Context: an optimization exercise on an open-source flow, tuned for small area, a short achievable clock period and few clock cycles. The choices shown serve that exercise and are no tape-out recipe. Where RTL was checked, it was by simulation tests only, not by an equivalence proof against the original. Not every run is shown, and edits may drop behaviour that the tests do not exercise. For runs 11 to 13, only the layout was checked, not whether the RTL still works.

<file path="design/flow/config.mk">
export PLATFORM = sky130hd
export DESIGN_NAME = FFT
export DESIGN_NICKNAME = FFT
export VERILOG_FILES = /design/flow/design.v
export SDC_FILE = /design/flow/constraint.sdc
export NUM_CORES = 4
export LEC_CHECK = 0
export CAP_MARGIN = 20
export CORE_MARGIN = 2
export CORE_UTILIZATION = 40
export SLEW_MARGIN = 20
</file>
<file path="design/flow/constraint.sdc">
create_clock -name core_clock -period 12.0 [get_ports {clk}]
set_input_delay 2.4000 -clock core_clock [delete_from_list [all_inputs] [get_ports {clk}]]
set_output_delay 2.4000 -clock core_clock [all_outputs]
set_load 0.01 [all_outputs]
</file>
<file path="design/flow/design.v">
module butter_fly_1(
    input clk,
    input rst_n,
    input in_valid,
    input signed[21:0] data_in_real,
    input signed[21:0] data_in_imag,
    input signed[21:0] data_in_delay_real,
    input signed[21:0] data_in_delay_imag,
    output [5:0] counter,
    output reg out_valid,
    output reg signed[21:0] data_out_delay_real,
    output reg signed[21:0] data_out_delay_imag,
    output signed[15:0] data_out_real,
    output signed[15:0] data_out_imag
);
reg valid,nxt_valid;
reg [1:0] curr_state;
reg [1:0] next_state;
reg [5:0] reg_counter;
reg [5:0] nxt_counter;
reg [22:0] reg_data_out_real,reg_data_out_imag;
assign counter = reg_counter;
assign data_out_real = reg_data_out_real[21:6];
assign data_out_imag = reg_data_out_imag[21:6];
always@(*)begin
    nxt_valid = (reg_counter<31)?valid:'d0;
    nxt_counter = (valid || in_valid)?reg_counter + 'd1:reg_counter;
end
always@(*)begin
    case (curr_state)
    2'b00: begin
        data_out_delay_real = data_in_real;
        data_out_delay_imag = data_in_imag;
        reg_data_out_real = data_in_delay_real;
        reg_data_out_imag = data_in_delay_imag;
        out_valid = 'd0;
        next_state = 2'b01;
    end
    2'b01: begin
        data_out_delay_real = data_in_delay_real - data_in_real;
        data_out_delay_imag = data_in_delay_imag - data_in_imag;
        reg_data_out_real = data_in_delay_real + data_in_real;
        reg_data_out_imag = data_in_delay_imag + data_in_imag;
        out_valid = 'd1;
        next_state = 2'b10;
    end
    2'b10:begin
        data_out_delay_real = data_in_real;
        data_out_delay_imag = data_in_imag;
        reg_data_out_real = data_in_delay_real;
        reg_data_out_imag = data_in_delay_imag;
        out_valid = 'd1;
        next_state = (reg_counter==32)?2'b11:2'b01;
    end
    2'b11:begin
        next_state = 2'b11;
        data_out_delay_real = 'd0;
        data_out_delay_imag = 'd0;
        reg_data_out_real = 'd0;
        reg_data_out_imag = 'd0;
        out_valid = 'd0;
    end
    endcase
end
always@(posedge clk or negedge rst_n)begin
    if(!rst_n)begin
        reg_counter <= 0;
        valid <= 0;
        curr_state <= 0;
    end
    else begin
        if(in_valid)begin
            reg_counter <= nxt_counter;
            valid <= in_valid;
            curr_state <= next_state;
        end
        else if(valid)begin
            reg_counter <= nxt_counter;
            valid <= nxt_valid;
            curr_state <= next_state;
        end
        else if(next_state == 2'b11)begin
            curr_state <= 2'b11;
        end
    end
end
endmodule
module butter_fly_2(
    input clk,
    input rst_n,
    input in_valid,
    input signed[21:0] data_in_real,
    input signed[21:0] data_in_imag,
    input signed[21:0] wnr_in_real,
    input signed[21:0] wnr_in_imag,
    input signed[21:0] data_in_delay_real,
    input signed[21:0] data_in_delay_imag,
    output [5:0] counter,
    output reg out_valid,
    output reg signed[21:0] data_out_delay_real,
    output reg signed[21:0] data_out_delay_imag,
    output reg signed[21:0] data_out_real,
    output reg signed[21:0] data_out_imag
);
reg valid,nxt_valid;
reg [1:0] curr_state;
reg [1:0] next_state;
reg [5:0] reg_counter;
reg [5:0] nxt_counter;
wire signed [45:0] temp_real,temp_imag;
assign temp_real = wnr_in_real*data_in_delay_real - wnr_in_imag*data_in_delay_imag;
assign temp_imag = wnr_in_real*data_in_delay_imag + wnr_in_imag*data_in_delay_real;
assign counter = reg_counter;
always@(*)begin
    nxt_valid = (reg_counter<32)?valid:'d0;
    nxt_counter = (valid || in_valid)?reg_counter + 'd1:reg_counter;
end
always@(*)begin
    case (curr_state)
    2'b00: begin
        data_out_delay_real = data_in_real;
        data_out_delay_imag = data_in_imag;
        data_out_real = data_in_delay_real;
        data_out_imag = data_in_delay_imag;
        out_valid = 'd0;
        next_state = (reg_counter <1)?2'b00:2'b01;
    end
    2'b01: begin
        data_out_delay_real = data_in_delay_real - data_in_real;
        data_out_delay_imag = data_in_delay_imag - data_in_imag;
        data_out_real = data_in_delay_real + data_in_real;
        data_out_imag = data_in_delay_imag + data_in_imag;
        out_valid = 'd1;
        next_state = (reg_counter%4==3)?2'b10:2'b01;
    end
    2'b10:begin
        data_out_delay_real = data_in_real;
        data_out_delay_imag = data_in_imag;
        data_out_real = temp_real[29:6];
        data_out_imag = temp_imag[29:6];
        out_valid = 'd1;
        next_state = (reg_counter==33)?2'b11:(reg_counter%4==1)?2'b01:2'b10;
    end
    2'b11:begin
        next_state = 2'b11;
        data_out_delay_real = 'd0;
        data_out_delay_imag = 'd0;
        data_out_real = 'd0;
        data_out_imag = 'd0;
        out_valid = 'd0;
    end
    endcase
end
always@(posedge clk or negedge rst_n)begin
    if(!rst_n)begin
        reg_counter <= 0;
        valid <= 0;
        curr_state <= 0;
    end
    else begin
        if(in_valid)begin
            reg_counter <= nxt_counter;
            valid <= in_valid;
            curr_state <= next_state;
        end
        else if(valid)begin
            reg_counter <= nxt_counter;
            valid <= nxt_valid;
            curr_state <= next_state;
        end
        else if(next_state == 2'b11)begin
            curr_state <= 2'b11;
        end
    end
end
endmodule
module butter_fly_4(
    input clk,
    input rst_n,
    input in_valid,
    input signed[21:0] data_in_real,
    input signed[21:0] data_in_imag,
    input signed[21:0] wnr_in_real,
    input signed[21:0] wnr_in_imag,
    input signed[21:0] data_in_delay_real,
    input signed[21:0] data_in_delay_imag,
    output [5:0] counter,
    output reg out_valid,
    output reg signed[21:0] data_out_delay_real,
    output reg signed[21:0] data_out_delay_imag,
    output reg signed[21:0] data_out_real,
    output reg signed[21:0] data_out_imag
);
reg valid,nxt_valid;
reg [1:0] curr_state;
reg [1:0] next_state;
reg [5:0] reg_counter;
reg [5:0] nxt_counter;
wire signed [45:0] temp_real,temp_imag;
assign temp_real = wnr_in_real*data_in_delay_real - wnr_in_imag*data_in_delay_imag;
assign temp_imag = wnr_in_real*data_in_delay_imag + wnr_in_imag*data_in_delay_real;
assign counter = reg_counter;
always@(*)begin
    nxt_valid = (reg_counter<34)?valid:'d0;
    nxt_counter = (valid || in_valid)?reg_counter + 'd1:reg_counter;
end
always@(*)begin
    case (curr_state)
    2'b00: begin
        data_out_delay_real = data_in_real;
        data_out_delay_imag = data_in_imag;
        data_out_real = data_in_delay_real;
        data_out_imag = data_in_delay_imag;
        out_valid = 'd0;
        next_state = (reg_counter <3)?2'b00:2'b01;
    end
    2'b01: begin
        data_out_delay_real = data_in_delay_real - data_in_real;
        data_out_delay_imag = data_in_delay_imag - data_in_imag;
        data_out_real = data_in_delay_real + data_in_real;
        data_out_imag = data_in_delay_imag + data_in_imag;
        out_valid = 'd1;
        next_state = (reg_counter%8==7)?2'b10:2'b01;
    end
    2'b10:begin
        data_out_delay_real = data_in_real;
        data_out_delay_imag = data_in_imag;
        data_out_real = temp_real[29:6];
        data_out_imag = temp_imag[29:6];
        out_valid = 'd1;
        next_state = (reg_counter==35)?2'b11:(reg_counter%8==3)?2'b01:2'b10;
    end
    2'b11:begin
        next_state = 2'b11;
        data_out_delay_real = 'd0;
        data_out_delay_imag = 'd0;
        data_out_real = 'd0;
        data_out_imag = 'd0;
        out_valid = 'd0;
    end
    endcase
end
always@(posedge clk or negedge rst_n)begin
    if(!rst_n)begin
        reg_counter <= 0;
        valid <= 0;
        curr_state <= 0;
    end
    else begin
        if(in_valid)begin
            reg_counter <= nxt_counter;
            valid <= in_valid;
            curr_state <= next_state;
        end
        else if(valid)begin
            reg_counter <= nxt_counter;
            valid <= nxt_valid;
            curr_state <= next_state;
        end
        else if(next_state == 2'b11)begin
            curr_state <= 2'b11;
        end
    end
end
endmodule
module butter_fly_8(
    input clk,
    input rst_n,
    input in_valid,
    input signed[21:0] data_in_real,
    input signed[21:0] data_in_imag,
    input signed[21:0] wnr_in_real,
    input signed[21:0] wnr_in_imag,
    input signed[21:0] data_in_delay_real,
    input signed[21:0] data_in_delay_imag,
    output [5:0] counter,
    output reg out_valid,
    output reg signed[21:0] data_out_delay_real,
    output reg signed[21:0] data_out_delay_imag,
    output reg signed[21:0] data_out_real,
    output reg signed[21:0] data_out_imag
);
reg valid,nxt_valid;
reg [5:0] nxt_counter;
reg [1:0] curr_state;
reg [1:0] next_state;
reg [5:0] reg_counter;
wire signed [45:0] temp_real,temp_imag;
assign temp_real = wnr_in_real*data_in_delay_real - wnr_in_imag*data_in_delay_imag;
assign temp_imag = wnr_in_real*data_in_delay_imag + wnr_in_imag*data_in_delay_real;
assign counter = reg_counter;
always@(*)begin
    nxt_valid = (reg_counter<38)?valid:'d0;
    nxt_counter = (valid || in_valid)?reg_counter + 'd1:reg_counter;
end
always@(*)begin
    case (curr_state)
    2'b00: begin
        data_out_delay_real = data_in_real;
        data_out_delay_imag = data_in_imag;
        data_out_real = data_in_delay_real;
        data_out_imag = data_in_delay_imag;
        out_valid = 'd0;
        next_state = ((reg_counter%24) <7)?2'b00:2'b01;
    end
    2'b01: begin
        data_out_delay_real = data_in_delay_real - data_in_real;
        data_out_delay_imag = data_in_delay_imag - data_in_imag;
        data_out_real = data_in_delay_real + data_in_real;
        data_out_imag = data_in_delay_imag + data_in_imag;
        out_valid = 'd1;
        next_state = ((reg_counter%24) <15)? (reg_counter==31)?2'b10:2'b01   :2'b10;
    end
    2'b10:begin
        data_out_delay_real = data_in_real;
        data_out_delay_imag = data_in_imag;
        data_out_real = temp_real[29:6];
        data_out_imag = temp_imag[29:6];
        out_valid = 'd1;
        next_state = ((reg_counter%'d24) <23)?(reg_counter=='d39)?2'b11:2'b10:(reg_counter==23)?2'b01:2'b11;
    end
    2'b11:begin
        next_state = 2'b11;
        data_out_delay_real = 'd0;
        data_out_delay_imag = 'd0;
        data_out_real = 'd0;
        data_out_imag = 'd0;
        out_valid = 'd0;
    end
    default:begin
        next_state = 2'b11;
        data_out_delay_real = 'd0;
        data_out_delay_imag = 'd0;
        data_out_real = 'd0;
        data_out_imag = 'd0;
        out_valid = 'd0;
    end
    endcase
end
always@(posedge clk or negedge rst_n)begin
    if(!rst_n)begin
        reg_counter <= 0;
        valid <= 0;
        curr_state <= 0;
    end
    else begin
        if(in_valid)begin
            reg_counter <= nxt_counter;
            valid <= in_valid;
            curr_state <= next_state;
        end
        else if(valid)begin
            reg_counter <= nxt_counter;
            valid <= nxt_valid;
            curr_state <= next_state;
        end
        else if(next_state == 2'b11)begin
            curr_state <= 2'b11;
        end
    end
end
endmodule
module butter_fly_16(
    input clk,
    input rst_n,
    input in_valid,
    input signed[21:0] data_in_real,
    input signed[21:0] data_in_imag,
    input signed[21:0] wnr_in_real,
    input signed[21:0] wnr_in_imag,
    input signed[21:0] data_in_delay_real,
    input signed[21:0] data_in_delay_imag,
    output [5:0] counter,
    output reg out_valid,
    output reg signed[21:0] data_out_delay_real,
    output reg signed[21:0] data_out_delay_imag,
    output reg signed[21:0] data_out_real,
    output reg signed[21:0] data_out_imag
);
reg valid,nxt_valid;
reg [5:0] nxt_counter;
reg [1:0] curr_state;
reg [1:0] next_state;
reg [5:0] reg_counter;
wire signed [45:0] temp_real,temp_imag;
assign temp_real = wnr_in_real*data_in_delay_real - wnr_in_imag*data_in_delay_imag;
assign temp_imag = wnr_in_real*data_in_delay_imag + wnr_in_imag*data_in_delay_real;
assign counter = reg_counter;
always@(*)begin
    nxt_valid = (reg_counter<46)?valid:'d0;
    nxt_counter = (valid || in_valid)?reg_counter + 'd1:reg_counter;
end
always@(*)begin
    case (curr_state)
    2'b00: begin
        data_out_delay_real = data_in_real;
        data_out_delay_imag = data_in_imag;
        data_out_real = data_in_delay_real;
        data_out_imag = data_in_delay_imag;
        out_valid = 'd0;
        next_state = (reg_counter<15)?2'b00:2'b01;
    end
    2'b01: begin
        data_out_delay_real = data_in_delay_real - data_in_real;
        data_out_delay_imag = data_in_delay_imag - data_in_imag;
        data_out_real = data_in_delay_real + data_in_real;
        data_out_imag = data_in_delay_imag + data_in_imag;
        out_valid = 'd1;
        next_state = (reg_counter<31)?2'b01:2'b10;
    end
    2'b10:begin
        data_out_delay_real = data_in_real;
        data_out_delay_imag = data_in_imag;
        data_out_real = temp_real[29:6];
        data_out_imag = temp_imag[29:6];
        out_valid = 'd1;
        next_state = (reg_counter<47)?2'b10:2'b11;
    end
    2'b11:begin
        out_valid = 'd0;
        data_out_delay_real = 'd0;
        data_out_delay_imag = 'd0;
        data_out_real = 'd0;
        data_out_imag = 'd0;
        next_state = 2'b11;
    end
    endcase
end
always@(posedge clk or negedge rst_n)begin
    if(!rst_n)begin
        reg_counter <= 0;
        valid <= 0;
        curr_state <= 0;
    end
    else begin
        if(in_valid)begin
            reg_counter <= nxt_counter;
            valid <= in_valid;
            curr_state <= next_state;
        end
        else if(valid)begin
            reg_counter <= nxt_counter;
            valid <= nxt_valid;
            curr_state <= next_state;
        end
        else if(next_state == 2'b11)begin
            curr_state <= next_state;
        end
    end
end
endmodule
module Rom2(
    input clk,
    input rst_n,
    input [5:0] address,
    output reg [21:0] data_real_out,
    output reg [21:0] data_imag_out
);
always@(*)begin
    case (address)
    6'b000100:begin
        data_real_out=22'b0000000000000001000000;
        data_imag_out=22'b0000000000000000000000;
    end
    6'b000101:begin
        data_real_out=22'b0000000000000000000000;
        data_imag_out=22'b1111111111111111000000;
    end
    6'b001000:begin
        data_real_out=22'b0000000000000001000000;
        data_imag_out=22'b0000000000000000000000;
    end
    6'b001001:begin
        data_real_out=22'b0000000000000000000000;
        data_imag_out=22'b1111111111111111000000;
    end
    6'b001100:begin
        data_real_out=22'b0000000000000001000000;
        data_imag_out=22'b0000000000000000000000;
    end
    6'b001101:begin
        data_real_out=22'b0000000000000000000000;
        data_imag_out=22'b1111111111111111000000;
    end
    6'b010000:begin
        data_real_out=22'b0000000000000001000000;
        data_imag_out=22'b0000000000000000000000;
    end
    6'b010001:begin
        data_real_out=22'b0000000000000000000000;
        data_imag_out=22'b1111111111111111000000;
    end
    6'b010100:begin
        data_real_out=22'b0000000000000001000000;
        data_imag_out=22'b0000000000000000000000;
    end
    6'b010101:begin
        data_real_out=22'b0000000000000000000000;
        data_imag_out=22'b1111111111111111000000;
    end
    6'b011000:begin
        data_real_out=22'b0000000000000001000000;
        data_imag_out=22'b0000000000000000000000;
    end
    6'b011001:begin
        data_real_out=22'b0000000000000000000000;
        data_imag_out=22'b1111111111111111000000;
    end
    6'b011100:begin
        data_real_out=22'b0000000000000001000000;
        data_imag_out=22'b0000000000000000000000;
    end
    6'b011101:begin
        data_real_out=22'b0000000000000000000000;
        data_imag_out=22'b1111111111111111000000;
    end
    6'b100000:begin
        data_real_out=22'b0000000000000001000000;
        data_imag_out=22'b0000000000000000000000;
    end
    6'b100001:begin
        data_real_out=22'b0000000000000000000000;
        data_imag_out=22'b1111111111111111000000;
    end
    default:begin
        data_real_out=23'b0000000000000001000000;
        data_imag_out=23'b0000000000000000000000;
    end
    endcase
end
endmodule
module Rom4(
    input clk,
    input rst_n,
    input [5:0] address,
    output reg [21:0] data_real_out,
    output reg [21:0] data_imag_out
);
always@(*)begin
    case (address)
    6'b001000:begin
        data_real_out=22'b0000000000000001000000;
        data_imag_out=22'b0000000000000000000000;
    end
    6'b001001:begin
        data_real_out=22'b0000000000000000101101;
        data_imag_out=22'b1111111111111111010011;
    end
    6'b001010:begin
        data_real_out=22'b0000000000000000000000;
        data_imag_out=22'b1111111111111111000000;
    end
    6'b001011:begin
        data_real_out=22'b1111111111111111010011;
        data_imag_out=22'b1111111111111111010011;
    end
    6'b010000:begin
        data_real_out=22'b0000000000000001000000;
        data_imag_out=22'b0000000000000000000000;
    end
    6'b010001:begin
        data_real_out=22'b0000000000000000101101;
        data_imag_out=22'b1111111111111111010011;
    end
    6'b010010:begin
        data_real_out=22'b0000000000000000000000;
        data_imag_out=22'b1111111111111111000000;
    end
    6'b010011:begin
        data_real_out=22'b1111111111111111010011;
        data_imag_out=22'b1111111111111111010011;
    end
    6'b011000:begin
        data_real_out=22'b0000000000000001000000;
        data_imag_out=22'b0000000000000000000000;
    end
    6'b011001:begin
        data_real_out=22'b0000000000000000101101;
        data_imag_out=22'b1111111111111111010011;
    end
    6'b011010:begin
        data_real_out=22'b0000000000000000000000;
        data_imag_out=22'b1111111111111111000000;
    end
    6'b011011:begin
        data_real_out=22'b1111111111111111010011;
        data_imag_out=22'b1111111111111111010011;
    end
    6'b100000:begin
        data_real_out=22'b0000000000000001000000;
        data_imag_out=22'b0000000000000000000000;
    end
    6'b100001:begin
        data_real_out=22'b0000000000000000101101;
        data_imag_out=22'b1111111111111111010011;
    end
    6'b100010:begin
        data_real_out=22'b0000000000000000000000;
        data_imag_out=22'b1111111111111111000000;
    end
    6'b100011:begin
        data_real_out=22'b1111111111111111010011;
        data_imag_out=22'b1111111111111111010011;
    end
    default:begin
        data_real_out=23'b0000000000000001000000;
        data_imag_out=23'b0000000000000000000000;
    end
    endcase
end
endmodule
module Rom8(
    input clk,
    input rst_n,
    input [5:0] address,
    output reg [21:0] data_real_out,
    output reg [21:0] data_imag_out
);
always@(*)begin
    case (address)
    6'b010000:begin
        data_real_out=22'b0000000000000001000000;
        data_imag_out=22'b0000000000000000000000;
    end
    6'b010001:begin
        data_real_out=22'b0000000000000000111011;
        data_imag_out=22'b1111111111111111101000;
    end
    6'b010010:begin
        data_real_out=22'b0000000000000000101101;
        data_imag_out=22'b1111111111111111010011;
    end
    6'b010011:begin
        data_real_out=22'b0000000000000000011000;
        data_imag_out=22'b1111111111111111000101;
    end
    6'b010100:begin
        data_real_out=22'b0000000000000000000000;
        data_imag_out=22'b1111111111111111000000;
    end
    6'b010101:begin
        data_real_out=22'b1111111111111111101000;
        data_imag_out=22'b1111111111111111000101;
    end
    6'b010110:begin
        data_real_out=22'b1111111111111111010011;
        data_imag_out=22'b1111111111111111010011;
    end
    6'b010111:begin
        data_real_out=22'b1111111111111111000101;
        data_imag_out=22'b1111111111111111101000;
    end
    6'b100000:begin
        data_real_out=22'b0000000000000001000000;
        data_imag_out=22'b0000000000000000000000;
    end
    6'b100001:begin
        data_real_out=22'b0000000000000000111011;
        data_imag_out=22'b1111111111111111101000;
    end
    6'b100010:begin
        data_real_out=22'b0000000000000000101101;
        data_imag_out=22'b1111111111111111010011;
    end
    6'b100011:begin
        data_real_out=22'b0000000000000000011000;
        data_imag_out=22'b1111111111111111000101;
    end
    6'b100100:begin
        data_real_out=22'b0000000000000000000000;
        data_imag_out=22'b1111111111111111000000;
    end
    6'b100101:begin
        data_real_out=22'b1111111111111111101000;
        data_imag_out=22'b1111111111111111000101;
    end
    6'b100110:begin
        data_real_out=22'b1111111111111111010011;
        data_imag_out=22'b1111111111111111010011;
    end
    6'b100111:begin
        data_real_out=22'b1111111111111111000101;
        data_imag_out=22'b1111111111111111101000;
    end
    default:begin
        data_real_out=23'b0000000000000001000000;
        data_imag_out=23'b0000000000000000000000;
    end
    endcase
end
endmodule
module Rom16(
    input clk,
    input rst_n,
    input [5:0] address,
    output reg [21:0] data_real_out,
    output reg [21:0] data_imag_out
);
always@(*)begin
    case (address)
    6'b100000:begin
        data_real_out=22'b0000000000000001000000;
        data_imag_out=22'b0000000000000000000000;
    end
    6'b100001:begin
        data_real_out=22'b0000000000000000111111;
        data_imag_out=22'b1111111111111111110100;
    end
    6'b100010:begin
        data_real_out=22'b0000000000000000111011;
        data_imag_out=22'b1111111111111111101000;
    end
    6'b100011:begin
        data_real_out=22'b0000000000000000110101;
        data_imag_out=22'b1111111111111111011100;
    end
    6'b100100:begin
        data_real_out=22'b0000000000000000101101;
        data_imag_out=22'b1111111111111111010011;
    end
    6'b100101:begin
        data_real_out=22'b0000000000000000100100;
        data_imag_out=22'b1111111111111111001011;
    end
    6'b100110:begin
        data_real_out=22'b0000000000000000011000;
        data_imag_out=22'b1111111111111111000101;
    end
    6'b100111:begin
        data_real_out=22'b0000000000000000001100;
        data_imag_out=22'b1111111111111111000001;
    end
    6'b101000:begin
        data_real_out=22'b0000000000000000000000;
        data_imag_out=22'b1111111111111111000000;
    end
    6'b101001:begin
        data_real_out=22'b1111111111111111110100;
        data_imag_out=22'b1111111111111111000001;
    end
    6'b101010:begin
        data_real_out=22'b1111111111111111101000;
        data_imag_out=22'b1111111111111111000101;
    end
    6'b101011:begin
        data_real_out=22'b1111111111111111011100;
        data_imag_out=22'b1111111111111111001011;
    end
    6'b101100:begin
        data_real_out=22'b1111111111111111010011;
        data_imag_out=22'b1111111111111111010011;
    end
    6'b101101:begin
        data_real_out=22'b1111111111111111001011;
        data_imag_out=22'b1111111111111111011100;
    end
    6'b101110:begin
        data_real_out=22'b1111111111111111000101;
        data_imag_out=22'b1111111111111111101000;
    end
    6'b101111:begin
        data_real_out=22'b1111111111111111000001;
        data_imag_out=22'b1111111111111111110100;
    end
    default:begin
        data_real_out=23'b0000000000000001000000;
        data_imag_out=23'b0000000000000000000000;
    end
    endcase
end
endmodule
module shift_register_1(
    input clk,
    input in_valid,
    input rst_n,
    input signed [21:0] data_real_in,
    input signed [21:0] data_imag_in,
    output signed [21:0] data_real_out,
    output signed [21:0] data_imag_out
);
reg [5:0] nxt_counter,counter;
reg valid,nxt_valid;
reg [21:0] shift_register_real,shift_register_imag;
reg [21:0] t_shift_register_real,t_shift_register_imag;
assign data_real_out = shift_register_real[21:0];
assign data_imag_out = shift_register_imag[21:0];
always@(*)begin
    nxt_valid = (counter<31)?valid:'d0;
    nxt_counter = (valid || in_valid)?counter + 'd1:counter;
    t_shift_register_real = shift_register_real;
    t_shift_register_imag = shift_register_imag;
end
always@(posedge clk or negedge rst_n)begin
    if(!rst_n)begin
        counter <= 0;
        valid <= 0;
        shift_register_real <= 0;
        shift_register_imag <= 0;
    end
    else begin
        if(in_valid)begin
            shift_register_real <= (t_shift_register_real<<22) + data_real_in;
            shift_register_imag <= (t_shift_register_imag<<22) + data_imag_in;
            counter <= nxt_counter;
            valid <= in_valid;
        end
        else if(valid)begin
            shift_register_real <= (t_shift_register_real<<22) + data_real_in;
            shift_register_imag <= (t_shift_register_imag<<22) + data_imag_in;
            counter <= nxt_counter;
            valid <= nxt_valid;
        end
    end
end
endmodule
module shift_register_2(
    input clk,
    input in_valid,
    input rst_n,
    input signed [21:0] data_real_in,
    input signed [21:0] data_imag_in,
    output signed [21:0] data_real_out,
    output signed [21:0] data_imag_out
);
reg [5:0] nxt_counter,counter;
reg valid,nxt_valid;
reg [43:0] shift_register_real,shift_register_imag;
reg [43:0] t_shift_register_real,t_shift_register_imag;
assign data_real_out = shift_register_real[43:22];
assign data_imag_out = shift_register_imag[43:22];
always@(*)begin
    nxt_valid = (counter<32)?valid:'d0;
    nxt_counter = (valid || in_valid)?counter + 'd1:counter;
    t_shift_register_real = shift_register_real;
    t_shift_register_imag = shift_register_imag;
end
always@(posedge clk or negedge rst_n)begin
    if(!rst_n)begin
        counter <= 0;
        valid <= 0;
        shift_register_real <= 0;
        shift_register_imag <= 0;
    end
    else begin
        if(in_valid)begin
            shift_register_real <= (t_shift_register_real<<22) + data_real_in;
            shift_register_imag <= (t_shift_register_imag<<22) + data_imag_in;
            counter <= nxt_counter;
            valid <= in_valid;
        end
        else if(valid)begin
            shift_register_real <= (t_shift_register_real<<22) + data_real_in;
            shift_register_imag <= (t_shift_register_imag<<22) + data_imag_in;
            counter <= nxt_counter;
            valid <= nxt_valid;
        end
    end
end
endmodule
module shift_register_4(
    input clk,
    input in_valid,
    input rst_n,
    input signed [21:0] data_real_in,
    input signed [21:0] data_imag_in,
    output signed [21:0] data_real_out,
    output signed [21:0] data_imag_out
);
reg [5:0] nxt_counter,counter;
reg valid,nxt_valid;
reg [87:0] shift_register_real,shift_register_imag;
reg [87:0] t_shift_register_real,t_shift_register_imag;
assign data_real_out = shift_register_real[87:66];
assign data_imag_out = shift_register_imag[87:66];
always@(*)begin
    nxt_valid = (counter<34)?valid:'d0;
    nxt_counter = (valid || in_valid)?counter + 'd1:counter;
    t_shift_register_real = shift_register_real;
    t_shift_register_imag = shift_register_imag;
end
always@(posedge clk or negedge rst_n)begin
    if(!rst_n)begin
        counter <= 0;
        valid <= 0;
        shift_register_real <= 0;
        shift_register_imag <= 0;
    end
    else begin
        if(in_valid)begin
            shift_register_real <= (t_shift_register_real<<22) + data_real_in;
            shift_register_imag <= (t_shift_register_imag<<22) + data_imag_in;
            counter <= nxt_counter;
            valid <= in_valid;
        end
        else if(valid)begin
            shift_register_real <= (t_shift_register_real<<22) + data_real_in;
            shift_register_imag <= (t_shift_register_imag<<22) + data_imag_in;
            counter <= nxt_counter;
            valid <= nxt_valid;
        end
    end
end
endmodule
module shift_register_8(
    input clk,
    input in_valid,
    input rst_n,
    input signed [21:0] data_real_in,
    input signed [21:0] data_imag_in,
    output signed [21:0] data_real_out,
    output signed [21:0] data_imag_out
);
reg [5:0] nxt_counter,counter;
reg valid,nxt_valid;
reg [175:0] shift_register_real,shift_register_imag;
reg [175:0] t_shift_register_real,t_shift_register_imag;
assign data_real_out = shift_register_real[175:154];
assign data_imag_out = shift_register_imag[175:154];
always@(*)begin
    nxt_valid = (counter<38)?valid:'d0;
    nxt_counter = (valid || in_valid)?counter + 'd1:counter;
    t_shift_register_real = shift_register_real;
    t_shift_register_imag = shift_register_imag;
end
always@(posedge clk or negedge rst_n)begin
    if(!rst_n)begin
        counter <= 0;
        valid <= 0;
        shift_register_real <= 0;
        shift_register_imag <= 0;
    end
    else begin
        if(in_valid)begin
            shift_register_real <= (t_shift_register_real<<22) + data_real_in;
            shift_register_imag <= (t_shift_register_imag<<22) + data_imag_in;
            counter <= nxt_counter;
            valid <= in_valid;
        end
        else if(valid)begin
            shift_register_real <= (t_shift_register_real<<22) + data_real_in;
            shift_register_imag <= (t_shift_register_imag<<22) + data_imag_in;
            counter <= nxt_counter;
            valid <= nxt_valid;
        end
    end
end
endmodule
module shift_register_16(
    input clk,
    input in_valid,
    input rst_n,
    input signed [21:0] data_real_in,
    input signed [21:0] data_imag_in,
    output signed [21:0] data_real_out,
    output signed [21:0] data_imag_out
);
reg [5:0] nxt_counter,counter;
reg valid,nxt_valid;
reg [351:0] shift_register_real,shift_register_imag;
reg [351:0] t_shift_register_real,t_shift_register_imag;
assign data_real_out = shift_register_real[351:330];
assign data_imag_out = shift_register_imag[351:330];
always@(*)begin
    nxt_valid = (counter<46)?valid:'d0;
    nxt_counter = (valid || in_valid)?counter + 'd1:counter;
    t_shift_register_real = shift_register_real;
    t_shift_register_imag = shift_register_imag;
end
always@(posedge clk or negedge rst_n)begin
    if(!rst_n)begin
        counter <= 0;
        valid <= 0;
        shift_register_real <= 0;
        shift_register_imag <= 0;
    end
    else begin
        if(in_valid)begin
            shift_register_real <= (t_shift_register_real<<22) + data_real_in;
            shift_register_imag <= (t_shift_register_imag<<22) + data_imag_in;
            counter <= nxt_counter;
            valid <= in_valid;
        end
        else if(valid)begin
            shift_register_real <= (t_shift_register_real<<22) + data_real_in;
            shift_register_imag <= (t_shift_register_imag<<22) + data_imag_in;
            counter <= nxt_counter;
            valid <= nxt_valid;
        end
    end
end
endmodule
module FFT(
input clk,
input rst_n,
input in_valid,
input signed [11:0] din_r,
input signed [11:0] din_i,
output out_valid,
output signed [15:0] dout_r,
output signed [15:0] dout_i
);
wire signed [21:0] data_real_in_16,data_imag_in_16;
wire signed [21:0] data_real_in_8,data_imag_in_8;
wire signed [21:0] data_real_in_4,data_imag_in_4;
wire signed [21:0] data_real_in_2,data_imag_in_2;
wire signed [21:0] data_real_in_1,data_imag_in_1;
wire signed [21:0] stage5_data_real_out,stage5_data_imag_out;
wire signed [21:0] stage4_data_real_out,stage4_data_imag_out;
wire signed [21:0] stage3_data_real_out,stage3_data_imag_out;
wire signed [21:0] stage2_data_real_out,stage2_data_imag_out;
wire signed [15:0] stage1_data_real_out,stage1_data_imag_out;
wire signed [21:0] data_real_out_16,data_imag_out_16;
wire signed [21:0] data_real_out_8,data_imag_out_8;
wire signed [21:0] data_real_out_4,data_imag_out_4;
wire signed [21:0] data_real_out_2,data_imag_out_2;
wire signed [21:0] data_real_out_1,data_imag_out_1;
wire signed [21:0] wnr_real_out_16,wnr_imag_out_16;
wire signed [21:0] wnr_real_out_8,wnr_imag_out_8;
wire signed [21:0] wnr_real_out_4,wnr_imag_out_4;
wire signed [21:0] wnr_real_out_2,wnr_imag_out_2;
wire signed [21:0] wnr_real_out_1,wnr_imag_out_1;
reg signed [21:0] reg_din_r,reg_din_i;
reg reg_valid;
reg reg_valid_16;
reg reg_valid_8;
reg reg_valid_4;
reg reg_valid_2;
reg reg_valid_1;
wire [5:0] counter_16,counter_8,counter_4,counter_2,counter_1;
wire [4:0] counter;
assign counter = counter_1[4:0]-1;
wire out_valid_16,out_valid_8,out_valid_4,out_valid_2,out_valid_1;
reg reg_out_valid;
reg signed [15:0] r_dout_r,r_dout_i;
assign out_valid = reg_out_valid;
assign dout_r = r_dout_r;
assign dout_i = r_dout_i;
reg signed [21:0] reg_stage5_data_real_out,reg_stage5_data_imag_out;
reg signed [21:0] reg_stage4_data_real_out,reg_stage4_data_imag_out;
reg signed [21:0] reg_stage3_data_real_out,reg_stage3_data_imag_out;
reg signed [21:0] reg_stage2_data_real_out,reg_stage2_data_imag_out;
reg signed [15:0] reg_stage1_data_real_out,reg_stage1_data_imag_out;
reg signed [15:0] reg_dout_r[0:31];
reg signed [15:0] reg_dout_i[0:31];
reg [4:0] nxt_output_counter,output_counter;
reg ordering_done;
always @(*) begin
    nxt_output_counter = output_counter + 'd1;
end
always@(posedge clk or negedge rst_n)begin
    if(!rst_n)begin
        reg_din_r <= 'd0;
        reg_din_i <= 'd0;
        reg_valid <= 'd0;
        reg_valid_16 <= 'd0;
        reg_valid_8 <= 'd0;
        reg_valid_4 <= 'd0;
        reg_valid_2 <= 'd0;
        reg_valid_1 <= 'd0;
        reg_out_valid <= 'd0;
        r_dout_r <= 'd0;
        r_dout_i <= 'd0;
        reg_stage5_data_real_out <= 'd0;
        reg_stage5_data_imag_out <= 'd0;
        reg_stage4_data_real_out <= 'd0;
        reg_stage4_data_imag_out <= 'd0;
        reg_stage3_data_real_out <= 'd0;
        reg_stage3_data_imag_out <= 'd0;
        reg_stage2_data_real_out <= 'd0;
        reg_stage2_data_imag_out <= 'd0;
        reg_stage1_data_real_out <= 'd0;
        reg_stage1_data_imag_out <= 'd0;
        output_counter <= 'd0;
    end
    else begin
        reg_din_r <= { {4{din_r[11]}}, din_r, 6'b0};
        reg_din_i <= { {4{din_i[11]}}, din_i, 6'b0};
        reg_valid <= in_valid;
        reg_valid_16 <= out_valid_16;
        reg_valid_8 <= out_valid_8;
        reg_valid_4 <= out_valid_4;
        reg_valid_2 <= out_valid_2;
        reg_valid_1 <= out_valid_1;
        reg_stage5_data_real_out <= stage5_data_real_out;
        reg_stage5_data_imag_out <= stage5_data_imag_out;
        reg_stage4_data_real_out <= stage4_data_real_out;
        reg_stage4_data_imag_out <= stage4_data_imag_out;
        reg_stage3_data_real_out <= stage3_data_real_out;
        reg_stage3_data_imag_out <= stage3_data_imag_out;
        reg_stage2_data_real_out <= stage2_data_real_out;
        reg_stage2_data_imag_out <= stage2_data_imag_out;
        reg_stage1_data_real_out <= stage1_data_real_out;
        reg_stage1_data_imag_out <= stage1_data_imag_out;
        if(ordering_done)begin
            r_dout_r <= reg_dout_r[output_counter];
            r_dout_i <= reg_dout_i[output_counter];
            output_counter <= nxt_output_counter;
            reg_out_valid <= 1'd1;
        end
    end
end
always@(posedge clk or negedge rst_n)begin
    if(!rst_n)begin
        ordering_done <= 'd0;
         reg_dout_r[0]<='d0;
         reg_dout_i[0]<='d0;
         reg_dout_r[16]<='d0;
         reg_dout_i[16]<='d0;
         reg_dout_r[8]<='d0;
         reg_dout_i[8]<='d0;
         reg_dout_r[24]<='d0;
         reg_dout_i[24]<='d0;
         reg_dout_r[4]<='d0;
         reg_dout_i[4]<='d0;
         reg_dout_r[20]<='d0;
         reg_dout_i[20]<='d0;
         reg_dout_r[12]<='d0;
         reg_dout_i[12]<='d0;
         reg_dout_r[28]<='d0;
         reg_dout_i[28]<='d0;
         reg_dout_r[2]<='d0;
         reg_dout_i[2]<='d0;
         reg_dout_r[18]<='d0;
         reg_dout_i[18]<='d0;
         reg_dout_r[10]<='d0;
         reg_dout_i[10]<='d0;
         reg_dout_r[26]<='d0;
         reg_dout_i[26]<='d0;
         reg_dout_r[6]<='d0;
         reg_dout_i[6]<='d0;
         reg_dout_r[22]<='d0;
         reg_dout_i[22]<='d0;
         reg_dout_r[14]<='d0;
         reg_dout_i[14]<='d0;
         reg_dout_r[30]<='d0;
         reg_dout_i[30]<='d0;
         reg_dout_r[1]<='d0;
         reg_dout_i[1]<='d0;
         reg_dout_r[17]<='d0;
         reg_dout_i[17]<='d0;
         reg_dout_r[9]<='d0;
         reg_dout_i[9]<='d0;
         reg_dout_r[25]<='d0;
         reg_dout_i[25]<='d0;
         reg_dout_r[5]<='d0;
         reg_dout_i[5]<='d0;
         reg_dout_r[21]<='d0;
         reg_dout_i[21]<='d0;
         reg_dout_r[13]<='d0;
         reg_dout_i[13]<='d0;
         reg_dout_r[29]<='d0;
         reg_dout_i[29]<='d0;
         reg_dout_r[3]<='d0;
         reg_dout_i[3]<='d0;
         reg_dout_r[19]<='d0;
         reg_dout_i[19]<='d0;
         reg_dout_r[11]<='d0;
         reg_dout_i[11]<='d0;
         reg_dout_r[27]<='d0;
         reg_dout_i[27]<='d0;
         reg_dout_r[7]<='d0;
         reg_dout_i[7]<='d0;
         reg_dout_r[23]<='d0;
         reg_dout_i[23]<='d0;
         reg_dout_r[15]<='d0;
         reg_dout_i[15]<='d0;
         reg_dout_r[31]<='d0;
         reg_dout_i[31]<='d0;
    end
    else begin
    if (counter_1 >0 && counter_1<33)begin
    case(counter)
        5'b00000:begin
         reg_dout_r[0]<=stage1_data_real_out;
         reg_dout_i[0]<=stage1_data_imag_out;
         ordering_done <= 'd0;
         end
        5'b00001:begin
         reg_dout_r[16]<=stage1_data_real_out;
         reg_dout_i[16]<=stage1_data_imag_out;
         ordering_done <= 'd0;
         end
        5'b00010:begin
         reg_dout_r[8]<=stage1_data_real_out;
         reg_dout_i[8]<=stage1_data_imag_out;
         ordering_done <= 'd0;
         end
        5'b00011:begin
         reg_dout_r[24]<=stage1_data_real_out;
         reg_dout_i[24]<=stage1_data_imag_out;
         ordering_done <= 'd0;
         end
        5'b00100:begin
         reg_dout_r[4]<=stage1_data_real_out;
         reg_dout_i[4]<=stage1_data_imag_out;
         ordering_done <= 'd0;
         end
        5'b00101:begin
         reg_dout_r[20]<=stage1_data_real_out;
         reg_dout_i[20]<=stage1_data_imag_out;
         ordering_done <= 'd0;
         end
        5'b00110:begin
         reg_dout_r[12]<=stage1_data_real_out;
         reg_dout_i[12]<=stage1_data_imag_out;
         ordering_done <= 'd0;
         end
        5'b00111:begin
         reg_dout_r[28]<=stage1_data_real_out;
         reg_dout_i[28]<=stage1_data_imag_out;
         ordering_done <= 'd0;
         end
        5'b01000:begin
         reg_dout_r[2]<=stage1_data_real_out;
         reg_dout_i[2]<=stage1_data_imag_out;
         ordering_done <= 'd0;
         end
        5'b01001:begin
         reg_dout_r[18]<=stage1_data_real_out;
         reg_dout_i[18]<=stage1_data_imag_out;
         ordering_done <= 'd0;
         end
        5'b01010:begin
         reg_dout_r[10]<=stage1_data_real_out;
         reg_dout_i[10]<=stage1_data_imag_out;
         ordering_done <= 'd0;
         end
        5'b01011:begin
         reg_dout_r[26]<=stage1_data_real_out;
         reg_dout_i[26]<=stage1_data_imag_out;
         ordering_done <= 'd0;
         end
        5'b01100:begin
         reg_dout_r[6]<=stage1_data_real_out;
         reg_dout_i[6]<=stage1_data_imag_out;
         ordering_done <= 'd0;
         end
        5'b01101:begin
         reg_dout_r[22]<=stage1_data_real_out;
         reg_dout_i[22]<=stage1_data_imag_out;
         ordering_done <= 'd0;
         end
        5'b01110:begin
         reg_dout_r[14]<=stage1_data_real_out;
         reg_dout_i[14]<=stage1_data_imag_out;
         ordering_done <= 'd0;
         end
        5'b01111:begin
         reg_dout_r[30]<=stage1_data_real_out;
         reg_dout_i[30]<=stage1_data_imag_out;
         ordering_done <= 'd0;
         end
        5'b10000:begin
         reg_dout_r[1]<=stage1_data_real_out;
         reg_dout_i[1]<=stage1_data_imag_out;
         ordering_done <= 'd0;
         end
        5'b10001:begin
         reg_dout_r[17]<=stage1_data_real_out;
         reg_dout_i[17]<=stage1_data_imag_out;
         ordering_done <= 'd0;
         end
        5'b10010:begin
         reg_dout_r[9]<=stage1_data_real_out;
         reg_dout_i[9]<=stage1_data_imag_out;
         ordering_done <= 'd0;
         end
        5'b10011:begin
         reg_dout_r[25]<=stage1_data_real_out;
         reg_dout_i[25]<=stage1_data_imag_out;
         ordering_done <= 'd0;
         end
        5'b10100:begin
         reg_dout_r[5]<=stage1_data_real_out;
         reg_dout_i[5]<=stage1_data_imag_out;
         ordering_done <= 'd0;
         end
        5'b10101:begin
         reg_dout_r[21]<=stage1_data_real_out;
         reg_dout_i[21]<=stage1_data_imag_out;
         ordering_done <= 'd0;
         end
        5'b10110:begin
         reg_dout_r[13]<=stage1_data_real_out;
         reg_dout_i[13]<=stage1_data_imag_out;
         ordering_done <= 'd0;
         end
        5'b10111:begin
         reg_dout_r[29]<=stage1_data_real_out;
         reg_dout_i[29]<=stage1_data_imag_out;
         ordering_done <= 'd0;
         end
        5'b11000:begin
         reg_dout_r[3]<=stage1_data_real_out;
         reg_dout_i[3]<=stage1_data_imag_out;
         ordering_done <= 'd0;
         end
        5'b11001:begin
         reg_dout_r[19]<=stage1_data_real_out;
         reg_dout_i[19]<=stage1_data_imag_out;
         ordering_done <= 'd0;
         end
        5'b11010:begin
         reg_dout_r[11]<=stage1_data_real_out;
         reg_dout_i[11]<=stage1_data_imag_out;
         ordering_done <= 'd0;
         end
        5'b11011:begin
         reg_dout_r[27]<=stage1_data_real_out;
         reg_dout_i[27]<=stage1_data_imag_out;
         ordering_done <= 'd0;
         end
        5'b11100:begin
         reg_dout_r[7]<=stage1_data_real_out;
         reg_dout_i[7]<=stage1_data_imag_out;
         ordering_done <= 'd0;
         end
        5'b11101:begin
         reg_dout_r[23]<=stage1_data_real_out;
         reg_dout_i[23]<=stage1_data_imag_out;
         ordering_done <= 'd0;
         end
        5'b11110:begin
         reg_dout_r[15]<=stage1_data_real_out;
         reg_dout_i[15]<=stage1_data_imag_out;
         ordering_done <= 'd0;
         end
        5'b11111:begin
         reg_dout_r[31]<=stage1_data_real_out;
         reg_dout_i[31]<=stage1_data_imag_out;
         ordering_done <= 'd1;
         end
    endcase
    end
    end
end
butter_fly_16 butter16(
    .clk(clk),
    .rst_n(rst_n),
    .in_valid(reg_valid),
    .data_in_real(reg_din_r),
    .data_in_imag(reg_din_i),
    .wnr_in_real(wnr_real_out_16),
    .wnr_in_imag(wnr_imag_out_16),
    .data_in_delay_real(data_real_out_16),
    .data_in_delay_imag(data_imag_out_16),
    .out_valid(out_valid_16),
    .counter(counter_16),
    .data_out_delay_real(data_real_in_16),
    .data_out_delay_imag(data_imag_in_16),
    .data_out_real(stage5_data_real_out),
    .data_out_imag(stage5_data_imag_out)
);
Rom16 rom16(
    .clk(clk),
    .rst_n(rst_n),
    .address(counter_16),
    .data_real_out(wnr_real_out_16),
    .data_imag_out(wnr_imag_out_16)
);
shift_register_16 SR16 (
    .clk(clk),
    .in_valid(reg_valid),
    .rst_n(rst_n),
    .data_real_in(data_real_in_16),
    .data_imag_in(data_imag_in_16),
    .data_real_out(data_real_out_16),
    .data_imag_out(data_imag_out_16)
    );
butter_fly_8 butter8(
    .clk(clk),
    .rst_n(rst_n),
    .in_valid(reg_valid_16),
    .data_in_real(reg_stage5_data_real_out),
    .data_in_imag(reg_stage5_data_imag_out),
    .wnr_in_real(wnr_real_out_8),
    .wnr_in_imag(wnr_imag_out_8),
    .data_in_delay_real(data_real_out_8),
    .data_in_delay_imag(data_imag_out_8),
    .out_valid(out_valid_8),
    .counter(counter_8),
    .data_out_delay_real(data_real_in_8),
    .data_out_delay_imag(data_imag_in_8),
    .data_out_real(stage4_data_real_out),
    .data_out_imag(stage4_data_imag_out)
);
Rom8 rom8(
    .clk(clk),
    .rst_n(rst_n),
    .address(counter_8),
    .data_real_out(wnr_real_out_8),
    .data_imag_out(wnr_imag_out_8)
);
shift_register_8 SR8 (
    .clk(clk),
    .in_valid(reg_valid_16),
    .rst_n(rst_n),
    .data_real_in(data_real_in_8),
    .data_imag_in(data_imag_in_8),
    .data_real_out(data_real_out_8),
    .data_imag_out(data_imag_out_8)
    );
butter_fly_4 butter4(
    .clk(clk),
    .rst_n(rst_n),
    .in_valid(reg_valid_8),
    .data_in_real(reg_stage4_data_real_out),
    .data_in_imag(reg_stage4_data_imag_out),
    .wnr_in_real(wnr_real_out_4),
    .wnr_in_imag(wnr_imag_out_4),
    .data_in_delay_real(data_real_out_4),
    .data_in_delay_imag(data_imag_out_4),
    .out_valid(out_valid_4),
    .counter(counter_4),
    .data_out_delay_real(data_real_in_4),
    .data_out_delay_imag(data_imag_in_4),
    .data_out_real(stage3_data_real_out),
    .data_out_imag(stage3_data_imag_out)
);
shift_register_4 SR4 (
    .clk(clk),
    .in_valid(reg_valid_8),
    .rst_n(rst_n),
    .data_real_in(data_real_in_4),
    .data_imag_in(data_imag_in_4),
    .data_real_out(data_real_out_4),
    .data_imag_out(data_imag_out_4)
    );
Rom4 rom4(
    .clk(clk),
    .rst_n(rst_n),
    .address(counter_4),
    .data_real_out(wnr_real_out_4),
    .data_imag_out(wnr_imag_out_4)
);
butter_fly_2 butter2(
    .clk(clk),
    .rst_n(rst_n),
    .in_valid(reg_valid_4),
    .data_in_real(reg_stage3_data_real_out),
    .data_in_imag(reg_stage3_data_imag_out),
    .wnr_in_real(wnr_real_out_2),
    .wnr_in_imag(wnr_imag_out_2),
    .data_in_delay_real(data_real_out_2),
    .data_in_delay_imag(data_imag_out_2),
    .out_valid(out_valid_2),
    .counter(counter_2),
    .data_out_delay_real(data_real_in_2),
    .data_out_delay_imag(data_imag_in_2),
    .data_out_real(stage2_data_real_out),
    .data_out_imag(stage2_data_imag_out)
);
shift_register_2 SR2 (
    .clk(clk),
    .in_valid(reg_valid_4),
    .rst_n(rst_n),
    .data_real_in(data_real_in_2),
    .data_imag_in(data_imag_in_2),
    .data_real_out(data_real_out_2),
    .data_imag_out(data_imag_out_2)
    );
Rom2 rom2(
    .clk(clk),
    .rst_n(rst_n),
    .address(counter_2),
    .data_real_out(wnr_real_out_2),
    .data_imag_out(wnr_imag_out_2)
);
butter_fly_1 butter1(
    .clk(clk),
    .rst_n(rst_n),
    .in_valid(reg_valid_2),
    .data_in_real(reg_stage2_data_real_out),
    .data_in_imag(reg_stage2_data_imag_out),
    .data_in_delay_real(data_real_out_1),
    .data_in_delay_imag(data_imag_out_1),
    .out_valid(out_valid_1),
    .counter(counter_1),
    .data_out_delay_real(data_real_in_1),
    .data_out_delay_imag(data_imag_in_1),
    .data_out_real(stage1_data_real_out),
    .data_out_imag(stage1_data_imag_out)
);
shift_register_1 SR1 (
    .clk(clk),
    .in_valid(reg_valid_2),
    .rst_n(rst_n),
    .data_real_in(data_real_in_1),
    .data_imag_in(data_imag_in_1),
    .data_real_out(data_real_out_1),
    .data_imag_out(data_imag_out_1)
    );
endmodule
</file>
<file path="design/flow/run.sh">
#!/bin/bash
# synth_recipe.tcl (not shown) runs the flow's synth.tcl, then flattens the netlist and writes it again
# the make line also repeats each setting of config.mk as NAME=value (left out here)
make -C /OpenROAD-flow-scripts/flow DESIGN_CONFIG=/design/flow/config.mk WORK_HOME=/design/flow/orfs CLKGATE_MAP_FILE= SYNTH_SCRIPT=/design/flow/synth_recipe.tcl finish
</file>
Figure 1. Floorplan with the power grid (run 1).
Scale: 0.5 px per um. Pins as bars on the die edge.
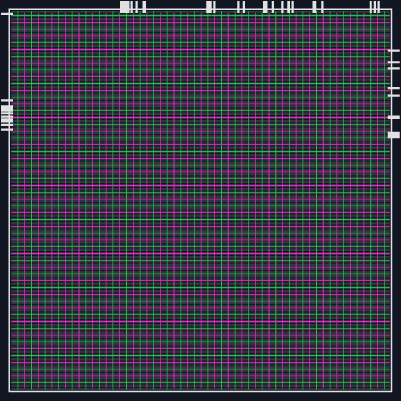
Magenta marks VDD. Green marks VSS.
60 signal pins sit on the boundary. 279 met1 rails follow the rows. The core has 278 rows. 55 straps on met5. 55 straps on met4.
Die H: 762 um
core footprint: 573000 um^2
die width: 762 um

Figure 2. Placement by cell class (run 1).
Scale: 1 px per um. Fill, decap, tap and diode cells in gray.
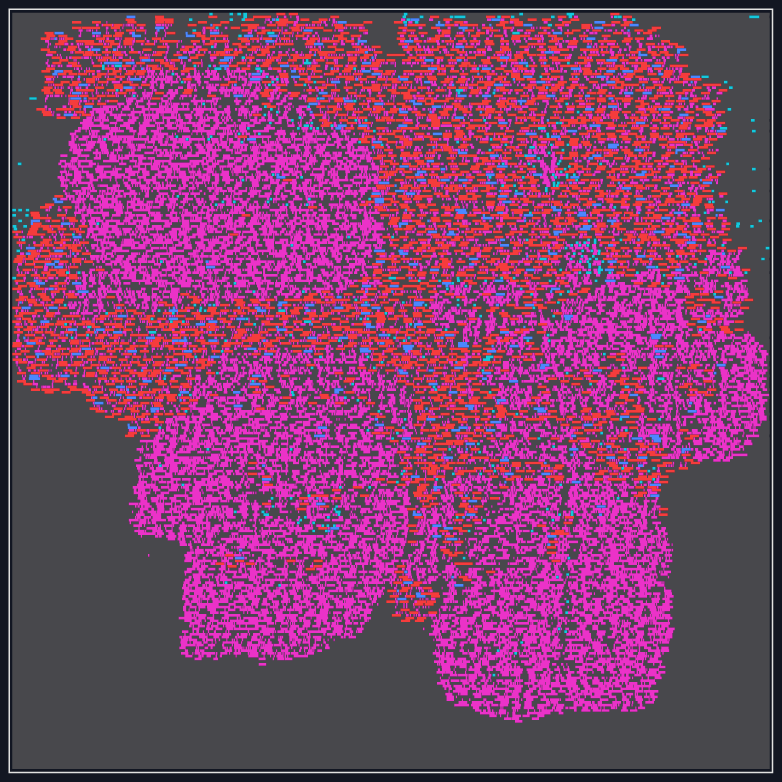
Magenta marks all other logic, cells 20730, share of their area 66%. Cyan marks other buffers and delay cells, cells 438, share of their area 1.5%. Blue marks clock drivers and dummy loads, cells 529, share of their area 4.2%. Red marks flip-flops, cells 2712, share of their area 28%.
sequential share of cell area: 27.2%
post-route cell area: 249000 um^2
std cell rows: 278

==> impl_metrics.yaml, run 1 <==
setup_path:
  cp-endpoint: "reg_stage5_data_imag_out[21]"
  r2r-start: "butter16.reg_counter[1]"
  critical_path_buf_inv_count: 7
  critPathMaxStageDelay_ns: 0.95
place:
  io_buffers: 59
  placed_cell_area_um2: 239000
  dpl.cell_count: 31400
  dp_hpwl_mm: 484
run_status:
  status: "timing/DRC/antenna clean"
cells_and_area:
  instances_no_fill: 32000
  layout_commonest_cell: "nand2_1"
floorplanning:
  start_util_pct: 40.1
  die_area_um2: 580000
  boundaryPins: 60
routing:
  drt-met1-wl_mm: 292
  ant_nets: 0
  route.met3.wl_mm: 42.3
  vias: 165000
  viasPerCell: 5.17
  routed.top_layer: "met5"
sta:
  fmax_mhz: 92.9
  finalCritPeriodShare_pct: 89.7
  hold_viol_final: 0
  period_minus_slack_ns: 10.76
  rsz0062_at_grt: "no"
  worst-slew-pin-transition_ns: 1.18
flow_run:
  drv_cap: 0
synthesis:
  synth_ff_type: "dfrtp_1"
  synthDistinctLibCells: 101
  async_flop_share_pct: 100
grt:
  grt_busiest_layer: "met2"
clock_network:
  cts_made_buffers: 294
  htree_num_levels: 5
hold_path:
  holdCritStartpoint: "SR16.shift_register_imag[157]"
  hp-class: "register to register"
Testbench counts for the RTL of run 1, summed over its fixed seeds: cycles 25,600.
Figure 3. Clock network drawn from the DEF (run 1).
Scale: 1 px per um.
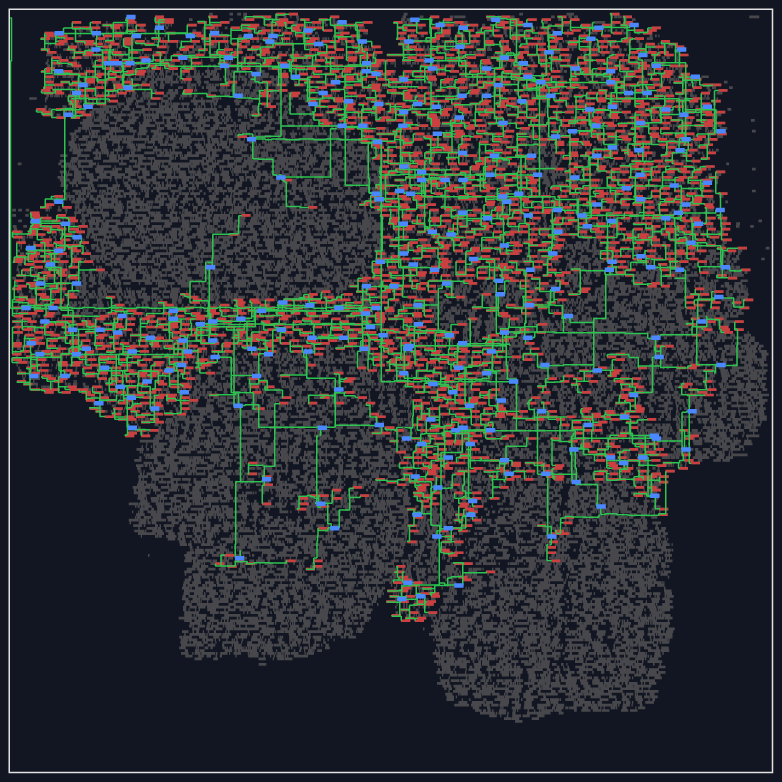
Blue marks cells driving clock nets, count 294. Red marks flip-flops, count 2712. Green marks clock wires, length 38.3 mm.
There are 295 routed clock nets.
clock skew: 0.133 ns
Clk Latency, worst-skew pair: 1.00 ns

Figure 4. Signal wires by layer (run 1).
Scale: 1 px per um.
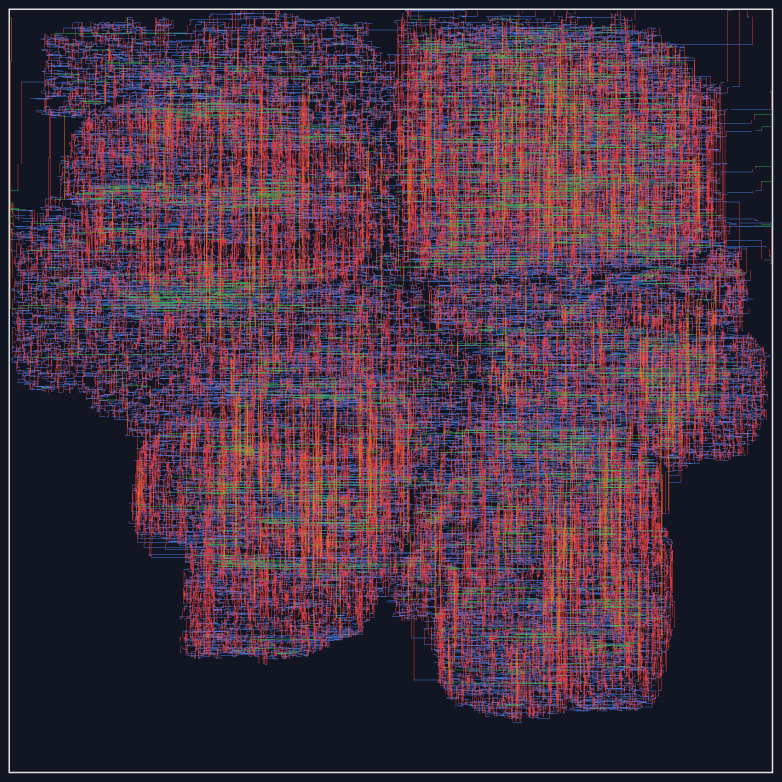
Red marks met2, wire length 308 mm. Green marks met3, wire length 42.3 mm. Purple marks met5, wire length 13.8 um. Orange marks met4, wire length 21.6 mm. Blue marks met1, wire length 292 mm.
GRT Util Overall: 23.0%
final WL: 664 mm

## run 1: synth_stat cells (276+ instances only)
library cell / count / area, um^2
nand2_1: 4350 / 16300
inv_1: 4019 / 15100
fa_1: 2883 / 57700
dfrtp_1: 2712 / 67900
nor2_1: 1859 / 6980
ha_1: 1829 / 22900
a21oi_1: 1578 / 7900
clkbuf_1: 1123 / 4220
xnor2_1: 609 / 5330
and2_1: 594 / 3720
o21ai_0: 404 / 2020
a221oi_1: 277 / 2430
a22oi_1: 276 / 2070
## run 1: logic make-up after synthesis
group                    Yosys count  synth area share, %
other                              1              0.00163
adder cells (fa/ha/maj)         4712                 35.1
buffers and inverters           5192                 8.49
AO/OA/AOI/OAI                   3308                 9.08
flip-flops                      2712                 29.6
AND/OR/NAND/NOR                 7791                 14.3
XOR/XNOR                         793                 3.03
multiplexers                      97                0.452
## run 1: area by class of cell
cell class	instances	area, um^2
clock inverters	128	1710
multi-input cells	16700	143000
diodes	13	32.5
fillers	55600	323000
clock buffers	401	8370
inverters	4028	15100
repair buffers	438	3690
flip-flops and latches	2712	67900
well taps	7560	9460
Figure 5. Routing congestion map (run 1).
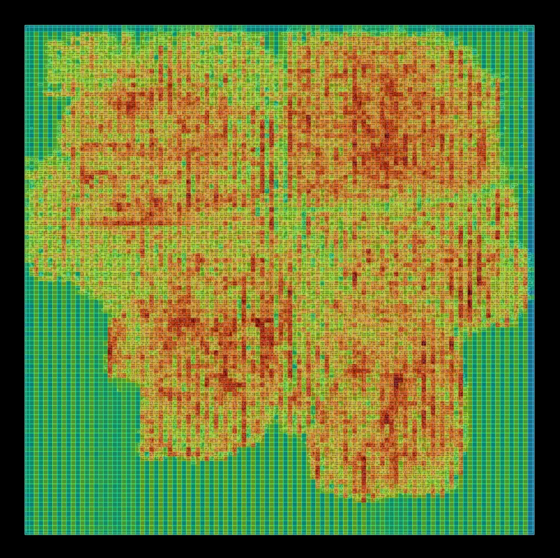

==> run 2: a larger rewrite; changed files in full <==
==> design/flow/design.v <==
module FFT(
input clk,
input rst_n,
input in_valid,
input signed [11:0] din_r,
input signed [11:0] din_i,
output out_valid,
output signed [15:0] dout_r,
output signed [15:0] dout_i
);
reg [6:0] cnt;       
reg       ov;
always @(posedge clk or negedge rst_n) begin
    if (!rst_n) begin
        cnt <= 7'd0;
        ov  <= 1'b0;
    end else begin
        if ((cnt != 7'd0 || in_valid) && cnt != 7'd127) cnt <= cnt + 7'd1;
        if (cnt == 7'd58) ov <= 1'b1;
    end
end
assign out_valid = ov;
wire [6:0] i1 = cnt - 7'd1;    
wire [6:0] i2 = cnt - 7'd18;   
wire [6:0] i3 = cnt - 7'd27;   
wire [6:0] i4 = cnt - 7'd32;   
wire [6:0] i5 = cnt - 7'd35;   
wire [6:0] pa = cnt - 7'd37;   
wire [6:0] pb = cnt - 7'd52;   
reg signed [11:0] xr, xi;
always @(posedge clk) begin
    xr <= din_r;
    xi <= din_i;
end
reg signed [12:0] d1r [0:15];
reg signed [12:0] d1i [0:15];
wire signed [12:0] t1r = d1r[15], t1i = d1i[15];
wire signed [12:0] s1r = t1r + xr, s1i = t1i + xi;
wire signed [12:0] f1r = t1r - xr, f1i = t1i - xi;
integer k;
always @(posedge clk) begin
    d1r[0] <= i1[4] ? f1r : {xr[11], xr};
    d1i[0] <= i1[4] ? f1i : {xi[11], xi};
    for (k = 1; k < 16; k = k + 1) begin
        d1r[k] <= d1r[k-1];
        d1i[k] <= d1i[k-1];
    end
end
wire [3:0] m1 = i1[3:0] + 4'd1;
wire signed [12:0] u1r = m1[3] ? d1i[14] : d1r[14];
wire signed [12:0] u1i = m1[3] ? -d1r[14] : d1i[14];
reg [6:0] c1, s1;
wire signed [7:0] c1x = {1'b0, c1}, s1x = {1'b0, s1};
always @(*) begin
    case (m1[2:0])
        3'd0: begin c1 = 7'd64; s1 = 7'd0;  end
        3'd1: begin c1 = 7'd63; s1 = 7'd12; end
        3'd2: begin c1 = 7'd59; s1 = 7'd24; end
        3'd3: begin c1 = 7'd53; s1 = 7'd36; end
        3'd4: begin c1 = 7'd45; s1 = 7'd45; end
        3'd5: begin c1 = 7'd36; s1 = 7'd53; end
        3'd6: begin c1 = 7'd24; s1 = 7'd59; end
        default: begin c1 = 7'd12; s1 = 7'd63; end
    endcase
end
wire signed [19:0] p1r = u1r * c1x + u1i * s1x;
wire signed [19:0] p1i = u1i * c1x - u1r * s1x;
reg signed [19:0] q1r, q1i, o1r, o1i;
always @(posedge clk) begin
    q1r <= p1r;
    q1i <= p1i;
    o1r <= i1[4] ? {s1r[12], s1r, 6'd0} : q1r;
    o1i <= i1[4] ? {s1i[12], s1i, 6'd0} : q1i;
end
reg signed [20:0] d2r [0:7];
reg signed [20:0] d2i [0:7];
wire signed [20:0] t2r = d2r[7], t2i = d2i[7];
wire signed [20:0] s2r = t2r + o1r, s2i = t2i + o1i;
wire signed [20:0] f2r = t2r - o1r, f2i = t2i - o1i;
always @(posedge clk) begin
    d2r[0] <= i2[3] ? f2r : o1r;
    d2i[0] <= i2[3] ? f2i : o1i;
    for (k = 1; k < 8; k = k + 1) begin
        d2r[k] <= d2r[k-1];
        d2i[k] <= d2i[k-1];
    end
end
wire [2:0] m2 = i2[2:0] + 3'd1;
wire signed [20:0] u2r = m2[2] ? d2i[6] : d2r[6];
wire signed [20:0] u2i = m2[2] ? -d2r[6] : d2i[6];
reg [6:0] c2, s2;
wire signed [7:0] c2x = {1'b0, c2}, s2x = {1'b0, s2};
always @(*) begin
    case (m2[1:0])
        2'd0: begin c2 = 7'd64; s2 = 7'd0;  end
        2'd1: begin c2 = 7'd59; s2 = 7'd24; end
        2'd2: begin c2 = 7'd45; s2 = 7'd45; end
        default: begin c2 = 7'd24; s2 = 7'd59; end
    endcase
end
wire signed [27:0] p2r = u2r * c2x + u2i * s2x;
wire signed [27:0] p2i = u2i * c2x - u2r * s2x;
reg signed [20:0] q2r, q2i, o2r, o2i;
always @(posedge clk) begin
    q2r <= p2r[26:6];
    q2i <= p2i[26:6];
    o2r <= i2[3] ? s2r : q2r;
    o2i <= i2[3] ? s2i : q2i;
end
reg signed [21:0] d3r [0:3];
reg signed [21:0] d3i [0:3];
wire signed [21:0] t3r = d3r[3], t3i = d3i[3];
wire signed [21:0] s3r = t3r + o2r, s3i = t3i + o2i;
wire signed [21:0] f3r = t3r - o2r, f3i = t3i - o2i;
always @(posedge clk) begin
    d3r[0] <= i3[2] ? f3r : o2r;
    d3i[0] <= i3[2] ? f3i : o2i;
    for (k = 1; k < 4; k = k + 1) begin
        d3r[k] <= d3r[k-1];
        d3i[k] <= d3i[k-1];
    end
end
wire [1:0] m3 = i3[1:0] + 2'd1;
wire signed [21:0] u3r = m3[1] ? d3i[2] : d3r[2];
wire signed [21:0] u3i = m3[1] ? -d3r[2] : d3i[2];
wire signed [22:0] a3 = u3r + u3i;      
wire signed [22:0] b3 = u3i - u3r;
wire signed [28:0] p3r = a3 * 29'sd45;
wire signed [28:0] p3i = b3 * 29'sd45;
reg signed [21:0] q3r, q3i, o3r, o3i;
always @(posedge clk) begin
    q3r <= m3[0] ? p3r[27:6] : u3r;
    q3i <= m3[0] ? p3i[27:6] : u3i;
    o3r <= i3[2] ? s3r : q3r;
    o3i <= i3[2] ? s3i : q3i;
end
reg signed [21:0] d4r [0:1];
reg signed [21:0] d4i [0:1];
wire signed [21:0] t4r = d4r[1], t4i = d4i[1];
wire signed [21:0] s4r = t4r + o3r, s4i = t4i + o3i;
wire signed [21:0] f4r = t4r - o3r, f4i = t4i - o3i;
reg signed [21:0] o4r, o4i;
always @(posedge clk) begin
    d4r[0] <= i4[1] ? f4r : o3r;
    d4i[0] <= i4[1] ? f4i : o3i;
    d4r[1] <= d4r[0];
    d4i[1] <= d4i[0];
    o4r <= i4[1] ? s4r : (i4[0] ? t4i : t4r);
    o4i <= i4[1] ? s4i : (i4[0] ? -t4r : t4i);
end
reg signed [21:0] d5r, d5i;
wire signed [21:0] s5r = d5r + o4r, s5i = d5i + o4i;
wire signed [21:0] f5r = d5r - o4r, f5i = d5i - o4i;
reg [31:0] o5;
always @(posedge clk) begin
    d5r <= i5[0] ? f5r : o4r;
    d5i <= i5[0] ? f5i : o4i;
    o5  <= i5[0] ? {s5r[21:6], s5i[21:6]} : {d5r[21:6], d5i[21:6]};
end
reg [31:0] ba [0:14];
wire sela = pa[4] & ~pa[0];
wire [31:0] outa = sela ? o5 : ba[14];
always @(posedge clk) begin
    ba[0] <= sela ? ba[14] : o5;
    for (k = 1; k < 15; k = k + 1) ba[k] <= ba[k-1];
end
reg [31:0] bb [0:5];
wire selb = pb[3] & ~pb[1];
wire [31:0] outb = selb ? outa : bb[5];
always @(posedge clk) begin
    bb[0] <= selb ? bb[5] : outa;
    for (k = 1; k < 6; k = k + 1) bb[k] <= bb[k-1];
end
reg [31:0] dout;
always @(posedge clk) dout <= outb;
assign dout_r = dout[31:16];
assign dout_i = dout[15:0];
endmodule
Figure 6. Routing congestion map (run 2).
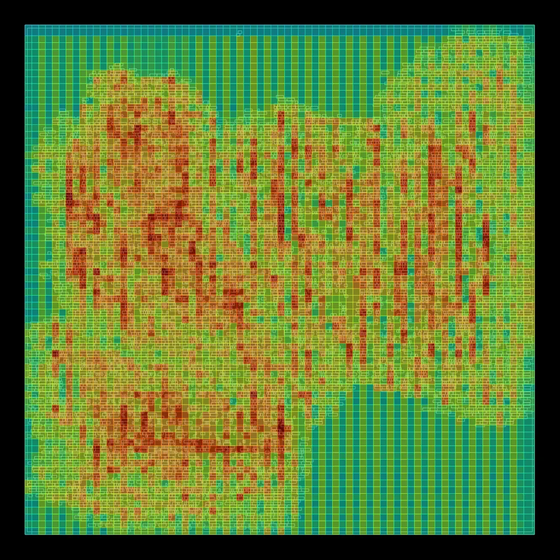
post-layout util: 44.8%
met3 usage: 2.91%
wire per inst: 18.5 um
GR Layer Usage met1: 25.0%
most used routing layer: met2

==> run 2 against run 1 <==
Compared with the run above: design area down 53%; global-route usage shrank 3.7 points; still clean on timing, DRC and antenna; via count is 60% lower; non-clock buffer count shrank 325; critical path type unchanged; clock skew fell by 0.012 ns; register-to-register slack improved by 0.27 ns; fmax rose by 2.6%; die area fell by 54%; worst setup slack improved by 0.27 ns; clock-buffer cell count down 121; sequential share of layout area is 9.4 points higher; final cell count down 57%.
==> impl_metrics.yaml, run 2 <==
run_status:
  status: "timing/DRC/antenna clean"
place:
  placed_cell_area_um2: 109000
  place_congestion: 0.910
  dpl.cell_count: 13300
  dp_hpwl_mm: 200
  io_buffers: 59
routing:
  viasPerCell: 4.88
  drt-met1-wl_mm: 113
  dr.pass1.iters: 6
  drcViolationCount: 0
  routed.top_layer: "met5"
  vias: 66900
  ant_nets: 0
  dr_wl_met2_mm: 122
  wl_mm: 253
  drtIter0Drc: 3640
  route.met3.wl_mm: 11.2
synthesis:
  avgSynthCellArea_um2: 10.3
  yosysMostFrequentCell: "dfxtp_1"
  synthDistinctLibCells: 89
  synth_ff_type: "dfxtp_1"
  netlist_top_cells_area: "dfxtp_1 41%, fa_1 17%, ha_1 11%"
  synth_xor_area_share_pct: 4.50
  synth-compound-area-share_pct: 8.63
  synthAdderAreaFrac_pct: 27.6
  ys_seq_area_share_pct: 40.8
  async_flop_share_pct: 0.377
  synth_warnings: 11
  synth-seq-cells: 2124
  synth_commonest_cells: "2116 x dfxtp_1, 1435 x inv_1, 885 x fa_1, 883 x ha_1, 819 x nand2_1"
  yosysTopAreaCellShare_pct: 40.6
  yosys.area.top_type: "dfxtp_1"
  synth_top_family_by_area: "adder cells"
  synthCells: 10100
  synth_edf_count: 0
  synthMuxAreaShare_pct: 2.49
  synth_simple_gate_area_share_pct: 9.80
  syn-cell-area_um2: 104000
sta:
  period_minus_slack_ns: 10.49
  tns_ns: 0
  final-setup-viol-count: 0
  fin_skew_ns: 0.122
  fin_ws_ns: 1.51
  finalCritPeriodShare_pct: 87.4
  max_slew_margin_pct: 23.0
  worst-slew-pin-transition_ns: 1.12
  rsz0062_at_grt: "no"
  fmax_mhz: 95.3
  hold_ws_ns: 0.251
  hold_viol_final: 0
grt:
  grt_use_total_pct: 19.2
  antenna_found_initial: 15
  use_met2_pct: 33.0
  overflow: 0
  grt_pass1_wl_mm: 399
  grt_pass1_vias: 70300
cells_and_area:
  fillers: 24100
  instances_no_fill: 13700
  finalInstanceArea_um2: 116000
  layout_commonest_cell: "dfxtp_1"
  nNetsFinal: 11900
  most-common-layout-cells: "2116 x dfxtp_1, 1434 x inv_1, 885 x fa_1"
  multi_input_area_um2: 55400
  regMostFlops: "ba"
  reg.largest.list: "ba: 480 flops, d1i: 208 flops, d1r: 208 flops"
  seqCellArea_um2: 42600
floorplanning:
  die_area_um2: 265000
  boundaryPins: 60
  start_util_pct: 40.2
  rows: 187
clock_network:
  clk_latency_ns: 0.90
  path_clk_slew_ns: 0.06
  cts_resized: 0
  cts_sinks: 2124
  htree_num_levels: 4
  cts_made_buffers: 218
  root_buffer: "clkbuf_16"
  ctsHoldBuffers: 0
  post-cts-setup-buffers: 0
  cts_buffer_depth: 4
setup_path:
  path_delay_family: "compound AO/OA/AOI/OAI gates"
  critical_path_buf_inv_count: 3
  path_class: "register to register"
  worst-path-max-fanout: 48
  cp_slowest_cell: "dfrtp_4"
  critPathMaxStageDelay_ns: 0.76
hold_path:
  hp-class: "register to register"
flow_run:
  drv_cap: 0
Testbench counts for the RTL of run 2, summed over its fixed seeds: cycles 23,040.
Figure 7. Floorplan with the power grid (run 2).
Scale: 1 px per um. Pins as bars on the die edge.
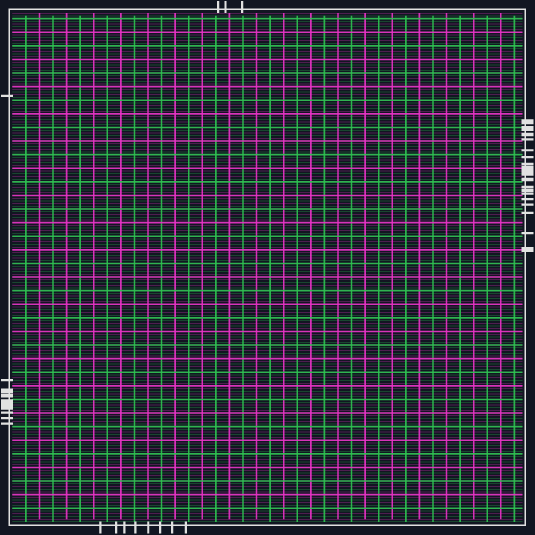
Magenta marks VDD. Green marks VSS.
60 signal pins sit on the boundary. 37 straps on met5. The core has 187 rows.
Die H: 515 um
die width: 515 um
core footprint: 259000 um^2

-- run 2: final cells by class --
cell class | instances | share of cell area (%)
Clock inverter | 111 | 1.24
Tap cell | 3402 | 3.66
Sequential cell | 2124 | 36.6
Antenna cell | 5 | 0.0108
Timing Repair Buffer | 113 | 0.857
Clock buffer | 280 | 5.23
Inverter | 1436 | 4.64
Multi-Input combinational cell | 6248 | 47.7
-- run 2: worst paths after layout --
check                           end  startpoint  depth (start not counted)  slack (ns)
min reg2reg                ba[2][3]    ba[1][3]                          0        0.25
min in group asynchronous    cnt[0]       rst_n                          1        1.87
max reg2reg                 q3r[20]      cnt[1]                         31        1.51
max                         q3r[20]      cnt[1]                         31        1.51
max in group asynchronous    cnt[1]       rst_n                          1        9.81
min                        ba[2][3]    ba[1][3]                          0        0.25
==> inputs of run 3 (changes only) <==
--- a/design/flow/config.mk
+++ b/design/flow/config.mk
@@ -6,4 +6,5 @@
 export NUM_CORES = 4
 export LEC_CHECK = 0
+export ABC_CLOCK_PERIOD_IN_PS = 3000
 export CAP_MARGIN = 20
 export CORE_MARGIN = 2
Figure 8. Placement by cell class (run 3).
Scale: 1 px per um. Fill, decap, tap and diode cells in gray.
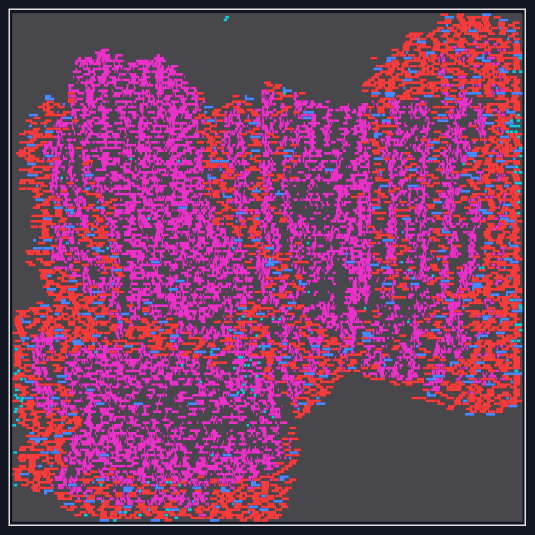
Magenta marks all other logic, cells 7684, share of their area 54%. Cyan marks other buffers and delay cells, cells 113, share of their area 0.89%. Red marks flip-flops, cells 2124, share of their area 38%. Blue marks clock drivers and dummy loads, cells 391, share of their area 6.7%.
post-route cell area: 116000 um^2
sequential share of cell area: 36.6%
std cell rows: 187

Figure 9. Clock network drawn from the DEF (run 3).
Scale: 1 px per um.
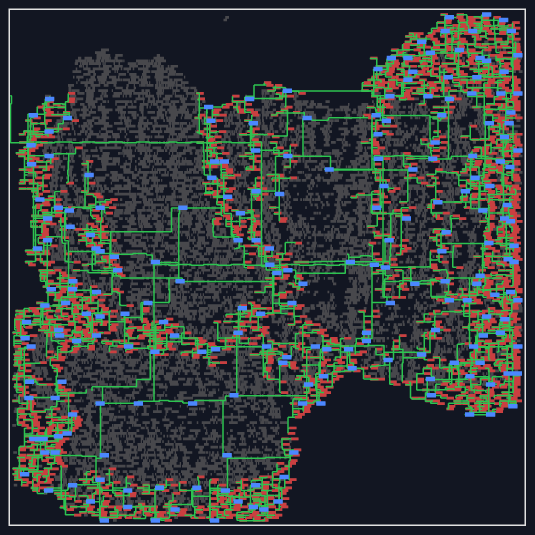
Green marks clock wires, length 24.5 mm. Red marks flip-flops, count 2124. Blue marks cells driving clock nets, count 218.
Position of the flops: widely spread.
clock skew: 0.122 ns
Clk Latency, worst-skew pair: 0.90 ns

==> run 3 against run 2 <==
Compared with the run above: core utilization unchanged; wire length unchanged; largest cell class unchanged; final cell count unchanged; die area unchanged; design area unchanged; synthesized cell count unchanged; clock skew unchanged; clock-buffer cell count unchanged; worst hold slack unchanged.
==> impl_metrics.yaml, run 3 <==
routing:
  wl_per_cell_um: 18.5
  drt-met1-wl_mm: 113
  dr_wl_met2_mm: 122
  wl_mm: 253
  routed.top_layer: "met5"
  drtIter0Drc: 3640
  viasPerCell: 4.88
  route.met3.wl_mm: 11.2
  vias: 66900
synthesis:
  synth_warnings: 11
  avgSynthCellArea_um2: 10.3
  netlist_top_cells_area: "dfxtp_1 41%, fa_1 17%, ha_1 11%"
  synth_commonest_cells: "2116 x dfxtp_1, 1435 x inv_1, 885 x fa_1, 883 x ha_1, 819 x nand2_1"
  yosys.area.top_type: "dfxtp_1"
  yosysMostFrequentCell: "dfxtp_1"
  yosysTopAreaCellShare_pct: 40.6
  synth-seq-cells: 2124
  synth_ff_type: "dfxtp_1"
  synthCells: 10100
  synth_edf_count: 0
  synthDistinctLibCells: 89
grt:
  overflow: 0
  use_met3_pct: 2.91
  grt_use_total_pct: 19.2
  grt_pass1_vias: 70300
sta:
  fin_ws_ns: 1.51
  hold_ws_ns: 0.251
  fmax_mhz: 95.3
  max_slew_margin_pct: 23.0
  period_minus_slack_ns: 10.49
  worst-slew-pin-transition_ns: 1.12
  hold_viol_final: 0
  rsz0062_at_grt: "no"
  finalCritPeriodShare_pct: 87.4
place:
  io_buffers: 59
  dpl.cell_count: 13300
flow_run:
  drv_cap: 0
floorplanning:
  die_h_um: 515
  dieWidth_um: 515
  start_util_pct: 40.2
  die_area_um2: 265000
cells_and_area:
  nNetsFinal: 11900
  instances_no_fill: 13700
  final_core_util_pct: 44.8
  fillers: 24100
  layout_commonest_cell: "dfxtp_1"
  seqCellArea_um2: 42600
  regMostFlops: "ba"
  reg.largest.list: "ba: 480 flops, d1i: 208 flops, d1r: 208 flops"
clock_network:
  root_buffer: "clkbuf_16"
  post-cts-setup-buffers: 0
  path_clk_slew_ns: 0.06
  cts_made_buffers: 218
  ctsHoldBuffers: 0
setup_path:
  critical_path_buf_inv_count: 3
  critPathMaxStageDelay_ns: 0.76
  path_delay_family: "compound AO/OA/AOI/OAI gates"
  worst-path-max-fanout: 48
hold_path:
  hp-class: "register to register"
run_status:
  status: "timing/DRC/antenna clean"
==> run 3: cell counts after synthesis <==
No cell type changed its count.
==> run 3: cell families after synthesis <==
kind of cell    synth area share (%)
fa+ha+maj                       27.6
compound gates                  8.63
buf+inv                         6.18
mux                             2.49
flops                           40.8
xor+xnor                        4.50
simple gates                    9.80
==> run 3: through the flow <==
step	area, um^2
floorplan	104000
global placement	109000
detailed placement	109000
CTS	116000
global route	116000
finish	116000
==> run 3: area by class of cell <==
cell class | instances | share of cell area (%)
timing repair buffer | 113 | 0.857
clock buffer | 280 | 5.23
tap | 3402 | 3.66
multi-input combinational | 6248 | 47.7
antenna | 5 | 0.0108
sequential | 2124 | 36.6
inverter | 1436 | 4.64
clock inverter | 111 | 1.24
==> run 3: worst paths after layout <==
path                          start       end  slack (ns)  depth (start not counted)
max                          cnt[1]   q3r[20]        1.51                         31
min                        ba[1][3]  ba[2][3]        0.25                          0
max reg2reg                  cnt[1]   q3r[20]        1.51                         31
min reg2reg                ba[1][3]  ba[2][3]        0.25                          0
max in group asynchronous     rst_n    cnt[1]        9.81                          1
min in group asynchronous     rst_n    cnt[0]        1.87                          1
## Run 4: files that changed since run 3, shown whole
==> design/flow/design.v <==
module twb #(parameter RW = 14, parameter PW = 20) (
    input  signed [RW-1:0] r1,
    input  signed [RW-1:0] r2,
    input  ben, bneg, cen, cneg, den, e16, e32, fen, f8, fneg,
    input  [2:0] kr,
    input  [2:0] ki,
    output [PW-1:0] sr, cr,
    output [PW-1:0] si, ci
);
wire signed [PW-1:0] x1 = r1, x2 = r2;
wire fpos = ~fneg;
wire [PW-1:0] a1 = {x1[PW-7:0], 3'b000, kr};
wire [PW-1:0] a2 = {x2[PW-7:0], 3'b000, ki};
wire [PW-1:0] b1 = ({PW{ben}} & x1) ^ {PW{bneg}};
wire [PW-1:0] b2 = ({PW{ben}} & x2) ^ {PW{bneg}};
wire [PW-1:0] c1 = ({PW{cen}} & (x1 <<< 2)) ^ {PW{cneg}};
wire [PW-1:0] c2 = ({PW{cen}} & (x2 <<< 2)) ^ {PW{cneg}};
wire [PW-1:0] d1 = ({PW{den}} & (x1 <<< 4)) ^ {PW{den}};
wire [PW-1:0] d2 = ({PW{den}} & (x2 <<< 4)) ^ {PW{den}};
wire [PW-1:0] e1 = ({PW{e16}} & (x1 <<< 4)) | ({PW{e32}} & (x1 <<< 5));
wire [PW-1:0] e2 = ({PW{e16}} & (x2 <<< 4)) | ({PW{e32}} & (x2 <<< 5));
wire [PW-1:0] g1 = {PW{fen}} & (f8 ? (x1 <<< 3) : (x1 <<< 2));
wire [PW-1:0] g2 = {PW{fen}} & (f8 ? (x2 <<< 3) : (x2 <<< 2));
csa6 #(.W(PW)) ur (.t1(a1), .t2(b1), .t3(c1), .t4(d1), .t5(e2), .t6(g2 ^ {PW{fneg}}), .s(sr), .c(cr));
csa6 #(.W(PW)) ui (.t1(a2), .t2(b2), .t3(c2), .t4(d2), .t5(~e1), .t6(g1 ^ {PW{fpos}}), .s(si), .c(ci));
endmodule
module csa6 #(parameter W = 20) (
    input  [W-1:0] t1, t2, t3, t4, t5, t6,
    output [W-1:0] s, c
);
wire [W-1:0] s1 = t1 ^ t2 ^ t3;
wire [W-1:0] c1 = {((t1 & t2) | (t1 & t3) | (t2 & t3)), 1'b0};
wire [W-1:0] s2 = t4 ^ t5 ^ t6;
wire [W-1:0] c2 = {((t4 & t5) | (t4 & t6) | (t5 & t6)), 1'b0};
wire [W-1:0] s3 = s1 ^ c1 ^ s2;
wire [W-1:0] c3 = {((s1 & c1) | (s1 & s2) | (c1 & s2)), 1'b0};
assign s = s3 ^ c3 ^ c2;
assign c = {((s3 & c3) | (s3 & c2) | (c3 & c2)), 1'b0};
endmodule
module FFT(
input clk,
input rst_n,
input in_valid,
input signed [11:0] din_r,
input signed [11:0] din_i,
output out_valid,
output signed [15:0] dout_r,
output signed [15:0] dout_i
);
reg [6:0] cnt;       
reg       ov;
always @(posedge clk or negedge rst_n) begin
    if (!rst_n) begin
        cnt <= 7'd0;
        ov  <= 1'b0;
    end else begin
        if ((cnt != 7'd0 || in_valid) && cnt != 7'd127) cnt <= cnt + 7'd1;
        if (cnt == 7'd56) ov <= 1'b1;
    end
end
assign out_valid = ov;
wire [6:0] i1 = cnt;           
wire [6:0] i2 = cnt - 7'd17;   
wire [6:0] i3 = cnt - 7'd26;   
wire [6:0] i4 = cnt - 7'd31;   
wire [6:0] i5 = cnt - 7'd34;   
wire [6:0] pa = cnt - 7'd35;   
wire [6:0] pb = cnt - 7'd50;   
integer k;
function [15:0] tctl;
    input [2:0] kk;
    case (kk)
        3'd1: tctl = 16'b1100010101_010_010;   
        3'd2: tctl = 16'b1111001111_011_011;   
        3'd3: tctl = 16'b1010101100_001_011;   
        3'd4: tctl = 16'b1011100000_010_100;   
        default: tctl = 16'b0000000000_000_010;  
    endcase
endfunction
wire signed [11:0] xr = din_r, xi = din_i;
reg signed [12:0] d1r [0:15];
reg signed [12:0] d1i [0:15];
wire signed [12:0] t1r = d1r[15], t1i = d1i[15];
wire signed [12:0] s1r = t1r + xr, s1i = t1i + xi;
wire signed [12:0] f1r = t1r - xr, f1i = t1i - xi;
always @(posedge clk) begin
    d1r[0] <= i1[4] ? f1r : {xr[11], xr};
    d1i[0] <= i1[4] ? f1i : {xi[11], xi};
    for (k = 1; k < 16; k = k + 1) begin
        d1r[k] <= d1r[k-1];
        d1i[k] <= d1i[k-1];
    end
end
wire [3:0] m1 = i1[3:0] + 4'd2;
wire signed [12:0] v1r = d1r[13], v1i = d1i[13];
reg signed [13:0] a1r, a1i;
reg [15:0] a1c;
reg a1s;
always @(posedge clk) begin
    case (m1)
        4'd4:  begin a1r <= v1r + v1i; a1i <= v1i - v1r;  end
        4'd5, 4'd6, 4'd7: begin a1r <= -v1r; a1i <= v1i;  end
        4'd8, 4'd9, 4'd10, 4'd11: begin a1r <= v1i; a1i <= -v1r; end
        4'd12: begin a1r <= v1i - v1r; a1i <= -v1r - v1i; end
        4'd13, 4'd14, 4'd15: begin a1r <= -v1i; a1i <= -v1r; end
        default: begin a1r <= v1r; a1i <= v1i; end
    endcase
    case (m1[2:0])
        3'd0: a1c <= tctl(3'd0);
        3'd1, 3'd7: a1c <= tctl(3'd1);
        3'd2, 3'd6: a1c <= tctl(3'd2);
        3'd3, 3'd5: a1c <= tctl(3'd3);
        default: a1c <= tctl(3'd4);
    endcase
    a1s <= m1[2] & (m1[1] | m1[0]);
end
wire [19:0] b1sr, b1cr, b1si, b1ci;
twb #(.RW(14), .PW(20)) tw1 (.r1(a1r), .r2(a1i),
    .ben(a1c[15]), .bneg(a1c[14]), .cen(a1c[13]), .cneg(a1c[12]), .den(a1c[11]),
    .e16(a1c[10]), .e32(a1c[9]), .fen(a1c[8]), .f8(a1c[7]), .fneg(a1c[6]),
    .kr(a1c[5:3]), .ki(a1c[2:0]), .sr(b1sr), .cr(b1cr), .si(b1si), .ci(b1ci));
reg [19:0] q1sr, q1cr, q1si, q1ci;
reg q1s;
always @(posedge clk) begin
    q1sr <= b1sr; q1cr <= b1cr; q1si <= b1si; q1ci <= b1ci;
    q1s <= a1s;
end
wire [19:0] h1r = q1sr + q1cr, h1i = q1si + q1ci;
wire signed [19:0] p1r = q1s ? h1i : h1r;
wire signed [19:0] p1i = q1s ? h1r : h1i;
reg signed [19:0] o1r, o1i;
always @(posedge clk) begin
    o1r <= i1[4] ? {s1r[12], s1r, 6'd0} : p1r;
    o1i <= i1[4] ? {s1i[12], s1i, 6'd0} : p1i;
end
reg signed [20:0] d2r [0:7];
reg signed [20:0] d2i [0:7];
wire signed [20:0] t2r = d2r[7], t2i = d2i[7];
wire signed [20:0] s2r = t2r + o1r, s2i = t2i + o1i;
wire signed [20:0] f2r = t2r - o1r, f2i = t2i - o1i;
always @(posedge clk) begin
    d2r[0] <= i2[3] ? f2r : o1r;
    d2i[0] <= i2[3] ? f2i : o1i;
    for (k = 1; k < 8; k = k + 1) begin
        d2r[k] <= d2r[k-1];
        d2i[k] <= d2i[k-1];
    end
end
wire [2:0] m2 = i2[2:0] + 3'd2;
wire signed [20:0] v2r = d2r[5], v2i = d2i[5];
reg signed [21:0] a2r, a2i;
reg [15:0] a2c;
reg a2s;
always @(posedge clk) begin
    case (m2)
        3'd2: begin a2r <= v2r + v2i; a2i <= v2i - v2r; end
        3'd3: begin a2r <= -v2r;      a2i <= v2i;       end
        3'd4, 3'd5: begin a2r <= v2i; a2i <= -v2r;      end
        3'd6: begin a2r <= v2i - v2r; a2i <= -v2r - v2i; end
        3'd7: begin a2r <= -v2i;      a2i <= -v2r;      end
        default: begin a2r <= v2r;    a2i <= v2i;       end
    endcase
    case (m2[1:0])
        2'd0: a2c <= tctl(3'd0);
        2'd2: a2c <= tctl(3'd4);
        default: a2c <= tctl(3'd2);
    endcase
    a2s <= m2[1] & m2[0];
end
wire [26:0] b2sr, b2cr, b2si, b2ci;
twb #(.RW(22), .PW(27)) tw2 (.r1(a2r), .r2(a2i),
    .ben(a2c[15]), .bneg(a2c[14]), .cen(a2c[13]), .cneg(a2c[12]), .den(a2c[11]),
    .e16(a2c[10]), .e32(a2c[9]), .fen(a2c[8]), .f8(a2c[7]), .fneg(a2c[6]),
    .kr(a2c[5:3]), .ki(a2c[2:0]), .sr(b2sr), .cr(b2cr), .si(b2si), .ci(b2ci));
wire [6:0] l2r = b2sr[5:0] + b2cr[5:0], l2i = b2si[5:0] + b2ci[5:0];
reg [20:0] q2sr, q2cr, q2si, q2ci;
reg q2lr, q2li, q2s;
always @(posedge clk) begin
    q2sr <= b2sr[26:6]; q2cr <= b2cr[26:6]; q2si <= b2si[26:6]; q2ci <= b2ci[26:6];
    q2lr <= l2r[6]; q2li <= l2i[6];
    q2s <= a2s;
end
wire [20:0] h2r = q2sr + q2cr + q2lr, h2i = q2si + q2ci + q2li;
wire signed [20:0] p2r = q2s ? h2i : h2r;
wire signed [20:0] p2i = q2s ? h2r : h2i;
reg signed [20:0] o2r, o2i;
always @(posedge clk) begin
    o2r <= i2[3] ? s2r : p2r;
    o2i <= i2[3] ? s2i : p2i;
end
reg signed [21:0] d3r [0:3];
reg signed [21:0] d3i [0:3];
wire signed [21:0] t3r = d3r[3], t3i = d3i[3];
wire signed [21:0] s3r = t3r + o2r, s3i = t3i + o2i;
wire signed [21:0] f3r = t3r - o2r, f3i = t3i - o2i;
always @(posedge clk) begin
    d3r[0] <= i3[2] ? f3r : o2r;
    d3i[0] <= i3[2] ? f3i : o2i;
    for (k = 1; k < 4; k = k + 1) begin
        d3r[k] <= d3r[k-1];
        d3i[k] <= d3i[k-1];
    end
end
wire [1:0] m3 = i3[1:0] + 2'd1;
wire signed [21:0] v3r = d3r[2], v3i = d3i[2];
reg signed [22:0] a3r, a3i;
reg a3k;
always @(posedge clk) begin
    case (m3)
        2'd1: begin a3r <= v3r + v3i; a3i <= v3i - v3r; end
        2'd2: begin a3r <= v3i;       a3i <= -v3r;      end
        2'd3: begin a3r <= v3i - v3r; a3i <= -v3r - v3i; end
        default: begin a3r <= v3r;    a3i <= v3i;       end
    endcase
    a3k <= m3[0];
end
wire signed [27:0] x3r = a3r, x3i = a3i;
wire [27:0] h3r = (x3r <<< 6) + ({28{a3k}} & (x3r - (x3r <<< 2) - (x3r <<< 4)));
wire [27:0] h3i = (x3i <<< 6) + ({28{a3k}} & (x3i - (x3i <<< 2) - (x3i <<< 4)));
reg signed [21:0] o3r, o3i;
always @(posedge clk) begin
    o3r <= i3[2] ? s3r : h3r[27:6];
    o3i <= i3[2] ? s3i : h3i[27:6];
end
reg signed [21:0] d4r [0:1];
reg signed [21:0] d4i [0:1];
wire signed [21:0] t4r = d4r[1], t4i = d4i[1];
wire signed [21:0] s4r = t4r + o3r, s4i = t4i + o3i;
wire signed [21:0] f4r = t4r - o3r, f4i = t4i - o3i;
reg signed [21:0] o4r, o4i;
always @(posedge clk) begin
    d4r[0] <= i4[1] ? f4r : o3r;
    d4i[0] <= i4[1] ? f4i : o3i;
    d4r[1] <= d4r[0];
    d4i[1] <= d4i[0];
    o4r <= i4[1] ? s4r : (i4[0] ? t4i : t4r);
    o4i <= i4[1] ? s4i : (i4[0] ? -t4r : t4i);
end
reg signed [21:0] d5r, d5i;
wire signed [21:0] s5r = d5r + o4r, s5i = d5i + o4i;
wire signed [21:0] f5r = d5r - o4r, f5i = d5i - o4i;
always @(posedge clk) begin
    d5r <= i5[0] ? f5r : o4r;
    d5i <= i5[0] ? f5i : o4i;
end
wire [31:0] o5 = i5[0] ? {s5r[21:6], s5i[21:6]} : {d5r[21:6], d5i[21:6]};
reg [31:0] ba [0:14];
wire sela = pa[4] & ~pa[0];
wire [31:0] outa = sela ? o5 : ba[14];
always @(posedge clk) begin
    ba[0] <= sela ? ba[14] : o5;
    for (k = 1; k < 15; k = k + 1) ba[k] <= ba[k-1];
end
reg [31:0] bb [0:5];
wire selb = pb[3] & ~pb[1];
wire [31:0] outb = selb ? outa : bb[5];
always @(posedge clk) begin
    bb[0] <= selb ? bb[5] : outa;
    for (k = 1; k < 6; k = k + 1) bb[k] <= bb[k-1];
end
reg [31:0] dout;
always @(posedge clk) dout <= outb;
assign dout_r = dout[31:16];
assign dout_i = dout[15:0];
endmodule
==> design/flow/config.mk <==
export PLATFORM = sky130hd
export DESIGN_NAME = FFT
export DESIGN_NICKNAME = FFT
export VERILOG_FILES = /design/flow/design.v
export SDC_FILE = /design/flow/constraint.sdc
export NUM_CORES = 4
export LEC_CHECK = 0
export CAP_MARGIN = 20
export CORE_MARGIN = 2
export CORE_UTILIZATION = 40
export SLEW_MARGIN = 20
==> run 4 against run 3 <==
Compared with the run above: register-to-register slack better by 4.6 ns; via count up 8.2%; largest cell class unchanged; worst hold slack better by 0.037 ns; non-clock buffer count up 9; core utilization up 0.22 points.
==> impl_metrics.yaml, run 4 <==
cells_and_area:
  finalInstanceArea_um2: 114000
  largest_reg_flops: 480
  multi_input_area_share_pct: 45.5
  nNetsFinal: 11600
  seq_share_pct: 39.4
  clkbuf_count: 309
  diodes: 3
  comb.multi_input.count: 6839
  seqCellArea_um2: 45000
  reg.largest.list: "ba: 480 flops, d1i: 208 flops, d1r: 208 flops"
  n_all_buffers: 122
  buffer_area_share_pct: 0.931
  fillers: 23700
  clk_share_pct: 7.13
  layout_commonest_cell: "dfxtp_1"
  regMostFlops: "ba"
  inv_count: 1018
  nFlopsAndLatches: 2243
  syn2layout_area_growth_pct: 11.9
  largest_cell_class: "multi-input combinational cells"
  most-common-layout-cells: "2230 x dfxtp_1, 1011 x inv_1, 832 x nand2_1"
synthesis:
  synth_commonest_cells: "2235 x dfxtp_1, 1014 x inv_1, 833 x nand2_1, 774 x ha_1, 711 x nor2_1"
  yosysMostFrequentCell: "dfxtp_1"
  synth_nets: 11700
  avgSynthCellArea_um2: 9.74
  synthCells: 10500
  synth_ff_type: "dfxtp_1"
  synth_warnings: 11
  synth-seq-cells: 2243
  yosys.area.top_type: "dfxtp_1"
  syn-cell-area_um2: 102000
  synth_edf_count: 0
  synthDistinctLibCells: 93
  async_flop_share_pct: 0.357
  yosysTopAreaCellShare_pct: 43.9
  netlist_top_cells_area: "dfxtp_1 44%, ha_1 9.5%, fa_1 7.6%"
setup_path:
  critPathMaxStageDelay_ns: 0.67
  rr_worst_depth: 21
  critPathCaptureType: "register"
  cp-endpoint: "o3i[21]"
  worst-path-max-fanout: 5
  reg2reg_to: "o3i[21]"
  critical_path_buf_inv_count: 1
  r2r-start: "a3i[5]"
  setup.worst_path.start_class: "register"
  path_delay_family: "compound AO/OA/AOI/OAI gates"
  worst-r2r-setup-slack_ns: 6.16
  path_depth: 21
sta:
  worst-slew-pin-transition_ns: 1.15
  max_slew_margin_pct: 22.8
  rsz0062_at_grt: "no"
  period_minus_slack_ns: 5.84
  fmax_mhz: 171
  finalCritPeriodShare_pct: 48.7
  hold_viol_final: 0
grt:
  antenna_found_initial: 12
  overflow: 0
  grt_pass1_vias: 72000
floorplanning:
  nWellTaps: 3366
  die_h_um: 509
  rows: 185
  die_area_um2: 259000
  start_util_pct: 40.2
  dieWidth_um: 509
hold_path:
  hp-class: "register to register"
  hold_end: "d4r[1][10]"
  holdCritStartpoint: "d4r[0][10]"
  hold_path_depth: 0
place:
  placed_cell_area_um2: 106000
  io_buffers: 59
flow_run:
  drv_cap: 0
clock_network:
  cts_made_buffers: 232
  post-cts-setup-buffers: 0
  cts_sinks: 2243
  root_buffer: "clkbuf_16"
  path_clk_slew_ns: 0.06
  cts_resized: 0
  ctsHoldBuffers: 0
routing:
  vias: 72400
  viasPerCell: 5.17
  wl_mm: 274
  drtIter0Drc: 5399
  ant_nets: 0
run_status:
  status: "timing/DRC/antenna clean"
Testbench counts for the RTL of run 4, summed over its fixed seeds: cycles 22,528.
==> run 4: per-stage QoR <==
stage,hold slack (ns),utilization [%],setup slack [ns],cells
2_1_floorplan,0.310,-,7.01,10500
3_3_place_gp,0.309,41.8,6.08,13600
3_5_place_dp,0.312,41.8,6.15,13600
4_1_cts,0.292,45.0,6.14,14000
5_1_grt,0.304,45.0,5.63,14000
6_report,0.288,45.0,6.16,14000
==> run 4: kinds of logic after synthesis <==
kind of cell    count (synthesis)  share of synthesized area, %
buf+inv                      1391                          5.12
mux                           155                          1.56
compound gates               2205                          13.9
simple gates                 2525                          11.5
flops                        2243                          44.0
xor+xnor                      791                          6.80
fa+ha+maj                    1163                          17.1
==> run 4: per-layer routing <==
metal	GRT usage [%]	vias up	part of all wire [%]
li1	-	35100	-
met1	26.3	34900	43
met2	35.4	1961	48
met3	2.76	483	5.1
met4	7.85	6	3.9
met5	0	-	0.015
Figure 10. Routing congestion map (run 4).
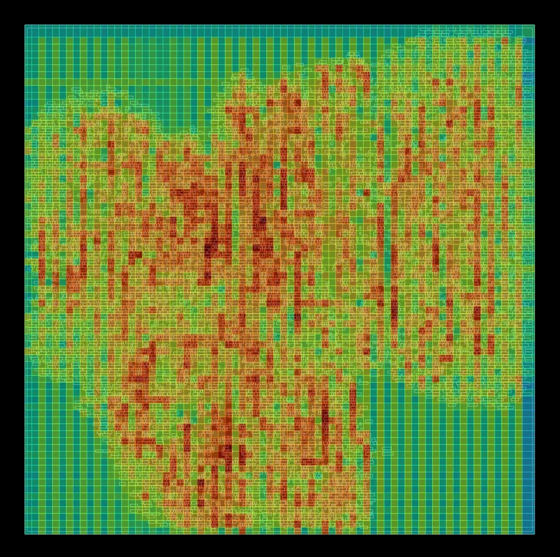
wire per inst: 19.5 um
post-layout util: 45.0%
GR Layer Usage met1: 26.3%
GRT Util Overall: 20.7%

Figure 11. Clock network drawn from the DEF (run 4).
Scale: 1 px per um.
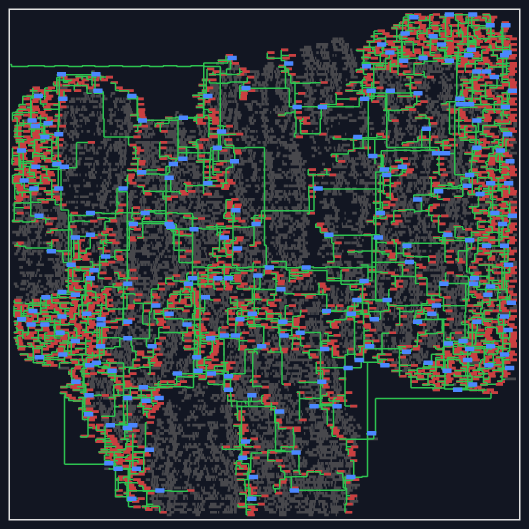
Blue marks cells driving clock nets, count 232. Red marks flip-flops, count 2243. Green marks clock wires, length 26.2 mm.
There are 233 routed clock nets.
Clk Latency, worst-skew pair: 0.89 ns
clock skew: 0.0621 ns

## Run 5: files that changed since run 4, shown whole
==> design/flow/design.v <==
module twb #(parameter RW = 14, parameter PW = 20) (
    input  signed [RW-1:0] r1,
    input  signed [RW-1:0] r2,
    input  ben, bneg, cen, cneg, den, e16, e32, fen, f8, fneg,
    input  [5:0] kr,
    input  [5:0] ki,
    output [PW-1:0] sr, cr,
    output [PW-1:0] si, ci
);
wire signed [PW-1:0] x1 = r1, x2 = r2;
wire fpos = ~fneg;
wire [PW-1:0] a1 = {x1[PW-7:0], kr};
wire [PW-1:0] a2 = {x2[PW-7:0], ki};
wire [PW-1:0] b1 = ({PW{ben}} & x1) ^ {PW{bneg}};
wire [PW-1:0] b2 = ({PW{ben}} & x2) ^ {PW{bneg}};
wire [PW-1:0] c1 = ({PW{cen}} & (x1 <<< 2)) ^ {PW{cneg}};
wire [PW-1:0] c2 = ({PW{cen}} & (x2 <<< 2)) ^ {PW{cneg}};
wire [PW-1:0] d1 = ({PW{den}} & (x1 <<< 4)) ^ {PW{den}};
wire [PW-1:0] d2 = ({PW{den}} & (x2 <<< 4)) ^ {PW{den}};
wire [PW-1:0] e1 = ({PW{e16}} & (x1 <<< 4)) | ({PW{e32}} & (x1 <<< 5));
wire [PW-1:0] e2 = ({PW{e16}} & (x2 <<< 4)) | ({PW{e32}} & (x2 <<< 5));
wire [PW-1:0] g1 = {PW{fen}} & (f8 ? (x1 <<< 3) : (x1 <<< 2));
wire [PW-1:0] g2 = {PW{fen}} & (f8 ? (x2 <<< 3) : (x2 <<< 2));
csa6 #(.W(PW)) ur (.t1(a1), .t2(b1), .t3(c1), .t4(d1), .t5(e2), .t6(g2 ^ {PW{fneg}}), .s(sr), .c(cr));
csa6 #(.W(PW)) ui (.t1(a2), .t2(b2), .t3(c2), .t4(d2), .t5(~e1), .t6(g1 ^ {PW{fpos}}), .s(si), .c(ci));
endmodule
module csa6 #(parameter W = 20) (
    input  [W-1:0] t1, t2, t3, t4, t5, t6,
    output [W-1:0] s, c
);
wire [W-1:0] s1 = t1 ^ t2 ^ t3;
wire [W-1:0] c1 = {((t1 & t2) | (t1 & t3) | (t2 & t3)), 1'b0};
wire [W-1:0] s2 = t4 ^ t5 ^ t6;
wire [W-1:0] c2 = {((t4 & t5) | (t4 & t6) | (t5 & t6)), 1'b0};
wire [W-1:0] s3 = s1 ^ c1 ^ s2;
wire [W-1:0] c3 = {((s1 & c1) | (s1 & s2) | (c1 & s2)), 1'b0};
assign s = s3 ^ c3 ^ c2;
assign c = {((s3 & c3) | (s3 & c2) | (c3 & c2)), 1'b0};
endmodule
module twa #(parameter W = 14) (
    input  signed [W-2:0] vr,
    input  signed [W-2:0] vi,
    input  [4:0] c,
    output [W-1:0] r
);
wire signed [W-1:0] xr = vr, xi = vi;
wire [W-1:0] a = (c[4] ? xi : xr) ^ {W{c[3]}};
wire [W-1:0] b = {W{c[2]}} & ((c[1] ? xr : xi) ^ {W{c[0]}});
wire ci = c[3] | (c[2] & c[0]);
wire [W:0] t = {a, 1'b1} + {b, ci};
assign r = t[W:1];
endmodule
module FFT(
input clk,
input rst_n,
input in_valid,
input signed [11:0] din_r,
input signed [11:0] din_i,
output out_valid,
output signed [15:0] dout_r,
output signed [15:0] dout_i
);
reg [6:0] cnt;       
reg       ov;
wire [6:0] cnt_n = ((cnt != 7'd0 || in_valid) && cnt != 7'd127) ? cnt + 7'd1 : cnt;
function [16:0] ctlf;
    input [6:0] c;
    reg [6:0] j0, j1, j2, k2, j3, k3, j4, j5, ja, jb;
    begin
        j0 = c - 7'd1;      
        j1 = c + 7'd1;      
        k2 = c - 7'd18;     
        j2 = c - 7'd16;     
        k3 = c - 7'd27;     
        j3 = c - 7'd26;     
        j4 = c - 7'd32;     
        j5 = c - 7'd35;     
        ja = c - 7'd36;     
        jb = c - 7'd51;     
        ctlf = {j0[4], j1[3:0], k2[3], j2[2:0], k3[2], j3[1:0], j4[1:0], j5[0],
                ja[4] & ~ja[0], jb[3] & ~jb[1]};
    end
endfunction
reg [16:0] ctl;
always @(posedge clk or negedge rst_n) begin
    if (!rst_n) begin
        cnt <= 7'd0;
        ov  <= 1'b0;
        ctl <= ctlf(7'd0);
    end else begin
        cnt <= cnt_n;
        ctl <= (cnt != 7'd0 || in_valid) ? ctlf(cnt + 7'd1) : ctlf(7'd0);
        if (cnt == 7'd57) ov <= 1'b1;
    end
end
assign out_valid = ov;
wire       ph1 = ctl[16];
wire [3:0] m1  = ctl[15:12];
wire       ph2 = ctl[11];
wire [2:0] m2  = ctl[10:8];
wire       ph3 = ctl[7];
wire [1:0] m3  = ctl[6:5];
wire [1:0] i4  = ctl[4:3];
wire       i5  = ctl[2];
wire       sela = ctl[1];
wire       selb = ctl[0];
integer k;
reg signed [11:0] xr, xi;
always @(posedge clk) begin
    xr <= din_r;
    xi <= din_i;
end
reg signed [12:0] d1r [0:15];
reg signed [12:0] d1i [0:15];
wire signed [12:0] t1r = d1r[15], t1i = d1i[15];
wire signed [12:0] s1r = t1r + xr, s1i = t1i + xi;
wire signed [12:0] f1r = t1r - xr, f1i = t1i - xi;
always @(posedge clk) begin
    d1r[0] <= ph1 ? f1r : {xr[11], xr};
    d1i[0] <= ph1 ? f1i : {xi[11], xi};
    for (k = 1; k < 16; k = k + 1) begin
        d1r[k] <= d1r[k-1];
        d1i[k] <= d1i[k-1];
    end
end
function [9:0] op1;
    input [3:0] m;
    case (m)
        4'd0: op1 = 10'b00000_10000;   
        4'd1: op1 = 10'b00000_10000;   
        4'd2: op1 = 10'b00000_10000;   
        4'd3: op1 = 10'b00000_10000;   
        4'd4: op1 = 10'b00100_10111;   
        4'd5: op1 = 10'b01000_10000;   
        4'd6: op1 = 10'b01000_10000;   
        4'd7: op1 = 10'b01000_10000;   
        4'd8: op1 = 10'b10000_01000;   
        4'd9: op1 = 10'b10000_01000;   
        4'd10: op1 = 10'b10000_01000;   
        4'd11: op1 = 10'b10000_01000;   
        4'd12: op1 = 10'b10111_01101;   
        4'd13: op1 = 10'b11000_01000;   
        4'd14: op1 = 10'b11000_01000;   
        4'd15: op1 = 10'b11000_01000;   
        default: op1 = 10'd0;
    endcase
endfunction
function [21:0] tc1;
    input [3:0] m;
    case (m)
        4'd0: tc1 = 22'b0000000000_000000_000010;
        4'd1: tc1 = 22'b1100010101_000010_000010;
        4'd2: tc1 = 22'b1111001111_000011_000011;
        4'd3: tc1 = 22'b1010101100_000001_000011;
        4'd4: tc1 = 22'b1011100000_000010_000100;
        4'd5: tc1 = 22'b1010101100_000001_000011;
        4'd6: tc1 = 22'b1111001111_000011_000011;
        4'd7: tc1 = 22'b1100010101_000010_000010;
        4'd8: tc1 = 22'b0000000000_000000_000010;
        4'd9: tc1 = 22'b1100010101_000010_000010;
        4'd10: tc1 = 22'b1111001111_000011_000011;
        4'd11: tc1 = 22'b1010101100_000001_000011;
        4'd12: tc1 = 22'b1011100000_000010_110001;
        4'd13: tc1 = 22'b1010101100_000001_000011;
        4'd14: tc1 = 22'b1111001111_000011_000011;
        4'd15: tc1 = 22'b1100010101_000010_000010;
        default: tc1 = 22'd0;
    endcase
endfunction
function [0:0] ts1;
    input [3:0] m;
    case (m)
        4'd0: ts1 = 1'b0;
        4'd1: ts1 = 1'b0;
        4'd2: ts1 = 1'b0;
        4'd3: ts1 = 1'b0;
        4'd4: ts1 = 1'b0;
        4'd5: ts1 = 1'b1;
        4'd6: ts1 = 1'b1;
        4'd7: ts1 = 1'b1;
        4'd8: ts1 = 1'b0;
        4'd9: ts1 = 1'b0;
        4'd10: ts1 = 1'b0;
        4'd11: ts1 = 1'b0;
        4'd12: ts1 = 1'b0;
        4'd13: ts1 = 1'b1;
        4'd14: ts1 = 1'b1;
        4'd15: ts1 = 1'b1;
        default: ts1 = 1'd0;
    endcase
endfunction
reg [9:0] y1o;
always @(posedge clk) y1o <= op1(m1 + 4'd1);
wire [13:0] r1r, r1i;
twa #(.W(14)) ta1r (.vr(d1r[13]), .vi(d1i[13]), .c(y1o[9:5]), .r(r1r));
twa #(.W(14)) ta1i (.vr(d1r[13]), .vi(d1i[13]), .c(y1o[4:0]), .r(r1i));
reg signed [13:0] a1r, a1i;
reg [21:0] a1c;
reg a1s;
always @(posedge clk) begin
    a1r <= r1r; a1i <= r1i; a1c <= tc1(m1); a1s <= ts1(m1);
end
wire [19:0] b1sr, b1cr, b1si, b1ci;
twb #(.RW(14), .PW(20)) tw1 (.r1(a1r), .r2(a1i),
    .ben(a1c[21]), .bneg(a1c[20]), .cen(a1c[19]), .cneg(a1c[18]), .den(a1c[17]),
    .e16(a1c[16]), .e32(a1c[15]), .fen(a1c[14]), .f8(a1c[13]), .fneg(a1c[12]),
    .kr(a1c[11:6]), .ki(a1c[5:0]), .sr(b1sr), .cr(b1cr), .si(b1si), .ci(b1ci));
reg [19:0] q1sr, q1cr, q1si, q1ci;
reg q1s;
always @(posedge clk) begin
    q1sr <= b1sr; q1cr <= b1cr; q1si <= b1si; q1ci <= b1ci;
    q1s <= a1s;
end
wire [19:0] h1r = q1sr + q1cr, h1i = q1si + q1ci;
wire signed [19:0] p1r = q1s ? h1i : h1r;
wire signed [19:0] p1i = q1s ? h1r : h1i;
reg signed [19:0] o1r, o1i;
always @(posedge clk) begin
    o1r <= ph1 ? {s1r[12], s1r, 6'd0} : p1r;
    o1i <= ph1 ? {s1i[12], s1i, 6'd0} : p1i;
end
reg signed [20:0] d2r [0:7];
reg signed [20:0] d2i [0:7];
wire signed [20:0] t2r = d2r[7], t2i = d2i[7];
wire signed [20:0] s2r = t2r + o1r, s2i = t2i + o1i;
wire signed [20:0] f2r = t2r - o1r, f2i = t2i - o1i;
always @(posedge clk) begin
    d2r[0] <= ph2 ? f2r : o1r;
    d2i[0] <= ph2 ? f2i : o1i;
    for (k = 1; k < 8; k = k + 1) begin
        d2r[k] <= d2r[k-1];
        d2i[k] <= d2i[k-1];
    end
end
function [9:0] op2;
    input [2:0] m;
    case (m)
        3'd0: op2 = 10'b00000_10000;   
        3'd1: op2 = 10'b00000_10000;   
        3'd2: op2 = 10'b00100_10111;   
        3'd3: op2 = 10'b01000_10000;   
        3'd4: op2 = 10'b10000_01000;   
        3'd5: op2 = 10'b10000_01000;   
        3'd6: op2 = 10'b10111_01101;   
        3'd7: op2 = 10'b11000_01000;   
        default: op2 = 10'd0;
    endcase
endfunction
function [21:0] tc2;
    input [2:0] m;
    case (m)
        3'd0: tc2 = 22'b0000000000_000000_000010;
        3'd1: tc2 = 22'b1111001111_000011_000011;
        3'd2: tc2 = 22'b1011100000_000010_000100;
        3'd3: tc2 = 22'b1111001111_000011_000011;
        3'd4: tc2 = 22'b0000000000_000000_000010;
        3'd5: tc2 = 22'b1111001111_000011_000011;
        3'd6: tc2 = 22'b1011100000_000010_110001;
        3'd7: tc2 = 22'b1111001111_000011_000011;
        default: tc2 = 22'd0;
    endcase
endfunction
function [0:0] ts2;
    input [2:0] m;
    case (m)
        3'd0: ts2 = 1'b0;
        3'd1: ts2 = 1'b0;
        3'd2: ts2 = 1'b0;
        3'd3: ts2 = 1'b1;
        3'd4: ts2 = 1'b0;
        3'd5: ts2 = 1'b0;
        3'd6: ts2 = 1'b0;
        3'd7: ts2 = 1'b1;
        default: ts2 = 1'd0;
    endcase
endfunction
reg [9:0] y2o;
always @(posedge clk) y2o <= op2(m2 + 3'd1);
wire [21:0] r2r, r2i;
twa #(.W(22)) ta2r (.vr(d2r[5]), .vi(d2i[5]), .c(y2o[9:5]), .r(r2r));
twa #(.W(22)) ta2i (.vr(d2r[5]), .vi(d2i[5]), .c(y2o[4:0]), .r(r2i));
reg signed [21:0] a2r, a2i;
reg [21:0] a2c;
reg a2s;
always @(posedge clk) begin
    a2r <= r2r; a2i <= r2i; a2c <= tc2(m2); a2s <= ts2(m2);
end
wire [26:0] b2sr, b2cr, b2si, b2ci;
twb #(.RW(22), .PW(27)) tw2 (.r1(a2r), .r2(a2i),
    .ben(a2c[21]), .bneg(a2c[20]), .cen(a2c[19]), .cneg(a2c[18]), .den(a2c[17]),
    .e16(a2c[16]), .e32(a2c[15]), .fen(a2c[14]), .f8(a2c[13]), .fneg(a2c[12]),
    .kr(a2c[11:6]), .ki(a2c[5:0]), .sr(b2sr), .cr(b2cr), .si(b2si), .ci(b2ci));
wire [6:0] l2r = b2sr[5:0] + b2cr[5:0], l2i = b2si[5:0] + b2ci[5:0];
reg [20:0] q2sr, q2cr, q2si, q2ci;
reg q2lr, q2li, q2s;
always @(posedge clk) begin
    q2sr <= b2sr[26:6]; q2cr <= b2cr[26:6]; q2si <= b2si[26:6]; q2ci <= b2ci[26:6];
    q2lr <= l2r[6]; q2li <= l2i[6];
    q2s <= a2s;
end
wire [20:0] h2r = q2sr + q2cr + q2lr, h2i = q2si + q2ci + q2li;
wire signed [20:0] p2r = q2s ? h2i : h2r;
wire signed [20:0] p2i = q2s ? h2r : h2i;
reg signed [20:0] o2r, o2i;
always @(posedge clk) begin
    o2r <= ph2 ? s2r : p2r;
    o2i <= ph2 ? s2i : p2i;
end
reg signed [21:0] d3r [0:3];
reg signed [21:0] d3i [0:3];
wire signed [21:0] t3r = d3r[3], t3i = d3i[3];
wire signed [21:0] s3r = t3r + o2r, s3i = t3i + o2i;
wire signed [21:0] f3r = t3r - o2r, f3i = t3i - o2i;
always @(posedge clk) begin
    d3r[0] <= ph3 ? f3r : o2r;
    d3i[0] <= ph3 ? f3i : o2i;
    for (k = 1; k < 4; k = k + 1) begin
        d3r[k] <= d3r[k-1];
        d3i[k] <= d3i[k-1];
    end
end
function [11:0] op3;
    input [1:0] m;
    case (m)
        2'd0: op3 = {10'b00000_10000, 1'b0, 1'b0};   
        2'd1: op3 = {10'b00100_10111, 1'b1, 1'b0};   
        2'd2: op3 = {10'b10000_01000, 1'b0, 1'b0};   
        2'd3: op3 = {10'b10111_01101, 1'b1, 1'b1};   
        default: op3 = 12'd0;
    endcase
endfunction
reg [9:0] y3o;
always @(posedge clk) y3o <= op3(m3 + 2'd1) >> 2;
wire [11:0] y3 = op3(m3);
wire [22:0] r3r, r3i;
twa #(.W(23)) ta3r (.vr(d3r[2]), .vi(d3i[2]), .c(y3o[9:5]), .r(r3r));
twa #(.W(23)) ta3i (.vr(d3r[2]), .vi(d3i[2]), .c(y3o[4:0]), .r(r3i));
reg signed [22:0] a3r, a3i;
reg a3k, a3x;
always @(posedge clk) begin
    a3r <= r3r; a3i <= r3i; a3k <= y3[1]; a3x <= y3[0];
end
wire signed [27:0] x3r = a3r, x3i = a3i;
wire [27:0] h3r = {x3r[21:0], 6'd0} + x3r + ~(x3r <<< 2) + ~(x3r <<< 4) + 28'd2;
wire [27:0] h3i = {x3i[21:0], a3x, 1'b0, a3x, a3x, 1'b0, a3x} + x3i + ~(x3i <<< 2) + ~(x3i <<< 4) + 28'd2;
wire signed [21:0] p3r = a3k ? h3r[27:6] : a3r[21:0];
wire signed [21:0] p3i = a3k ? h3i[27:6] : a3i[21:0];
reg signed [21:0] o3r, o3i;
always @(posedge clk) begin
    o3r <= ph3 ? s3r : p3r;
    o3i <= ph3 ? s3i : p3i;
end
reg signed [21:0] d4r [0:1];
reg signed [21:0] d4i [0:1];
wire signed [21:0] t4r = d4r[1], t4i = d4i[1];
wire signed [21:0] s4r = t4r + o3r, s4i = t4i + o3i;
wire signed [21:0] f4r = t4r - o3r, f4i = t4i - o3i;
reg signed [21:0] o4r, o4i;
always @(posedge clk) begin
    d4r[0] <= i4[1] ? f4r : o3r;
    d4i[0] <= i4[1] ? f4i : o3i;
    d4r[1] <= d4r[0];
    d4i[1] <= d4i[0];
    o4r <= i4[1] ? s4r : (i4[0] ? t4i : t4r);
    o4i <= i4[1] ? s4i : (i4[0] ? -t4r : t4i);
end
reg signed [21:0] d5r, d5i;
wire signed [21:0] s5r = d5r + o4r, s5i = d5i + o4i;
wire signed [21:0] f5r = d5r - o4r, f5i = d5i - o4i;
always @(posedge clk) begin
    d5r <= i5 ? f5r : o4r;
    d5i <= i5 ? f5i : o4i;
end
wire [31:0] o5 = i5 ? {s5r[21:6], s5i[21:6]} : {d5r[21:6], d5i[21:6]};
reg [31:0] ba [0:14];
wire [31:0] outa = sela ? o5 : ba[14];
always @(posedge clk) begin
    ba[0] <= sela ? ba[14] : o5;
    for (k = 1; k < 15; k = k + 1) ba[k] <= ba[k-1];
end
reg [31:0] bb [0:5];
wire [31:0] outb = selb ? outa : bb[5];
always @(posedge clk) begin
    bb[0] <= selb ? bb[5] : outa;
    for (k = 1; k < 6; k = k + 1) bb[k] <= bb[k-1];
end
reg [31:0] dout;
always @(posedge clk) dout <= outb;
assign dout_r = dout[31:16];
assign dout_i = dout[15:0];
endmodule
==> run 5 against run 4 <==
Compared with the run above: first-iteration DRC count down 37%; worst hold slack lost 0.019 ns; sequential share of layout area up 2.0 points; non-clock buffer count decreased by 11; global-route usage decreased by 2.1 points; die area shrank 2.3%; design area is 2.1% lower; flip-flop and latch count rose by 60; critical path depth down 5; largest cell class unchanged.
==> impl_metrics.yaml, run 5 <==
cells_and_area:
  fillers: 23200
  nFlopsAndLatches: 2303
  finalInstanceArea_um2: 112000
  diodes: 4
  seqCellArea_um2: 46300
  regMostFlops: "ba"
  layout_commonest_cell: "dfxtp_1"
  largest_cell_class: "multi-input combinational cells"
  multi_input_area_share_pct: 43.2
  buffer_area_share_pct: 0.909
  clkbuf_count: 308
  largest_reg_flops: 480
  reg.largest.list: "ba: 480 flops, d1i: 208 flops, d1r: 208 flops"
  syn2layout_area_growth_pct: 12.2
  n_all_buffers: 111
  clk_share_pct: 7.34
  nNetsFinal: 10800
  seq_share_pct: 41.4
  most-common-layout-cells: "2274 x dfxtp_1, 1031 x inv_1, 682 x ha_1"
  instances_no_fill: 13200
routing:
  drtIter0Drc: 3414
  vias: 64700
  dr_wl_met2_mm: 113
  wl_mm: 235
  ant_nets: 0
  wl_per_cell_um: 17.9
  route.met3.wl_mm: 8.69
  viasPerCell: 4.91
  routed.top_layer: "met5"
synthesis:
  synth_commonest_cells: "2282 x dfxtp_1, 1032 x inv_1, 682 x ha_1, 642 x nand2_1, 564 x xnor2_1"
  synth_top_family_by_area: "adder cells"
  synth_simple_gate_area_share_pct: 9.21
  synth_edf_count: 0
  yosysMostFrequentCell: "dfxtp_1"
  synth_xor_area_share_pct: 6.82
  syn-cell-area_um2: 99700
  avgSynthCellArea_um2: 10.3
  synthDistinctLibCells: 99
  yosys.area.top_type: "dfxtp_1"
  async_flop_share_pct: 0.912
  netlist_top_cells_area: "dfxtp_1 46%, fa_1 8.7%, ha_1 8.6%"
  synthAdderAreaFrac_pct: 17.3
  synth-compound-area-share_pct: 11.3
  synthCells: 9650
  synth-seq-cells: 2303
  synth_ff_type: "dfxtp_1"
  synth_nets: 10800
  synthMuxAreaShare_pct: 3.77
  synth_warnings: 21
hold_path:
  hp-class: "register to register"
clock_network:
  path_clk_slew_ns: 0.06
  cts_sinks: 2303
  cts_resized: 0
  post-cts-setup-buffers: 0
  ctsHoldBuffers: 0
  root_buffer: "clkbuf_16"
  clk_latency_ns: 0.90
floorplanning:
  start_util_pct: 40.1
  die_h_um: 503
  nWellTaps: 3330
  dieWidth_um: 503
  rows: 183
  die_area_um2: 253000
sta:
  fmax_mhz: 219
  finalCritPeriodShare_pct: 38.0
  fin_ws_ns: 7.44
  period_minus_slack_ns: 4.56
  hold_viol_final: 0
  max_slew_margin_pct: 27.0
  rsz0062_at_grt: "no"
place:
  placed_cell_area_um2: 104000
  dp_slack_ns: 7.48
  dpl.cell_count: 12700
  dp_hpwl_mm: 179
setup_path:
  setup.worst_path.start_class: "register"
  critPathCaptureType: "register"
  worst-path-max-fanout: 5
grt:
  use_met1_pct: 23.9
  antenna_found_initial: 4
  use_met3_pct: 2.35
  grt_busiest_layer: "met2"
run_status:
  status: "timing/DRC/antenna clean"
flow_run:
  drv_cap: 0
Testbench counts for the RTL of run 5, summed over its fixed seeds: cycles 22,784.
## run 5: changes by cell type in the layout (fill, tap and decap cells not counted), sizes merged, moves of 92 or more
cell   before  now
a21oi     599  499
ha        774  682
mux2i     126  293
nand2     833  642
nor2      711  543
o21ai     554  437
## run 5: worst max-delay path: stages (launching register included)
cell and delay, ns:
dfxtp_1 0.40, inv_1 0.13, fa_1 0.59, inv_1 0.07, fa_1 0.43, ha_1 0.30, o21a_1 0.18, o2111ai_1 0.17
o21ai_1 0.13, a311oi_1 0.44, nor2b_1 0.20, a311oi_1 0.56, o2bb2ai_1 0.24, o21bai_1 0.12, xnor2_1 0.13, a211oi_1 0.24
a21oi_1 0.06
## run 5: worst paths after layout
| path | start | end | slack, ns | depth (start not counted) |
|---|---|---|---|---|
| min reg2reg | d4r[0][4] | d4r[1][4] | 0.27 | 0 |
| max reg2reg | a3i[1] | o3i[21] | 7.44 | 16 |
| min in group asynchronous | rst_n | cnt[5] | 2.06 | 1 |
| min | d4r[0][4] | d4r[1][4] | 0.27 | 0 |
| max in group asynchronous | rst_n | ctl[9] | 9.27 | 1 |
| max | a3i[1] | o3i[21] | 7.44 | 16 |
Figure 12. Clock network drawn from the DEF (run 5).
Scale: 1 px per um.
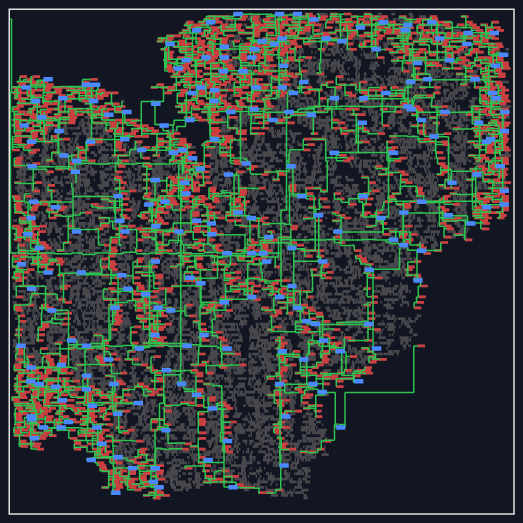
Red marks flip-flops, count 2303. Green marks clock wires, length 27.2 mm. Blue marks cells driving clock nets, count 227.
Position of the flops: widely spread.
clock skew: 0.108 ns

Figure 13. Routing congestion map (run 5).
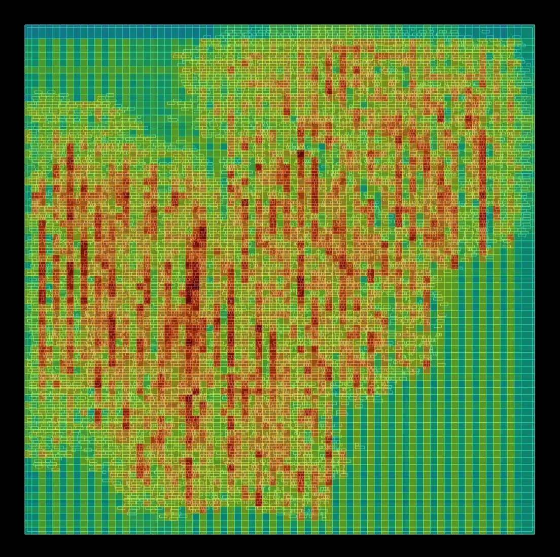
GRT Util Overall: 18.5%
met2 usage in global routing: 32.0%
post-layout util: 45.0%

## Run 6: files that changed since run 5, shown whole
==> design/flow/design.v <==
module twb #(parameter RW = 14, parameter PW = 20) (
    input  signed [RW-1:0] r1,
    input  signed [RW-1:0] r2,
    input  ben, bneg, cen, cneg, den, e16, e32, fen, f8, fneg,
    input  [5:0] kr,
    input  [5:0] ki,
    output [PW-1:0] sr, cr,
    output [PW-1:0] si, ci
);
wire signed [PW-1:0] x1 = r1, x2 = r2;
wire fpos = ~fneg;
wire [PW-1:0] a1 = {x1[PW-7:0], kr};
wire [PW-1:0] a2 = {x2[PW-7:0], ki};
wire [PW-1:0] b1 = ({PW{ben}} & x1) ^ {PW{bneg}};
wire [PW-1:0] b2 = ({PW{ben}} & x2) ^ {PW{bneg}};
wire [PW-1:0] c1 = ({PW{cen}} & (x1 <<< 2)) ^ {PW{cneg}};
wire [PW-1:0] c2 = ({PW{cen}} & (x2 <<< 2)) ^ {PW{cneg}};
wire [PW-1:0] d1 = ({PW{den}} & (x1 <<< 4)) ^ {PW{den}};
wire [PW-1:0] d2 = ({PW{den}} & (x2 <<< 4)) ^ {PW{den}};
wire [PW-1:0] e1 = ({PW{e16}} & (x1 <<< 4)) | ({PW{e32}} & (x1 <<< 5));
wire [PW-1:0] e2 = ({PW{e16}} & (x2 <<< 4)) | ({PW{e32}} & (x2 <<< 5));
wire [PW-1:0] g1 = {PW{fen}} & (f8 ? (x1 <<< 3) : (x1 <<< 2));
wire [PW-1:0] g2 = {PW{fen}} & (f8 ? (x2 <<< 3) : (x2 <<< 2));
csa6 #(.W(PW)) ur (.t1(a1), .t2(b1), .t3(c1), .t4(d1), .t5(e2), .t6(g2 ^ {PW{fneg}}), .s(sr), .c(cr));
csa6 #(.W(PW)) ui (.t1(a2), .t2(b2), .t3(c2), .t4(d2), .t5(~e1), .t6(g1 ^ {PW{fpos}}), .s(si), .c(ci));
endmodule
module csa6 #(parameter W = 20) (
    input  [W-1:0] t1, t2, t3, t4, t5, t6,
    output [W-1:0] s, c
);
wire [W-1:0] s1 = t1 ^ t2 ^ t3;
wire [W-1:0] c1 = {((t1 & t2) | (t1 & t3) | (t2 & t3)), 1'b0};
wire [W-1:0] s2 = t4 ^ t5 ^ t6;
wire [W-1:0] c2 = {((t4 & t5) | (t4 & t6) | (t5 & t6)), 1'b0};
wire [W-1:0] s3 = s1 ^ c1 ^ s2;
wire [W-1:0] c3 = {((s1 & c1) | (s1 & s2) | (c1 & s2)), 1'b0};
assign s = s3 ^ c3 ^ c2;
assign c = {((s3 & c3) | (s3 & c2) | (c3 & c2)), 1'b0};
endmodule
module tpa #(parameter W = 14) (
    input  signed [W-2:0] vr,
    input  signed [W-2:0] vi,
    input  e,
    output [W-1:0] r1,
    output [W-1:0] r2
);
wire signed [W-1:0] xr = vr, xi = vi;
assign r1 = xr + ({W{e}} & xi);
wire [W:0] t = {xi, 1'b1} + {({W{e}} & ~xr), e};
assign r2 = t[W:1];
endmodule
module bfd #(parameter W = 13) (
    input  [W-1:0] tr, ti, vr, vi,
    input  [1:0] w,
    output [W-1:0] fr, fi
);
wire [W-1:0] ar = w[1] ? ti : tr, br = w[1] ? vi : vr;
wire [W-1:0] ai = w[1] ? tr : ti, bi = w[1] ? vr : vi;
wire [W:0] ur = {ar ^ {W{w[0]}}, 1'b1} + {br ^ {W{~w[0]}}, 1'b1};
wire [W:0] ui = {ai ^ {W{w[1]}}, 1'b1} + {bi ^ {W{~w[1]}}, 1'b1};
assign fr = ur[W:1];
assign fi = ui[W:1];
endmodule
module t45 (
    input  signed [22:0] x,
    input  e,
    output [27:0] s, c
);
wire signed [27:0] y = x;
wire [27:0] g = {28{e}} & y;
wire [27:0] t1 = {y[21:0], 4'b0000, e, 1'b0};    
wire [27:0] t2 = g;
wire [27:0] t3 = ~{g[25:0], 2'b00} & {28{e}};
wire [27:0] t4 = ~{g[23:0], 4'b0000} & {28{e}};
wire [27:0] s1 = t1 ^ t2 ^ t3;
wire [27:0] c1 = {((t1 & t2) | (t1 & t3) | (t2 & t3)), 1'b0};
assign s = s1 ^ c1 ^ t4;
assign c = {((s1 & c1) | (s1 & t4) | (c1 & t4)), 1'b0};
endmodule
module FFT(
input clk,
input rst_n,
input in_valid,
input signed [11:0] din_r,
input signed [11:0] din_i,
output out_valid,
output signed [15:0] dout_r,
output signed [15:0] dout_i
);
integer k;
function [21:0] tc1;
    input [3:0] n;
    case (n)
        4'd0: tc1 = 22'b0000000000_000000_000010;   
        4'd1: tc1 = 22'b1100010101_000010_000010;   
        4'd2: tc1 = 22'b1111001111_000011_000011;   
        4'd3: tc1 = 22'b1010101100_000001_000011;   
        4'd4: tc1 = 22'b1011100000_000010_000100;   
        4'd5: tc1 = 22'b1010101100_000001_000011;   
        4'd6: tc1 = 22'b1111001111_000011_000011;   
        4'd7: tc1 = 22'b1100010101_000010_000010;   
        4'd8: tc1 = 22'b0000000000_000000_000010;   
        4'd9: tc1 = 22'b1100010101_000010_000010;   
        4'd10: tc1 = 22'b1111001111_000011_000011;   
        4'd11: tc1 = 22'b1010101100_000001_000011;   
        4'd12: tc1 = 22'b1011100000_000010_000100;   
        4'd13: tc1 = 22'b1010101100_000001_000011;   
        4'd14: tc1 = 22'b1111001111_000011_000011;   
        4'd15: tc1 = 22'b1100010101_000010_000010;   
        default: tc1 = 22'd0;
    endcase
endfunction
function [0:0] ts1;
    input [3:0] n;
    case (n)
        4'd0: ts1 = 1'b0;
        4'd1: ts1 = 1'b0;
        4'd2: ts1 = 1'b0;
        4'd3: ts1 = 1'b0;
        4'd4: ts1 = 1'b0;
        4'd5: ts1 = 1'b1;
        4'd6: ts1 = 1'b1;
        4'd7: ts1 = 1'b1;
        4'd8: ts1 = 1'b0;
        4'd9: ts1 = 1'b0;
        4'd10: ts1 = 1'b0;
        4'd11: ts1 = 1'b0;
        4'd12: ts1 = 1'b0;
        4'd13: ts1 = 1'b1;
        4'd14: ts1 = 1'b1;
        4'd15: ts1 = 1'b1;
        default: ts1 = 1'd0;
    endcase
endfunction
function [0:0] te1;
    input [3:0] n;
    case (n)
        4'd0: te1 = 1'b0;
        4'd1: te1 = 1'b0;
        4'd2: te1 = 1'b0;
        4'd3: te1 = 1'b0;
        4'd4: te1 = 1'b1;
        4'd5: te1 = 1'b0;
        4'd6: te1 = 1'b0;
        4'd7: te1 = 1'b0;
        4'd8: te1 = 1'b0;
        4'd9: te1 = 1'b0;
        4'd10: te1 = 1'b0;
        4'd11: te1 = 1'b0;
        4'd12: te1 = 1'b1;
        4'd13: te1 = 1'b0;
        4'd14: te1 = 1'b0;
        4'd15: te1 = 1'b0;
        default: te1 = 1'd0;
    endcase
endfunction
function [1:0] wr1;
    input [3:0] n;
    case (n)
        4'd0: wr1 = 2'b00;
        4'd1: wr1 = 2'b00;
        4'd2: wr1 = 2'b00;
        4'd3: wr1 = 2'b00;
        4'd4: wr1 = 2'b00;
        4'd5: wr1 = 2'b01;
        4'd6: wr1 = 2'b01;
        4'd7: wr1 = 2'b01;
        4'd8: wr1 = 2'b10;
        4'd9: wr1 = 2'b10;
        4'd10: wr1 = 2'b10;
        4'd11: wr1 = 2'b10;
        4'd12: wr1 = 2'b10;
        4'd13: wr1 = 2'b11;
        4'd14: wr1 = 2'b11;
        4'd15: wr1 = 2'b11;
        default: wr1 = 2'd0;
    endcase
endfunction
function [21:0] tc2;
    input [2:0] n;
    case (n)
        3'd0: tc2 = 22'b0000000000_000000_000010;   
        3'd1: tc2 = 22'b1111001111_000011_000011;   
        3'd2: tc2 = 22'b1011100000_000010_000100;   
        3'd3: tc2 = 22'b1111001111_000011_000011;   
        3'd4: tc2 = 22'b0000000000_000000_000010;   
        3'd5: tc2 = 22'b1111001111_000011_000011;   
        3'd6: tc2 = 22'b1011100000_000010_000100;   
        3'd7: tc2 = 22'b1111001111_000011_000011;   
        default: tc2 = 22'd0;
    endcase
endfunction
function [0:0] ts2;
    input [2:0] n;
    case (n)
        3'd0: ts2 = 1'b0;
        3'd1: ts2 = 1'b0;
        3'd2: ts2 = 1'b0;
        3'd3: ts2 = 1'b1;
        3'd4: ts2 = 1'b0;
        3'd5: ts2 = 1'b0;
        3'd6: ts2 = 1'b0;
        3'd7: ts2 = 1'b1;
        default: ts2 = 1'd0;
    endcase
endfunction
function [0:0] te2;
    input [2:0] n;
    case (n)
        3'd0: te2 = 1'b0;
        3'd1: te2 = 1'b0;
        3'd2: te2 = 1'b1;
        3'd3: te2 = 1'b0;
        3'd4: te2 = 1'b0;
        3'd5: te2 = 1'b0;
        3'd6: te2 = 1'b1;
        3'd7: te2 = 1'b0;
        default: te2 = 1'd0;
    endcase
endfunction
function [1:0] wr2;
    input [2:0] n;
    case (n)
        3'd0: wr2 = 2'b00;
        3'd1: wr2 = 2'b00;
        3'd2: wr2 = 2'b00;
        3'd3: wr2 = 2'b01;
        3'd4: wr2 = 2'b10;
        3'd5: wr2 = 2'b10;
        3'd6: wr2 = 2'b10;
        3'd7: wr2 = 2'b11;
        default: wr2 = 2'd0;
    endcase
endfunction
function [21:0] tc3;
    input [1:0] n;
    case (n)
        2'd0: tc3 = 22'b0000000000_000000_000010;   
        2'd1: tc3 = 22'b1011100000_000010_000100;   
        2'd2: tc3 = 22'b0000000000_000000_000010;   
        2'd3: tc3 = 22'b1011100000_000010_000100;   
        default: tc3 = 22'd0;
    endcase
endfunction
function [0:0] ts3;
    input [1:0] n;
    case (n)
        2'd0: ts3 = 1'b0;
        2'd1: ts3 = 1'b0;
        2'd2: ts3 = 1'b0;
        2'd3: ts3 = 1'b0;
        default: ts3 = 1'd0;
    endcase
endfunction
function [0:0] te3;
    input [1:0] n;
    case (n)
        2'd0: te3 = 1'b0;
        2'd1: te3 = 1'b1;
        2'd2: te3 = 1'b0;
        2'd3: te3 = 1'b1;
        default: te3 = 1'd0;
    endcase
endfunction
function [1:0] wr3;
    input [1:0] n;
    case (n)
        2'd0: wr3 = 2'b00;
        2'd1: wr3 = 2'b00;
        2'd2: wr3 = 2'b10;
        2'd3: wr3 = 2'b10;
        default: wr3 = 2'd0;
    endcase
endfunction
reg [6:0] cnt;       
reg       ov;
localparam CW = 32;
function [CW-1:0] ctlf;
    input [6:0] c;
    reg [6:0] i1, i2, i3, i4, i5, ja, jb, n1, n2, n3;
    begin
        i1 = c - 7'd1;  n1 = c + 7'd1;
        i2 = c - 7'd18; n2 = c - 7'd16;
        i3 = c - 7'd27; n3 = c - 7'd25;
        i4 = c - 7'd32;
        i5 = c - 7'd35;
        ja = c - 7'd36;
        jb = c - 7'd51;
        ctlf = {i1[4], n1[3:0], te1(n1[3:0]), wr1(i1[3:0]),         
                i2[3], n2[2:0], te2(n2[2:0]), wr2(i2[2:0]),         
                i3[2], n3[1:0], te3(n3[1:0]), wr3(i3[1:0]),         
                i4[1], i4[0], 1'b0,                                 
                i5[0], ja[4] & ~ja[0], jb[3] & ~jb[1],              
                5'd0};
    end
endfunction
reg [CW-1:0] ctl;
always @(posedge clk or negedge rst_n) begin
    if (!rst_n) begin
        cnt <= 7'd0;
        ov  <= 1'b0;
        ctl <= ctlf(7'd0);
    end else begin
        if ((cnt != 7'd0 || in_valid) && cnt != 7'd127) cnt <= cnt + 7'd1;
        ctl <= (cnt != 7'd0 || in_valid) ? ctlf(cnt + 7'd1) : ctlf(7'd0);
        if (cnt == 7'd57) ov <= 1'b1;
    end
end
assign out_valid = ov;
wire       ph1 = ctl[31];
wire [3:0] m1  = ctl[30:27];
wire       e1  = ctl[26];
wire [1:0] w1  = ctl[25:24];
wire       ph2 = ctl[23];
wire [2:0] m2  = ctl[22:20];
wire       e2  = ctl[19];
wire [1:0] w2  = ctl[18:17];
wire       ph3 = ctl[16];
wire [1:0] m3  = ctl[15:14];
wire       e3  = ctl[13];
wire [1:0] w3  = ctl[12:11];
wire       ph4 = ctl[10];
wire [1:0] w4  = {ctl[9], 1'b0};
wire       ph5 = ctl[7];
wire       sela = ctl[6];
wire       selb = ctl[5];
reg signed [11:0] xr, xi;
always @(posedge clk) begin
    xr <= din_r;
    xi <= din_i;
end
reg signed [12:0] d1r [0:15];
reg signed [12:0] d1i [0:15];
wire signed [12:0] t1r = d1r[15], t1i = d1i[15];
wire signed [12:0] s1r = t1r + xr, s1i = t1i + xi;
wire signed [12:0] f1r, f1i;
bfd #(.W(13)) bf1 (.tr(t1r), .ti(t1i), .vr({xr[11], xr}), .vi({xi[11], xi}), .w(w1), .fr(f1r), .fi(f1i));
always @(posedge clk) begin
    d1r[0] <= ph1 ? f1r : {xr[11], xr};
    d1i[0] <= ph1 ? f1i : {xi[11], xi};
    for (k = 1; k < 16; k = k + 1) begin
        d1r[k] <= d1r[k-1];
        d1i[k] <= d1i[k-1];
    end
end
wire [13:0] r1r, r1i;
tpa #(.W(14)) ta1 (.vr(d1r[13]), .vi(d1i[13]), .e(e1), .r1(r1r), .r2(r1i));
reg signed [13:0] a1r, a1i;
reg [21:0] a1c;
reg a1s;
always @(posedge clk) begin
    a1r <= r1r; a1i <= r1i; a1c <= tc1(m1); a1s <= ts1(m1);
end
wire [19:0] b1sr, b1cr, b1si, b1ci;
twb #(.RW(14), .PW(20)) tw1 (.r1(a1r), .r2(a1i),
    .ben(a1c[21]), .bneg(a1c[20]), .cen(a1c[19]), .cneg(a1c[18]), .den(a1c[17]),
    .e16(a1c[16]), .e32(a1c[15]), .fen(a1c[14]), .f8(a1c[13]), .fneg(a1c[12]),
    .kr(a1c[11:6]), .ki(a1c[5:0]), .sr(b1sr), .cr(b1cr), .si(b1si), .ci(b1ci));
reg [19:0] q1sr, q1cr, q1si, q1ci;
reg q1s;
always @(posedge clk) begin
    q1sr <= b1sr; q1cr <= b1cr; q1si <= b1si; q1ci <= b1ci;
    q1s <= a1s;
end
wire [19:0] h1r = q1sr + q1cr, h1i = q1si + q1ci;
wire signed [19:0] p1r = q1s ? h1i : h1r;
wire signed [19:0] p1i = q1s ? h1r : h1i;
reg signed [19:0] o1r, o1i;
always @(posedge clk) begin
    o1r <= ph1 ? {s1r[12], s1r, 6'd0} : p1r;
    o1i <= ph1 ? {s1i[12], s1i, 6'd0} : p1i;
end
reg signed [20:0] d2r [0:7];
reg signed [20:0] d2i [0:7];
wire signed [20:0] t2r = d2r[7], t2i = d2i[7];
wire signed [20:0] s2r = t2r + o1r, s2i = t2i + o1i;
wire signed [20:0] f2r, f2i;
bfd #(.W(21)) bf2 (.tr(t2r), .ti(t2i), .vr({o1r[19], o1r}), .vi({o1i[19], o1i}), .w(w2), .fr(f2r), .fi(f2i));
always @(posedge clk) begin
    d2r[0] <= ph2 ? f2r : o1r;
    d2i[0] <= ph2 ? f2i : o1i;
    for (k = 1; k < 8; k = k + 1) begin
        d2r[k] <= d2r[k-1];
        d2i[k] <= d2i[k-1];
    end
end
wire [21:0] r2r, r2i;
tpa #(.W(22)) ta2 (.vr(d2r[5]), .vi(d2i[5]), .e(e2), .r1(r2r), .r2(r2i));
reg signed [21:0] a2r, a2i;
reg [21:0] a2c;
reg a2s;
always @(posedge clk) begin
    a2r <= r2r; a2i <= r2i; a2c <= tc2(m2); a2s <= ts2(m2);
end
wire [26:0] b2sr, b2cr, b2si, b2ci;
twb #(.RW(22), .PW(27)) tw2 (.r1(a2r), .r2(a2i),
    .ben(a2c[21]), .bneg(a2c[20]), .cen(a2c[19]), .cneg(a2c[18]), .den(a2c[17]),
    .e16(a2c[16]), .e32(a2c[15]), .fen(a2c[14]), .f8(a2c[13]), .fneg(a2c[12]),
    .kr(a2c[11:6]), .ki(a2c[5:0]), .sr(b2sr), .cr(b2cr), .si(b2si), .ci(b2ci));
reg [26:0] q2sr, q2cr, q2si, q2ci;
reg q2s;
always @(posedge clk) begin
    q2sr <= b2sr; q2cr <= b2cr; q2si <= b2si; q2ci <= b2ci;
    q2s <= a2s;
end
wire [26:0] h2r = q2sr + q2cr, h2i = q2si + q2ci;
wire signed [20:0] p2r = q2s ? h2i[26:6] : h2r[26:6];
wire signed [20:0] p2i = q2s ? h2r[26:6] : h2i[26:6];
reg signed [20:0] o2r, o2i;
always @(posedge clk) begin
    o2r <= ph2 ? s2r : p2r;
    o2i <= ph2 ? s2i : p2i;
end
reg signed [21:0] d3r [0:3];
reg signed [21:0] d3i [0:3];
wire signed [21:0] t3r = d3r[3], t3i = d3i[3];
wire signed [21:0] s3r = t3r + o2r, s3i = t3i + o2i;
wire signed [21:0] f3r, f3i;
bfd #(.W(22)) bf3 (.tr(t3r), .ti(t3i), .vr({o2r[20], o2r}), .vi({o2i[20], o2i}), .w(w3), .fr(f3r), .fi(f3i));
always @(posedge clk) begin
    d3r[0] <= ph3 ? f3r : o2r;
    d3i[0] <= ph3 ? f3i : o2i;
    for (k = 1; k < 4; k = k + 1) begin
        d3r[k] <= d3r[k-1];
        d3i[k] <= d3i[k-1];
    end
end
wire [22:0] r3r, r3i;
tpa #(.W(23)) ta3 (.vr(d3r[1]), .vi(d3i[1]), .e(e3), .r1(r3r), .r2(r3i));
reg signed [22:0] a3r, a3i;
reg a3k;
always @(posedge clk) begin
    a3r <= r3r; a3i <= r3i; a3k <= te3(m3);
end
wire [27:0] b3sr, b3cr, b3si, b3ci;
t45 tm3r (.x(a3r), .e(a3k), .s(b3sr), .c(b3cr));
t45 tm3i (.x(a3i), .e(a3k), .s(b3si), .c(b3ci));
reg [27:0] q3sr, q3cr, q3si, q3ci;
always @(posedge clk) begin
    q3sr <= b3sr; q3cr <= b3cr; q3si <= b3si; q3ci <= b3ci;
end
wire [27:0] h3r = q3sr + q3cr, h3i = q3si + q3ci;
reg signed [21:0] o3r, o3i;
always @(posedge clk) begin
    o3r <= ph3 ? s3r : h3r[27:6];
    o3i <= ph3 ? s3i : h3i[27:6];
end
reg signed [21:0] d4r [0:1];
reg signed [21:0] d4i [0:1];
wire signed [21:0] t4r = d4r[1], t4i = d4i[1];
wire signed [21:0] s4r = t4r + o3r, s4i = t4i + o3i;
wire signed [21:0] f4r, f4i;
bfd #(.W(22)) bf4 (.tr(t4r), .ti(t4i), .vr(o3r), .vi(o3i), .w(w4), .fr(f4r), .fi(f4i));
reg signed [21:0] o4r, o4i;
always @(posedge clk) begin
    d4r[0] <= ph4 ? f4r : o3r;
    d4i[0] <= ph4 ? f4i : o3i;
    d4r[1] <= d4r[0];
    d4i[1] <= d4i[0];
    o4r <= ph4 ? s4r : t4r;
    o4i <= ph4 ? s4i : t4i;
end
reg signed [21:0] d5r, d5i;
wire signed [21:0] s5r = d5r + o4r, s5i = d5i + o4i;
wire signed [21:0] f5r = d5r - o4r, f5i = d5i - o4i;
always @(posedge clk) begin
    d5r <= ph5 ? f5r : o4r;
    d5i <= ph5 ? f5i : o4i;
end
wire [31:0] o5 = ph5 ? {s5r[21:6], s5i[21:6]} : {d5r[21:6], d5i[21:6]};
reg [31:0] ba [0:14];
wire [31:0] outa = sela ? o5 : ba[14];
always @(posedge clk) begin
    ba[0] <= sela ? ba[14] : o5;
    for (k = 1; k < 15; k = k + 1) ba[k] <= ba[k-1];
end
reg [31:0] bb [0:5];
wire [31:0] outb = selb ? outa : bb[5];
always @(posedge clk) begin
    bb[0] <= selb ? bb[5] : outa;
    for (k = 1; k < 6; k = k + 1) bb[k] <= bb[k-1];
end
reg [31:0] dout;
always @(posedge clk) dout <= outb;
assign dout_r = dout[31:16];
assign dout_i = dout[15:0];
endmodule
==> run 6 against run 5 <==
Compared with the run above: still clean; final cell count fell by 1.5%; die area rose by 0.59%; worst setup slack got worse by 0.44 ns; non-clock buffer count fell by 16; core utilization rose by 0.28 points; design area rose by 0.90%; global-route usage fell by 0.61 points; critical path type unchanged; critical endpoint is now d2i[0][18].
==> impl_metrics.yaml, run 6 <==
synthesis:
  synth_warnings: 21
  synth-seq-cells: 2405
  synthCells: 9388
  syn-cell-area_um2: 100000
  synth_edf_count: 0
  yosysMostFrequentCell: "dfxtp_1"
  synthDistinctLibCells: 83
  async_flop_share_pct: 0.998
  avgSynthCellArea_um2: 10.7
  synth_ff_type: "dfxtp_1"
  yosys.area.top_type: "dfxtp_1"
  synth_commonest_cells: "2381 x dfxtp_1, 701 x ha_1, 697 x inv_1, 631 x nor2_1, 560 x nand2_1"
  synth_nets: 10500
  netlist_top_cells_area: "dfxtp_1 48%, ha_1 8.7%, fa_1 8.5%"
cells_and_area:
  instances_no_fill: 13000
  drive_above_1_share_pct: 7.18
  clk_share_pct: 7.53
  seqCellArea_um2: 48300
  diodes: 1
  seq_share_pct: 42.8
  clkbuf_count: 295
  nFlopsAndLatches: 2405
  final_core_util_pct: 45.3
  multi_input_area_share_pct: 42.8
  largest_cell_class: "registers"
  n_all_buffers: 95
  layout_commonest_cell: "dfxtp_1"
  most-common-layout-cells: "2376 x dfxtp_1, 701 x ha_1, 694 x inv_1"
  fillers: 22800
  regMostFlops: "ba"
  largest_reg_flops: 480
  finalInstanceArea_um2: 113000
  syn2layout_area_growth_pct: 12.5
  buffer_area_share_pct: 0.763
  nNetsFinal: 10600
  comb.multi_input.count: 6008
  reg.largest.list: "ba: 480 flops, d1i: 208 flops, d1r: 208 flops"
floorplanning:
  start_util_pct: 40.3
  nWellTaps: 3330
  die_area_um2: 255000
  rows: 183
grt:
  overflow: 0
  grt_use_total_pct: 17.9
  use_met2_pct: 29.3
  grt_pass1_vias: 65100
  use_met1_pct: 24.3
  grt_busiest_layer: "met2"
  antenna_found_initial: 5
clock_network:
  clk_latency_ns: 0.89
  post-cts-setup-buffers: 0
  root_buffer: "clkbuf_16"
  cts_buffer_depth: 3
  cts_resized: 0
  cts_sinks: 2405
  ctsHoldBuffers: 0
  path_clk_slew_ns: 0.07
setup_path:
  path_delay_family: "compound AO/OA/AOI/OAI gates"
  crit_chain: "buf_4 -> mux2i_1 -> ha_1 -> a21o_1 -> a21oi_1 -> o32ai_1 -> a311oi_1 -> o311ai_0 -> a21oi_1 -> o21bai_1 -> a21oi_1 -> xnor2_1 -> mux2_2"
  rr_worst_depth: 13
  critPathCaptureType: "register"
  cp_common_cell: "a21oi_1"
  reg2reg_to: "d2i[0][18]"
  worst-path-max-fanout: 76
  worst-r2r-setup-slack_ns: 7.00
  r2r-start: "ctl[18]"
  cp_slowest_cell: "dfstp_4"
  cp-endpoint: "d2i[0][18]"
  crit_start: "ctl[18]"
  critical_path_buf_inv_count: 1
  path_depth: 13
  setup.worst_path.start_class: "register"
  critPathMaxStageDelay_ns: 0.85
place:
  placed_cell_area_um2: 104000
  dp_slack_ns: 7.10
  dp_hpwl_mm: 173
  dpl.cell_count: 12500
hold_path:
  hp-class: "register to register"
  hold_end: "ba[4][17]"
  hold_path_depth: 0
  holdCritStartpoint: "ba[3][17]"
sta:
  fin_ws_ns: 7.00
  fin_skew_ns: 0.104
  tns_ns: 0
  period_minus_slack_ns: 5.00
  finalCritPeriodShare_pct: 41.7
  hold_viol_final: 0
  max_slew_margin_pct: 24.0
  fmax_mhz: 200
  rsz0062_at_grt: "no"
routing:
  vias: 64200
  route.met3.wl_mm: 9.88
  dr_wl_met2_mm: 106
  drtIter0Drc: 4206
  wl_mm: 231
  viasPerCell: 4.95
  routed.top_layer: "met4"
  ant_nets: 0
run_status:
  status: "timing/DRC/antenna clean"
flow_run:
  drv_cap: 0
Testbench counts for the RTL of run 6, summed over its fixed seeds: cycles 22,784.
-- run 6: changes by cell type after synthesis, moves of 45 or more --
cell,change
xnor2_1,-68
clkbuf_1,-45
mux2_2,+102
o21ai_1,-69
nor2_1,+88
a21o_1,+81
nand2_1,-82
o211a_1,-61
a21oi_1,+56
mux2i_1,-45
dfxtp_1,+99
inv_1,-335
-- run 6: cell families (layout without fill, tap and decap cells) --
kind of cell	after synthesis	count (layout)	synth area share, %
AOI/OAI and AO/OA	1732	1732	10.8
xor gates and xnor gates	736	736	6.43
adders and majority gates	1125	1125	17.2
buffers and inverters	975	1229	3.66
DFF	2405	2405	48.2
muxes	423	423	4.44
other	0	1	0
and+or+nand+nor	1992	1992	9.27
Figure 14. Floorplan with the power grid (run 6).
Scale: 1 px per um. Pins as bars on the die edge.
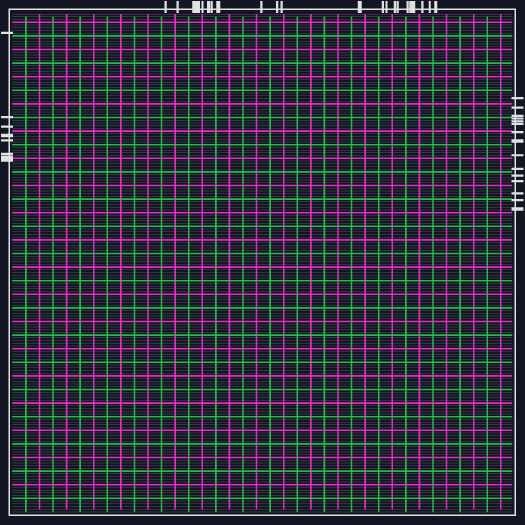
Magenta marks VDD. Green marks VSS.
36 straps on met5. 36 straps on met4. 184 met1 rails follow the rows. The core has 183 rows.
Die H: 505 um
die width: 505 um
core footprint: 249000 um^2

Figure 15. Routing congestion map (run 6).
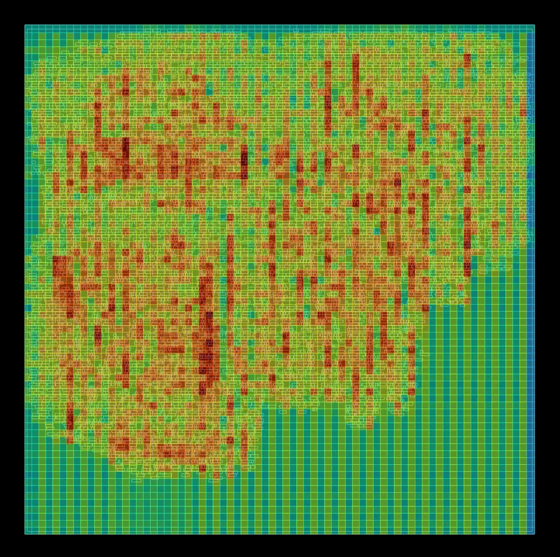
met3 usage: 2.61%
wire per inst: 17.8 um

==> inputs of run 7 (changes only) <==
--- a/design/flow/design.v
+++ b/design/flow/design.v
@@ -55,10 +55,11 @@
     output [W-1:0] fr, fi
 );
-wire [W-1:0] ar = w[1] ? ti : tr, br = w[1] ? vi : vr;
-wire [W-1:0] ai = w[1] ? tr : ti, bi = w[1] ? vr : vi;
-wire [W:0] ur = {ar ^ {W{w[0]}}, 1'b1} + {br ^ {W{~w[0]}}, 1'b1};
-wire [W:0] ui = {ai ^ {W{w[1]}}, 1'b1} + {bi ^ {W{~w[1]}}, 1'b1};
-assign fr = ur[W:1];
-assign fi = ui[W:1];
+wire nx = w[1] | w[0], ny = w[1] & w[0], px = ~nx, py = ~ny;
+wire [W:0] zx = {tr, 1'b1} + {~vr, px};
+wire [W:0] zy = {ti, 1'b1} + {~vi, py};
+wire [W-1:0] x = zx[W:1] ^ {W{nx}};
+wire [W-1:0] y = zy[W:1] ^ {W{ny}};
+assign fr = w[1] ? y : x;
+assign fi = w[1] ? x : y;
 endmodule
 module t45 (
--- a/design/flow/config.mk
+++ b/design/flow/config.mk
@@ -8,4 +8,4 @@
 export CAP_MARGIN = 20
 export CORE_MARGIN = 2
-export CORE_UTILIZATION = 40
+export CORE_UTILIZATION = 60
 export SLEW_MARGIN = 20
==> run 7 against run 6 <==
Compared with the run above: worst setup slack better by 0.29 ns; synthesized cell count is 0.38% lower; worst hold slack better by 0.019 ns; largest cell class unchanged; highest routed layer unchanged.
==> impl_metrics.yaml, run 7 <==
cells_and_area:
  comb.multi_input.count: 5803
  final_core_util_pct: 66.9
  seqCellArea_um2: 48300
  multi_input_area_share_pct: 42.0
  buffer_area_share_pct: 0.859
  nFlopsAndLatches: 2405
  diodes: 1
  finalInstanceArea_um2: 109000
  largest_reg_flops: 480
  instances_no_fill: 11700
  clkbuf_count: 319
  largest_cell_class: "registers"
synthesis:
  avgSynthCellArea_um2: 10.5
  synth_commonest_cells: "2381 x dfxtp_1, 818 x inv_1, 751 x nor2_1, 701 x ha_1, 561 x xnor2_1"
  synthCells: 9352
  syn-cell-area_um2: 98400
  synth_ff_type: "dfxtp_1"
  synth-seq-cells: 2405
  netlist_top_cells_area: "dfxtp_1 48%, ha_1 8.9%, fa_1 8.5%"
  yosys.area.top_type: "dfxtp_1"
setup_path:
  crit_start: "ctl[19]"
  critPathMaxStageDelay_ns: 0.69
  r2r-start: "ctl[19]"
  worst-path-max-fanout: 23
  critPathCaptureType: "register"
  worst-r2r-setup-slack_ns: 7.29
  cp-endpoint: "a2r[20]"
  crit_chain: "inv_1 -> nor2_1 -> ha_1 -> fa_1 -> a21o_1 -> a21oi_2 -> o21ai_2 -> o41ai_4 -> o21ai_2 -> o41a_1 -> a31o_1 -> or4_1 -> a31o_1 -> a21oi_2 -> xnor2_1"
  rr_worst_depth: 15
  setup.worst_path.start_class: "register"
  path_delay_family: "compound AO/OA/AOI/OAI gates"
routing:
  ant_nets: 0
  viasPerCell: 5.33
clock_network:
  ctsHoldBuffers: 0
  path_clk_slew_ns: 0.06
sta:
  fmax_mhz: 212
  finalCritPeriodShare_pct: 39.3
  max_slew_margin_pct: 24.5
  tns_ns: 0
  hold_viol_final: 0
place:
  dpl.cell_count: 11300
  dp_hpwl_mm: 164
grt:
  overflow: 0
  antenna_found_initial: 1
run_status:
  status: "timing/DRC/antenna clean"
hold_path:
  holdCritStartpoint: "d3r[2][21]"
  hold_end: "d3r[3][21]"
floorplanning:
  rows: 148
  core_area_um2: 163000
  start_util_pct: 60.4
flow_run:
  drv_cap: 0
Testbench counts for the RTL of run 7, summed over its fixed seeds: cycles 22,784.
-- run 7: cell types whose count changed after synthesis, sizes merged, moves of 13 or more --
cell	before	now
a211oi	72	56
a21boi	26	13
a21o	192	99
clkbuf	217	258
inv	699	824
mux2	175	70
mux2i	248	124
nand3	98	82
nor2	631	751
o211ai	26	43
o21ai	397	382
o21bai	79	110
xnor2	496	561
xor2	240	178
-- run 7: logic make-up (layout without fill, tap and decap cells) --
kind of cell | Yosys count | count (layout) | synth area share, %
fa+ha+maj | 1120 | 1120 | 17.4
mux | 194 | 194 | 2.06
xor+xnor | 739 | 739 | 6.58
other cells | 0 | 1 | 0
buf+inv | 1144 | 1361 | 4.42
flops | 2405 | 2405 | 49.1
compound gates | 1655 | 1655 | 10.6
simple gates | 2095 | 2095 | 9.82
-- run 7: per-layer routing --
layer	wire length, um	track usage, %	vias to the layer above
met1	104000	37.3	30100
li1	-	-	30800
met2	99700	42.2	1405
met3	10400	3.91	341
met5	0	0	-
met4	5860	7.80	0
Figure 16. Signal wires by layer (run 7).
Scale: 1 px per um.
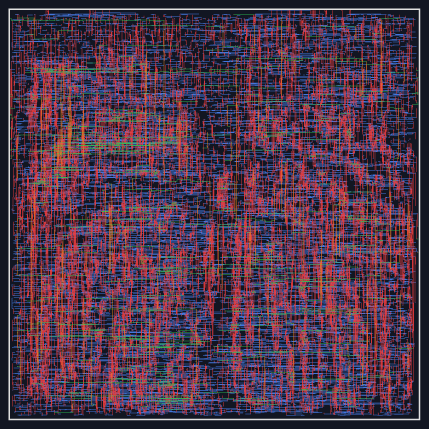
Red marks met2, wire length 99.7 mm. Orange marks met4, wire length 5860 um. Blue marks met1, wire length 104 mm. Green marks met3, wire length 10400 um.
GRT Util Overall: 26.4%
DR vias: 62600
wire per inst: 18.8 um
final WL: 220 mm

Figure 17. Clock network drawn from the DEF (run 7).
Scale: 1 px per um.
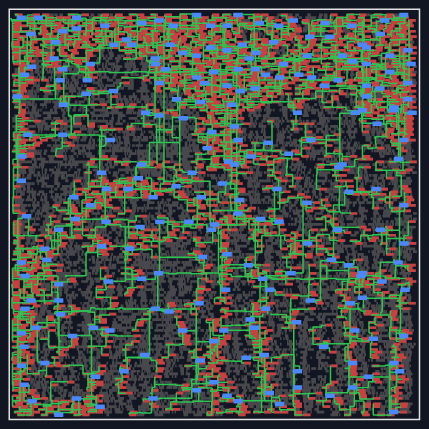
Red marks flip-flops, count 2405. Blue marks cells driving clock nets, count 228. Green marks clock wires, length 25.6 mm.
There are 229 routed clock nets. Position of the flops: widely spread.
Clk Latency, worst-skew pair: 0.88 ns
clock skew: 0.0540 ns

Figure 18. Floorplan with the power grid (run 7).
Scale: 1 px per um. Pins as bars on the die edge.
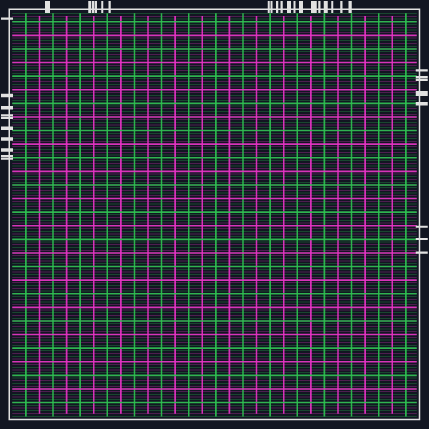

==> inputs of run 8 (changes only) <==
==> design/flow/flow/run.sh (new file) <==
#!/bin/bash
# Layout flow: the standard flow (standard.sh, unchanged synthesis),
# with repair_timing aiming for 8.5 ns of setup slack and the port buffers
# made from buf_4 cells. Full tool output goes to standard.log.
set -e
bash standard.sh SETUP_SLACK_MARGIN=8.5 TNS_END_PERCENT=100 \
    'BUFFER_PORTS_ARGS=-buffer_cell sky130_fd_sc_hd__buf_4' finish > standard.log 2>&1
==> design/flow/standard.sh (new file) <==
#!/bin/bash
# synth_recipe.tcl (not shown) runs the flow's synth.tcl, then flattens the netlist and writes it again
# the make line also repeats each setting of config.mk as NAME=value (left out here)
make -C /OpenROAD-flow-scripts/flow DESIGN_CONFIG=/design/flow/config.mk WORK_HOME=/design/flow/orfs CLKGATE_MAP_FILE= SYNTH_SCRIPT=/design/flow/synth_recipe.tcl "${@:-finish}"
--- a/design/flow/config.mk
+++ b/design/flow/config.mk
@@ -8,4 +8,4 @@
 export CAP_MARGIN = 20
 export CORE_MARGIN = 2
-export CORE_UTILIZATION = 60
+export CORE_UTILIZATION = 40
 export SLEW_MARGIN = 20
removed: design/flow/run.sh
Figure 19. Floorplan with the power grid (run 8).
Scale: 1 px per um. Pins as bars on the die edge.
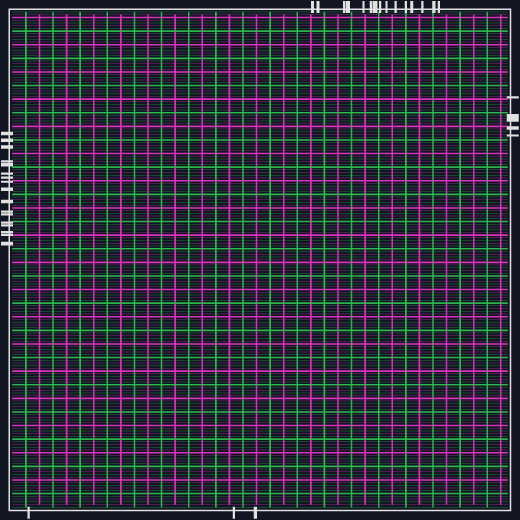
Green marks VSS. Magenta marks VDD.
183 met1 rails follow the rows. 60 signal pins sit on the boundary. The core has 182 rows. 36 straps on met5. 36 straps on met4.
Die H: 500 um
die width: 500 um
core footprint: 245000 um^2

==> run 8 against run 7 <==
Compared with the run above: design area increased by 3.0%; via count rose by 0.21%; synthesized cell count did not move; final cell count is 9.6% higher; fmax increased by 24%; critical path type is now register to primary output.
==> impl_metrics.yaml, run 8 <==
clock_network:
  cts_buffer_depth: 3
  post-cts-setup-buffers: 32
  htree_num_levels: 4
  ctsHoldBuffers: 0
  path_clk_slew_ns: 0.06
  cts_made_buffers: 232
  cts_sinks: 2405
  clk_latency_ns: 0.91
  cts_resized: 142
synthesis:
  avgSynthCellArea_um2: 10.5
  synth_commonest_cells: "2381 x dfxtp_1, 818 x inv_1, 751 x nor2_1, 701 x ha_1, 561 x xnor2_1"
  synth_nets: 10500
  syn-cell-area_um2: 98400
  async_flop_share_pct: 0.998
  synth-seq-cells: 2405
  synthCells: 9352
  netlist_top_cells_area: "dfxtp_1 48%, ha_1 8.9%, fa_1 8.5%"
  synth_warnings: 21
  synth_ff_type: "dfxtp_1"
  synth_edf_count: 0
  yosys.area.top_type: "dfxtp_1"
  ys_seq_area_share_pct: 49.1
  yosysMostFrequentCell: "dfxtp_1"
grt:
  grt_pass1_wl_mm: 351
  grt_max_degree: 90
  overflow: 0
  antenna_found_initial: 9
  grt_pass1_vias: 64200
hold_path:
  holdCritStartpoint: "ba[9][19]"
  hold_end: "ba[10][19]"
  hp-class: "register to register"
setup_path:
  critPathMaxStageDelay_ns: 0.39
  path_delay_family: "flip-flops"
  r2r-start: "ctl[19]"
  reg2reg_to: "a2r[20]"
  cp.arrival_ns: 1.40
  setup.worst_path.start_class: "register"
  required_ns: 9.60
  rr_worst_depth: 14
  critPathCaptureType: "primary output"
  worst-path-max-fanout: 2
  path_depth: 1
  crit_start: "ov"
  crit_chain: "buf_6"
  critical_path_buf_inv_count: 1
  worst-r2r-setup-slack_ns: 8.31
  cp-endpoint: "out_valid"
  path_class: "register to primary output"
cells_and_area:
  largest_reg_flops: 480
  most-common-layout-cells: "2337 x dfxtp_1, 815 x inv_1, 749 x nor2_1"
  nNetsFinal: 10600
  instances_no_fill: 12900
  finalInstanceArea_um2: 112000
  regMostFlops: "ba"
  syn2layout_area_growth_pct: 14.2
  reg.largest.list: "ba: 480 flops, d1i: 208 flops, d1r: 208 flops"
  final_core_util_pct: 45.8
routing:
  ant_nets: 0
  viasPerCell: 4.87
  wl_mm: 224
sta:
  fmax_mhz: 263
  tns_ns: 0
  worst-slew-pin-transition_ns: 0.972
  final_max_slew_viol_count: 0
  fin_skew_ns: 0.102
  final-setup-viol-count: 0
  hold_viol_final: 0
  finalCritPeriodShare_pct: 31.7
  rsz0062_at_grt: "yes"
  max_slew_margin_pct: 35.2
place:
  placed_cell_area_um2: 102000
  dpl.cell_count: 12400
  io_buffers: 59
  dp_hpwl_mm: 166
flow_run:
  drv_cap: 0
run_status:
  status: "timing/DRC/antenna clean"
floorplanning:
  boundaryPins: 60
  start_util_pct: 40.1
  die_area_um2: 250000
  rows: 182
Figure 20. Signal wires by layer (run 8).
Scale: 1 px per um.
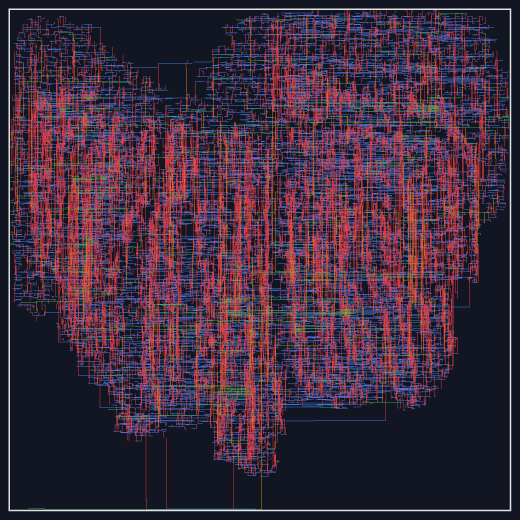
Red marks met2, wire length 109 mm. Green marks met3, wire length 8500 um. Purple marks met5, wire length 7.40 um. Blue marks met1, wire length 99.2 mm. Orange marks met4, wire length 7320 um.
DR vias: 62700
wire per inst: 17.4 um
GRT Util Overall: 17.7%

[run 8: changes by cell type in the layout (fill, tap and decap cells not counted), sizes merged]
cell	delta
buf	+121
clkinvlp	+11
clkdlybuf4s50	-59
clkbuf	+3
bufinv	+8
bufbuf	+3
inv	-6
clkinv	-1
[run 8: cell type report]
type,count,area [um^2]
diodes,1,2.50
clock buffers,320,6640
clock inverters,120,1870
fillers,22300,133000
inverters,828,3120
multi-input cells,5803,46600
flip-flops and latches,2405,48400
well taps,3220,4030
repair buffers,172,1610
repair inverters,1,7.51
[run 8: kinds of logic (layout without fill, tap and decap cells)]
family,Yosys count,in the layout,synth area share [%]
flops,2405,2405,49.1
fa+ha+maj,1120,1120,17.4
other cells,0,1,0
xor+xnor,739,739,6.58
buf+inv,1144,1441,4.42
mux,194,194,2.06
simple gates,2095,2095,9.82
compound gates,1655,1655,10.6
[run 8: per-layer routing]
metal  up-vias  wire length, um  GRT usage (%)
li1      30900                -              -
met1     30300            99200           22.2
met2      1135           109000           31.1
met3       419             8500           2.45
met4         2             7320           5.87
met5         -                7              0
==> inputs of run 9 (changes only) <==
==> design/flow/flow/run.sh (replaced) <==
#!/bin/bash
# Layout flow: the standard flow (standard.sh, unchanged synthesis),
# with repair_timing aiming for 8.25 ns of setup slack and the port buffers
# made from buf_4 cells. Full tool output goes to standard.log.
set -e
bash standard.sh SETUP_SLACK_MARGIN=8.25 TNS_END_PERCENT=100  \
    'BUFFER_PORTS_ARGS=-buffer_cell sky130_fd_sc_hd__buf_4' finish > standard.log 2>&1
==> run 9 against run 8 <==
Compared with the run above: wire length down 0.98%; via count decreased by 0.33%; worst setup slack got worse by 0.0060 ns; synthesized cell count stayed put; flip-flop and latch count is the same; fmax shrank 0.16%; sequential share of layout area rose by 0.39 points; critical path depth up 14.
==> impl_metrics.yaml, run 9 <==
flow_run:
  drv_cap: 0
sta:
  fmax_mhz: 263
  final-setup-viol-count: 0
  hold_viol_final: 0
  worst-slew-pin-transition_ns: 1.02
  fin_skew_ns: 0.0739
  rsz0062_at_grt: "yes"
  final_max_slew_viol_count: 0
  max_slew_margin_pct: 31.9
  finalCritPeriodShare_pct: 31.7
cells_and_area:
  largest_reg_flops: 480
  syn2layout_area_growth_pct: 13.1
  nFlopsAndLatches: 2405
  largest_cell_class: "registers"
  n_all_buffers: 130
  nNetsFinal: 10500
  multi_input_area_um2: 46000
  inv_count: 829
  regMostFlops: "ba"
  comb.multi_input.count: 5803
  buffer_area_share_pct: 1.02
  fillers: 22500
  reg.largest.list: "ba: 480 flops, d1i: 208 flops, d1r: 208 flops"
  clkbuf_count: 314
  multi_input_area_share_pct: 41.4
  diodes: 4
synthesis:
  synthDistinctLibCells: 104
  yosys.area.top_type: "dfxtp_1"
  synthCells: 9352
  synth_edf_count: 0
  syn-cell-area_um2: 98400
  synth_ff_type: "dfxtp_1"
  synth_nets: 10500
  synth-seq-cells: 2405
  yosysMostFrequentCell: "dfxtp_1"
  async_flop_share_pct: 0.998
  synth_warnings: 21
routing:
  wl_mm: 222
  ant_nets: 0
  viasPerCell: 4.87
  vias: 62500
setup_path:
  path_depth: 15
  path_delay_family: "compound AO/OA/AOI/OAI gates"
  crit_start: "ctl[19]"
  worst-path-max-fanout: 4
  critical_path_buf_inv_count: 1
  worst-r2r-setup-slack_ns: 8.19
  cp.arrival_ns: 4.59
  crit_chain: "clkinvlp_4 -> nor2_1 -> ha_2 -> fa_2 -> a21o_1 -> a21oi_2 -> o21ai_2 -> o41ai_4 -> o21ai_2 -> o41a_1 -> a31o_1 -> or4_4 -> a31o_1 -> a21oi_2 -> xnor2_1"
  r2r-start: "ctl[19]"
  setup.worst_path.start_class: "register"
  rr_worst_depth: 15
  critPathCaptureType: "register"
  critPathMaxStageDelay_ns: 0.51
  reg2reg_to: "a2r[20]"
  cp-endpoint: "a2r[20]"
floorplanning:
  boundaryPins: 60
  core_area_um2: 245000
  start_util_pct: 40.1
  nWellTaps: 3220
  dieWidth_um: 500
  die_area_um2: 250000
  die_h_um: 500
clock_network:
  cts_sinks: 2405
  cts_buffer_depth: 3
  cts_made_buffers: 233
  path_clk_slew_ns: 0.06
  ctsHoldBuffers: 0
  clk_latency_ns: 0.89
  cts_resized: 78
  post-cts-setup-buffers: 8
grt:
  grt_pass1_wl_mm: 349
  overflow: 0
  grt_pass1_vias: 63900
  antenna_found_initial: 6
  grt_max_degree: 82
  grt_use_total_pct: 17.6
run_status:
  status: "timing/DRC/antenna clean"
place:
  dp_hpwl_mm: 166
  io_buffers: 59
hold_path:
  hold_end: "ba[12][21]"
  holdCritStartpoint: "ba[11][21]"
  hp-class: "register to register"
run 9: cell counts after synthesis:
No cell type changed its count.
run 9: metrics by stage:
stage	util, %	hold slack, ns	cells	setup slack, ns
floorplan	-	0.310	9352	8.26
global placement	41.6	0.310	12400	7.21
detailed placement	41.6	0.312	12400	7.26
CTS	45.2	0.272	12800	8.03
global route	45.4	0.287	12800	8.08
finish	45.4	0.286	12800	8.19
run 9: routing by layer:
| metal | vias up | GRT usage (%) | part of all wire (%) |
|---|---|---|---|
| li1 | 30800 | - | - |
| met1 | 30200 | 22.2 | 45 |
| met2 | 1133 | 30.6 | 48 |
| met3 | 408 | 2.55 | 3.8 |
| met4 | 2 | 5.88 | 3.2 |
| met5 | - | 0 | 0.0050 |
run 9: kinds of logic (layout without fill, tap and decap cells):
group / after synthesis / after routing / synth area share, %
AOI/OAI and AO/OA: 1655 / 1655 / 10.6
xor gates and xnor gates: 739 / 739 / 6.58
adders and majority gates: 1120 / 1120 / 17.4
buffers and inverters: 1144 / 1401 / 4.42
DFF: 2405 / 2405 / 49.1
muxes: 194 / 194 / 2.06
other: 0 / 4 / 0
and+or+nand+nor: 2095 / 2095 / 9.82
Figure 21. Routing congestion map (run 9).
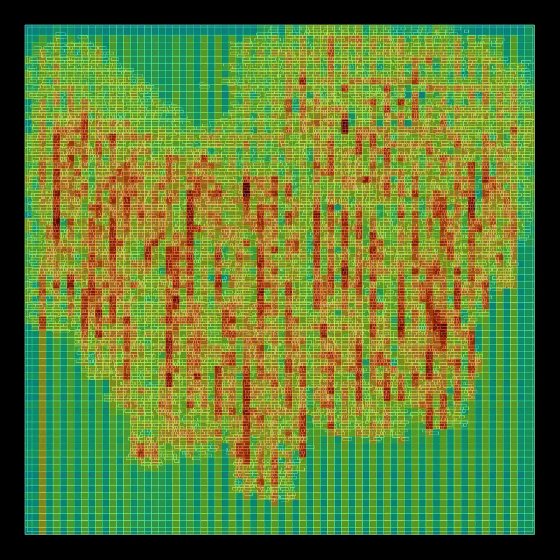
GR Layer Usage met1: 22.2%
met2 usage in global routing: 30.6%
wire per inst: 17.3 um
post-layout util: 45.4%

Figure 22. Placement by cell class (run 9).
Scale: 1 px per um. Fill, decap, tap and diode cells in gray.
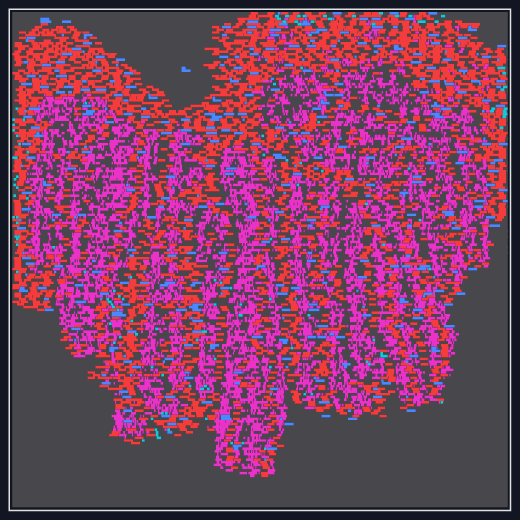
Cyan marks other buffers and delay cells, cells 130, share of their area 1.1%. Red marks flip-flops, cells 2405, share of their area 45%. Blue marks clock drivers and dummy loads, cells 442, share of their area 8.0%. Magenta marks all other logic, cells 6632, share of their area 46%.
std cell rows: 182
sequential share of cell area: 43.5%
post-route cell area: 111000 um^2

Figure 23. Floorplan with the power grid (run 9).
Scale: 1 px per um. Pins as bars on the die edge.
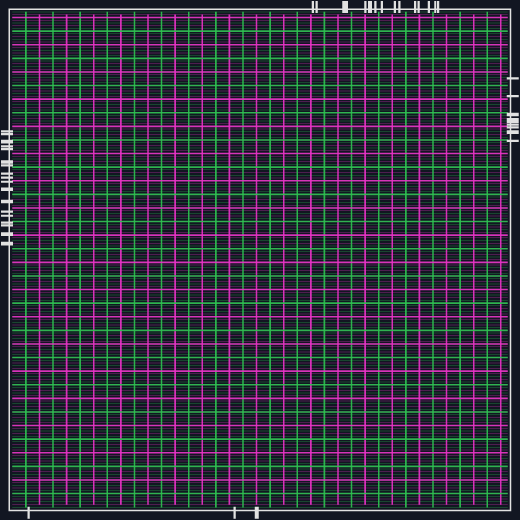

==> inputs of run 10 (changes only) <==
==> design/flow/flow/run.sh (replaced) <==
#!/bin/bash
# Layout flow: the standard flow (standard.sh, unchanged synthesis),
# with repair_timing aiming for 8.0 ns of setup slack and the port buffers
# made from buf_4 cells. Full tool output goes to standard.log.
set -e
bash standard.sh SETUP_SLACK_MARGIN=8.0 TNS_END_PERCENT=100 \
    'BUFFER_PORTS_ARGS=-buffer_cell sky130_fd_sc_hd__buf_4' finish > standard.log 2>&1
Figure 24. Floorplan with the power grid (run 10).
Scale: 1 px per um. Pins as bars on the die edge.
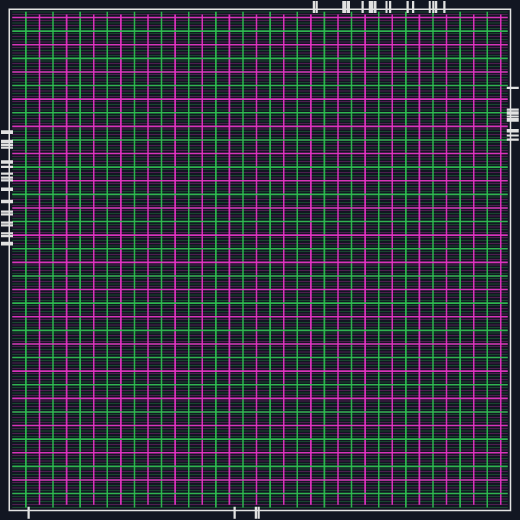
Green marks VSS. Magenta marks VDD.
36 straps on met4. 60 signal pins sit on the boundary. The core has 182 rows. 183 met1 rails follow the rows.

==> run 10 against run 9 <==
Compared with the run above: fmax fell by 1.3%; clock skew rose by 0.029 ns; first-iteration DRC count fell by 4.6%; synthesized cell count did not move; critical endpoint is now dout_i[9]; largest cell class unchanged; highest routed layer unchanged.
==> impl_metrics.yaml, run 10 <==
place:
  io_buffers: 59
  dp_hpwl_mm: 166
  place_congestion: 0.869
  dp_slack_ns: 7.25
floorplanning:
  core_area_um2: 245000
  die_h_um: 500
  die_area_um2: 250000
  dieWidth_um: 500
  boundaryPins: 60
  rows: 182
  start_util_pct: 40.1
cells_and_area:
  drive_above_1_share_pct: 7.09
  nNetsFinal: 10500
  regMostFlops: "ba"
  seqCellArea_um2: 48300
  multi_input_area_um2: 45800
  syn2layout_area_growth_pct: 12.5
  layout_commonest_cell: "dfxtp_1"
  fillers: 22500
  reg.largest.list: "ba: 480 flops, d1i: 208 flops, d1r: 208 flops"
  most-common-layout-cells: "2377 x dfxtp_1, 814 x inv_1, 751 x nor2_1"
  largest_reg_flops: 480
grt:
  overflow: 0
  use_met2_pct: 30.5
  grt_busiest_layer: "met2"
  antenna_found_initial: 9
  grt_pass1_vias: 63500
  grt_pass1_wl_mm: 346
  grt_max_degree: 96
sta:
  rsz0062_at_grt: "yes"
  fin_ws_ns: 8.15
  hold_ws_ns: 0.265
  final-setup-viol-count: 0
  fin_skew_ns: 0.103
  fmax_mhz: 259
  worst-slew-pin-transition_ns: 1.03
  max_slew_margin_pct: 31.1
  hold_viol_final: 0
  final_max_slew_viol_count: 0
  finalCritPeriodShare_pct: 32.1
  tns_ns: 0
synthesis:
  ys_seq_area_share_pct: 49.1
  synth_warnings: 21
  synth_nets: 10500
  syn-cell-area_um2: 98400
  synthCells: 9352
  netlist_top_cells_area: "dfxtp_1 48%, ha_1 8.9%, fa_1 8.5%"
  yosys.area.top_type: "dfxtp_1"
  synthMuxAreaShare_pct: 2.06
  synth_xor_area_share_pct: 6.58
  yosysTopAreaCellShare_pct: 48.5
  synth_edf_count: 0
  synth_top_family_by_area: "adder cells"
  synth_commonest_cells: "2381 x dfxtp_1, 818 x inv_1, 751 x nor2_1, 701 x ha_1, 561 x xnor2_1"
  async_flop_share_pct: 0.998
  synth-seq-cells: 2405
  synthDistinctLibCells: 104
  synth_ff_type: "dfxtp_1"
  yosysMostFrequentCell: "dfxtp_1"
  synth-compound-area-share_pct: 10.6
  synthAdderAreaFrac_pct: 17.4
  synth_simple_gate_area_share_pct: 9.82
setup_path:
  path_class: "register to primary output"
  path_delay_family: "flip-flops"
  cp.arrival_ns: 1.45
  critPathMaxStageDelay_ns: 0.40
  required_ns: 9.60
  critPathCaptureType: "primary output"
  critical_path_buf_inv_count: 1
  worst-path-max-fanout: 1
  crit_chain: "buf_4"
  cp_slowest_cell: "dfxtp_1"
  setup.worst_path.start_class: "register"
clock_network:
  path_clk_slew_ns: 0.06
  ctsHoldBuffers: 0
  htree_num_levels: 4
  cts_tree: "yes"
  post-cts-setup-buffers: 2
  cts_buffer_depth: 3
  clk_latency_ns: 0.91
  cts_sinks: 2405
  root_buffer: "clkbuf_16"
  cts_resized: 6
  cts_made_buffers: 232
routing:
  vias: 62300
  wl_per_cell_um: 17.2
  drt-met1-wl_mm: 100
  ant_nets: 0
  viasPerCell: 4.86
  dr.pass1.iters: 8
  dr_wl_met2_mm: 107
  drcViolationCount: 0
  route.met3.wl_mm: 8.35
  drtIter0Drc: 3378
  wl_mm: 221
  routed.top_layer: "met5"
run_status:
  status: "timing/DRC/antenna clean"
flow_run:
  drv_cap: 0
hold_path:
  hp-class: "register to register"
Figure 25. Routing congestion map (run 10).
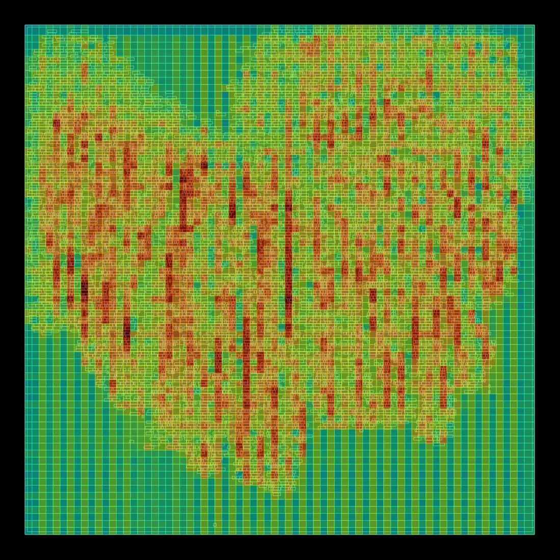
post-layout util: 45.1%
met3 usage: 2.54%
GRT Util Overall: 17.4%
GR Layer Usage met1: 22.3%

run 10: layout make-up:
cell class	count	area share, %
clock inverter	135	1.81
timing repair buffer	117	0.817
timing repair inverter	1	0.00452
inverter	828	2.81
tap	3220	3.64
antenna	5	0.0113
sequential	2405	43.7
multi-input combinational	5803	41.4
clock buffer	303	5.81
run 10: path summary, 6_finish.rpt:
kind / cells after the start / slack [ns] / end / from
worst max-delay path: 1 / 8.15 / dout_i[9] / dout[9]
worst min-delay path: 0 / 0.27 / ba[6][27] / ba[5][27]
worst max register to register: 15 / 8.16 / a2r[20] / ctl[19]
worst min register to register: 0 / 0.27 / ba[6][27] / ba[5][27]
max in group asynchronous: 1 / 10.21 / ctl[24] / rst_n
min in group asynchronous: 1 / 1.43 / ctl[19] / rst_n
run 10: per-stage QoR:
step           util, %  cells  area (um^2)
5_1_grt           45.1  12800       111000
6_report          45.1  12800       111000
3_5_place_dp      41.6  12400       102000
3_3_place_gp      41.6  12400       102000
2_1_floorplan        -   9352        98400
4_1_cts           45.0  12800       110000
==> inputs of run 11 (changes only) <==
--- a/design/flow/design.v
+++ b/design/flow/design.v
@@ -334,5 +334,4 @@
 reg signed [12:0] d1i [0:15];
 wire signed [12:0] t1r = d1r[15], t1i = d1i[15];
-wire signed [12:0] s1r = t1r + xr, s1i = t1i + xi;
 wire signed [12:0] f1r, f1i;
 bfd #(.W(13)) bf1 (.tr(t1r), .ti(t1i), .vr({xr[11], xr}), .vi({xi[11], xi}), .w(w1), .fr(f1r), .fi(f1i));
@@ -364,16 +363,16 @@
     q1s <= a1s;
 end
-wire [19:0] h1r = q1sr + q1cr, h1i = q1si + q1ci;
-wire signed [19:0] p1r = q1s ? h1i : h1r;
-wire signed [19:0] p1i = q1s ? h1r : h1i;
+wire [19:0] g1ar = ph1 ? {t1r[12], t1r, 6'd0} : q1sr, g1br = ph1 ? {xr[11], xr[11], xr, 6'd0} : q1cr;
+wire [19:0] g1ai = ph1 ? {t1i[12], t1i, 6'd0} : q1si, g1bi = ph1 ? {xi[11], xi[11], xi, 6'd0} : q1ci;
+wire [19:0] h1r = g1ar + g1br, h1i = g1ai + g1bi;
+wire sw1 = q1s & ~ph1;
 reg signed [19:0] o1r, o1i;
 always @(posedge clk) begin
-    o1r <= ph1 ? {s1r[12], s1r, 6'd0} : p1r;
-    o1i <= ph1 ? {s1i[12], s1i, 6'd0} : p1i;
+    o1r <= sw1 ? h1i : h1r;
+    o1i <= sw1 ? h1r : h1i;
 end
 reg signed [20:0] d2r [0:7];
 reg signed [20:0] d2i [0:7];
 wire signed [20:0] t2r = d2r[7], t2i = d2i[7];
-wire signed [20:0] s2r = t2r + o1r, s2i = t2i + o1i;
 wire signed [20:0] f2r, f2i;
 bfd #(.W(21)) bf2 (.tr(t2r), .ti(t2i), .vr({o1r[19], o1r}), .vi({o1i[19], o1i}), .w(w2), .fr(f2r), .fi(f2i));
@@ -405,16 +404,16 @@
     q2s <= a2s;
 end
-wire [26:0] h2r = q2sr + q2cr, h2i = q2si + q2ci;
-wire signed [20:0] p2r = q2s ? h2i[26:6] : h2r[26:6];
-wire signed [20:0] p2i = q2s ? h2r[26:6] : h2i[26:6];
+wire [26:0] g2ar = ph2 ? {t2r, 6'd0} : q2sr, g2br = ph2 ? {o1r[19], o1r, 6'd0} : q2cr;
+wire [26:0] g2ai = ph2 ? {t2i, 6'd0} : q2si, g2bi = ph2 ? {o1i[19], o1i, 6'd0} : q2ci;
+wire [26:0] h2r = g2ar + g2br, h2i = g2ai + g2bi;
+wire sw2 = q2s & ~ph2;
 reg signed [20:0] o2r, o2i;
 always @(posedge clk) begin
-    o2r <= ph2 ? s2r : p2r;
-    o2i <= ph2 ? s2i : p2i;
+    o2r <= sw2 ? h2i[26:6] : h2r[26:6];
+    o2i <= sw2 ? h2r[26:6] : h2i[26:6];
 end
 reg signed [21:0] d3r [0:3];
 reg signed [21:0] d3i [0:3];
 wire signed [21:0] t3r = d3r[3], t3i = d3i[3];
-wire signed [21:0] s3r = t3r + o2r, s3i = t3i + o2i;
 wire signed [21:0] f3r, f3i;
 bfd #(.W(22)) bf3 (.tr(t3r), .ti(t3i), .vr({o2r[20], o2r}), .vi({o2i[20], o2i}), .w(w3), .fr(f3r), .fi(f3i));
@@ -441,9 +440,11 @@
     q3sr <= b3sr; q3cr <= b3cr; q3si <= b3si; q3ci <= b3ci;
 end
-wire [27:0] h3r = q3sr + q3cr, h3i = q3si + q3ci;
+wire [27:0] g3ar = ph3 ? {t3r, 6'd0} : q3sr, g3br = ph3 ? {o2r[20], o2r, 6'd0} : q3cr;
+wire [27:0] g3ai = ph3 ? {t3i, 6'd0} : q3si, g3bi = ph3 ? {o2i[20], o2i, 6'd0} : q3ci;
+wire [27:0] h3r = g3ar + g3br, h3i = g3ai + g3bi;
 reg signed [21:0] o3r, o3i;
 always @(posedge clk) begin
-    o3r <= ph3 ? s3r : h3r[27:6];
-    o3i <= ph3 ? s3i : h3i[27:6];
+    o3r <= h3r[27:6];
+    o3i <= h3i[27:6];
 end
 reg signed [21:0] d4r [0:1];
==> design/flow/flow/run.sh (replaced) <==
#!/bin/bash
# Layout flow: the standard flow (standard.sh, unchanged synthesis),
# with repair_timing aiming for 8.6 ns of setup slack and the port buffers
# made from buf_4 cells. Full tool output goes to standard.log.
set -e
bash standard.sh SETUP_SLACK_MARGIN=8.6 TNS_END_PERCENT=100 \
    'BUFFER_PORTS_ARGS=-buffer_cell sky130_fd_sc_hd__buf_4' finish > standard.log 2>&1
Figure 26. Floorplan with the power grid (run 11).
Scale: 1 px per um. Pins as bars on the die edge.
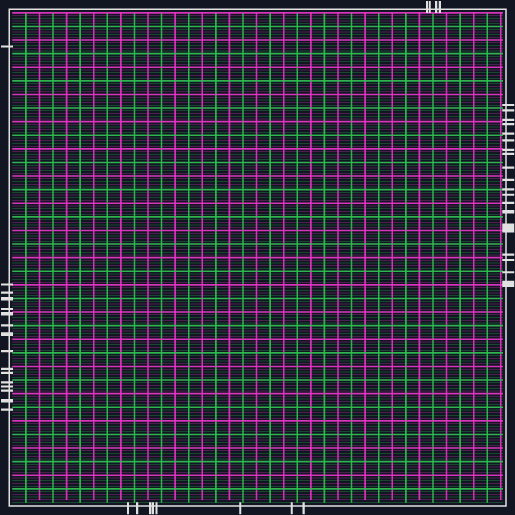
Green marks VSS. Magenta marks VDD.
60 signal pins sit on the boundary. The core has 180 rows. 181 met1 rails follow the rows.
die width: 495 um
core footprint: 240000 um^2
Die H: 495 um

Figure 27. Clock network drawn from the DEF (run 11).
Scale: 1 px per um.
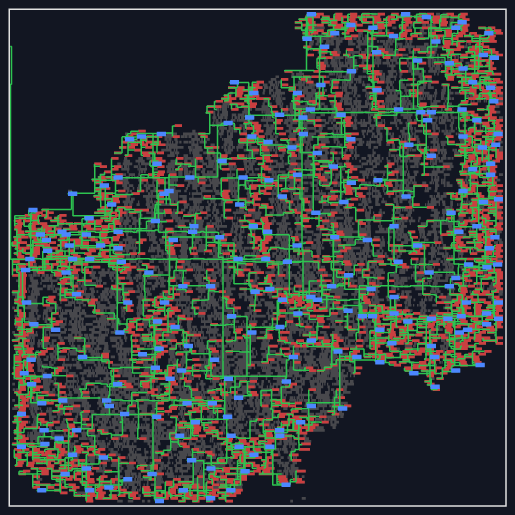
Blue marks cells driving clock nets, count 238. Red marks flip-flops, count 2405. Green marks clock wires, length 26.9 mm.
There are 239 routed clock nets.
Clk Latency, worst-skew pair: 0.90 ns

==> run 11 against run 10 <==
Compared with the run above: final cell count is 1.3% lower; worst setup slack better by 0.043 ns; worst hold slack gained 0.012 ns; wire length rose by 6.5%; clock skew is 0.028 ns lower; design area up 3.2%; critical path type unchanged; largest cell class unchanged.
==> impl_metrics.yaml, run 11 <==
routing:
  route.met3.wl_mm: 9.30
  ant_nets: 0
  vias: 62500
  drcViolationCount: 0
  drtIter0Drc: 3387
  wl_per_cell_um: 18.6
  viasPerCell: 4.94
  drt-met1-wl_mm: 102
  dr_wl_met2_mm: 115
  wl_mm: 235
  routed.top_layer: "met5"
clock_network:
  cts_sinks: 2405
  cts_tree: "yes"
  root_buffer: "clkbuf_16"
  path_clk_slew_ns: 0.06
  post-cts-setup-buffers: 126
  cts_buffer_depth: 3
  ctsHoldBuffers: 0
  cts_made_buffers: 238
  cts_resized: 453
  htree_num_levels: 4
synthesis:
  synth_edf_count: 0
  synth_commonest_cells: "2381 x dfxtp_1, 779 x inv_1, 645 x nor2_1, 595 x ha_1, 573 x nand2_1"
  ys_seq_area_share_pct: 50.0
  yosys.area.top_type: "dfxtp_1"
  synthCells: 8991
  synth_warnings: 21
  synth_nets: 10000
  netlist_top_cells_area: "dfxtp_1 49%, fa_1 8.5%, ha_1 7.7%"
  yosysTopAreaCellShare_pct: 49.4
  synthDistinctLibCells: 101
  yosysMostFrequentCell: "dfxtp_1"
  synth-seq-cells: 2405
  syn-cell-area_um2: 96500
  async_flop_share_pct: 0.998
  synth_ff_type: "dfxtp_1"
grt:
  grt_use_total_pct: 18.9
  use_met1_pct: 23.4
  grt_busiest_layer: "met2"
  use_met2_pct: 33.0
  grt_pass1_vias: 63800
  overflow: 0
  use_met3_pct: 2.61
  grt_pass1_wl_mm: 362
  grt_max_degree: 83
  antenna_found_initial: 9
sta:
  fin_skew_ns: 0.0746
  finalCritPeriodShare_pct: 31.8
  fmax_mhz: 262
  max_slew_margin_pct: 30.3
  final-setup-viol-count: 0
  final_max_slew_viol_count: 0
  rsz0062_at_grt: "yes"
  tns_ns: 0
  worst-slew-pin-transition_ns: 1.03
  fin_ws_ns: 8.19
  hold_ws_ns: 0.277
  hold_viol_final: 0
setup_path:
  critical_path_buf_inv_count: 1
  setup.worst_path.start_class: "register"
  crit_chain: "buf_6"
  critPathMaxStageDelay_ns: 0.39
  cp.arrival_ns: 1.41
  rr_worst_depth: 17
  r2r-start: "ctl[23]"
  cp_slowest_cell: "dfrtp_1"
  path_depth: 1
  path_class: "register to primary output"
  crit_start: "ov"
  critPathCaptureType: "primary output"
  path_delay_family: "flip-flops"
  required_ns: 9.60
  worst-path-max-fanout: 2
cells_and_area:
  finalInstanceArea_um2: 114000
  nNetsFinal: 10300
  final_core_util_pct: 47.5
  multi_input_area_um2: 46800
  drive_above_1_share_pct: 15.6
  instances_no_fill: 12600
  fillers: 21500
  reg.largest.list: "ba: 480 flops, d1i: 208 flops, d1r: 208 flops"
  syn2layout_area_growth_pct: 18.3
  layout_commonest_cell: "dfxtp_1"
  largest_reg_flops: 480
  regMostFlops: "ba"
  most-common-layout-cells: "2322 x dfxtp_1, 767 x inv_1, 632 x nor2_1"
  seqCellArea_um2: 48400
floorplanning:
  start_util_pct: 40.2
  rows: 180
  boundaryPins: 60
  die_area_um2: 245000
place:
  dp_slack_ns: 7.04
  place_congestion: 0.904
  dpl.cell_count: 12000
  dp_hpwl_mm: 168
  io_buffers: 59
hold_path:
  hold_path_depth: 0
  holdCritStartpoint: "d3r[2][10]"
  hp-class: "register to register"
flow_run:
  drv_cap: 0
run_status:
  status: "timing/DRC/antenna clean"
==> run 11: logic make-up after synthesis <==
kind of cell	Yosys count	synth area share (%)
compound gates	1438	9.63
mux	371	4.21
fa+ha+maj	1008	16.3
simple gates	2093	10.2
flops	2405	50.0
xor+xnor	598	5.44
buf+inv	1078	4.21
==> run 11: area by class of cell <==
| class | count | area share, % |
|---|---|---|
| Antenna cell | 6 | 0.0132 |
| Clock buffer | 323 | 5.92 |
| Clock inverter | 117 | 1.48 |
| Inverter | 782 | 2.60 |
| Multi-Input combinational cell | 5508 | 41.0 |
| Sequential cell | 2405 | 42.4 |
| Tap cell | 3185 | 3.49 |
| Timing Repair Buffer | 322 | 3.08 |
| Timing Repair inverter | 1 | 0.00767 |
==> run 11: final timing paths <==
kind                              endpoint  slack [ns]
worst max-delay path             out_valid        8.19
worst min-delay path            d3r[3][10]        0.28
worst max register to register     o2r[19]        8.30
worst min register to register  d3r[3][10]        0.28
max in group asynchronous          ctl[21]       10.22
min in group asynchronous          ctl[19]        1.42
==> inputs of run 12 (changes only) <==
==> design/flow/flow/run.sh (replaced) <==
#!/bin/bash
# Layout flow: the standard flow (standard.sh, unchanged synthesis),
# with repair_timing aiming for 8.25 ns of setup slack and the port buffers
# made from buf_4 cells. Full tool output goes to standard.log.
set -e
bash standard.sh SETUP_SLACK_MARGIN=8.25 TNS_END_PERCENT=100  \
    'BUFFER_PORTS_ARGS=-buffer_cell sky130_fd_sc_hd__buf_4' finish > standard.log 2>&1
Figure 28. Floorplan with the power grid (run 12).
Scale: 1 px per um. Pins as bars on the die edge.
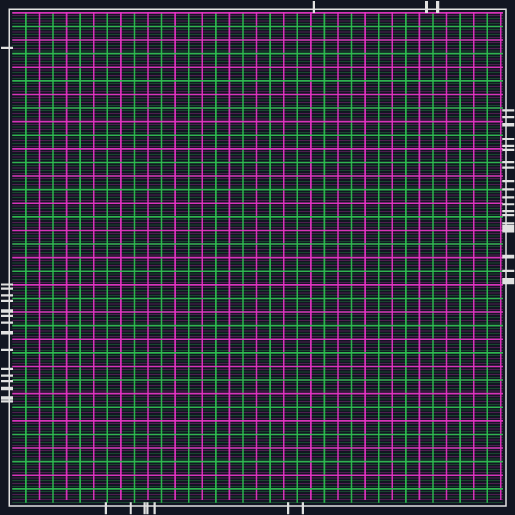
Magenta marks VDD. Green marks VSS.
The core has 180 rows. 36 straps on met4. 36 straps on met5.

Figure 29. Clock network drawn from the DEF (run 12).
Scale: 1 px per um.
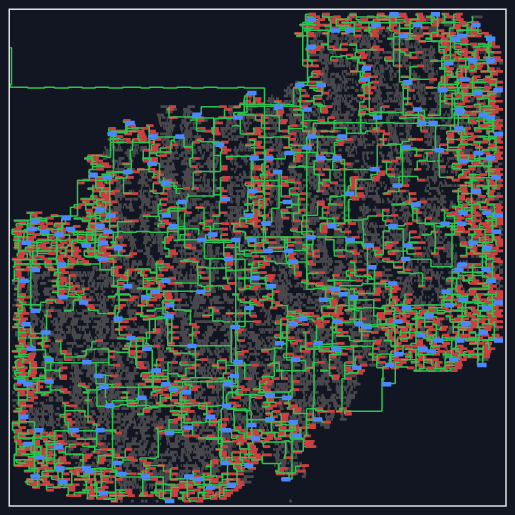
Blue marks cells driving clock nets, count 234. Green marks clock wires, length 27.3 mm. Red marks flip-flops, count 2405.
There are 235 routed clock nets. Position of the flops: widely spread.
Clk Latency, worst-skew pair: 0.92 ns

==> run 12 against run 11 <==
Compared with the run above: wire length is 1.7% lower; highest routed layer unchanged; critical endpoint unchanged; still clean on timing, DRC and antenna.
==> impl_metrics.yaml, run 12 <==
sta:
  tns_ns: 0
  finalCritPeriodShare_pct: 31.8
  hold_viol_final: 0
  final-setup-viol-count: 0
  worst-slew-pin-transition_ns: 1.07
  fin_skew_ns: 0.102
  rsz0062_at_grt: "yes"
  final_max_slew_viol_count: 0
  hold_ws_ns: 0.249
cells_and_area:
  multi_input_area_um2: 45200
  finalInstanceArea_um2: 112000
  reg.largest.list: "ba: 480 flops, d1i: 208 flops, d1r: 208 flops"
  syn2layout_area_growth_pct: 15.7
  layout_commonest_cell: "dfxtp_1"
  most-common-layout-cells: "2346 x dfxtp_1, 773 x inv_1, 639 x nor2_1"
  drive_above_1_share_pct: 12.5
  fillers: 21700
  largest_reg_flops: 480
  nNetsFinal: 10200
  regMostFlops: "ba"
floorplanning:
  die_area_um2: 245000
  dieWidth_um: 495
  boundaryPins: 60
  core_area_um2: 240000
  die_h_um: 495
synthesis:
  synth_edf_count: 0
  async_flop_share_pct: 0.998
  synth_ff_type: "dfxtp_1"
  synthCells: 8991
  synthDistinctLibCells: 101
  netlist_top_cells_area: "dfxtp_1 49%, fa_1 8.5%, ha_1 7.7%"
  yosysMostFrequentCell: "dfxtp_1"
  yosys.area.top_type: "dfxtp_1"
  yosysTopAreaCellShare_pct: 49.4
  ys_seq_area_share_pct: 50.0
  synth-seq-cells: 2405
  synth_warnings: 21
  synth_nets: 10000
hold_path:
  hp-class: "register to register"
routing:
  drtIter0Drc: 3367
  wl_per_cell_um: 18.4
  drt-met1-wl_mm: 101
  viasPerCell: 4.92
  ant_nets: 0
  dr_wl_met2_mm: 110
  route.met3.wl_mm: 9.46
  drcViolationCount: 0
  routed.top_layer: "met5"
  vias: 61800
setup_path:
  cp.arrival_ns: 1.41
  path_delay_family: "flip-flops"
  required_ns: 9.60
  cp_slowest_cell: "dfrtp_1"
  setup.worst_path.start_class: "register"
  critPathMaxStageDelay_ns: 0.39
  r2r-start: "ctl[23]"
  critical_path_buf_inv_count: 1
  path_class: "register to primary output"
  rr_worst_depth: 15
  cp-endpoint: "out_valid"
  worst-r2r-setup-slack_ns: 8.23
  worst-path-max-fanout: 2
  crit_chain: "buf_6"
flow_run:
  drv_cap: 0
place:
  place_congestion: 0.894
grt:
  use_met2_pct: 31.5
  use_met3_pct: 2.64
  grt_pass1_wl_mm: 356
  use_met1_pct: 23.5
  grt_busiest_layer: "met2"
  grt_use_total_pct: 18.6
  grt_pass1_vias: 62700
  overflow: 0
  antenna_found_initial: 11
clock_network:
  ctsHoldBuffers: 0
  cts_resized: 167
  path_clk_slew_ns: 0.07
  post-cts-setup-buffers: 62
  cts_buffer_depth: 3
  cts_sinks: 2405
  cts_tree: "yes"
  cts_made_buffers: 234
  htree_num_levels: 4
  root_buffer: "clkbuf_16"
run_status:
  status: "timing/DRC/antenna clean"
[run 12: worst min path at each step]
stage,end,cells past startpoint,from,slack (ns)
finish,d4r[1][10],0,d4r[0][10],0.25
global route,ba[9][17],0,ba[8][17],0.24
CTS,ba[9][17],0,ba[8][17],0.24
detailed placement,ba[14][28],0,ba[13][28],0.31
global placement,bb[5][17],0,bb[4][17],0.31
floorplan,ba[10][0],0,ba[9][0],0.31
[run 12: cell type report]
type	count	area share, %
antenna	10	0.0224
clock buffer	322	6.04
clock inverter	120	1.57
inverter	782	2.65
multi-input combinational	5508	40.5
sequential	2405	43.3
tap	3185	3.57
timing repair buffer	230	2.32
[run 12: logic make-up after synthesis]
kind of cell / share of synthesized area, %
simple gates: 10.2
buf+inv: 4.21
xor+xnor: 5.44
mux: 4.21
compound gates: 9.63
fa+ha+maj: 16.3
flops: 50.0
[run 12: through the flow]
step / worst slack, ns / std cells / util, %
2_1_floorplan: 8.25 / 8991 / -
3_3_place_gp: 7.09 / 12000 / 41.7
3_5_place_dp: 7.06 / 12000 / 41.7
4_1_cts: 8.11 / 12500 / 45.9
5_1_grt: 8.11 / 12600 / 46.4
6_report: 8.19 / 12600 / 46.4
==> inputs of run 13 (changes only) <==
--- a/design/flow/design.v
+++ b/design/flow/design.v
@@ -281,11 +281,11 @@
     reg [6:0] i1, i2, i3, i4, i5, ja, jb, n1, n2, n3;
     begin
-        i1 = c - 7'd1;  n1 = c + 7'd1;
-        i2 = c - 7'd18; n2 = c - 7'd16;
-        i3 = c - 7'd27; n3 = c - 7'd25;
-        i4 = c - 7'd32;
-        i5 = c - 7'd35;
-        ja = c - 7'd36;
-        jb = c - 7'd51;
+        i1 = c;         n1 = c + 7'd2;
+        i2 = c - 7'd17; n2 = c - 7'd15;
+        i3 = c - 7'd26; n3 = c - 7'd24;
+        i4 = c - 7'd31;
+        i5 = c - 7'd34;
+        ja = c - 7'd35;
+        jb = c - 7'd50;
         ctlf = {i1[4], n1[3:0], te1(n1[3:0]), wr1(i1[3:0]),         
                 i2[3], n2[2:0], te2(n2[2:0]), wr2(i2[2:0]),         
@@ -305,5 +305,5 @@
         if ((cnt != 7'd0 || in_valid) && cnt != 7'd127) cnt <= cnt + 7'd1;
         ctl <= (cnt != 7'd0 || in_valid) ? ctlf(cnt + 7'd1) : ctlf(7'd0);
-        if (cnt == 7'd57) ov <= 1'b1;
+        if (cnt == 7'd56) ov <= 1'b1;
     end
 end
@@ -326,9 +326,5 @@
 wire       sela = ctl[6];
 wire       selb = ctl[5];
-reg signed [11:0] xr, xi;
-always @(posedge clk) begin
-    xr <= din_r;
-    xi <= din_i;
-end
+wire signed [11:0] xr = din_r, xi = din_i;
 reg signed [12:0] d1r [0:15];
 reg signed [12:0] d1i [0:15];
==> design/flow/flow/run.sh (replaced) <==
#!/bin/bash
# Layout flow: the standard flow (standard.sh, unchanged synthesis),
# with repair_timing aiming for 8.6 ns of setup slack and the port buffers
# made from buf_4 cells. Full tool output goes to standard.log.
set -e
bash standard.sh SETUP_SLACK_MARGIN=8.6 TNS_END_PERCENT=100 \
    'BUFFER_PORTS_ARGS=-buffer_cell sky130_fd_sc_hd__buf_4' finish > standard.log 2>&1
==> run 13 against run 12 <==
Compared with the run above: critical endpoint is now d1r[0][11]; fmax shrank 4.5%; largest cell class unchanged; highest routed layer unchanged; worst setup slack lost 0.18 ns; critical path type is now primary input to register; first-iteration DRC count shrank 12%; area after synthesis shrank 0.75%; non-clock buffer count grew 106; flip-flop and latch count shrank 22; core utilization grew 1.2 points; clock-buffer cell count shrank 10.
==> impl_metrics.yaml, run 13 <==
run_status:
  status: "timing/DRC/antenna clean"
cells_and_area:
  largest_reg_flops: 480
  comb.multi_input.count: 5440
  diodes: 3
  multi_input_area_um2: 46700
  syn2layout_area_growth_pct: 18.5
  fillers: 21400
  n_all_buffers: 336
  regMostFlops: "ba"
  buffer_area_share_pct: 3.18
  nNetsFinal: 10200
  nFlopsAndLatches: 2383
  clkbuf_count: 312
  final_core_util_pct: 47.7
  largest_cell_class: "registers"
  multi_input_area_share_pct: 41.2
  most-common-layout-cells: "2312 x dfxtp_1, 767 x inv_1, 608 x nor2_1"
  inv_count: 781
  layout_commonest_cell: "dfxtp_1"
  clk_share_pct: 7.28
  instances_no_fill: 12500
  reg.largest.list: "ba: 480 flops, d1i: 208 flops, d1r: 208 flops"
  finalInstanceArea_um2: 114000
  drive_above_1_share_pct: 16.0
setup_path:
  critical_path_buf_inv_count: 3
  worst-path-max-fanout: 3
  cp-endpoint: "d1r[0][11]"
  rr_worst_depth: 15
  setup.worst_path.start_class: "primary input"
  required_ns: 12.74
  critPathMaxStageDelay_ns: 0.51
  reg2reg_to: "o2i[12]"
  worst-r2r-setup-slack_ns: 8.37
  path_depth: 14
  path_delay_family: "simple AND/OR/NAND/NOR gates"
  cp_slowest_cell: "or4_4"
  cp.arrival_ns: 4.73
  r2r-start: "ctl[23]"
  path_class: "primary input to register"
synthesis:
  synthAdderAreaFrac_pct: 16.4
  yosysTopAreaCellShare_pct: 49.3
  synthDistinctLibCells: 101
  ys_seq_area_share_pct: 50.0
  synth_simple_gate_area_share_pct: 9.68
  synth_edf_count: 0
  synth_xor_area_share_pct: 5.78
  synth_nets: 9934
  synth-compound-area-share_pct: 9.39
  synthCells: 8902
  synth-seq-cells: 2383
  synth_top_family_by_area: "adder cells"
  synthMuxAreaShare_pct: 4.58
  synth_ff_type: "dfxtp_1"
  yosys.area.top_type: "dfxtp_1"
  synth_warnings: 21
  async_flop_share_pct: 1.09
  yosysMostFrequentCell: "dfxtp_1"
sta:
  final-setup-viol-count: 0
  tns_ns: 0
  finalCritPeriodShare_pct: 33.3
  final_max_slew_viol_count: 0
  fin_ws_ns: 8.01
  worst-slew-pin-transition_ns: 1.12
  hold_viol_final: 0
  hold_ws_ns: 0.256
flow_run:
  drv_cap: 0
routing:
  ant_nets: 0
  vias: 61000
  drcViolationCount: 0
  wl_per_cell_um: 18.5
  viasPerCell: 4.86
place:
  dp_slack_ns: 6.76
  place_congestion: 0.878
  dpl.cell_count: 11900
hold_path:
  hp-class: "register to register"
  hold_end: "ba[5][28]"
  hold_path_depth: 0
clock_network:
  root_buffer: "clkbuf_16"
  path_clk_slew_ns: 0.06
  htree_num_levels: 4
  cts_made_buffers: 236
  cts_buffer_depth: 3
  cts_resized: 434
  ctsHoldBuffers: 0
  post-cts-setup-buffers: 128
  cts_sinks: 2383
  cts_tree: "yes"
floorplanning:
  nWellTaps: 3167
  dieWidth_um: 493
  die_area_um2: 243000
  die_h_um: 493
grt:
  grt_pass1_wl_mm: 358
  grt_pass1_vias: 62700
  overflow: 0
  antenna_found_initial: 10
  grt_use_total_pct: 18.8
-- run 13: cell types whose count changed after synthesis, moves of 16 or more --
cell / before / now
a211oi_1: 55 / 34
a21oi_1: 428 / 478
a31oi_1: 63 / 38
dfxtp_1: 2381 / 2357
mux2i_1: 93 / 121
nand2_1: 573 / 552
nand3_1: 109 / 77
nor2_1: 645 / 623
nor3_1: 143 / 120
o21ai_0: 307 / 328
or3_1: 51 / 35
xor2_1: 154 / 178
-- run 13: worst register-to-register path, delay by kind of cell, from the launching register on --
kind | cells | cell delay (ns)
AO/OA/AOI/OAI | 6 | 1.54
buffers and inverters | 4 | 0.38
AND/OR/NAND/NOR | 2 | 0.44
flip-flops | 1 | 0.71
XOR/XNOR | 1 | 0.19
adder cells (fa/ha/maj) | 1 | 0.17
multiplexers | 1 | 0.11
-- run 13: layer usage --
layer  wire, um  track usage, %  share of wire [%]
met1     102000            23.7                 44
met2     113000            32.8                 49
met4       8740            6.53                3.8
met5         32               0              0.014
met3       8450            2.53                3.6
Figure 30. Floorplan with the power grid (run 13).
Scale: 1 px per um. Pins as bars on the die edge.
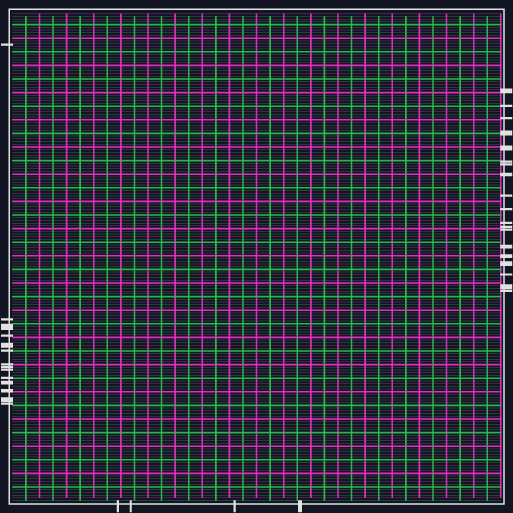
Green marks VSS. Magenta marks VDD.
60 signal pins sit on the boundary. 36 straps on met4.
core footprint: 238000 um^2

Figure 31. Clock network drawn from the DEF (run 13).
Scale: 1 px per um.
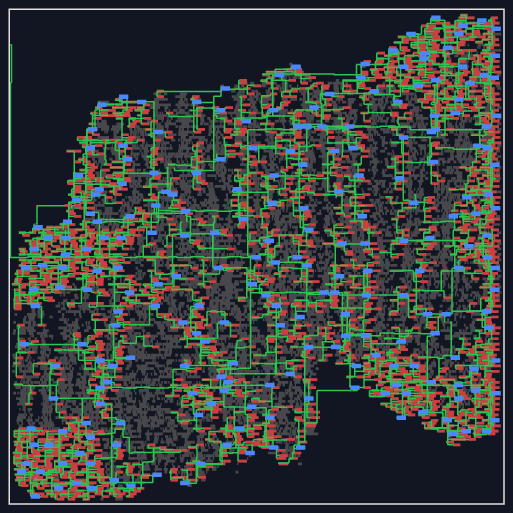
Red marks flip-flops, count 2383. Blue marks cells driving clock nets, count 236. Green marks clock wires, length 26.9 mm.
Position of the flops: widely spread. There are 237 routed clock nets.
clock skew: 0.0885 ns
Clk Latency, worst-skew pair: 0.91 ns

==> inputs of run 14 (changes only) <==
--- a/design/flow/design.v
+++ b/design/flow/design.v
@@ -281,14 +281,14 @@
     reg [6:0] i1, i2, i3, i4, i5, ja, jb, n1, n2, n3;
     begin
-        i1 = c;         n1 = c + 7'd2;
-        i2 = c - 7'd17; n2 = c - 7'd15;
-        i3 = c - 7'd26; n3 = c - 7'd24;
-        i4 = c - 7'd31;
-        i5 = c - 7'd34;
-        ja = c - 7'd35;
-        jb = c - 7'd50;
-        ctlf = {i1[4], n1[3:0], te1(n1[3:0]), wr1(i1[3:0]),         
-                i2[3], n2[2:0], te2(n2[2:0]), wr2(i2[2:0]),         
-                i3[2], n3[1:0], te3(n3[1:0]), wr3(i3[1:0]),         
+        i1 = c - 7'd1;  n1 = c + 7'd1;
+        i2 = c - 7'd18; n2 = c - 7'd16;
+        i3 = c - 7'd27; n3 = c - 7'd25;
+        i4 = c - 7'd32;
+        i5 = c - 7'd35;
+        ja = c - 7'd36;
+        jb = c - 7'd51;
+        ctlf = {i1[4], n1[3:0], te1(n1[3:0]) & ~n1[4], wr1(i1[3:0]),         
+                i2[3], n2[2:0], te2(n2[2:0]) & ~n2[3], wr2(i2[2:0]),         
+                i3[2], n3[1:0], te3(n3[1:0]) & ~n3[2], wr3(i3[1:0]),         
                 i4[1], i4[0], 1'b0,                                 
                 i5[0], ja[4] & ~ja[0], jb[3] & ~jb[1],              
@@ -305,5 +305,5 @@
         if ((cnt != 7'd0 || in_valid) && cnt != 7'd127) cnt <= cnt + 7'd1;
         ctl <= (cnt != 7'd0 || in_valid) ? ctlf(cnt + 7'd1) : ctlf(7'd0);
-        if (cnt == 7'd56) ov <= 1'b1;
+        if (cnt == 7'd57) ov <= 1'b1;
     end
 end
@@ -326,8 +326,13 @@
 wire       sela = ctl[6];
 wire       selb = ctl[5];
-wire signed [11:0] xr = din_r, xi = din_i;
-reg signed [12:0] d1r [0:15];
-reg signed [12:0] d1i [0:15];
-wire signed [12:0] t1r = d1r[15], t1i = d1i[15];
+reg signed [11:0] xr, xi;
+always @(posedge clk) begin
+    xr <= din_r;
+    xi <= din_i;
+end
+reg signed [12:0] d1r [0:13];
+reg signed [12:0] d1i [0:13];
+reg signed [13:0] d1r14, d1i14, d1r15, d1i15;
+wire signed [12:0] t1r = d1r15[12:0], t1i = d1i15[12:0];
 wire signed [12:0] f1r, f1i;
 bfd #(.W(13)) bf1 (.tr(t1r), .ti(t1i), .vr({xr[11], xr}), .vi({xi[11], xi}), .w(w1), .fr(f1r), .fi(f1i));
@@ -335,19 +340,20 @@
     d1r[0] <= ph1 ? f1r : {xr[11], xr};
     d1i[0] <= ph1 ? f1i : {xi[11], xi};
-    for (k = 1; k < 16; k = k + 1) begin
+    for (k = 1; k < 14; k = k + 1) begin
         d1r[k] <= d1r[k-1];
         d1i[k] <= d1i[k-1];
     end
+    d1r14 <= r1r; d1i14 <= r1i;
+    d1r15 <= d1r14; d1i15 <= d1i14;
 end
 wire [13:0] r1r, r1i;
 tpa #(.W(14)) ta1 (.vr(d1r[13]), .vi(d1i[13]), .e(e1), .r1(r1r), .r2(r1i));
-reg signed [13:0] a1r, a1i;
 reg [21:0] a1c;
 reg a1s;
 always @(posedge clk) begin
-    a1r <= r1r; a1i <= r1i; a1c <= tc1(m1); a1s <= ts1(m1);
+    a1c <= tc1(m1); a1s <= ts1(m1);
 end
 wire [19:0] b1sr, b1cr, b1si, b1ci;
-twb #(.RW(14), .PW(20)) tw1 (.r1(a1r), .r2(a1i),
+twb #(.RW(14), .PW(20)) tw1 (.r1(d1r14), .r2(d1i14),
     .ben(a1c[21]), .bneg(a1c[20]), .cen(a1c[19]), .cneg(a1c[18]), .den(a1c[17]),
     .e16(a1c[16]), .e32(a1c[15]), .fen(a1c[14]), .f8(a1c[13]), .fneg(a1c[12]),
@@ -368,7 +374,8 @@
     o1i <= sw1 ? h1r : h1i;
 end
-reg signed [20:0] d2r [0:7];
-reg signed [20:0] d2i [0:7];
-wire signed [20:0] t2r = d2r[7], t2i = d2i[7];
+reg signed [20:0] d2r [0:5];
+reg signed [20:0] d2i [0:5];
+reg signed [21:0] d2r6, d2i6, d2r7, d2i7;
+wire signed [20:0] t2r = d2r7[20:0], t2i = d2i7[20:0];
 wire signed [20:0] f2r, f2i;
 bfd #(.W(21)) bf2 (.tr(t2r), .ti(t2i), .vr({o1r[19], o1r}), .vi({o1i[19], o1i}), .w(w2), .fr(f2r), .fi(f2i));
@@ -376,19 +383,20 @@
     d2r[0] <= ph2 ? f2r : o1r;
     d2i[0] <= ph2 ? f2i : o1i;
-    for (k = 1; k < 8; k = k + 1) begin
+    for (k = 1; k < 6; k = k + 1) begin
         d2r[k] <= d2r[k-1];
         d2i[k] <= d2i[k-1];
     end
+    d2r6 <= r2r; d2i6 <= r2i;
+    d2r7 <= d2r6; d2i7 <= d2i6;
 end
 wire [21:0] r2r, r2i;
 tpa #(.W(22)) ta2 (.vr(d2r[5]), .vi(d2i[5]), .e(e2), .r1(r2r), .r2(r2i));
-reg signed [21:0] a2r, a2i;
 reg [21:0] a2c;
 reg a2s;
 always @(posedge clk) begin
-    a2r <= r2r; a2i <= r2i; a2c <= tc2(m2); a2s <= ts2(m2);
+    a2c <= tc2(m2); a2s <= ts2(m2);
 end
 wire [26:0] b2sr, b2cr, b2si, b2ci;
-twb #(.RW(22), .PW(27)) tw2 (.r1(a2r), .r2(a2i),
+twb #(.RW(22), .PW(27)) tw2 (.r1(d2r6), .r2(d2i6),
     .ben(a2c[21]), .bneg(a2c[20]), .cen(a2c[19]), .cneg(a2c[18]), .den(a2c[17]),
     .e16(a2c[16]), .e32(a2c[15]), .fen(a2c[14]), .f8(a2c[13]), .fneg(a2c[12]),
@@ -409,7 +417,8 @@
     o2i <= sw2 ? h2r[26:6] : h2i[26:6];
 end
-reg signed [21:0] d3r [0:3];
-reg signed [21:0] d3i [0:3];
-wire signed [21:0] t3r = d3r[3], t3i = d3i[3];
+reg signed [21:0] d3r [0:1];
+reg signed [21:0] d3i [0:1];
+reg signed [22:0] d3r2, d3i2, d3r3, d3i3;
+wire signed [21:0] t3r = d3r3[21:0], t3i = d3i3[21:0];
 wire signed [21:0] f3r, f3i;
 bfd #(.W(22)) bf3 (.tr(t3r), .ti(t3i), .vr({o2r[20], o2r}), .vi({o2i[20], o2i}), .w(w3), .fr(f3r), .fi(f3i));
@@ -417,19 +426,16 @@
     d3r[0] <= ph3 ? f3r : o2r;
     d3i[0] <= ph3 ? f3i : o2i;
-    for (k = 1; k < 4; k = k + 1) begin
-        d3r[k] <= d3r[k-1];
-        d3i[k] <= d3i[k-1];
-    end
+    d3r[1] <= d3r[0];
+    d3i[1] <= d3i[0];
+    d3r2 <= r3r; d3i2 <= r3i;
+    d3r3 <= d3r2; d3i3 <= d3i2;
 end
 wire [22:0] r3r, r3i;
 tpa #(.W(23)) ta3 (.vr(d3r[1]), .vi(d3i[1]), .e(e3), .r1(r3r), .r2(r3i));
-reg signed [22:0] a3r, a3i;
 reg a3k;
-always @(posedge clk) begin
-    a3r <= r3r; a3i <= r3i; a3k <= te3(m3);
-end
+always @(posedge clk) a3k <= te3(m3);
 wire [27:0] b3sr, b3cr, b3si, b3ci;
-t45 tm3r (.x(a3r), .e(a3k), .s(b3sr), .c(b3cr));
-t45 tm3i (.x(a3i), .e(a3k), .s(b3si), .c(b3ci));
+t45 tm3r (.x(d3r2), .e(a3k), .s(b3sr), .c(b3cr));
+t45 tm3i (.x(d3i2), .e(a3k), .s(b3si), .c(b3ci));
 reg [27:0] q3sr, q3cr, q3si, q3ci;
 always @(posedge clk) begin
==> design/flow/flow/run.sh (replaced) <==
#!/bin/bash
# Layout flow: the standard flow (standard.sh, unchanged synthesis),
# with repair_timing aiming for 8.25 ns of setup slack and the port buffers
# made from buf_4 cells. Full tool output goes to standard.log.
set -e
bash standard.sh SETUP_SLACK_MARGIN=8.25 TNS_END_PERCENT=100 \
    'BUFFER_PORTS_ARGS=-buffer_cell sky130_fd_sc_hd__buf_4' finish > standard.log 2>&1
Figure 32. Routing congestion map (run 14).
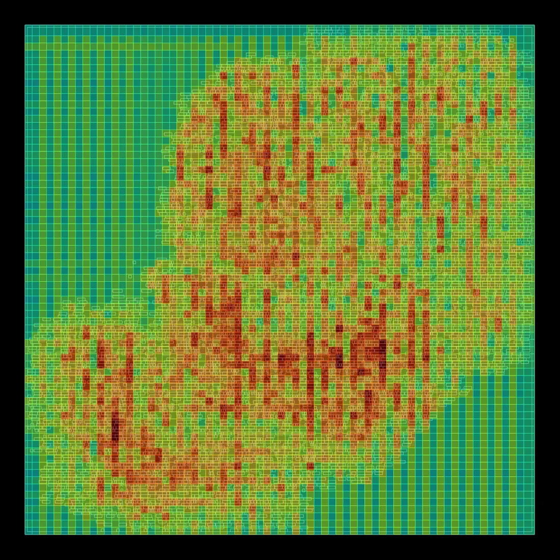
wire per inst: 18.1 um
met2 usage in global routing: 29.6%
post-layout util: 46.2%
GR Layer Usage met1: 24.7%
met3 usage: 2.79%

==> run 14 against run 13 <==
Compared with the run above: worst setup slack gained 0.17 ns; sequential share of layout area grew 0.85 points; largest cell class unchanged; non-clock buffer count shrank 138; first-iteration DRC count grew 19%; die area shrank 2.8%; highest routed layer unchanged; critical path depth grew 1; register-to-register slack lost 0.19 ns; final cell count shrank 3.8%; critical path type is now register to register.
==> impl_metrics.yaml, run 14 <==
place:
  io_buffers: 59
  place_congestion: 0.884
  dp_slack_ns: 6.80
  dp_hpwl_mm: 158
  dpl.cell_count: 11500
cells_and_area:
  nNetsFinal: 9858
  layout_commonest_cell: "dfxtp_1"
  n_all_buffers: 198
  reg.largest.list: "ba: 480 flops, bb: 192 flops"
  syn2layout_area_growth_pct: 15.1
  diodes: 6
  regMostFlops: "ba"
  multi_input_area_um2: 44200
  most-common-layout-cells: "2231 x dfxtp_1, 730 x inv_1, 645 x nor2_1"
  fillers: 21100
  nFlopsAndLatches: 2295
  multi_input_area_share_pct: 41.3
  instances_no_fill: 12100
  clkbuf_count: 300
  largest_cell_class: "registers"
  inv_count: 739
  clk_share_pct: 7.47
  finalInstanceArea_um2: 107000
  largest_reg_flops: 480
  drive_above_1_share_pct: 12.5
  buffer_area_share_pct: 1.99
  comb.multi_input.count: 5364
clock_network:
  cts_resized: 200
  path_clk_slew_ns: 0.06
  cts_made_buffers: 226
  cts_tree: "yes"
  htree_num_levels: 4
  post-cts-setup-buffers: 39
  root_buffer: "clkbuf_16"
  cts_buffer_depth: 3
  ctsHoldBuffers: 0
  cts_sinks: 2295
sta:
  final-setup-viol-count: 0
  fin_ws_ns: 8.18
  worst-slew-pin-transition_ns: 1.18
  hold_ws_ns: 0.289
  hold_viol_final: 0
  tns_ns: 0
  final_max_slew_viol_count: 0
  finalCritPeriodShare_pct: 31.8
  rsz0062_at_grt: "yes"
routing:
  drtIter0Drc: 3545
  drcViolationCount: 0
  ant_nets: 0
  vias: 58900
  viasPerCell: 4.88
synthesis:
  synth_edf_count: 0
  yosysMostFrequentCell: "dfxtp_1"
  async_flop_share_pct: 1.13
  synthDistinctLibCells: 92
  synth_nets: 9715
  yosys.area.top_type: "dfxtp_1"
  synth_warnings: 21
  yosysTopAreaCellShare_pct: 48.8
  synthCells: 8681
  ys_seq_area_share_pct: 49.5
  synth_ff_type: "dfxtp_1"
  synth-compound-area-share_pct: 9.27
  synth_simple_gate_area_share_pct: 9.56
  synth_xor_area_share_pct: 6.11
  synth_top_family_by_area: "adder cells"
  synth-seq-cells: 2295
  synthAdderAreaFrac_pct: 16.9
  synthMuxAreaShare_pct: 4.54
floorplanning:
  dieWidth_um: 486
  die_area_um2: 237000
  die_h_um: 486
  nWellTaps: 3043
  core_area_um2: 232000
setup_path:
  cp.arrival_ns: 4.52
  worst-path-max-fanout: 8
  path_class: "register to register"
  critPathCaptureType: "register"
  critical_path_buf_inv_count: 3
  setup.worst_path.start_class: "register"
  path_delay_family: "compound AO/OA/AOI/OAI gates"
  worst-r2r-setup-slack_ns: 8.18
  crit_chain: "buf_6 -> buf_6 -> buf_16 -> mux2_4 -> ha_4 -> o21a_1 -> nor2_2 -> a211oi_4 -> o2111ai_2 -> a32oi_2 -> a41oi_2 -> a21oi_4 -> a31oi_1 -> xnor2_1 -> mux2_2"
  critPathMaxStageDelay_ns: 0.68
  required_ns: 12.70
  cp_slowest_cell: "dfstp_4"
grt:
  grt_pass1_vias: 59800
  grt_pass1_wl_mm: 339
  antenna_found_initial: 21
  overflow: 0
  grt_use_total_pct: 18.2
run_status:
  status: "timing/DRC/antenna clean"
hold_path:
  hp-class: "register to register"
flow_run:
  drv_cap: 0
Testbench counts for the RTL of run 14, summed over its fixed seeds: cycles 22,784.
Figure 33. Clock network drawn from the DEF (run 14).
Scale: 1 px per um.
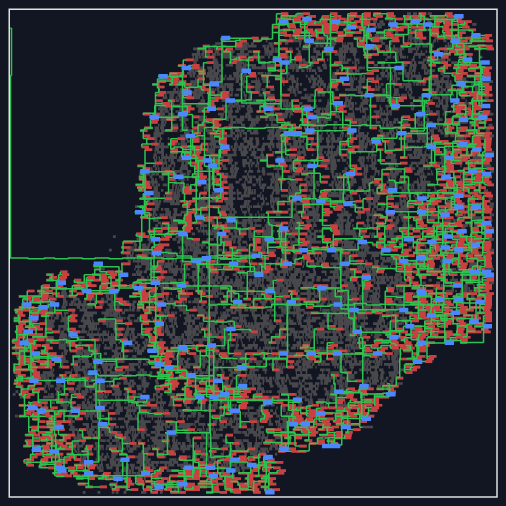
Red marks flip-flops, count 2295. Blue marks cells driving clock nets, count 226. Green marks clock wires, length 26.4 mm.
Position of the flops: widely spread.
clock skew: 0.103 ns
Clk Latency, worst-skew pair: 0.90 ns

[run 14: changes by cell type in the layout (fill, tap and decap cells not counted), sizes merged, moves of 17 or more]
cell,delta
nor3,-29
a21oi,-17
xnor2,+26
inv,-47
dfxtp,-88
o21ai,+26
a31oi,+19
o31ai,-19
buf,-139
mux2i,-32
nor2,+29
[run 14: metal layers]
layer  wire length [um]  track usage [%]  share of wire [%]
met2              99500             29.6                 45
met3              10800             2.79                4.9
met5                 27                0              0.012
met4               7170             6.23                3.3
met1             101000             24.7                 46
[run 14: path summary, 6_finish.rpt]
kind,from,end,cells after the start
worst max-delay path,ctl[23],o2r[19],15
worst min-delay path,d4i[0][8],d4i[1][8],0
worst max register to register,ctl[23],o2r[19],15
worst min register to register,d4i[0][8],d4i[1][8],0
max in group asynchronous,rst_n,ctl[21],1
min in group asynchronous,rst_n,ov,1
Figure 34. Placement by cell class (run 14).
Scale: 1 px per um. Fill, decap, tap and diode cells in gray.
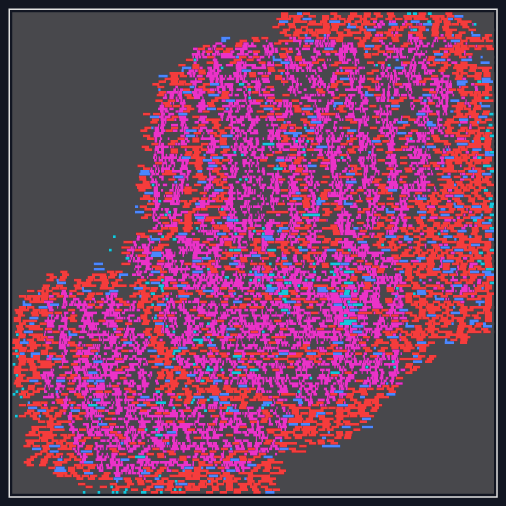

==> inputs of run 15 (changes only) <==
==> design/flow/flow/run.sh (replaced) <==
#!/bin/bash
# Layout flow: the standard flow (standard.sh, unchanged synthesis),
# with repair_timing aiming for 8.5 ns of setup slack and the port buffers
# made from buf_4 cells. Full tool output goes to standard.log.
set -e
bash standard.sh SETUP_SLACK_MARGIN=8.5 TNS_END_PERCENT=100  \
    'BUFFER_PORTS_ARGS=-buffer_cell sky130_fd_sc_hd__buf_4' finish > standard.log 2>&1
Figure 35. Placement by cell class (run 15).
Scale: 1 px per um. Fill, decap, tap and diode cells in gray.
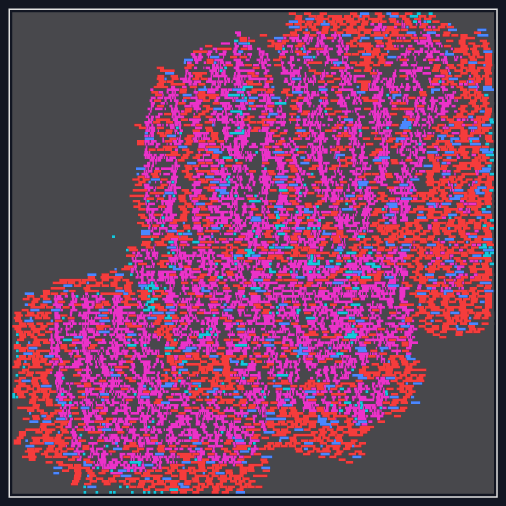
Cyan marks other buffers and delay cells, cells 282, share of their area 3.0%. Red marks flip-flops, cells 2295, share of their area 44%. Magenta marks all other logic, cells 6105, share of their area 46%. Blue marks clock drivers and dummy loads, cells 424, share of their area 7.8%.
post-layout util: 47.2%
core footprint: 232000 um^2
post-route cell area: 109000 um^2

Figure 36. Floorplan with the power grid (run 15).
Scale: 1 px per um. Pins as bars on the die edge.
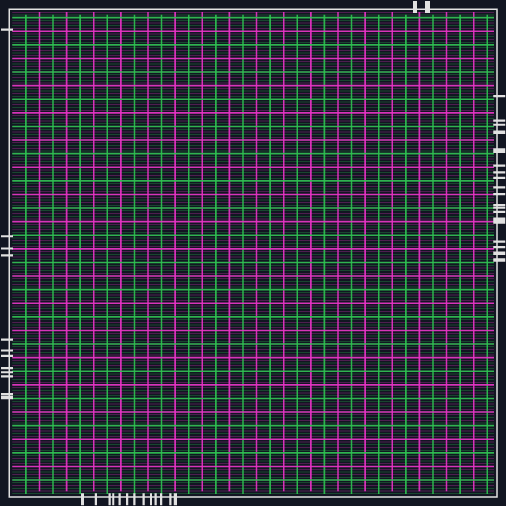
Magenta marks VDD. Green marks VSS.
35 straps on met4. 60 signal pins sit on the boundary.
die width: 486 um

==> run 15 against run 14 <==
Compared with the run above: design area up 2.2%; core utilization up 1.0 points; area after synthesis unchanged; clock-buffer cell count down 6; synthesized cell count unchanged; highest routed layer unchanged.
==> impl_metrics.yaml, run 15 <==
routing:
  viasPerCell: 4.91
  drcViolationCount: 0
  vias: 59600
  dr_wl_met2_mm: 103
  wl_per_cell_um: 18.4
sta:
  fin_skew_ns: 0.0742
  hold_viol_final: 0
  rsz0062_at_grt: "yes"
  hold_ws_ns: 0.282
  final_max_slew_viol_count: 0
  fin_ws_ns: 8.19
hold_path:
  hold_end: "d1i[5][9]"
  hold_path_depth: 0
  holdCritStartpoint: "d1i[4][9]"
  hp-class: "register to register"
clock_network:
  htree_num_levels: 4
  cts_made_buffers: 225
  ctsHoldBuffers: 0
  post-cts-setup-buffers: 83
  root_buffer: "clkbuf_16"
  cts_tree: "yes"
synthesis:
  synth_warnings: 21
  synth-seq-cells: 2295
  yosysTopAreaCellShare_pct: 48.8
  synth_ff_type: "dfxtp_1"
  yosys.area.top_type: "dfxtp_1"
  yosysMostFrequentCell: "dfxtp_1"
place:
  dp_hpwl_mm: 158
  place_congestion: 0.884
setup_path:
  path_class: "register to primary output"
  crit_chain: "buf_6"
  critPathCaptureType: "primary output"
  cp.arrival_ns: 1.41
  cp-endpoint: "out_valid"
  path_depth: 1
  critPathMaxStageDelay_ns: 0.39
  r2r-start: "ctl[23]"
  reg2reg_to: "o2r[19]"
  setup.worst_path.start_class: "register"
  cp_slowest_cell: "dfrtp_1"
cells_and_area:
  regMostFlops: "ba"
  most-common-layout-cells: "2214 x dfxtp_1, 730 x inv_1, 638 x nor2_1"
grt:
  use_met3_pct: 2.85
  grt_busiest_layer: "met2"
  overflow: 0
  use_met2_pct: 30.6
  use_met1_pct: 25.0
floorplanning:
  die_area_um2: 237000
run_status:
  status: "timing/DRC/antenna clean"
run 15: changes by cell type in the layout (fill, tap and decap cells not counted), sizes merged:
cell	change
buf	+78
bufbuf	+8
clkbuf	-8
bufinv	+6
clkinv	-6
clkinvlp	+3
diode	-2
inv	+2
run 15: cell type report:
class | instances | area (um^2)
fill | 20800 | 122000
sequential | 2295 | 46200
multi-input combinational | 5364 | 45300
clock buffer | 294 | 6270
tap | 3043 | 3810
timing repair buffer | 282 | 3160
inverter | 738 | 2780
clock inverter | 130 | 1920
timing repair inverter | 3 | 15.0
antenna | 4 | 10.0
run 15: logic make-up (layout without fill, tap and decap cells):
family | Yosys count | in the layout | synth area share [%]
muxes | 385 | 385 | 4.54
adders and majority gates | 1008 | 1008 | 16.9
AOI/OAI and AO/OA | 1399 | 1399 | 9.27
buffers and inverters | 1022 | 1447 | 4.13
and+or+nand+nor | 1923 | 1923 | 9.56
other | 0 | 4 | 0
xor gates and xnor gates | 649 | 649 | 6.11
DFF | 2295 | 2295 | 49.5
==> inputs of run 16 (changes only) <==
==> design/flow/flow/run.sh (replaced) <==
#!/bin/bash
# Layout flow: the standard flow (standard.sh, unchanged synthesis),
# with repair_timing aiming for 8.25 ns of setup slack and the port buffers
# made from buf_4 cells. Full tool output goes to standard.log.
set -e
bash standard.sh CORE_UTILIZATION=70 PLACE_DENSITY=0.8 SETUP_SLACK_MARGIN=8.25 TNS_END_PERCENT=100  \
    'BUFFER_PORTS_ARGS=-buffer_cell sky130_fd_sc_hd__buf_4' finish > standard.log 2>&1
--- a/design/flow/config.mk
+++ b/design/flow/config.mk
@@ -8,4 +8,5 @@
 export CAP_MARGIN = 20
 export CORE_MARGIN = 2
-export CORE_UTILIZATION = 40
+export CORE_UTILIZATION = 70
+export PLACE_DENSITY = 0.8
 export SLEW_MARGIN = 20
==> run 16 against run 15 <==
Compared with the run above: worst setup slack got worse by 0.039 ns; register-to-register slack about the same; wire length is 1.2% higher; core utilization increased by 32 points; still clean on timing, DRC and antenna.
==> impl_metrics.yaml, run 16 <==
cells_and_area:
  largest_cell_class: "registers"
  inv_count: 739
  multi_input_area_share_pct: 41.9
  regMostFlops: "ba"
  seqCellArea_um2: 46200
  diodes: 0
  nNetsFinal: 9818
  comb.multi_input.count: 5364
  fillers: 7837
  seq_share_pct: 44.2
  buffer_area_share_pct: 1.81
  multi_input_area_um2: 43800
  most-common-layout-cells: "2229 x dfxtp_1, 731 x inv_1, 648 x nor2_1"
  clk_share_pct: 7.36
  n_all_buffers: 174
  finalInstanceArea_um2: 105000
  syn2layout_area_growth_pct: 12.4
  nFlopsAndLatches: 2295
  clkbuf_count: 278
hold_path:
  hold_path_depth: 0
  hp-class: "register to register"
  hold_end: "d2i[3][1]"
  holdCritStartpoint: "d2i[2][1]"
place:
  place_congestion: 0.936
  placed_cell_area_um2: 95000
  dp_hpwl_mm: 153
  io_buffers: 59
grt:
  overflow: 0
  grt_pass1_wl_mm: 349
  grt_pass1_vias: 62600
routing:
  drcViolationCount: 0
  viasPerCell: 5.74
  vias: 61500
  wl_mm: 227
synthesis:
  synth_warnings: 21
  synth_top_family_by_area: "adder cells"
  synthMuxAreaShare_pct: 4.54
  synth-compound-area-share_pct: 9.27
  yosysTopAreaCellShare_pct: 48.8
  yosys.area.top_type: "dfxtp_1"
  synth_simple_gate_area_share_pct: 9.56
  netlist_top_cells_area: "dfxtp_1 49%, fa_1 8.9%, ha_1 8.0%"
  synth_xor_area_share_pct: 6.11
  synth-seq-cells: 2295
  synthAdderAreaFrac_pct: 16.9
  synth_ff_type: "dfxtp_1"
  yosysMostFrequentCell: "dfxtp_1"
floorplanning:
  core_area_um2: 132000
  nWellTaps: 1755
  die_area_um2: 136000
  dieWidth_um: 369
clock_network:
  ctsHoldBuffers: 0
  cts_buffer_depth: 3
  htree_num_levels: 4
  cts_tree: "yes"
  cts_made_buffers: 210
  root_buffer: "clkbuf_16"
setup_path:
  critPathMaxStageDelay_ns: 0.48
  crit_chain: "buf_6"
  r2r-start: "ctl[23]"
  critPathCaptureType: "primary output"
  path_class: "register to primary output"
  cp_slowest_cell: "dfrtp_2"
  reg2reg_to: "o2i[19]"
  path_depth: 1
  cp.arrival_ns: 1.45
  setup.worst_path.start_class: "register"
  cp-endpoint: "out_valid"
sta:
  fmax_mhz: 260
  hold_viol_final: 0
  final-setup-viol-count: 0
  fin_ws_ns: 8.15
  finalCritPeriodShare_pct: 32.1
  rsz0062_at_grt: "yes"
  final_max_slew_viol_count: 0
  max_slew_margin_pct: 23.4
flow_run:
  drv_cap: 0
run_status:
  status: "timing/DRC/antenna clean"
## run 16: cell counts after synthesis
Identical to the previous run, type by type.
## run 16: per-stage QoR
step                utilization, %  hold WS, ns
finish                        79.4        0.257
global route                  79.4        0.273
CTS                           78.7        0.258
detailed placement            72.0        0.312
global placement              72.0        0.310
floorplan                        -        0.310
## run 16: what timing repair did
| action | 4_1_cts | 5_1_grt |
|---|---|---|
| endpoints found under the setup margin | 188 | 145 |
| gates resized for setup | 138 | 114 |
| pin swaps | 19 | 40 |
| gates cloned | 8 | 5 |
| buffers inserted | 32 | 34 |
## run 16: cells by family (layout without fill, tap and decap cells)
kind of cell               after synthesis  after routing
AOI/OAI and AO/OA                     1399           1399
xor gates and xnor gates               649            649
adders and majority gates             1008           1008
buffers and inverters                 1022           1306
DFF                                   2295           2295
muxes                                  385            385
and+or+nand+nor                       1923           1923
## run 16: layer usage
metal  GRT usage, %  part of all wire [%]
met1           43.6                    41
met2           54.2                    47
met3           6.09                   7.7
met4           12.9                   4.0
met5              0                 0.019
Figure 37. Clock network drawn from the DEF (run 16).
Scale: 1 px per um.
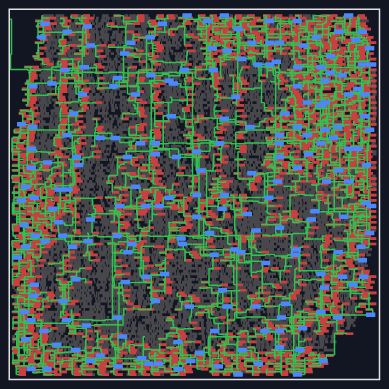
Blue marks cells driving clock nets, count 210. Red marks flip-flops, count 2295. Green marks clock wires, length 24.2 mm.
There are 211 routed clock nets. Position of the flops: widely spread.
clock skew: 0.100 ns
Clk Latency, worst-skew pair: 0.91 ns

Figure 38. Routing congestion map (run 16).
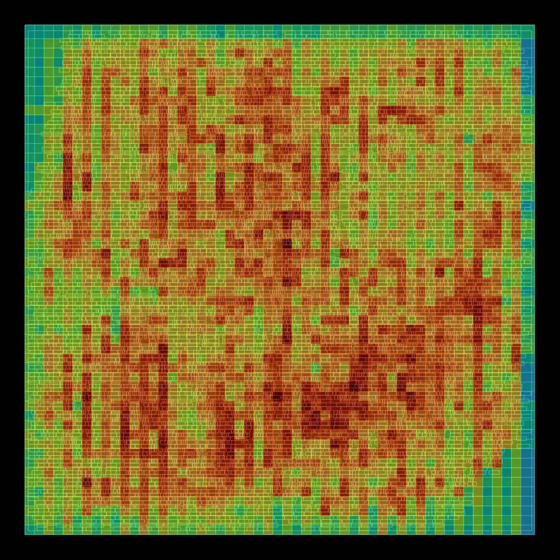
wire per inst: 21.2 um
met3 usage: 6.09%
GRT Util Overall: 33.1%
met2 usage in global routing: 54.2%
GR Layer Usage met1: 43.6%

==> inputs of run 17 (changes only) <==
==> design/flow/flow/run.sh (replaced) <==
#!/bin/bash
# Layout flow: the standard flow (standard.sh, unchanged synthesis),
# with repair_timing aiming for 8.25 ns of setup slack and the port buffers
# made from buf_4 cells. Full tool output goes to standard.log.
set -e
bash standard.sh CORE_UTILIZATION=60 PLACE_DENSITY=0.7 SETUP_SLACK_MARGIN=8.25 TNS_END_PERCENT=100 GPL_TIMING_DRIVEN=1 \
    'BUFFER_PORTS_ARGS=-buffer_cell sky130_fd_sc_hd__buf_4' finish > standard.log 2>&1
--- a/design/flow/config.mk
+++ b/design/flow/config.mk
@@ -8,5 +8,5 @@
 export CAP_MARGIN = 20
 export CORE_MARGIN = 2
-export CORE_UTILIZATION = 70
-export PLACE_DENSITY = 0.8
+export CORE_UTILIZATION = 60
+export PLACE_DENSITY = 0.7
 export SLEW_MARGIN = 20
Figure 39. Clock network drawn from the DEF (run 17).
Scale: 1 px per um.
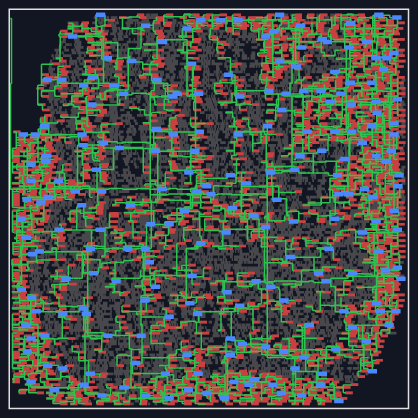
Red marks flip-flops, count 2295. Blue marks cells driving clock nets, count 215. Green marks clock wires, length 24.4 mm.
There are 216 routed clock nets.
Clk Latency, worst-skew pair: 0.90 ns

==> run 17 against run 16 <==
Compared with the run above: still clean; global-route usage down 5.5 points; core utilization fell by 11 points; fmax rose by 0.38%; wire length is 3.6% lower.
==> impl_metrics.yaml, run 17 <==
run_status:
  status: "timing/DRC/antenna clean"
setup_path:
  reg2reg_to: "o3i[15]"
  crit_chain: "buf_6"
  setup.worst_path.start_class: "register"
  path_class: "register to primary output"
  r2r-start: "ctl[16]"
  path_depth: 1
  critPathCaptureType: "primary output"
  cp_slowest_cell: "dfrtp_2"
grt:
  use_met3_pct: 4.87
  use_met2_pct: 44.5
  grt_pass1_vias: 60300
  grt_pass1_wl_mm: 338
  grt_busiest_layer: "met2"
  use_met1_pct: 37.2
  grt_use_total_pct: 27.5
sta:
  fin_skew_ns: 0.0842
  fin_ws_ns: 8.17
  hold_viol_final: 0
  max_slew_margin_pct: 29.6
  fmax_mhz: 261
  final-setup-viol-count: 0
  hold_ws_ns: 0.279
clock_network:
  htree_num_levels: 4
  cts_resized: 141
  cts_made_buffers: 215
  ctsHoldBuffers: 0
  cts_tree: "yes"
  post-cts-setup-buffers: 36
  cts_buffer_depth: 3
routing:
  vias: 59800
  viasPerCell: 5.42
  routed.top_layer: "met5"
  wl_mm: 219
  route.met3.wl_mm: 13.7
  drt-met1-wl_mm: 97.7
  dr_wl_met2_mm: 99.8
  wl_per_cell_um: 19.8
  drcViolationCount: 0
synthesis:
  synth_xor_area_share_pct: 6.11
  synth_warnings: 21
  yosys.area.top_type: "dfxtp_1"
  synth-compound-area-share_pct: 9.27
  synth_top_family_by_area: "adder cells"
  yosysMostFrequentCell: "dfxtp_1"
  synthMuxAreaShare_pct: 4.54
  synthAdderAreaFrac_pct: 16.9
  yosysTopAreaCellShare_pct: 48.8
  synth-seq-cells: 2295
cells_and_area:
  seqCellArea_um2: 46200
  most-common-layout-cells: "2229 x dfxtp_1, 733 x inv_1, 650 x nor2_1"
  regMostFlops: "ba"
  syn2layout_area_growth_pct: 13.0
  fillers: 11500
  multi_input_area_um2: 43800
hold_path:
  holdCritStartpoint: "ba[9][17]"
  hold_end: "ba[10][17]"
  hp-class: "register to register"
place:
  place_congestion: 0.906
  dp_hpwl_mm: 155
flow_run:
  drv_cap: 0
Figure 40. Floorplan with the power grid (run 17).
Scale: 1 px per um. Pins as bars on the die edge.
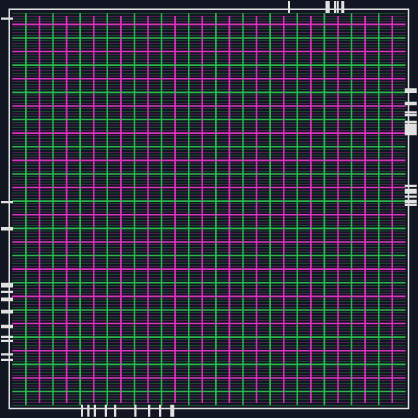
Green marks VSS. Magenta marks VDD.
28 straps on met5. 145 met1 rails follow the rows. 28 straps on met4. 60 signal pins sit on the boundary. The core has 144 rows.
Die H: 398 um
core footprint: 154000 um^2
die width: 398 um

-- run 17: cell counts after synthesis --
Identical to the previous run, type by type.
-- run 17: final cells by class --
| type | instances | share of cell area, % |
|---|---|---|
| repair inverters | 1 | 0.00476 |
| multi-input cells | 5364 | 41.6 |
| repair buffers | 176 | 1.84 |
| well taps | 2044 | 2.43 |
| clock buffers | 288 | 5.74 |
| inverters | 738 | 2.64 |
| diodes | 3 | 0.00714 |
| flip-flops and latches | 2295 | 43.9 |
| clock inverters | 114 | 1.81 |
-- run 17: metrics by stage --
| stage | area (um^2) | utilization, % | instances |
|---|---|---|---|
| 5_1_grt | 105000 | 68.3 | 11000 |
| 4_1_cts | 104000 | 67.7 | 11000 |
| 3_3_place_gp | 95400 | 61.9 | 10500 |
| 3_5_place_dp | 95400 | 61.9 | 10500 |
| 2_1_floorplan | 93100 | - | 8681 |
| 6_report | 105000 | 68.3 | 11000 |
-- run 17: cell families after synthesis --
group           count (synthesis)
buf+inv                      1022
simple gates                 1923
compound gates               1399
flops                        2295
xor+xnor                      649
mux                           385
fa+ha+maj                    1008
==> inputs of run 18 (changes only) <==
==> design/flow/flow/run.sh (replaced) <==
#!/bin/bash
# Layout flow: the standard flow (standard.sh, unchanged synthesis),
# with repair_timing aiming for 8.25 ns of setup slack and the port buffers
# made from buf_4 cells. Full tool output goes to standard.log.
set -e
bash standard.sh CORE_UTILIZATION=60 PLACE_DENSITY=0.7 SETUP_SLACK_MARGIN=8.25 TNS_END_PERCENT=100  \
    'BUFFER_PORTS_ARGS=-buffer_cell sky130_fd_sc_hd__buf_4' finish > standard.log 2>&1
==> run 18 against run 17 <==
Compared with the run above: final cell count unchanged; non-clock buffer count unchanged; critical path depth unchanged; worst hold slack unchanged; critical path type unchanged; worst setup slack unchanged.
==> impl_metrics.yaml, run 18 <==
synthesis:
  yosysMostFrequentCell: "dfxtp_1"
  synth_warnings: 21
  synth-seq-cells: 2295
  yosysTopAreaCellShare_pct: 48.8
  avgSynthCellArea_um2: 10.7
  synthDistinctLibCells: 92
  async_flop_share_pct: 1.13
  synth-compound-area-share_pct: 9.27
  synth_xor_area_share_pct: 6.11
  synthMuxAreaShare_pct: 4.54
  synthAdderAreaFrac_pct: 16.9
  yosys.area.top_type: "dfxtp_1"
clock_network:
  cts_resized: 141
  clk_latency_ns: 0.90
  htree_num_levels: 4
  post-cts-setup-buffers: 36
  cts_made_buffers: 215
  path_clk_slew_ns: 0.06
  cts_tree: "yes"
  cts_buffer_depth: 3
  ctsHoldBuffers: 0
place:
  dpl.cell_count: 10500
  dp_hpwl_mm: 155
  place_congestion: 0.906
  placed_cell_area_um2: 95400
setup_path:
  cp_slowest_cell: "dfrtp_2"
  worst-path-max-fanout: 2
  critPathCaptureType: "primary output"
  crit_chain: "buf_6"
  setup.worst_path.start_class: "register"
floorplanning:
  dieWidth_um: 398
  die_h_um: 398
  die_area_um2: 158000
  core_area_um2: 154000
grt:
  overflow: 0
  grt_pass1_wl_mm: 338
  grt_busiest_layer: "met2"
  grt_pass1_vias: 60300
hold_path:
  hp-class: "register to register"
run_status:
  status: "timing/DRC/antenna clean"
routing:
  routed.top_layer: "met5"
  wl_per_cell_um: 19.8
  route.met3.wl_mm: 13.7
  drt-met1-wl_mm: 97.7
  wl_mm: 219
  vias: 59800
  viasPerCell: 5.42
cells_and_area:
  instances_no_fill: 11000
  syn2layout_area_growth_pct: 13.0
  most-common-layout-cells: "2229 x dfxtp_1, 733 x inv_1, 650 x nor2_1"
  regMostFlops: "ba"
sta:
  hold_viol_final: 0
  hold_ws_ns: 0.279
  fmax_mhz: 261
  fin_ws_ns: 8.17
  fin_skew_ns: 0.0842
  max_slew_margin_pct: 29.6
  final-setup-viol-count: 0
flow_run:
  drv_cap: 0
==> run 18: cell counts in the layout (fill, tap and decap cells not counted) <==
Identical to the previous run, type by type.
==> run 18: final cells by class <==
cell class | instances | area [um^2]
tap | 2044 | 2560
sequential | 2295 | 46200
inverter | 738 | 2780
timing repair inverter | 1 | 5.00
clock inverter | 114 | 1900
fill | 11500 | 48900
clock buffer | 288 | 6030
timing repair buffer | 176 | 1940
multi-input combinational | 5364 | 43800
antenna | 3 | 7.51
==> run 18: final timing paths <==
| kind | slack [ns] | startpoint | endpoint | depth (start not counted) |
|---|---|---|---|---|
| max | 8.17 | ov | out_valid | 1 |
| min | 0.28 | ba[9][17] | ba[10][17] | 0 |
| max reg2reg | 8.30 | ctl[16] | o3i[15] | 14 |
| min reg2reg | 0.28 | ba[9][17] | ba[10][17] | 0 |
| max in group asynchronous | 10.12 | rst_n | ctl[23] | 1 |
| min in group asynchronous | 1.48 | rst_n | ctl[13] | 1 |
Figure 41. Routing congestion map (run 18).
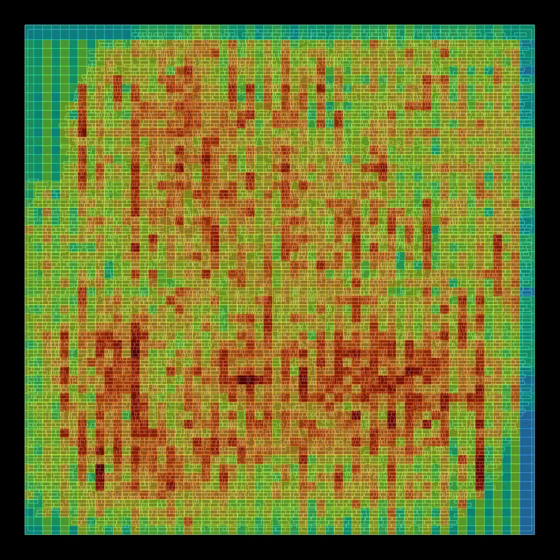
post-layout util: 68.3%
GRT Util Overall: 27.5%
GR Layer Usage met1: 37.2%
met3 usage: 4.87%
met2 usage in global routing: 44.5%

Figure 42. Placement by cell class (run 18).
Scale: 1 px per um. Fill, decap, tap and diode cells in gray.
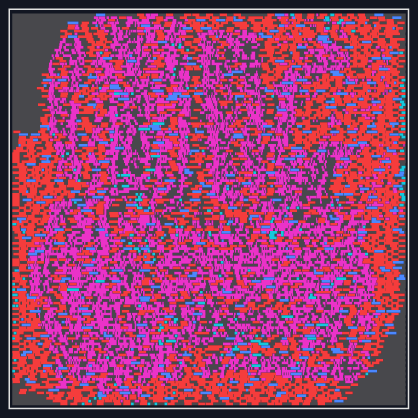
Cyan marks other buffers and delay cells, cells 176, share of their area 1.9%. Red marks flip-flops, cells 2295, share of their area 45%. Magenta marks all other logic, cells 6103, share of their area 45%. Blue marks clock drivers and dummy loads, cells 402, share of their area 7.7%.
post-route cell area: 105000 um^2
sequential share of cell area: 43.9%
std cell rows: 144

==> inputs of run 19 (changes only) <==
--- a/design/flow/design.v
+++ b/design/flow/design.v
@@ -305,5 +305,5 @@
         if ((cnt != 7'd0 || in_valid) && cnt != 7'd127) cnt <= cnt + 7'd1;
         ctl <= (cnt != 7'd0 || in_valid) ? ctlf(cnt + 7'd1) : ctlf(7'd0);
-        if (cnt == 7'd57) ov <= 1'b1;
+        ov  <= (cnt >= 7'd57);     
     end
 end
Figure 43. Floorplan with the power grid (run 19).
Scale: 1 px per um. Pins as bars on the die edge.
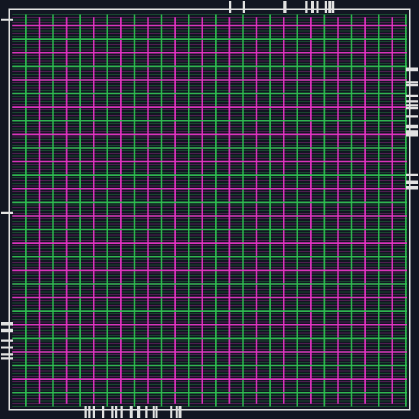
Magenta marks VDD. Green marks VSS.
145 met1 rails follow the rows. 29 straps on met4.
core footprint: 155000 um^2
Die H: 399 um
die width: 399 um

Figure 44. Clock network drawn from the DEF (run 19).
Scale: 1 px per um.
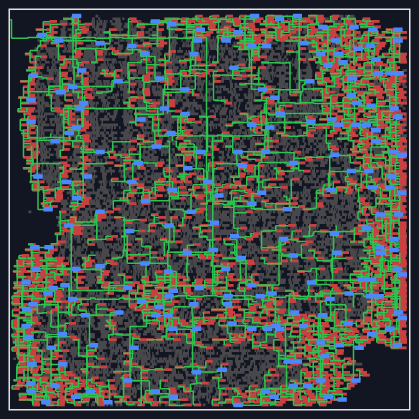
Green marks clock wires, length 24.7 mm. Blue marks cells driving clock nets, count 217. Red marks flip-flops, count 2295.
There are 218 routed clock nets. Position of the flops: widely spread.
clock skew: 0.0946 ns
Clk Latency, worst-skew pair: 0.87 ns

==> run 19 against run 18 <==
Compared with the run above: design area is 0.17% higher; die area is 0.61% higher; core utilization is 0.12 points lower; still clean; area after synthesis is 0.62% higher; flip-flop and latch count stayed put; worst hold slack worse by 0.0040 ns; clock skew is 0.010 ns higher; global-route usage is 0.83 points lower; clock-buffer cell count is 2 higher; synthesized cell count is 0.38% higher; fmax is 0.11% lower; highest routed layer unchanged; register-to-register slack worse by 0.08 ns.
==> impl_metrics.yaml, run 19 <==
run_status:
  status: "timing/DRC/antenna clean"
sta:
  fmax_mhz: 261
  hold_ws_ns: 0.275
  final_max_slew_viol_count: 0
  tns_ns: 0
  hold_viol_final: 0
  max_slew_margin_pct: 36.2
  rsz0062_at_grt: "yes"
  worst-slew-pin-transition_ns: 0.956
  period_minus_slack_ns: 3.84
  final-setup-viol-count: 0
cells_and_area:
  nNetsFinal: 9841
  regMostFlops: "ba"
  syn2layout_area_growth_pct: 12.5
  finalInstanceArea_um2: 105000
  fillers: 11500
  reg.largest.list: "ba: 480 flops, bb: 192 flops"
  drive_above_1_share_pct: 11.4
  largest_reg_flops: 480
  instances_no_fill: 11000
  most-common-layout-cells: "2248 x dfxtp_1, 753 x inv_1, 636 x nor2_1"
clock_network:
  cts_sinks: 2295
  cts_buffer_depth: 3
  cts_made_buffers: 217
  cts_tree: "yes"
  cts_resized: 65
  htree_num_levels: 4
  post-cts-setup-buffers: 25
  path_clk_slew_ns: 0.06
  ctsHoldBuffers: 0
routing:
  dr.pass1.iters: 6
  wl_mm: 215
  wl_per_cell_um: 19.4
  vias: 59500
  drtIter0Drc: 4220
  drt-met1-wl_mm: 100
  viasPerCell: 5.39
  routed.top_layer: "met5"
  route.met3.wl_mm: 12.2
  dr_wl_met2_mm: 96.0
  drcViolationCount: 0
synthesis:
  synth_top_family_by_area: "adder cells"
  synth_ff_type: "dfxtp_1"
  synth_commonest_cells: "2269 x dfxtp_1, 756 x inv_1, 637 x nor2_1, 598 x ha_1, 554 x nand2_1"
  synthAdderAreaFrac_pct: 16.8
  synth_warnings: 21
  synth_simple_gate_area_share_pct: 9.68
  ys_seq_area_share_pct: 49.2
  netlist_top_cells_area: "dfxtp_1 49%, fa_1 8.8%, ha_1 8.0%"
  synth_xor_area_share_pct: 5.95
  synth_edf_count: 0
  synthMuxAreaShare_pct: 4.62
  synth-seq-cells: 2295
  synth-compound-area-share_pct: 9.47
  async_flop_share_pct: 1.13
  avgSynthCellArea_um2: 10.7
  yosysMostFrequentCell: "dfxtp_1"
  synth_nets: 9751
  yosys.area.top_type: "dfxtp_1"
  synthCells: 8714
  yosysTopAreaCellShare_pct: 48.5
  synthDistinctLibCells: 112
  syn-cell-area_um2: 93600
setup_path:
  worst-r2r-setup-slack_ns: 8.22
  reg2reg_to: "o3r[21]"
  r2r-start: "ctl[16]"
  critPathCaptureType: "primary output"
  critical_path_buf_inv_count: 1
  cp_slowest_cell: "dfrtp_2"
  setup.worst_path.start_class: "register"
  crit_start: "ov"
  required_ns: 9.60
  crit_chain: "buf_6"
  worst-path-max-fanout: 1
  rr_worst_depth: 12
  path_delay_family: "flip-flops"
grt:
  use_met2_pct: 42.3
  overflow: 0
  grt_pass1_vias: 59200
  grt_pass1_wl_mm: 331
  grt_use_total_pct: 26.7
  use_met3_pct: 4.19
  use_met1_pct: 37.9
  grt_max_degree: 78
  grt_busiest_layer: "met2"
floorplanning:
  start_util_pct: 60.6
  die_area_um2: 159000
  boundaryPins: 60
  rows: 144
place:
  io_buffers: 59
  dpl.cell_count: 10600
  placed_cell_area_um2: 95900
  place_congestion: 0.899
  dp_hpwl_mm: 154
hold_path:
  hp-class: "register to register"
  hold_end: "d2r[4][11]"
  hold_path_depth: 0
  holdCritStartpoint: "d2r[3][11]"
flow_run:
  drv_cap: 0
Testbench counts for the RTL of run 19, summed over its fixed seeds: cycles 22,784.
-- run 19: worst max-delay path by stage --
stage,to,slack [ns],cells after the start
floorplan,o3i[21],8.22,16
global placement,o2i[20],7.12,13
detailed placement,o2r[20],7.10,13
CTS,out_valid,8.10,1
global route,o3r[21],8.09,12
finish,out_valid,8.16,1
-- run 19: metrics by stage --
step / utilization (%) / setup slack, ns
CTS: 67.5 / 8.10
global placement: 62.0 / 7.12
floorplan: - / 8.22
detailed placement: 62.0 / 7.10
global route: 68.1 / 8.09
finish: 68.2 / 8.16
-- run 19: area by class of cell --
class	count	area, um^2	share of cell area [%]
flip-flops and latches	2295	46200	43.8
clock buffers	290	6090	5.78
clock inverters	116	1790	1.70
repair buffers	162	1650	1.56
repair inverters	2	10.0	0.00950
multi-input cells	5366	44200	42.0
well taps	2044	2560	2.43
inverters	760	2860	2.71
diodes	3	7.51	0.00713

==> layout pictures side by side <==
Signal wires by layer.
Scale: 1 px per um.
shot_01.png
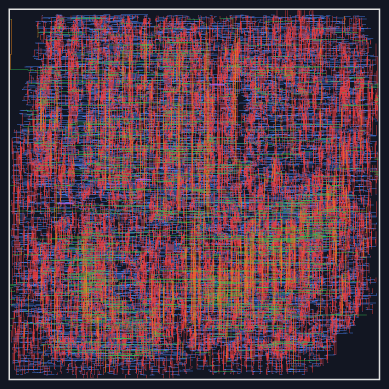
shot_02.png
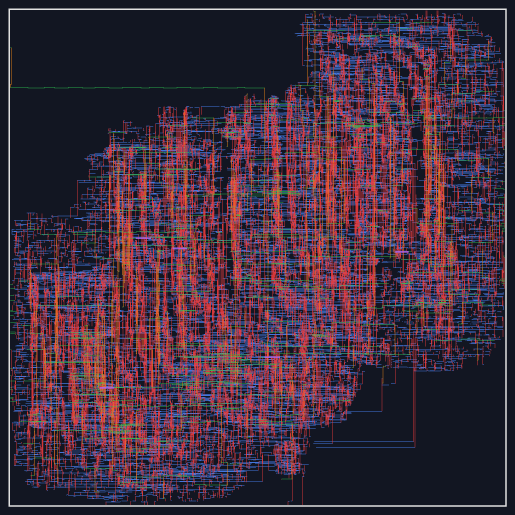
shot_03.png
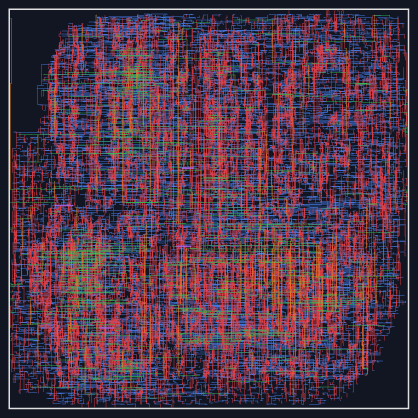
shot_04.png
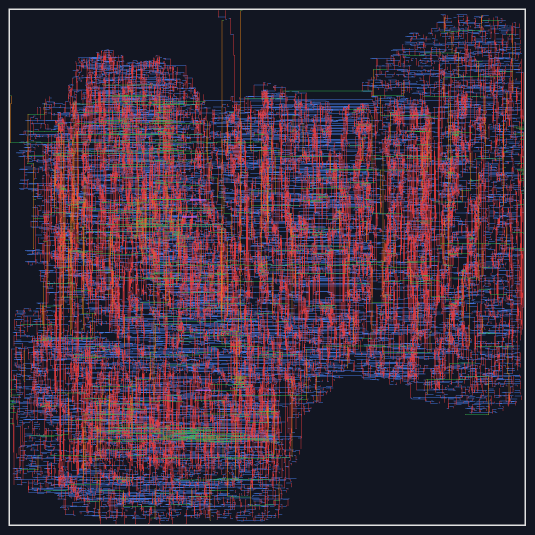
shot_05.png
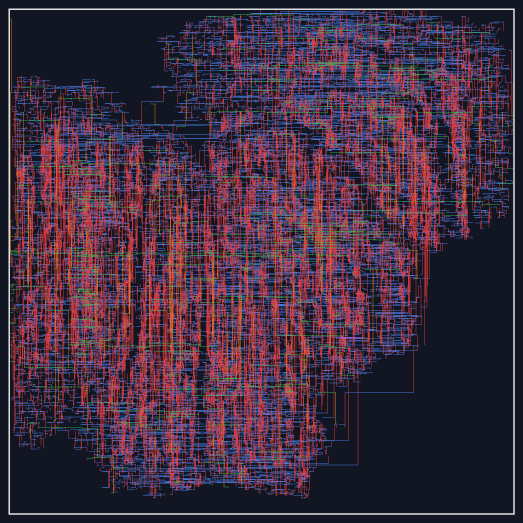
shot_06.png
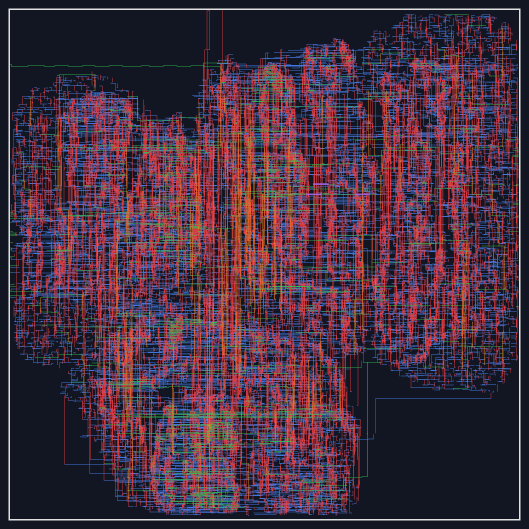
shot_06.png: run 4
shot_01.png: run 16
shot_03.png: run 17
shot_02.png: run 12
shot_05.png: run 5
shot_04.png: run 2
Of these, smallest die: shot_01.png


==> notes/layouts.md <==
Pictures saved along the way, in no particular order.

Routing congestion map.
panel A
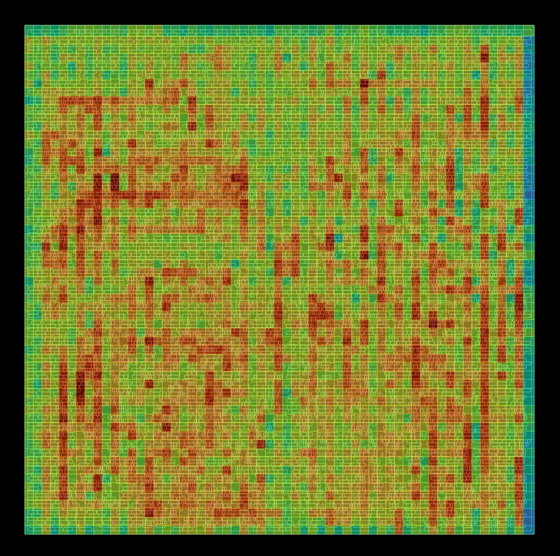
panel B
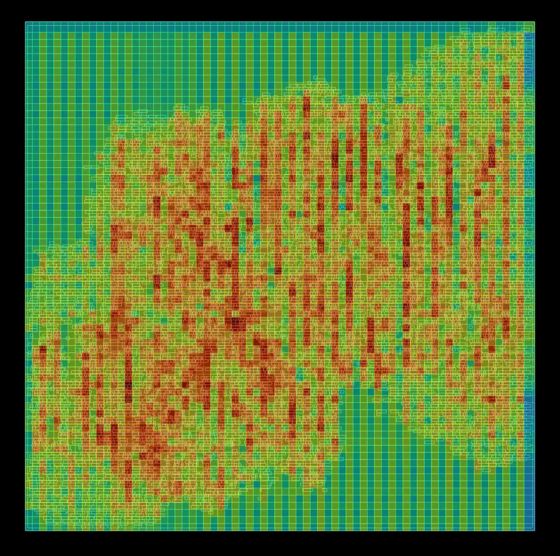
panel C
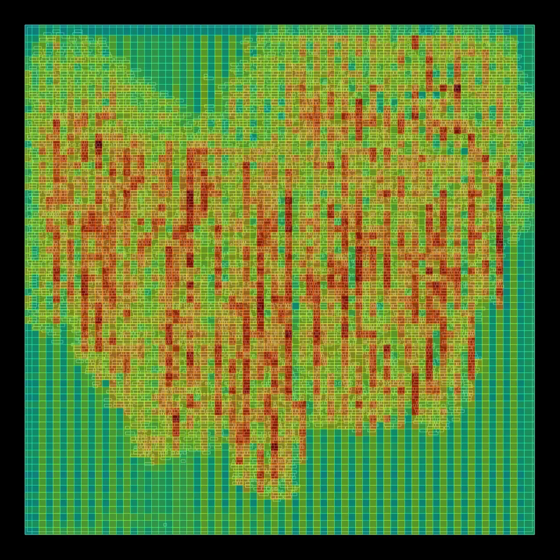
panel D
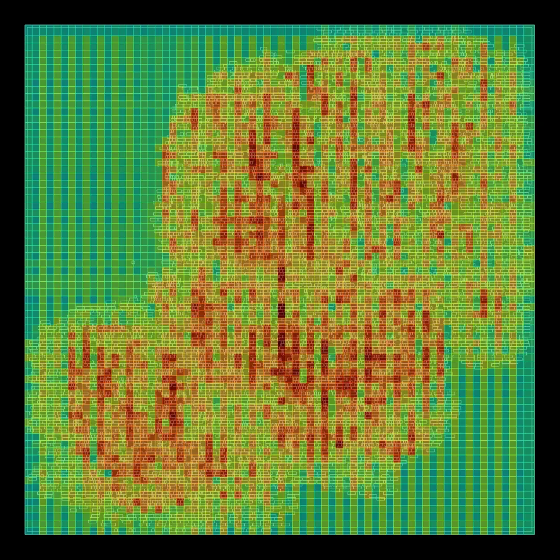
| from | picture |
|---|---|
| run 15 | panel D |
| run 13 | panel B |
| run 7 | panel A |
| run 8 | panel C |
- highest track usage: panel A
- highest utilization: panel A

[afterwards: timing with drivers on the ports]
Ports are ideal in the flow. The routed layouts listed here were re-timed in OpenROAD. Step 1 assumes that a clkbuf_16 drives the clock port and a buf_2 every other input. Step 2, shift: input delay + t, output delay - t, t = (earliest + latest rising clock arrival at the registers) / 2. This alone moves slack from input paths to output paths. Three values: ideal ports, drivers, drivers and shift; two values: the first two.
| run | shift t [ns] | slack for setup (ns) | hold WS [ns] | worst register clock-pin slew, ns | worst data-port slew with drivers (ns) |
|---|---|---|---|---|---|
| run 1 | 1.066 | 1.239 / 1.239 / 1.239 | 0.334 / 0.334 / 0.334 | 0.07 / 0.07 | 0.08 |
| run 2 | 0.940 | 1.512 / 1.512 / 1.512 | 0.251 / 0.251 / 0.251 | 0.07 / 0.07 | 0.24 |
| run 3 | 0.940 | 1.512 / 1.512 / 1.512 | 0.251 / 0.251 / 0.251 | 0.07 / 0.07 | 0.24 |
| run 4 | 0.954 | 6.158 / 6.158 / 6.158 | 0.288 / 0.288 / 0.288 | 0.07 / 0.07 | 0.09 |
| run 5 | 0.934 | 7.437 / 7.437 / 7.437 | 0.269 / 0.269 / 0.269 | 0.07 / 0.07 | 0.10 |
| run 6 | 0.932 | 7.000 / 7.000 / 7.000 | 0.277 / 0.277 / 0.277 | 0.07 / 0.07 | 0.08 |
| run 7 | 0.940 | 7.287 / 7.287 / 7.287 | 0.296 / 0.296 / 0.296 | 0.07 / 0.07 | 0.06 |
| run 8 | 0.962 | 8.199 / 8.102 / 8.230 | 0.271 / 0.271 / 0.271 | 0.07 / 0.07 | 0.12 |
| run 9 | 0.949 | 8.193 / 8.118 / 8.193 | 0.286 / 0.286 / 0.286 | 0.07 / 0.07 | 0.14 |
| run 10 | 0.948 | 8.145 / 8.054 / 8.158 | 0.265 / 0.265 / 0.265 | 0.07 / 0.07 | 0.08 |
| run 11 | 0.951 | 8.189 / 8.102 / 7.976 | 0.277 / 0.277 / 0.277 | 0.07 / 0.07 | 0.04 |
| run 12 | 0.944 | 8.189 / 8.107 / 7.982 | 0.249 / 0.249 / 0.249 | 0.07 / 0.07 | 0.29 |
| run 13 | 0.948 | 8.009 / 8.025 / 7.077 | 0.256 / 0.256 / 0.256 | 0.08 / 0.08 | 0.07 |
| run 14 | 0.931 | 8.183 / 8.123 / 7.952 | 0.289 / 0.289 / 0.289 | 0.07 / 0.07 | 0.08 |
| run 15 | 0.952 | 8.190 / 8.108 / 7.952 | 0.282 / 0.282 / 0.282 | 0.07 / 0.07 | 0.09 |
| run 16 | 0.940 | 8.151 / 8.067 / 8.051 | 0.257 / 0.257 / 0.257 | 0.08 / 0.08 | 0.04 |
| run 17 | 0.934 | 8.165 / 8.091 / 8.148 | 0.279 / 0.279 / 0.279 | 0.07 / 0.07 | 0.07 |
| run 18 | 0.934 | 8.165 / 8.091 / 8.148 | 0.279 / 0.279 / 0.279 | 0.07 / 0.07 | 0.07 |
| run 19 | 0.921 | 8.161 / 8.067 / 8.216 | 0.275 / 0.275 / 0.275 | 0.07 / 0.07 | 0.05 |
After both steps every run listed still meets setup and hold. The setup slack of run 13, which loses most, moves by +0.016 ns with the drivers and by -0.932 ns with both steps.
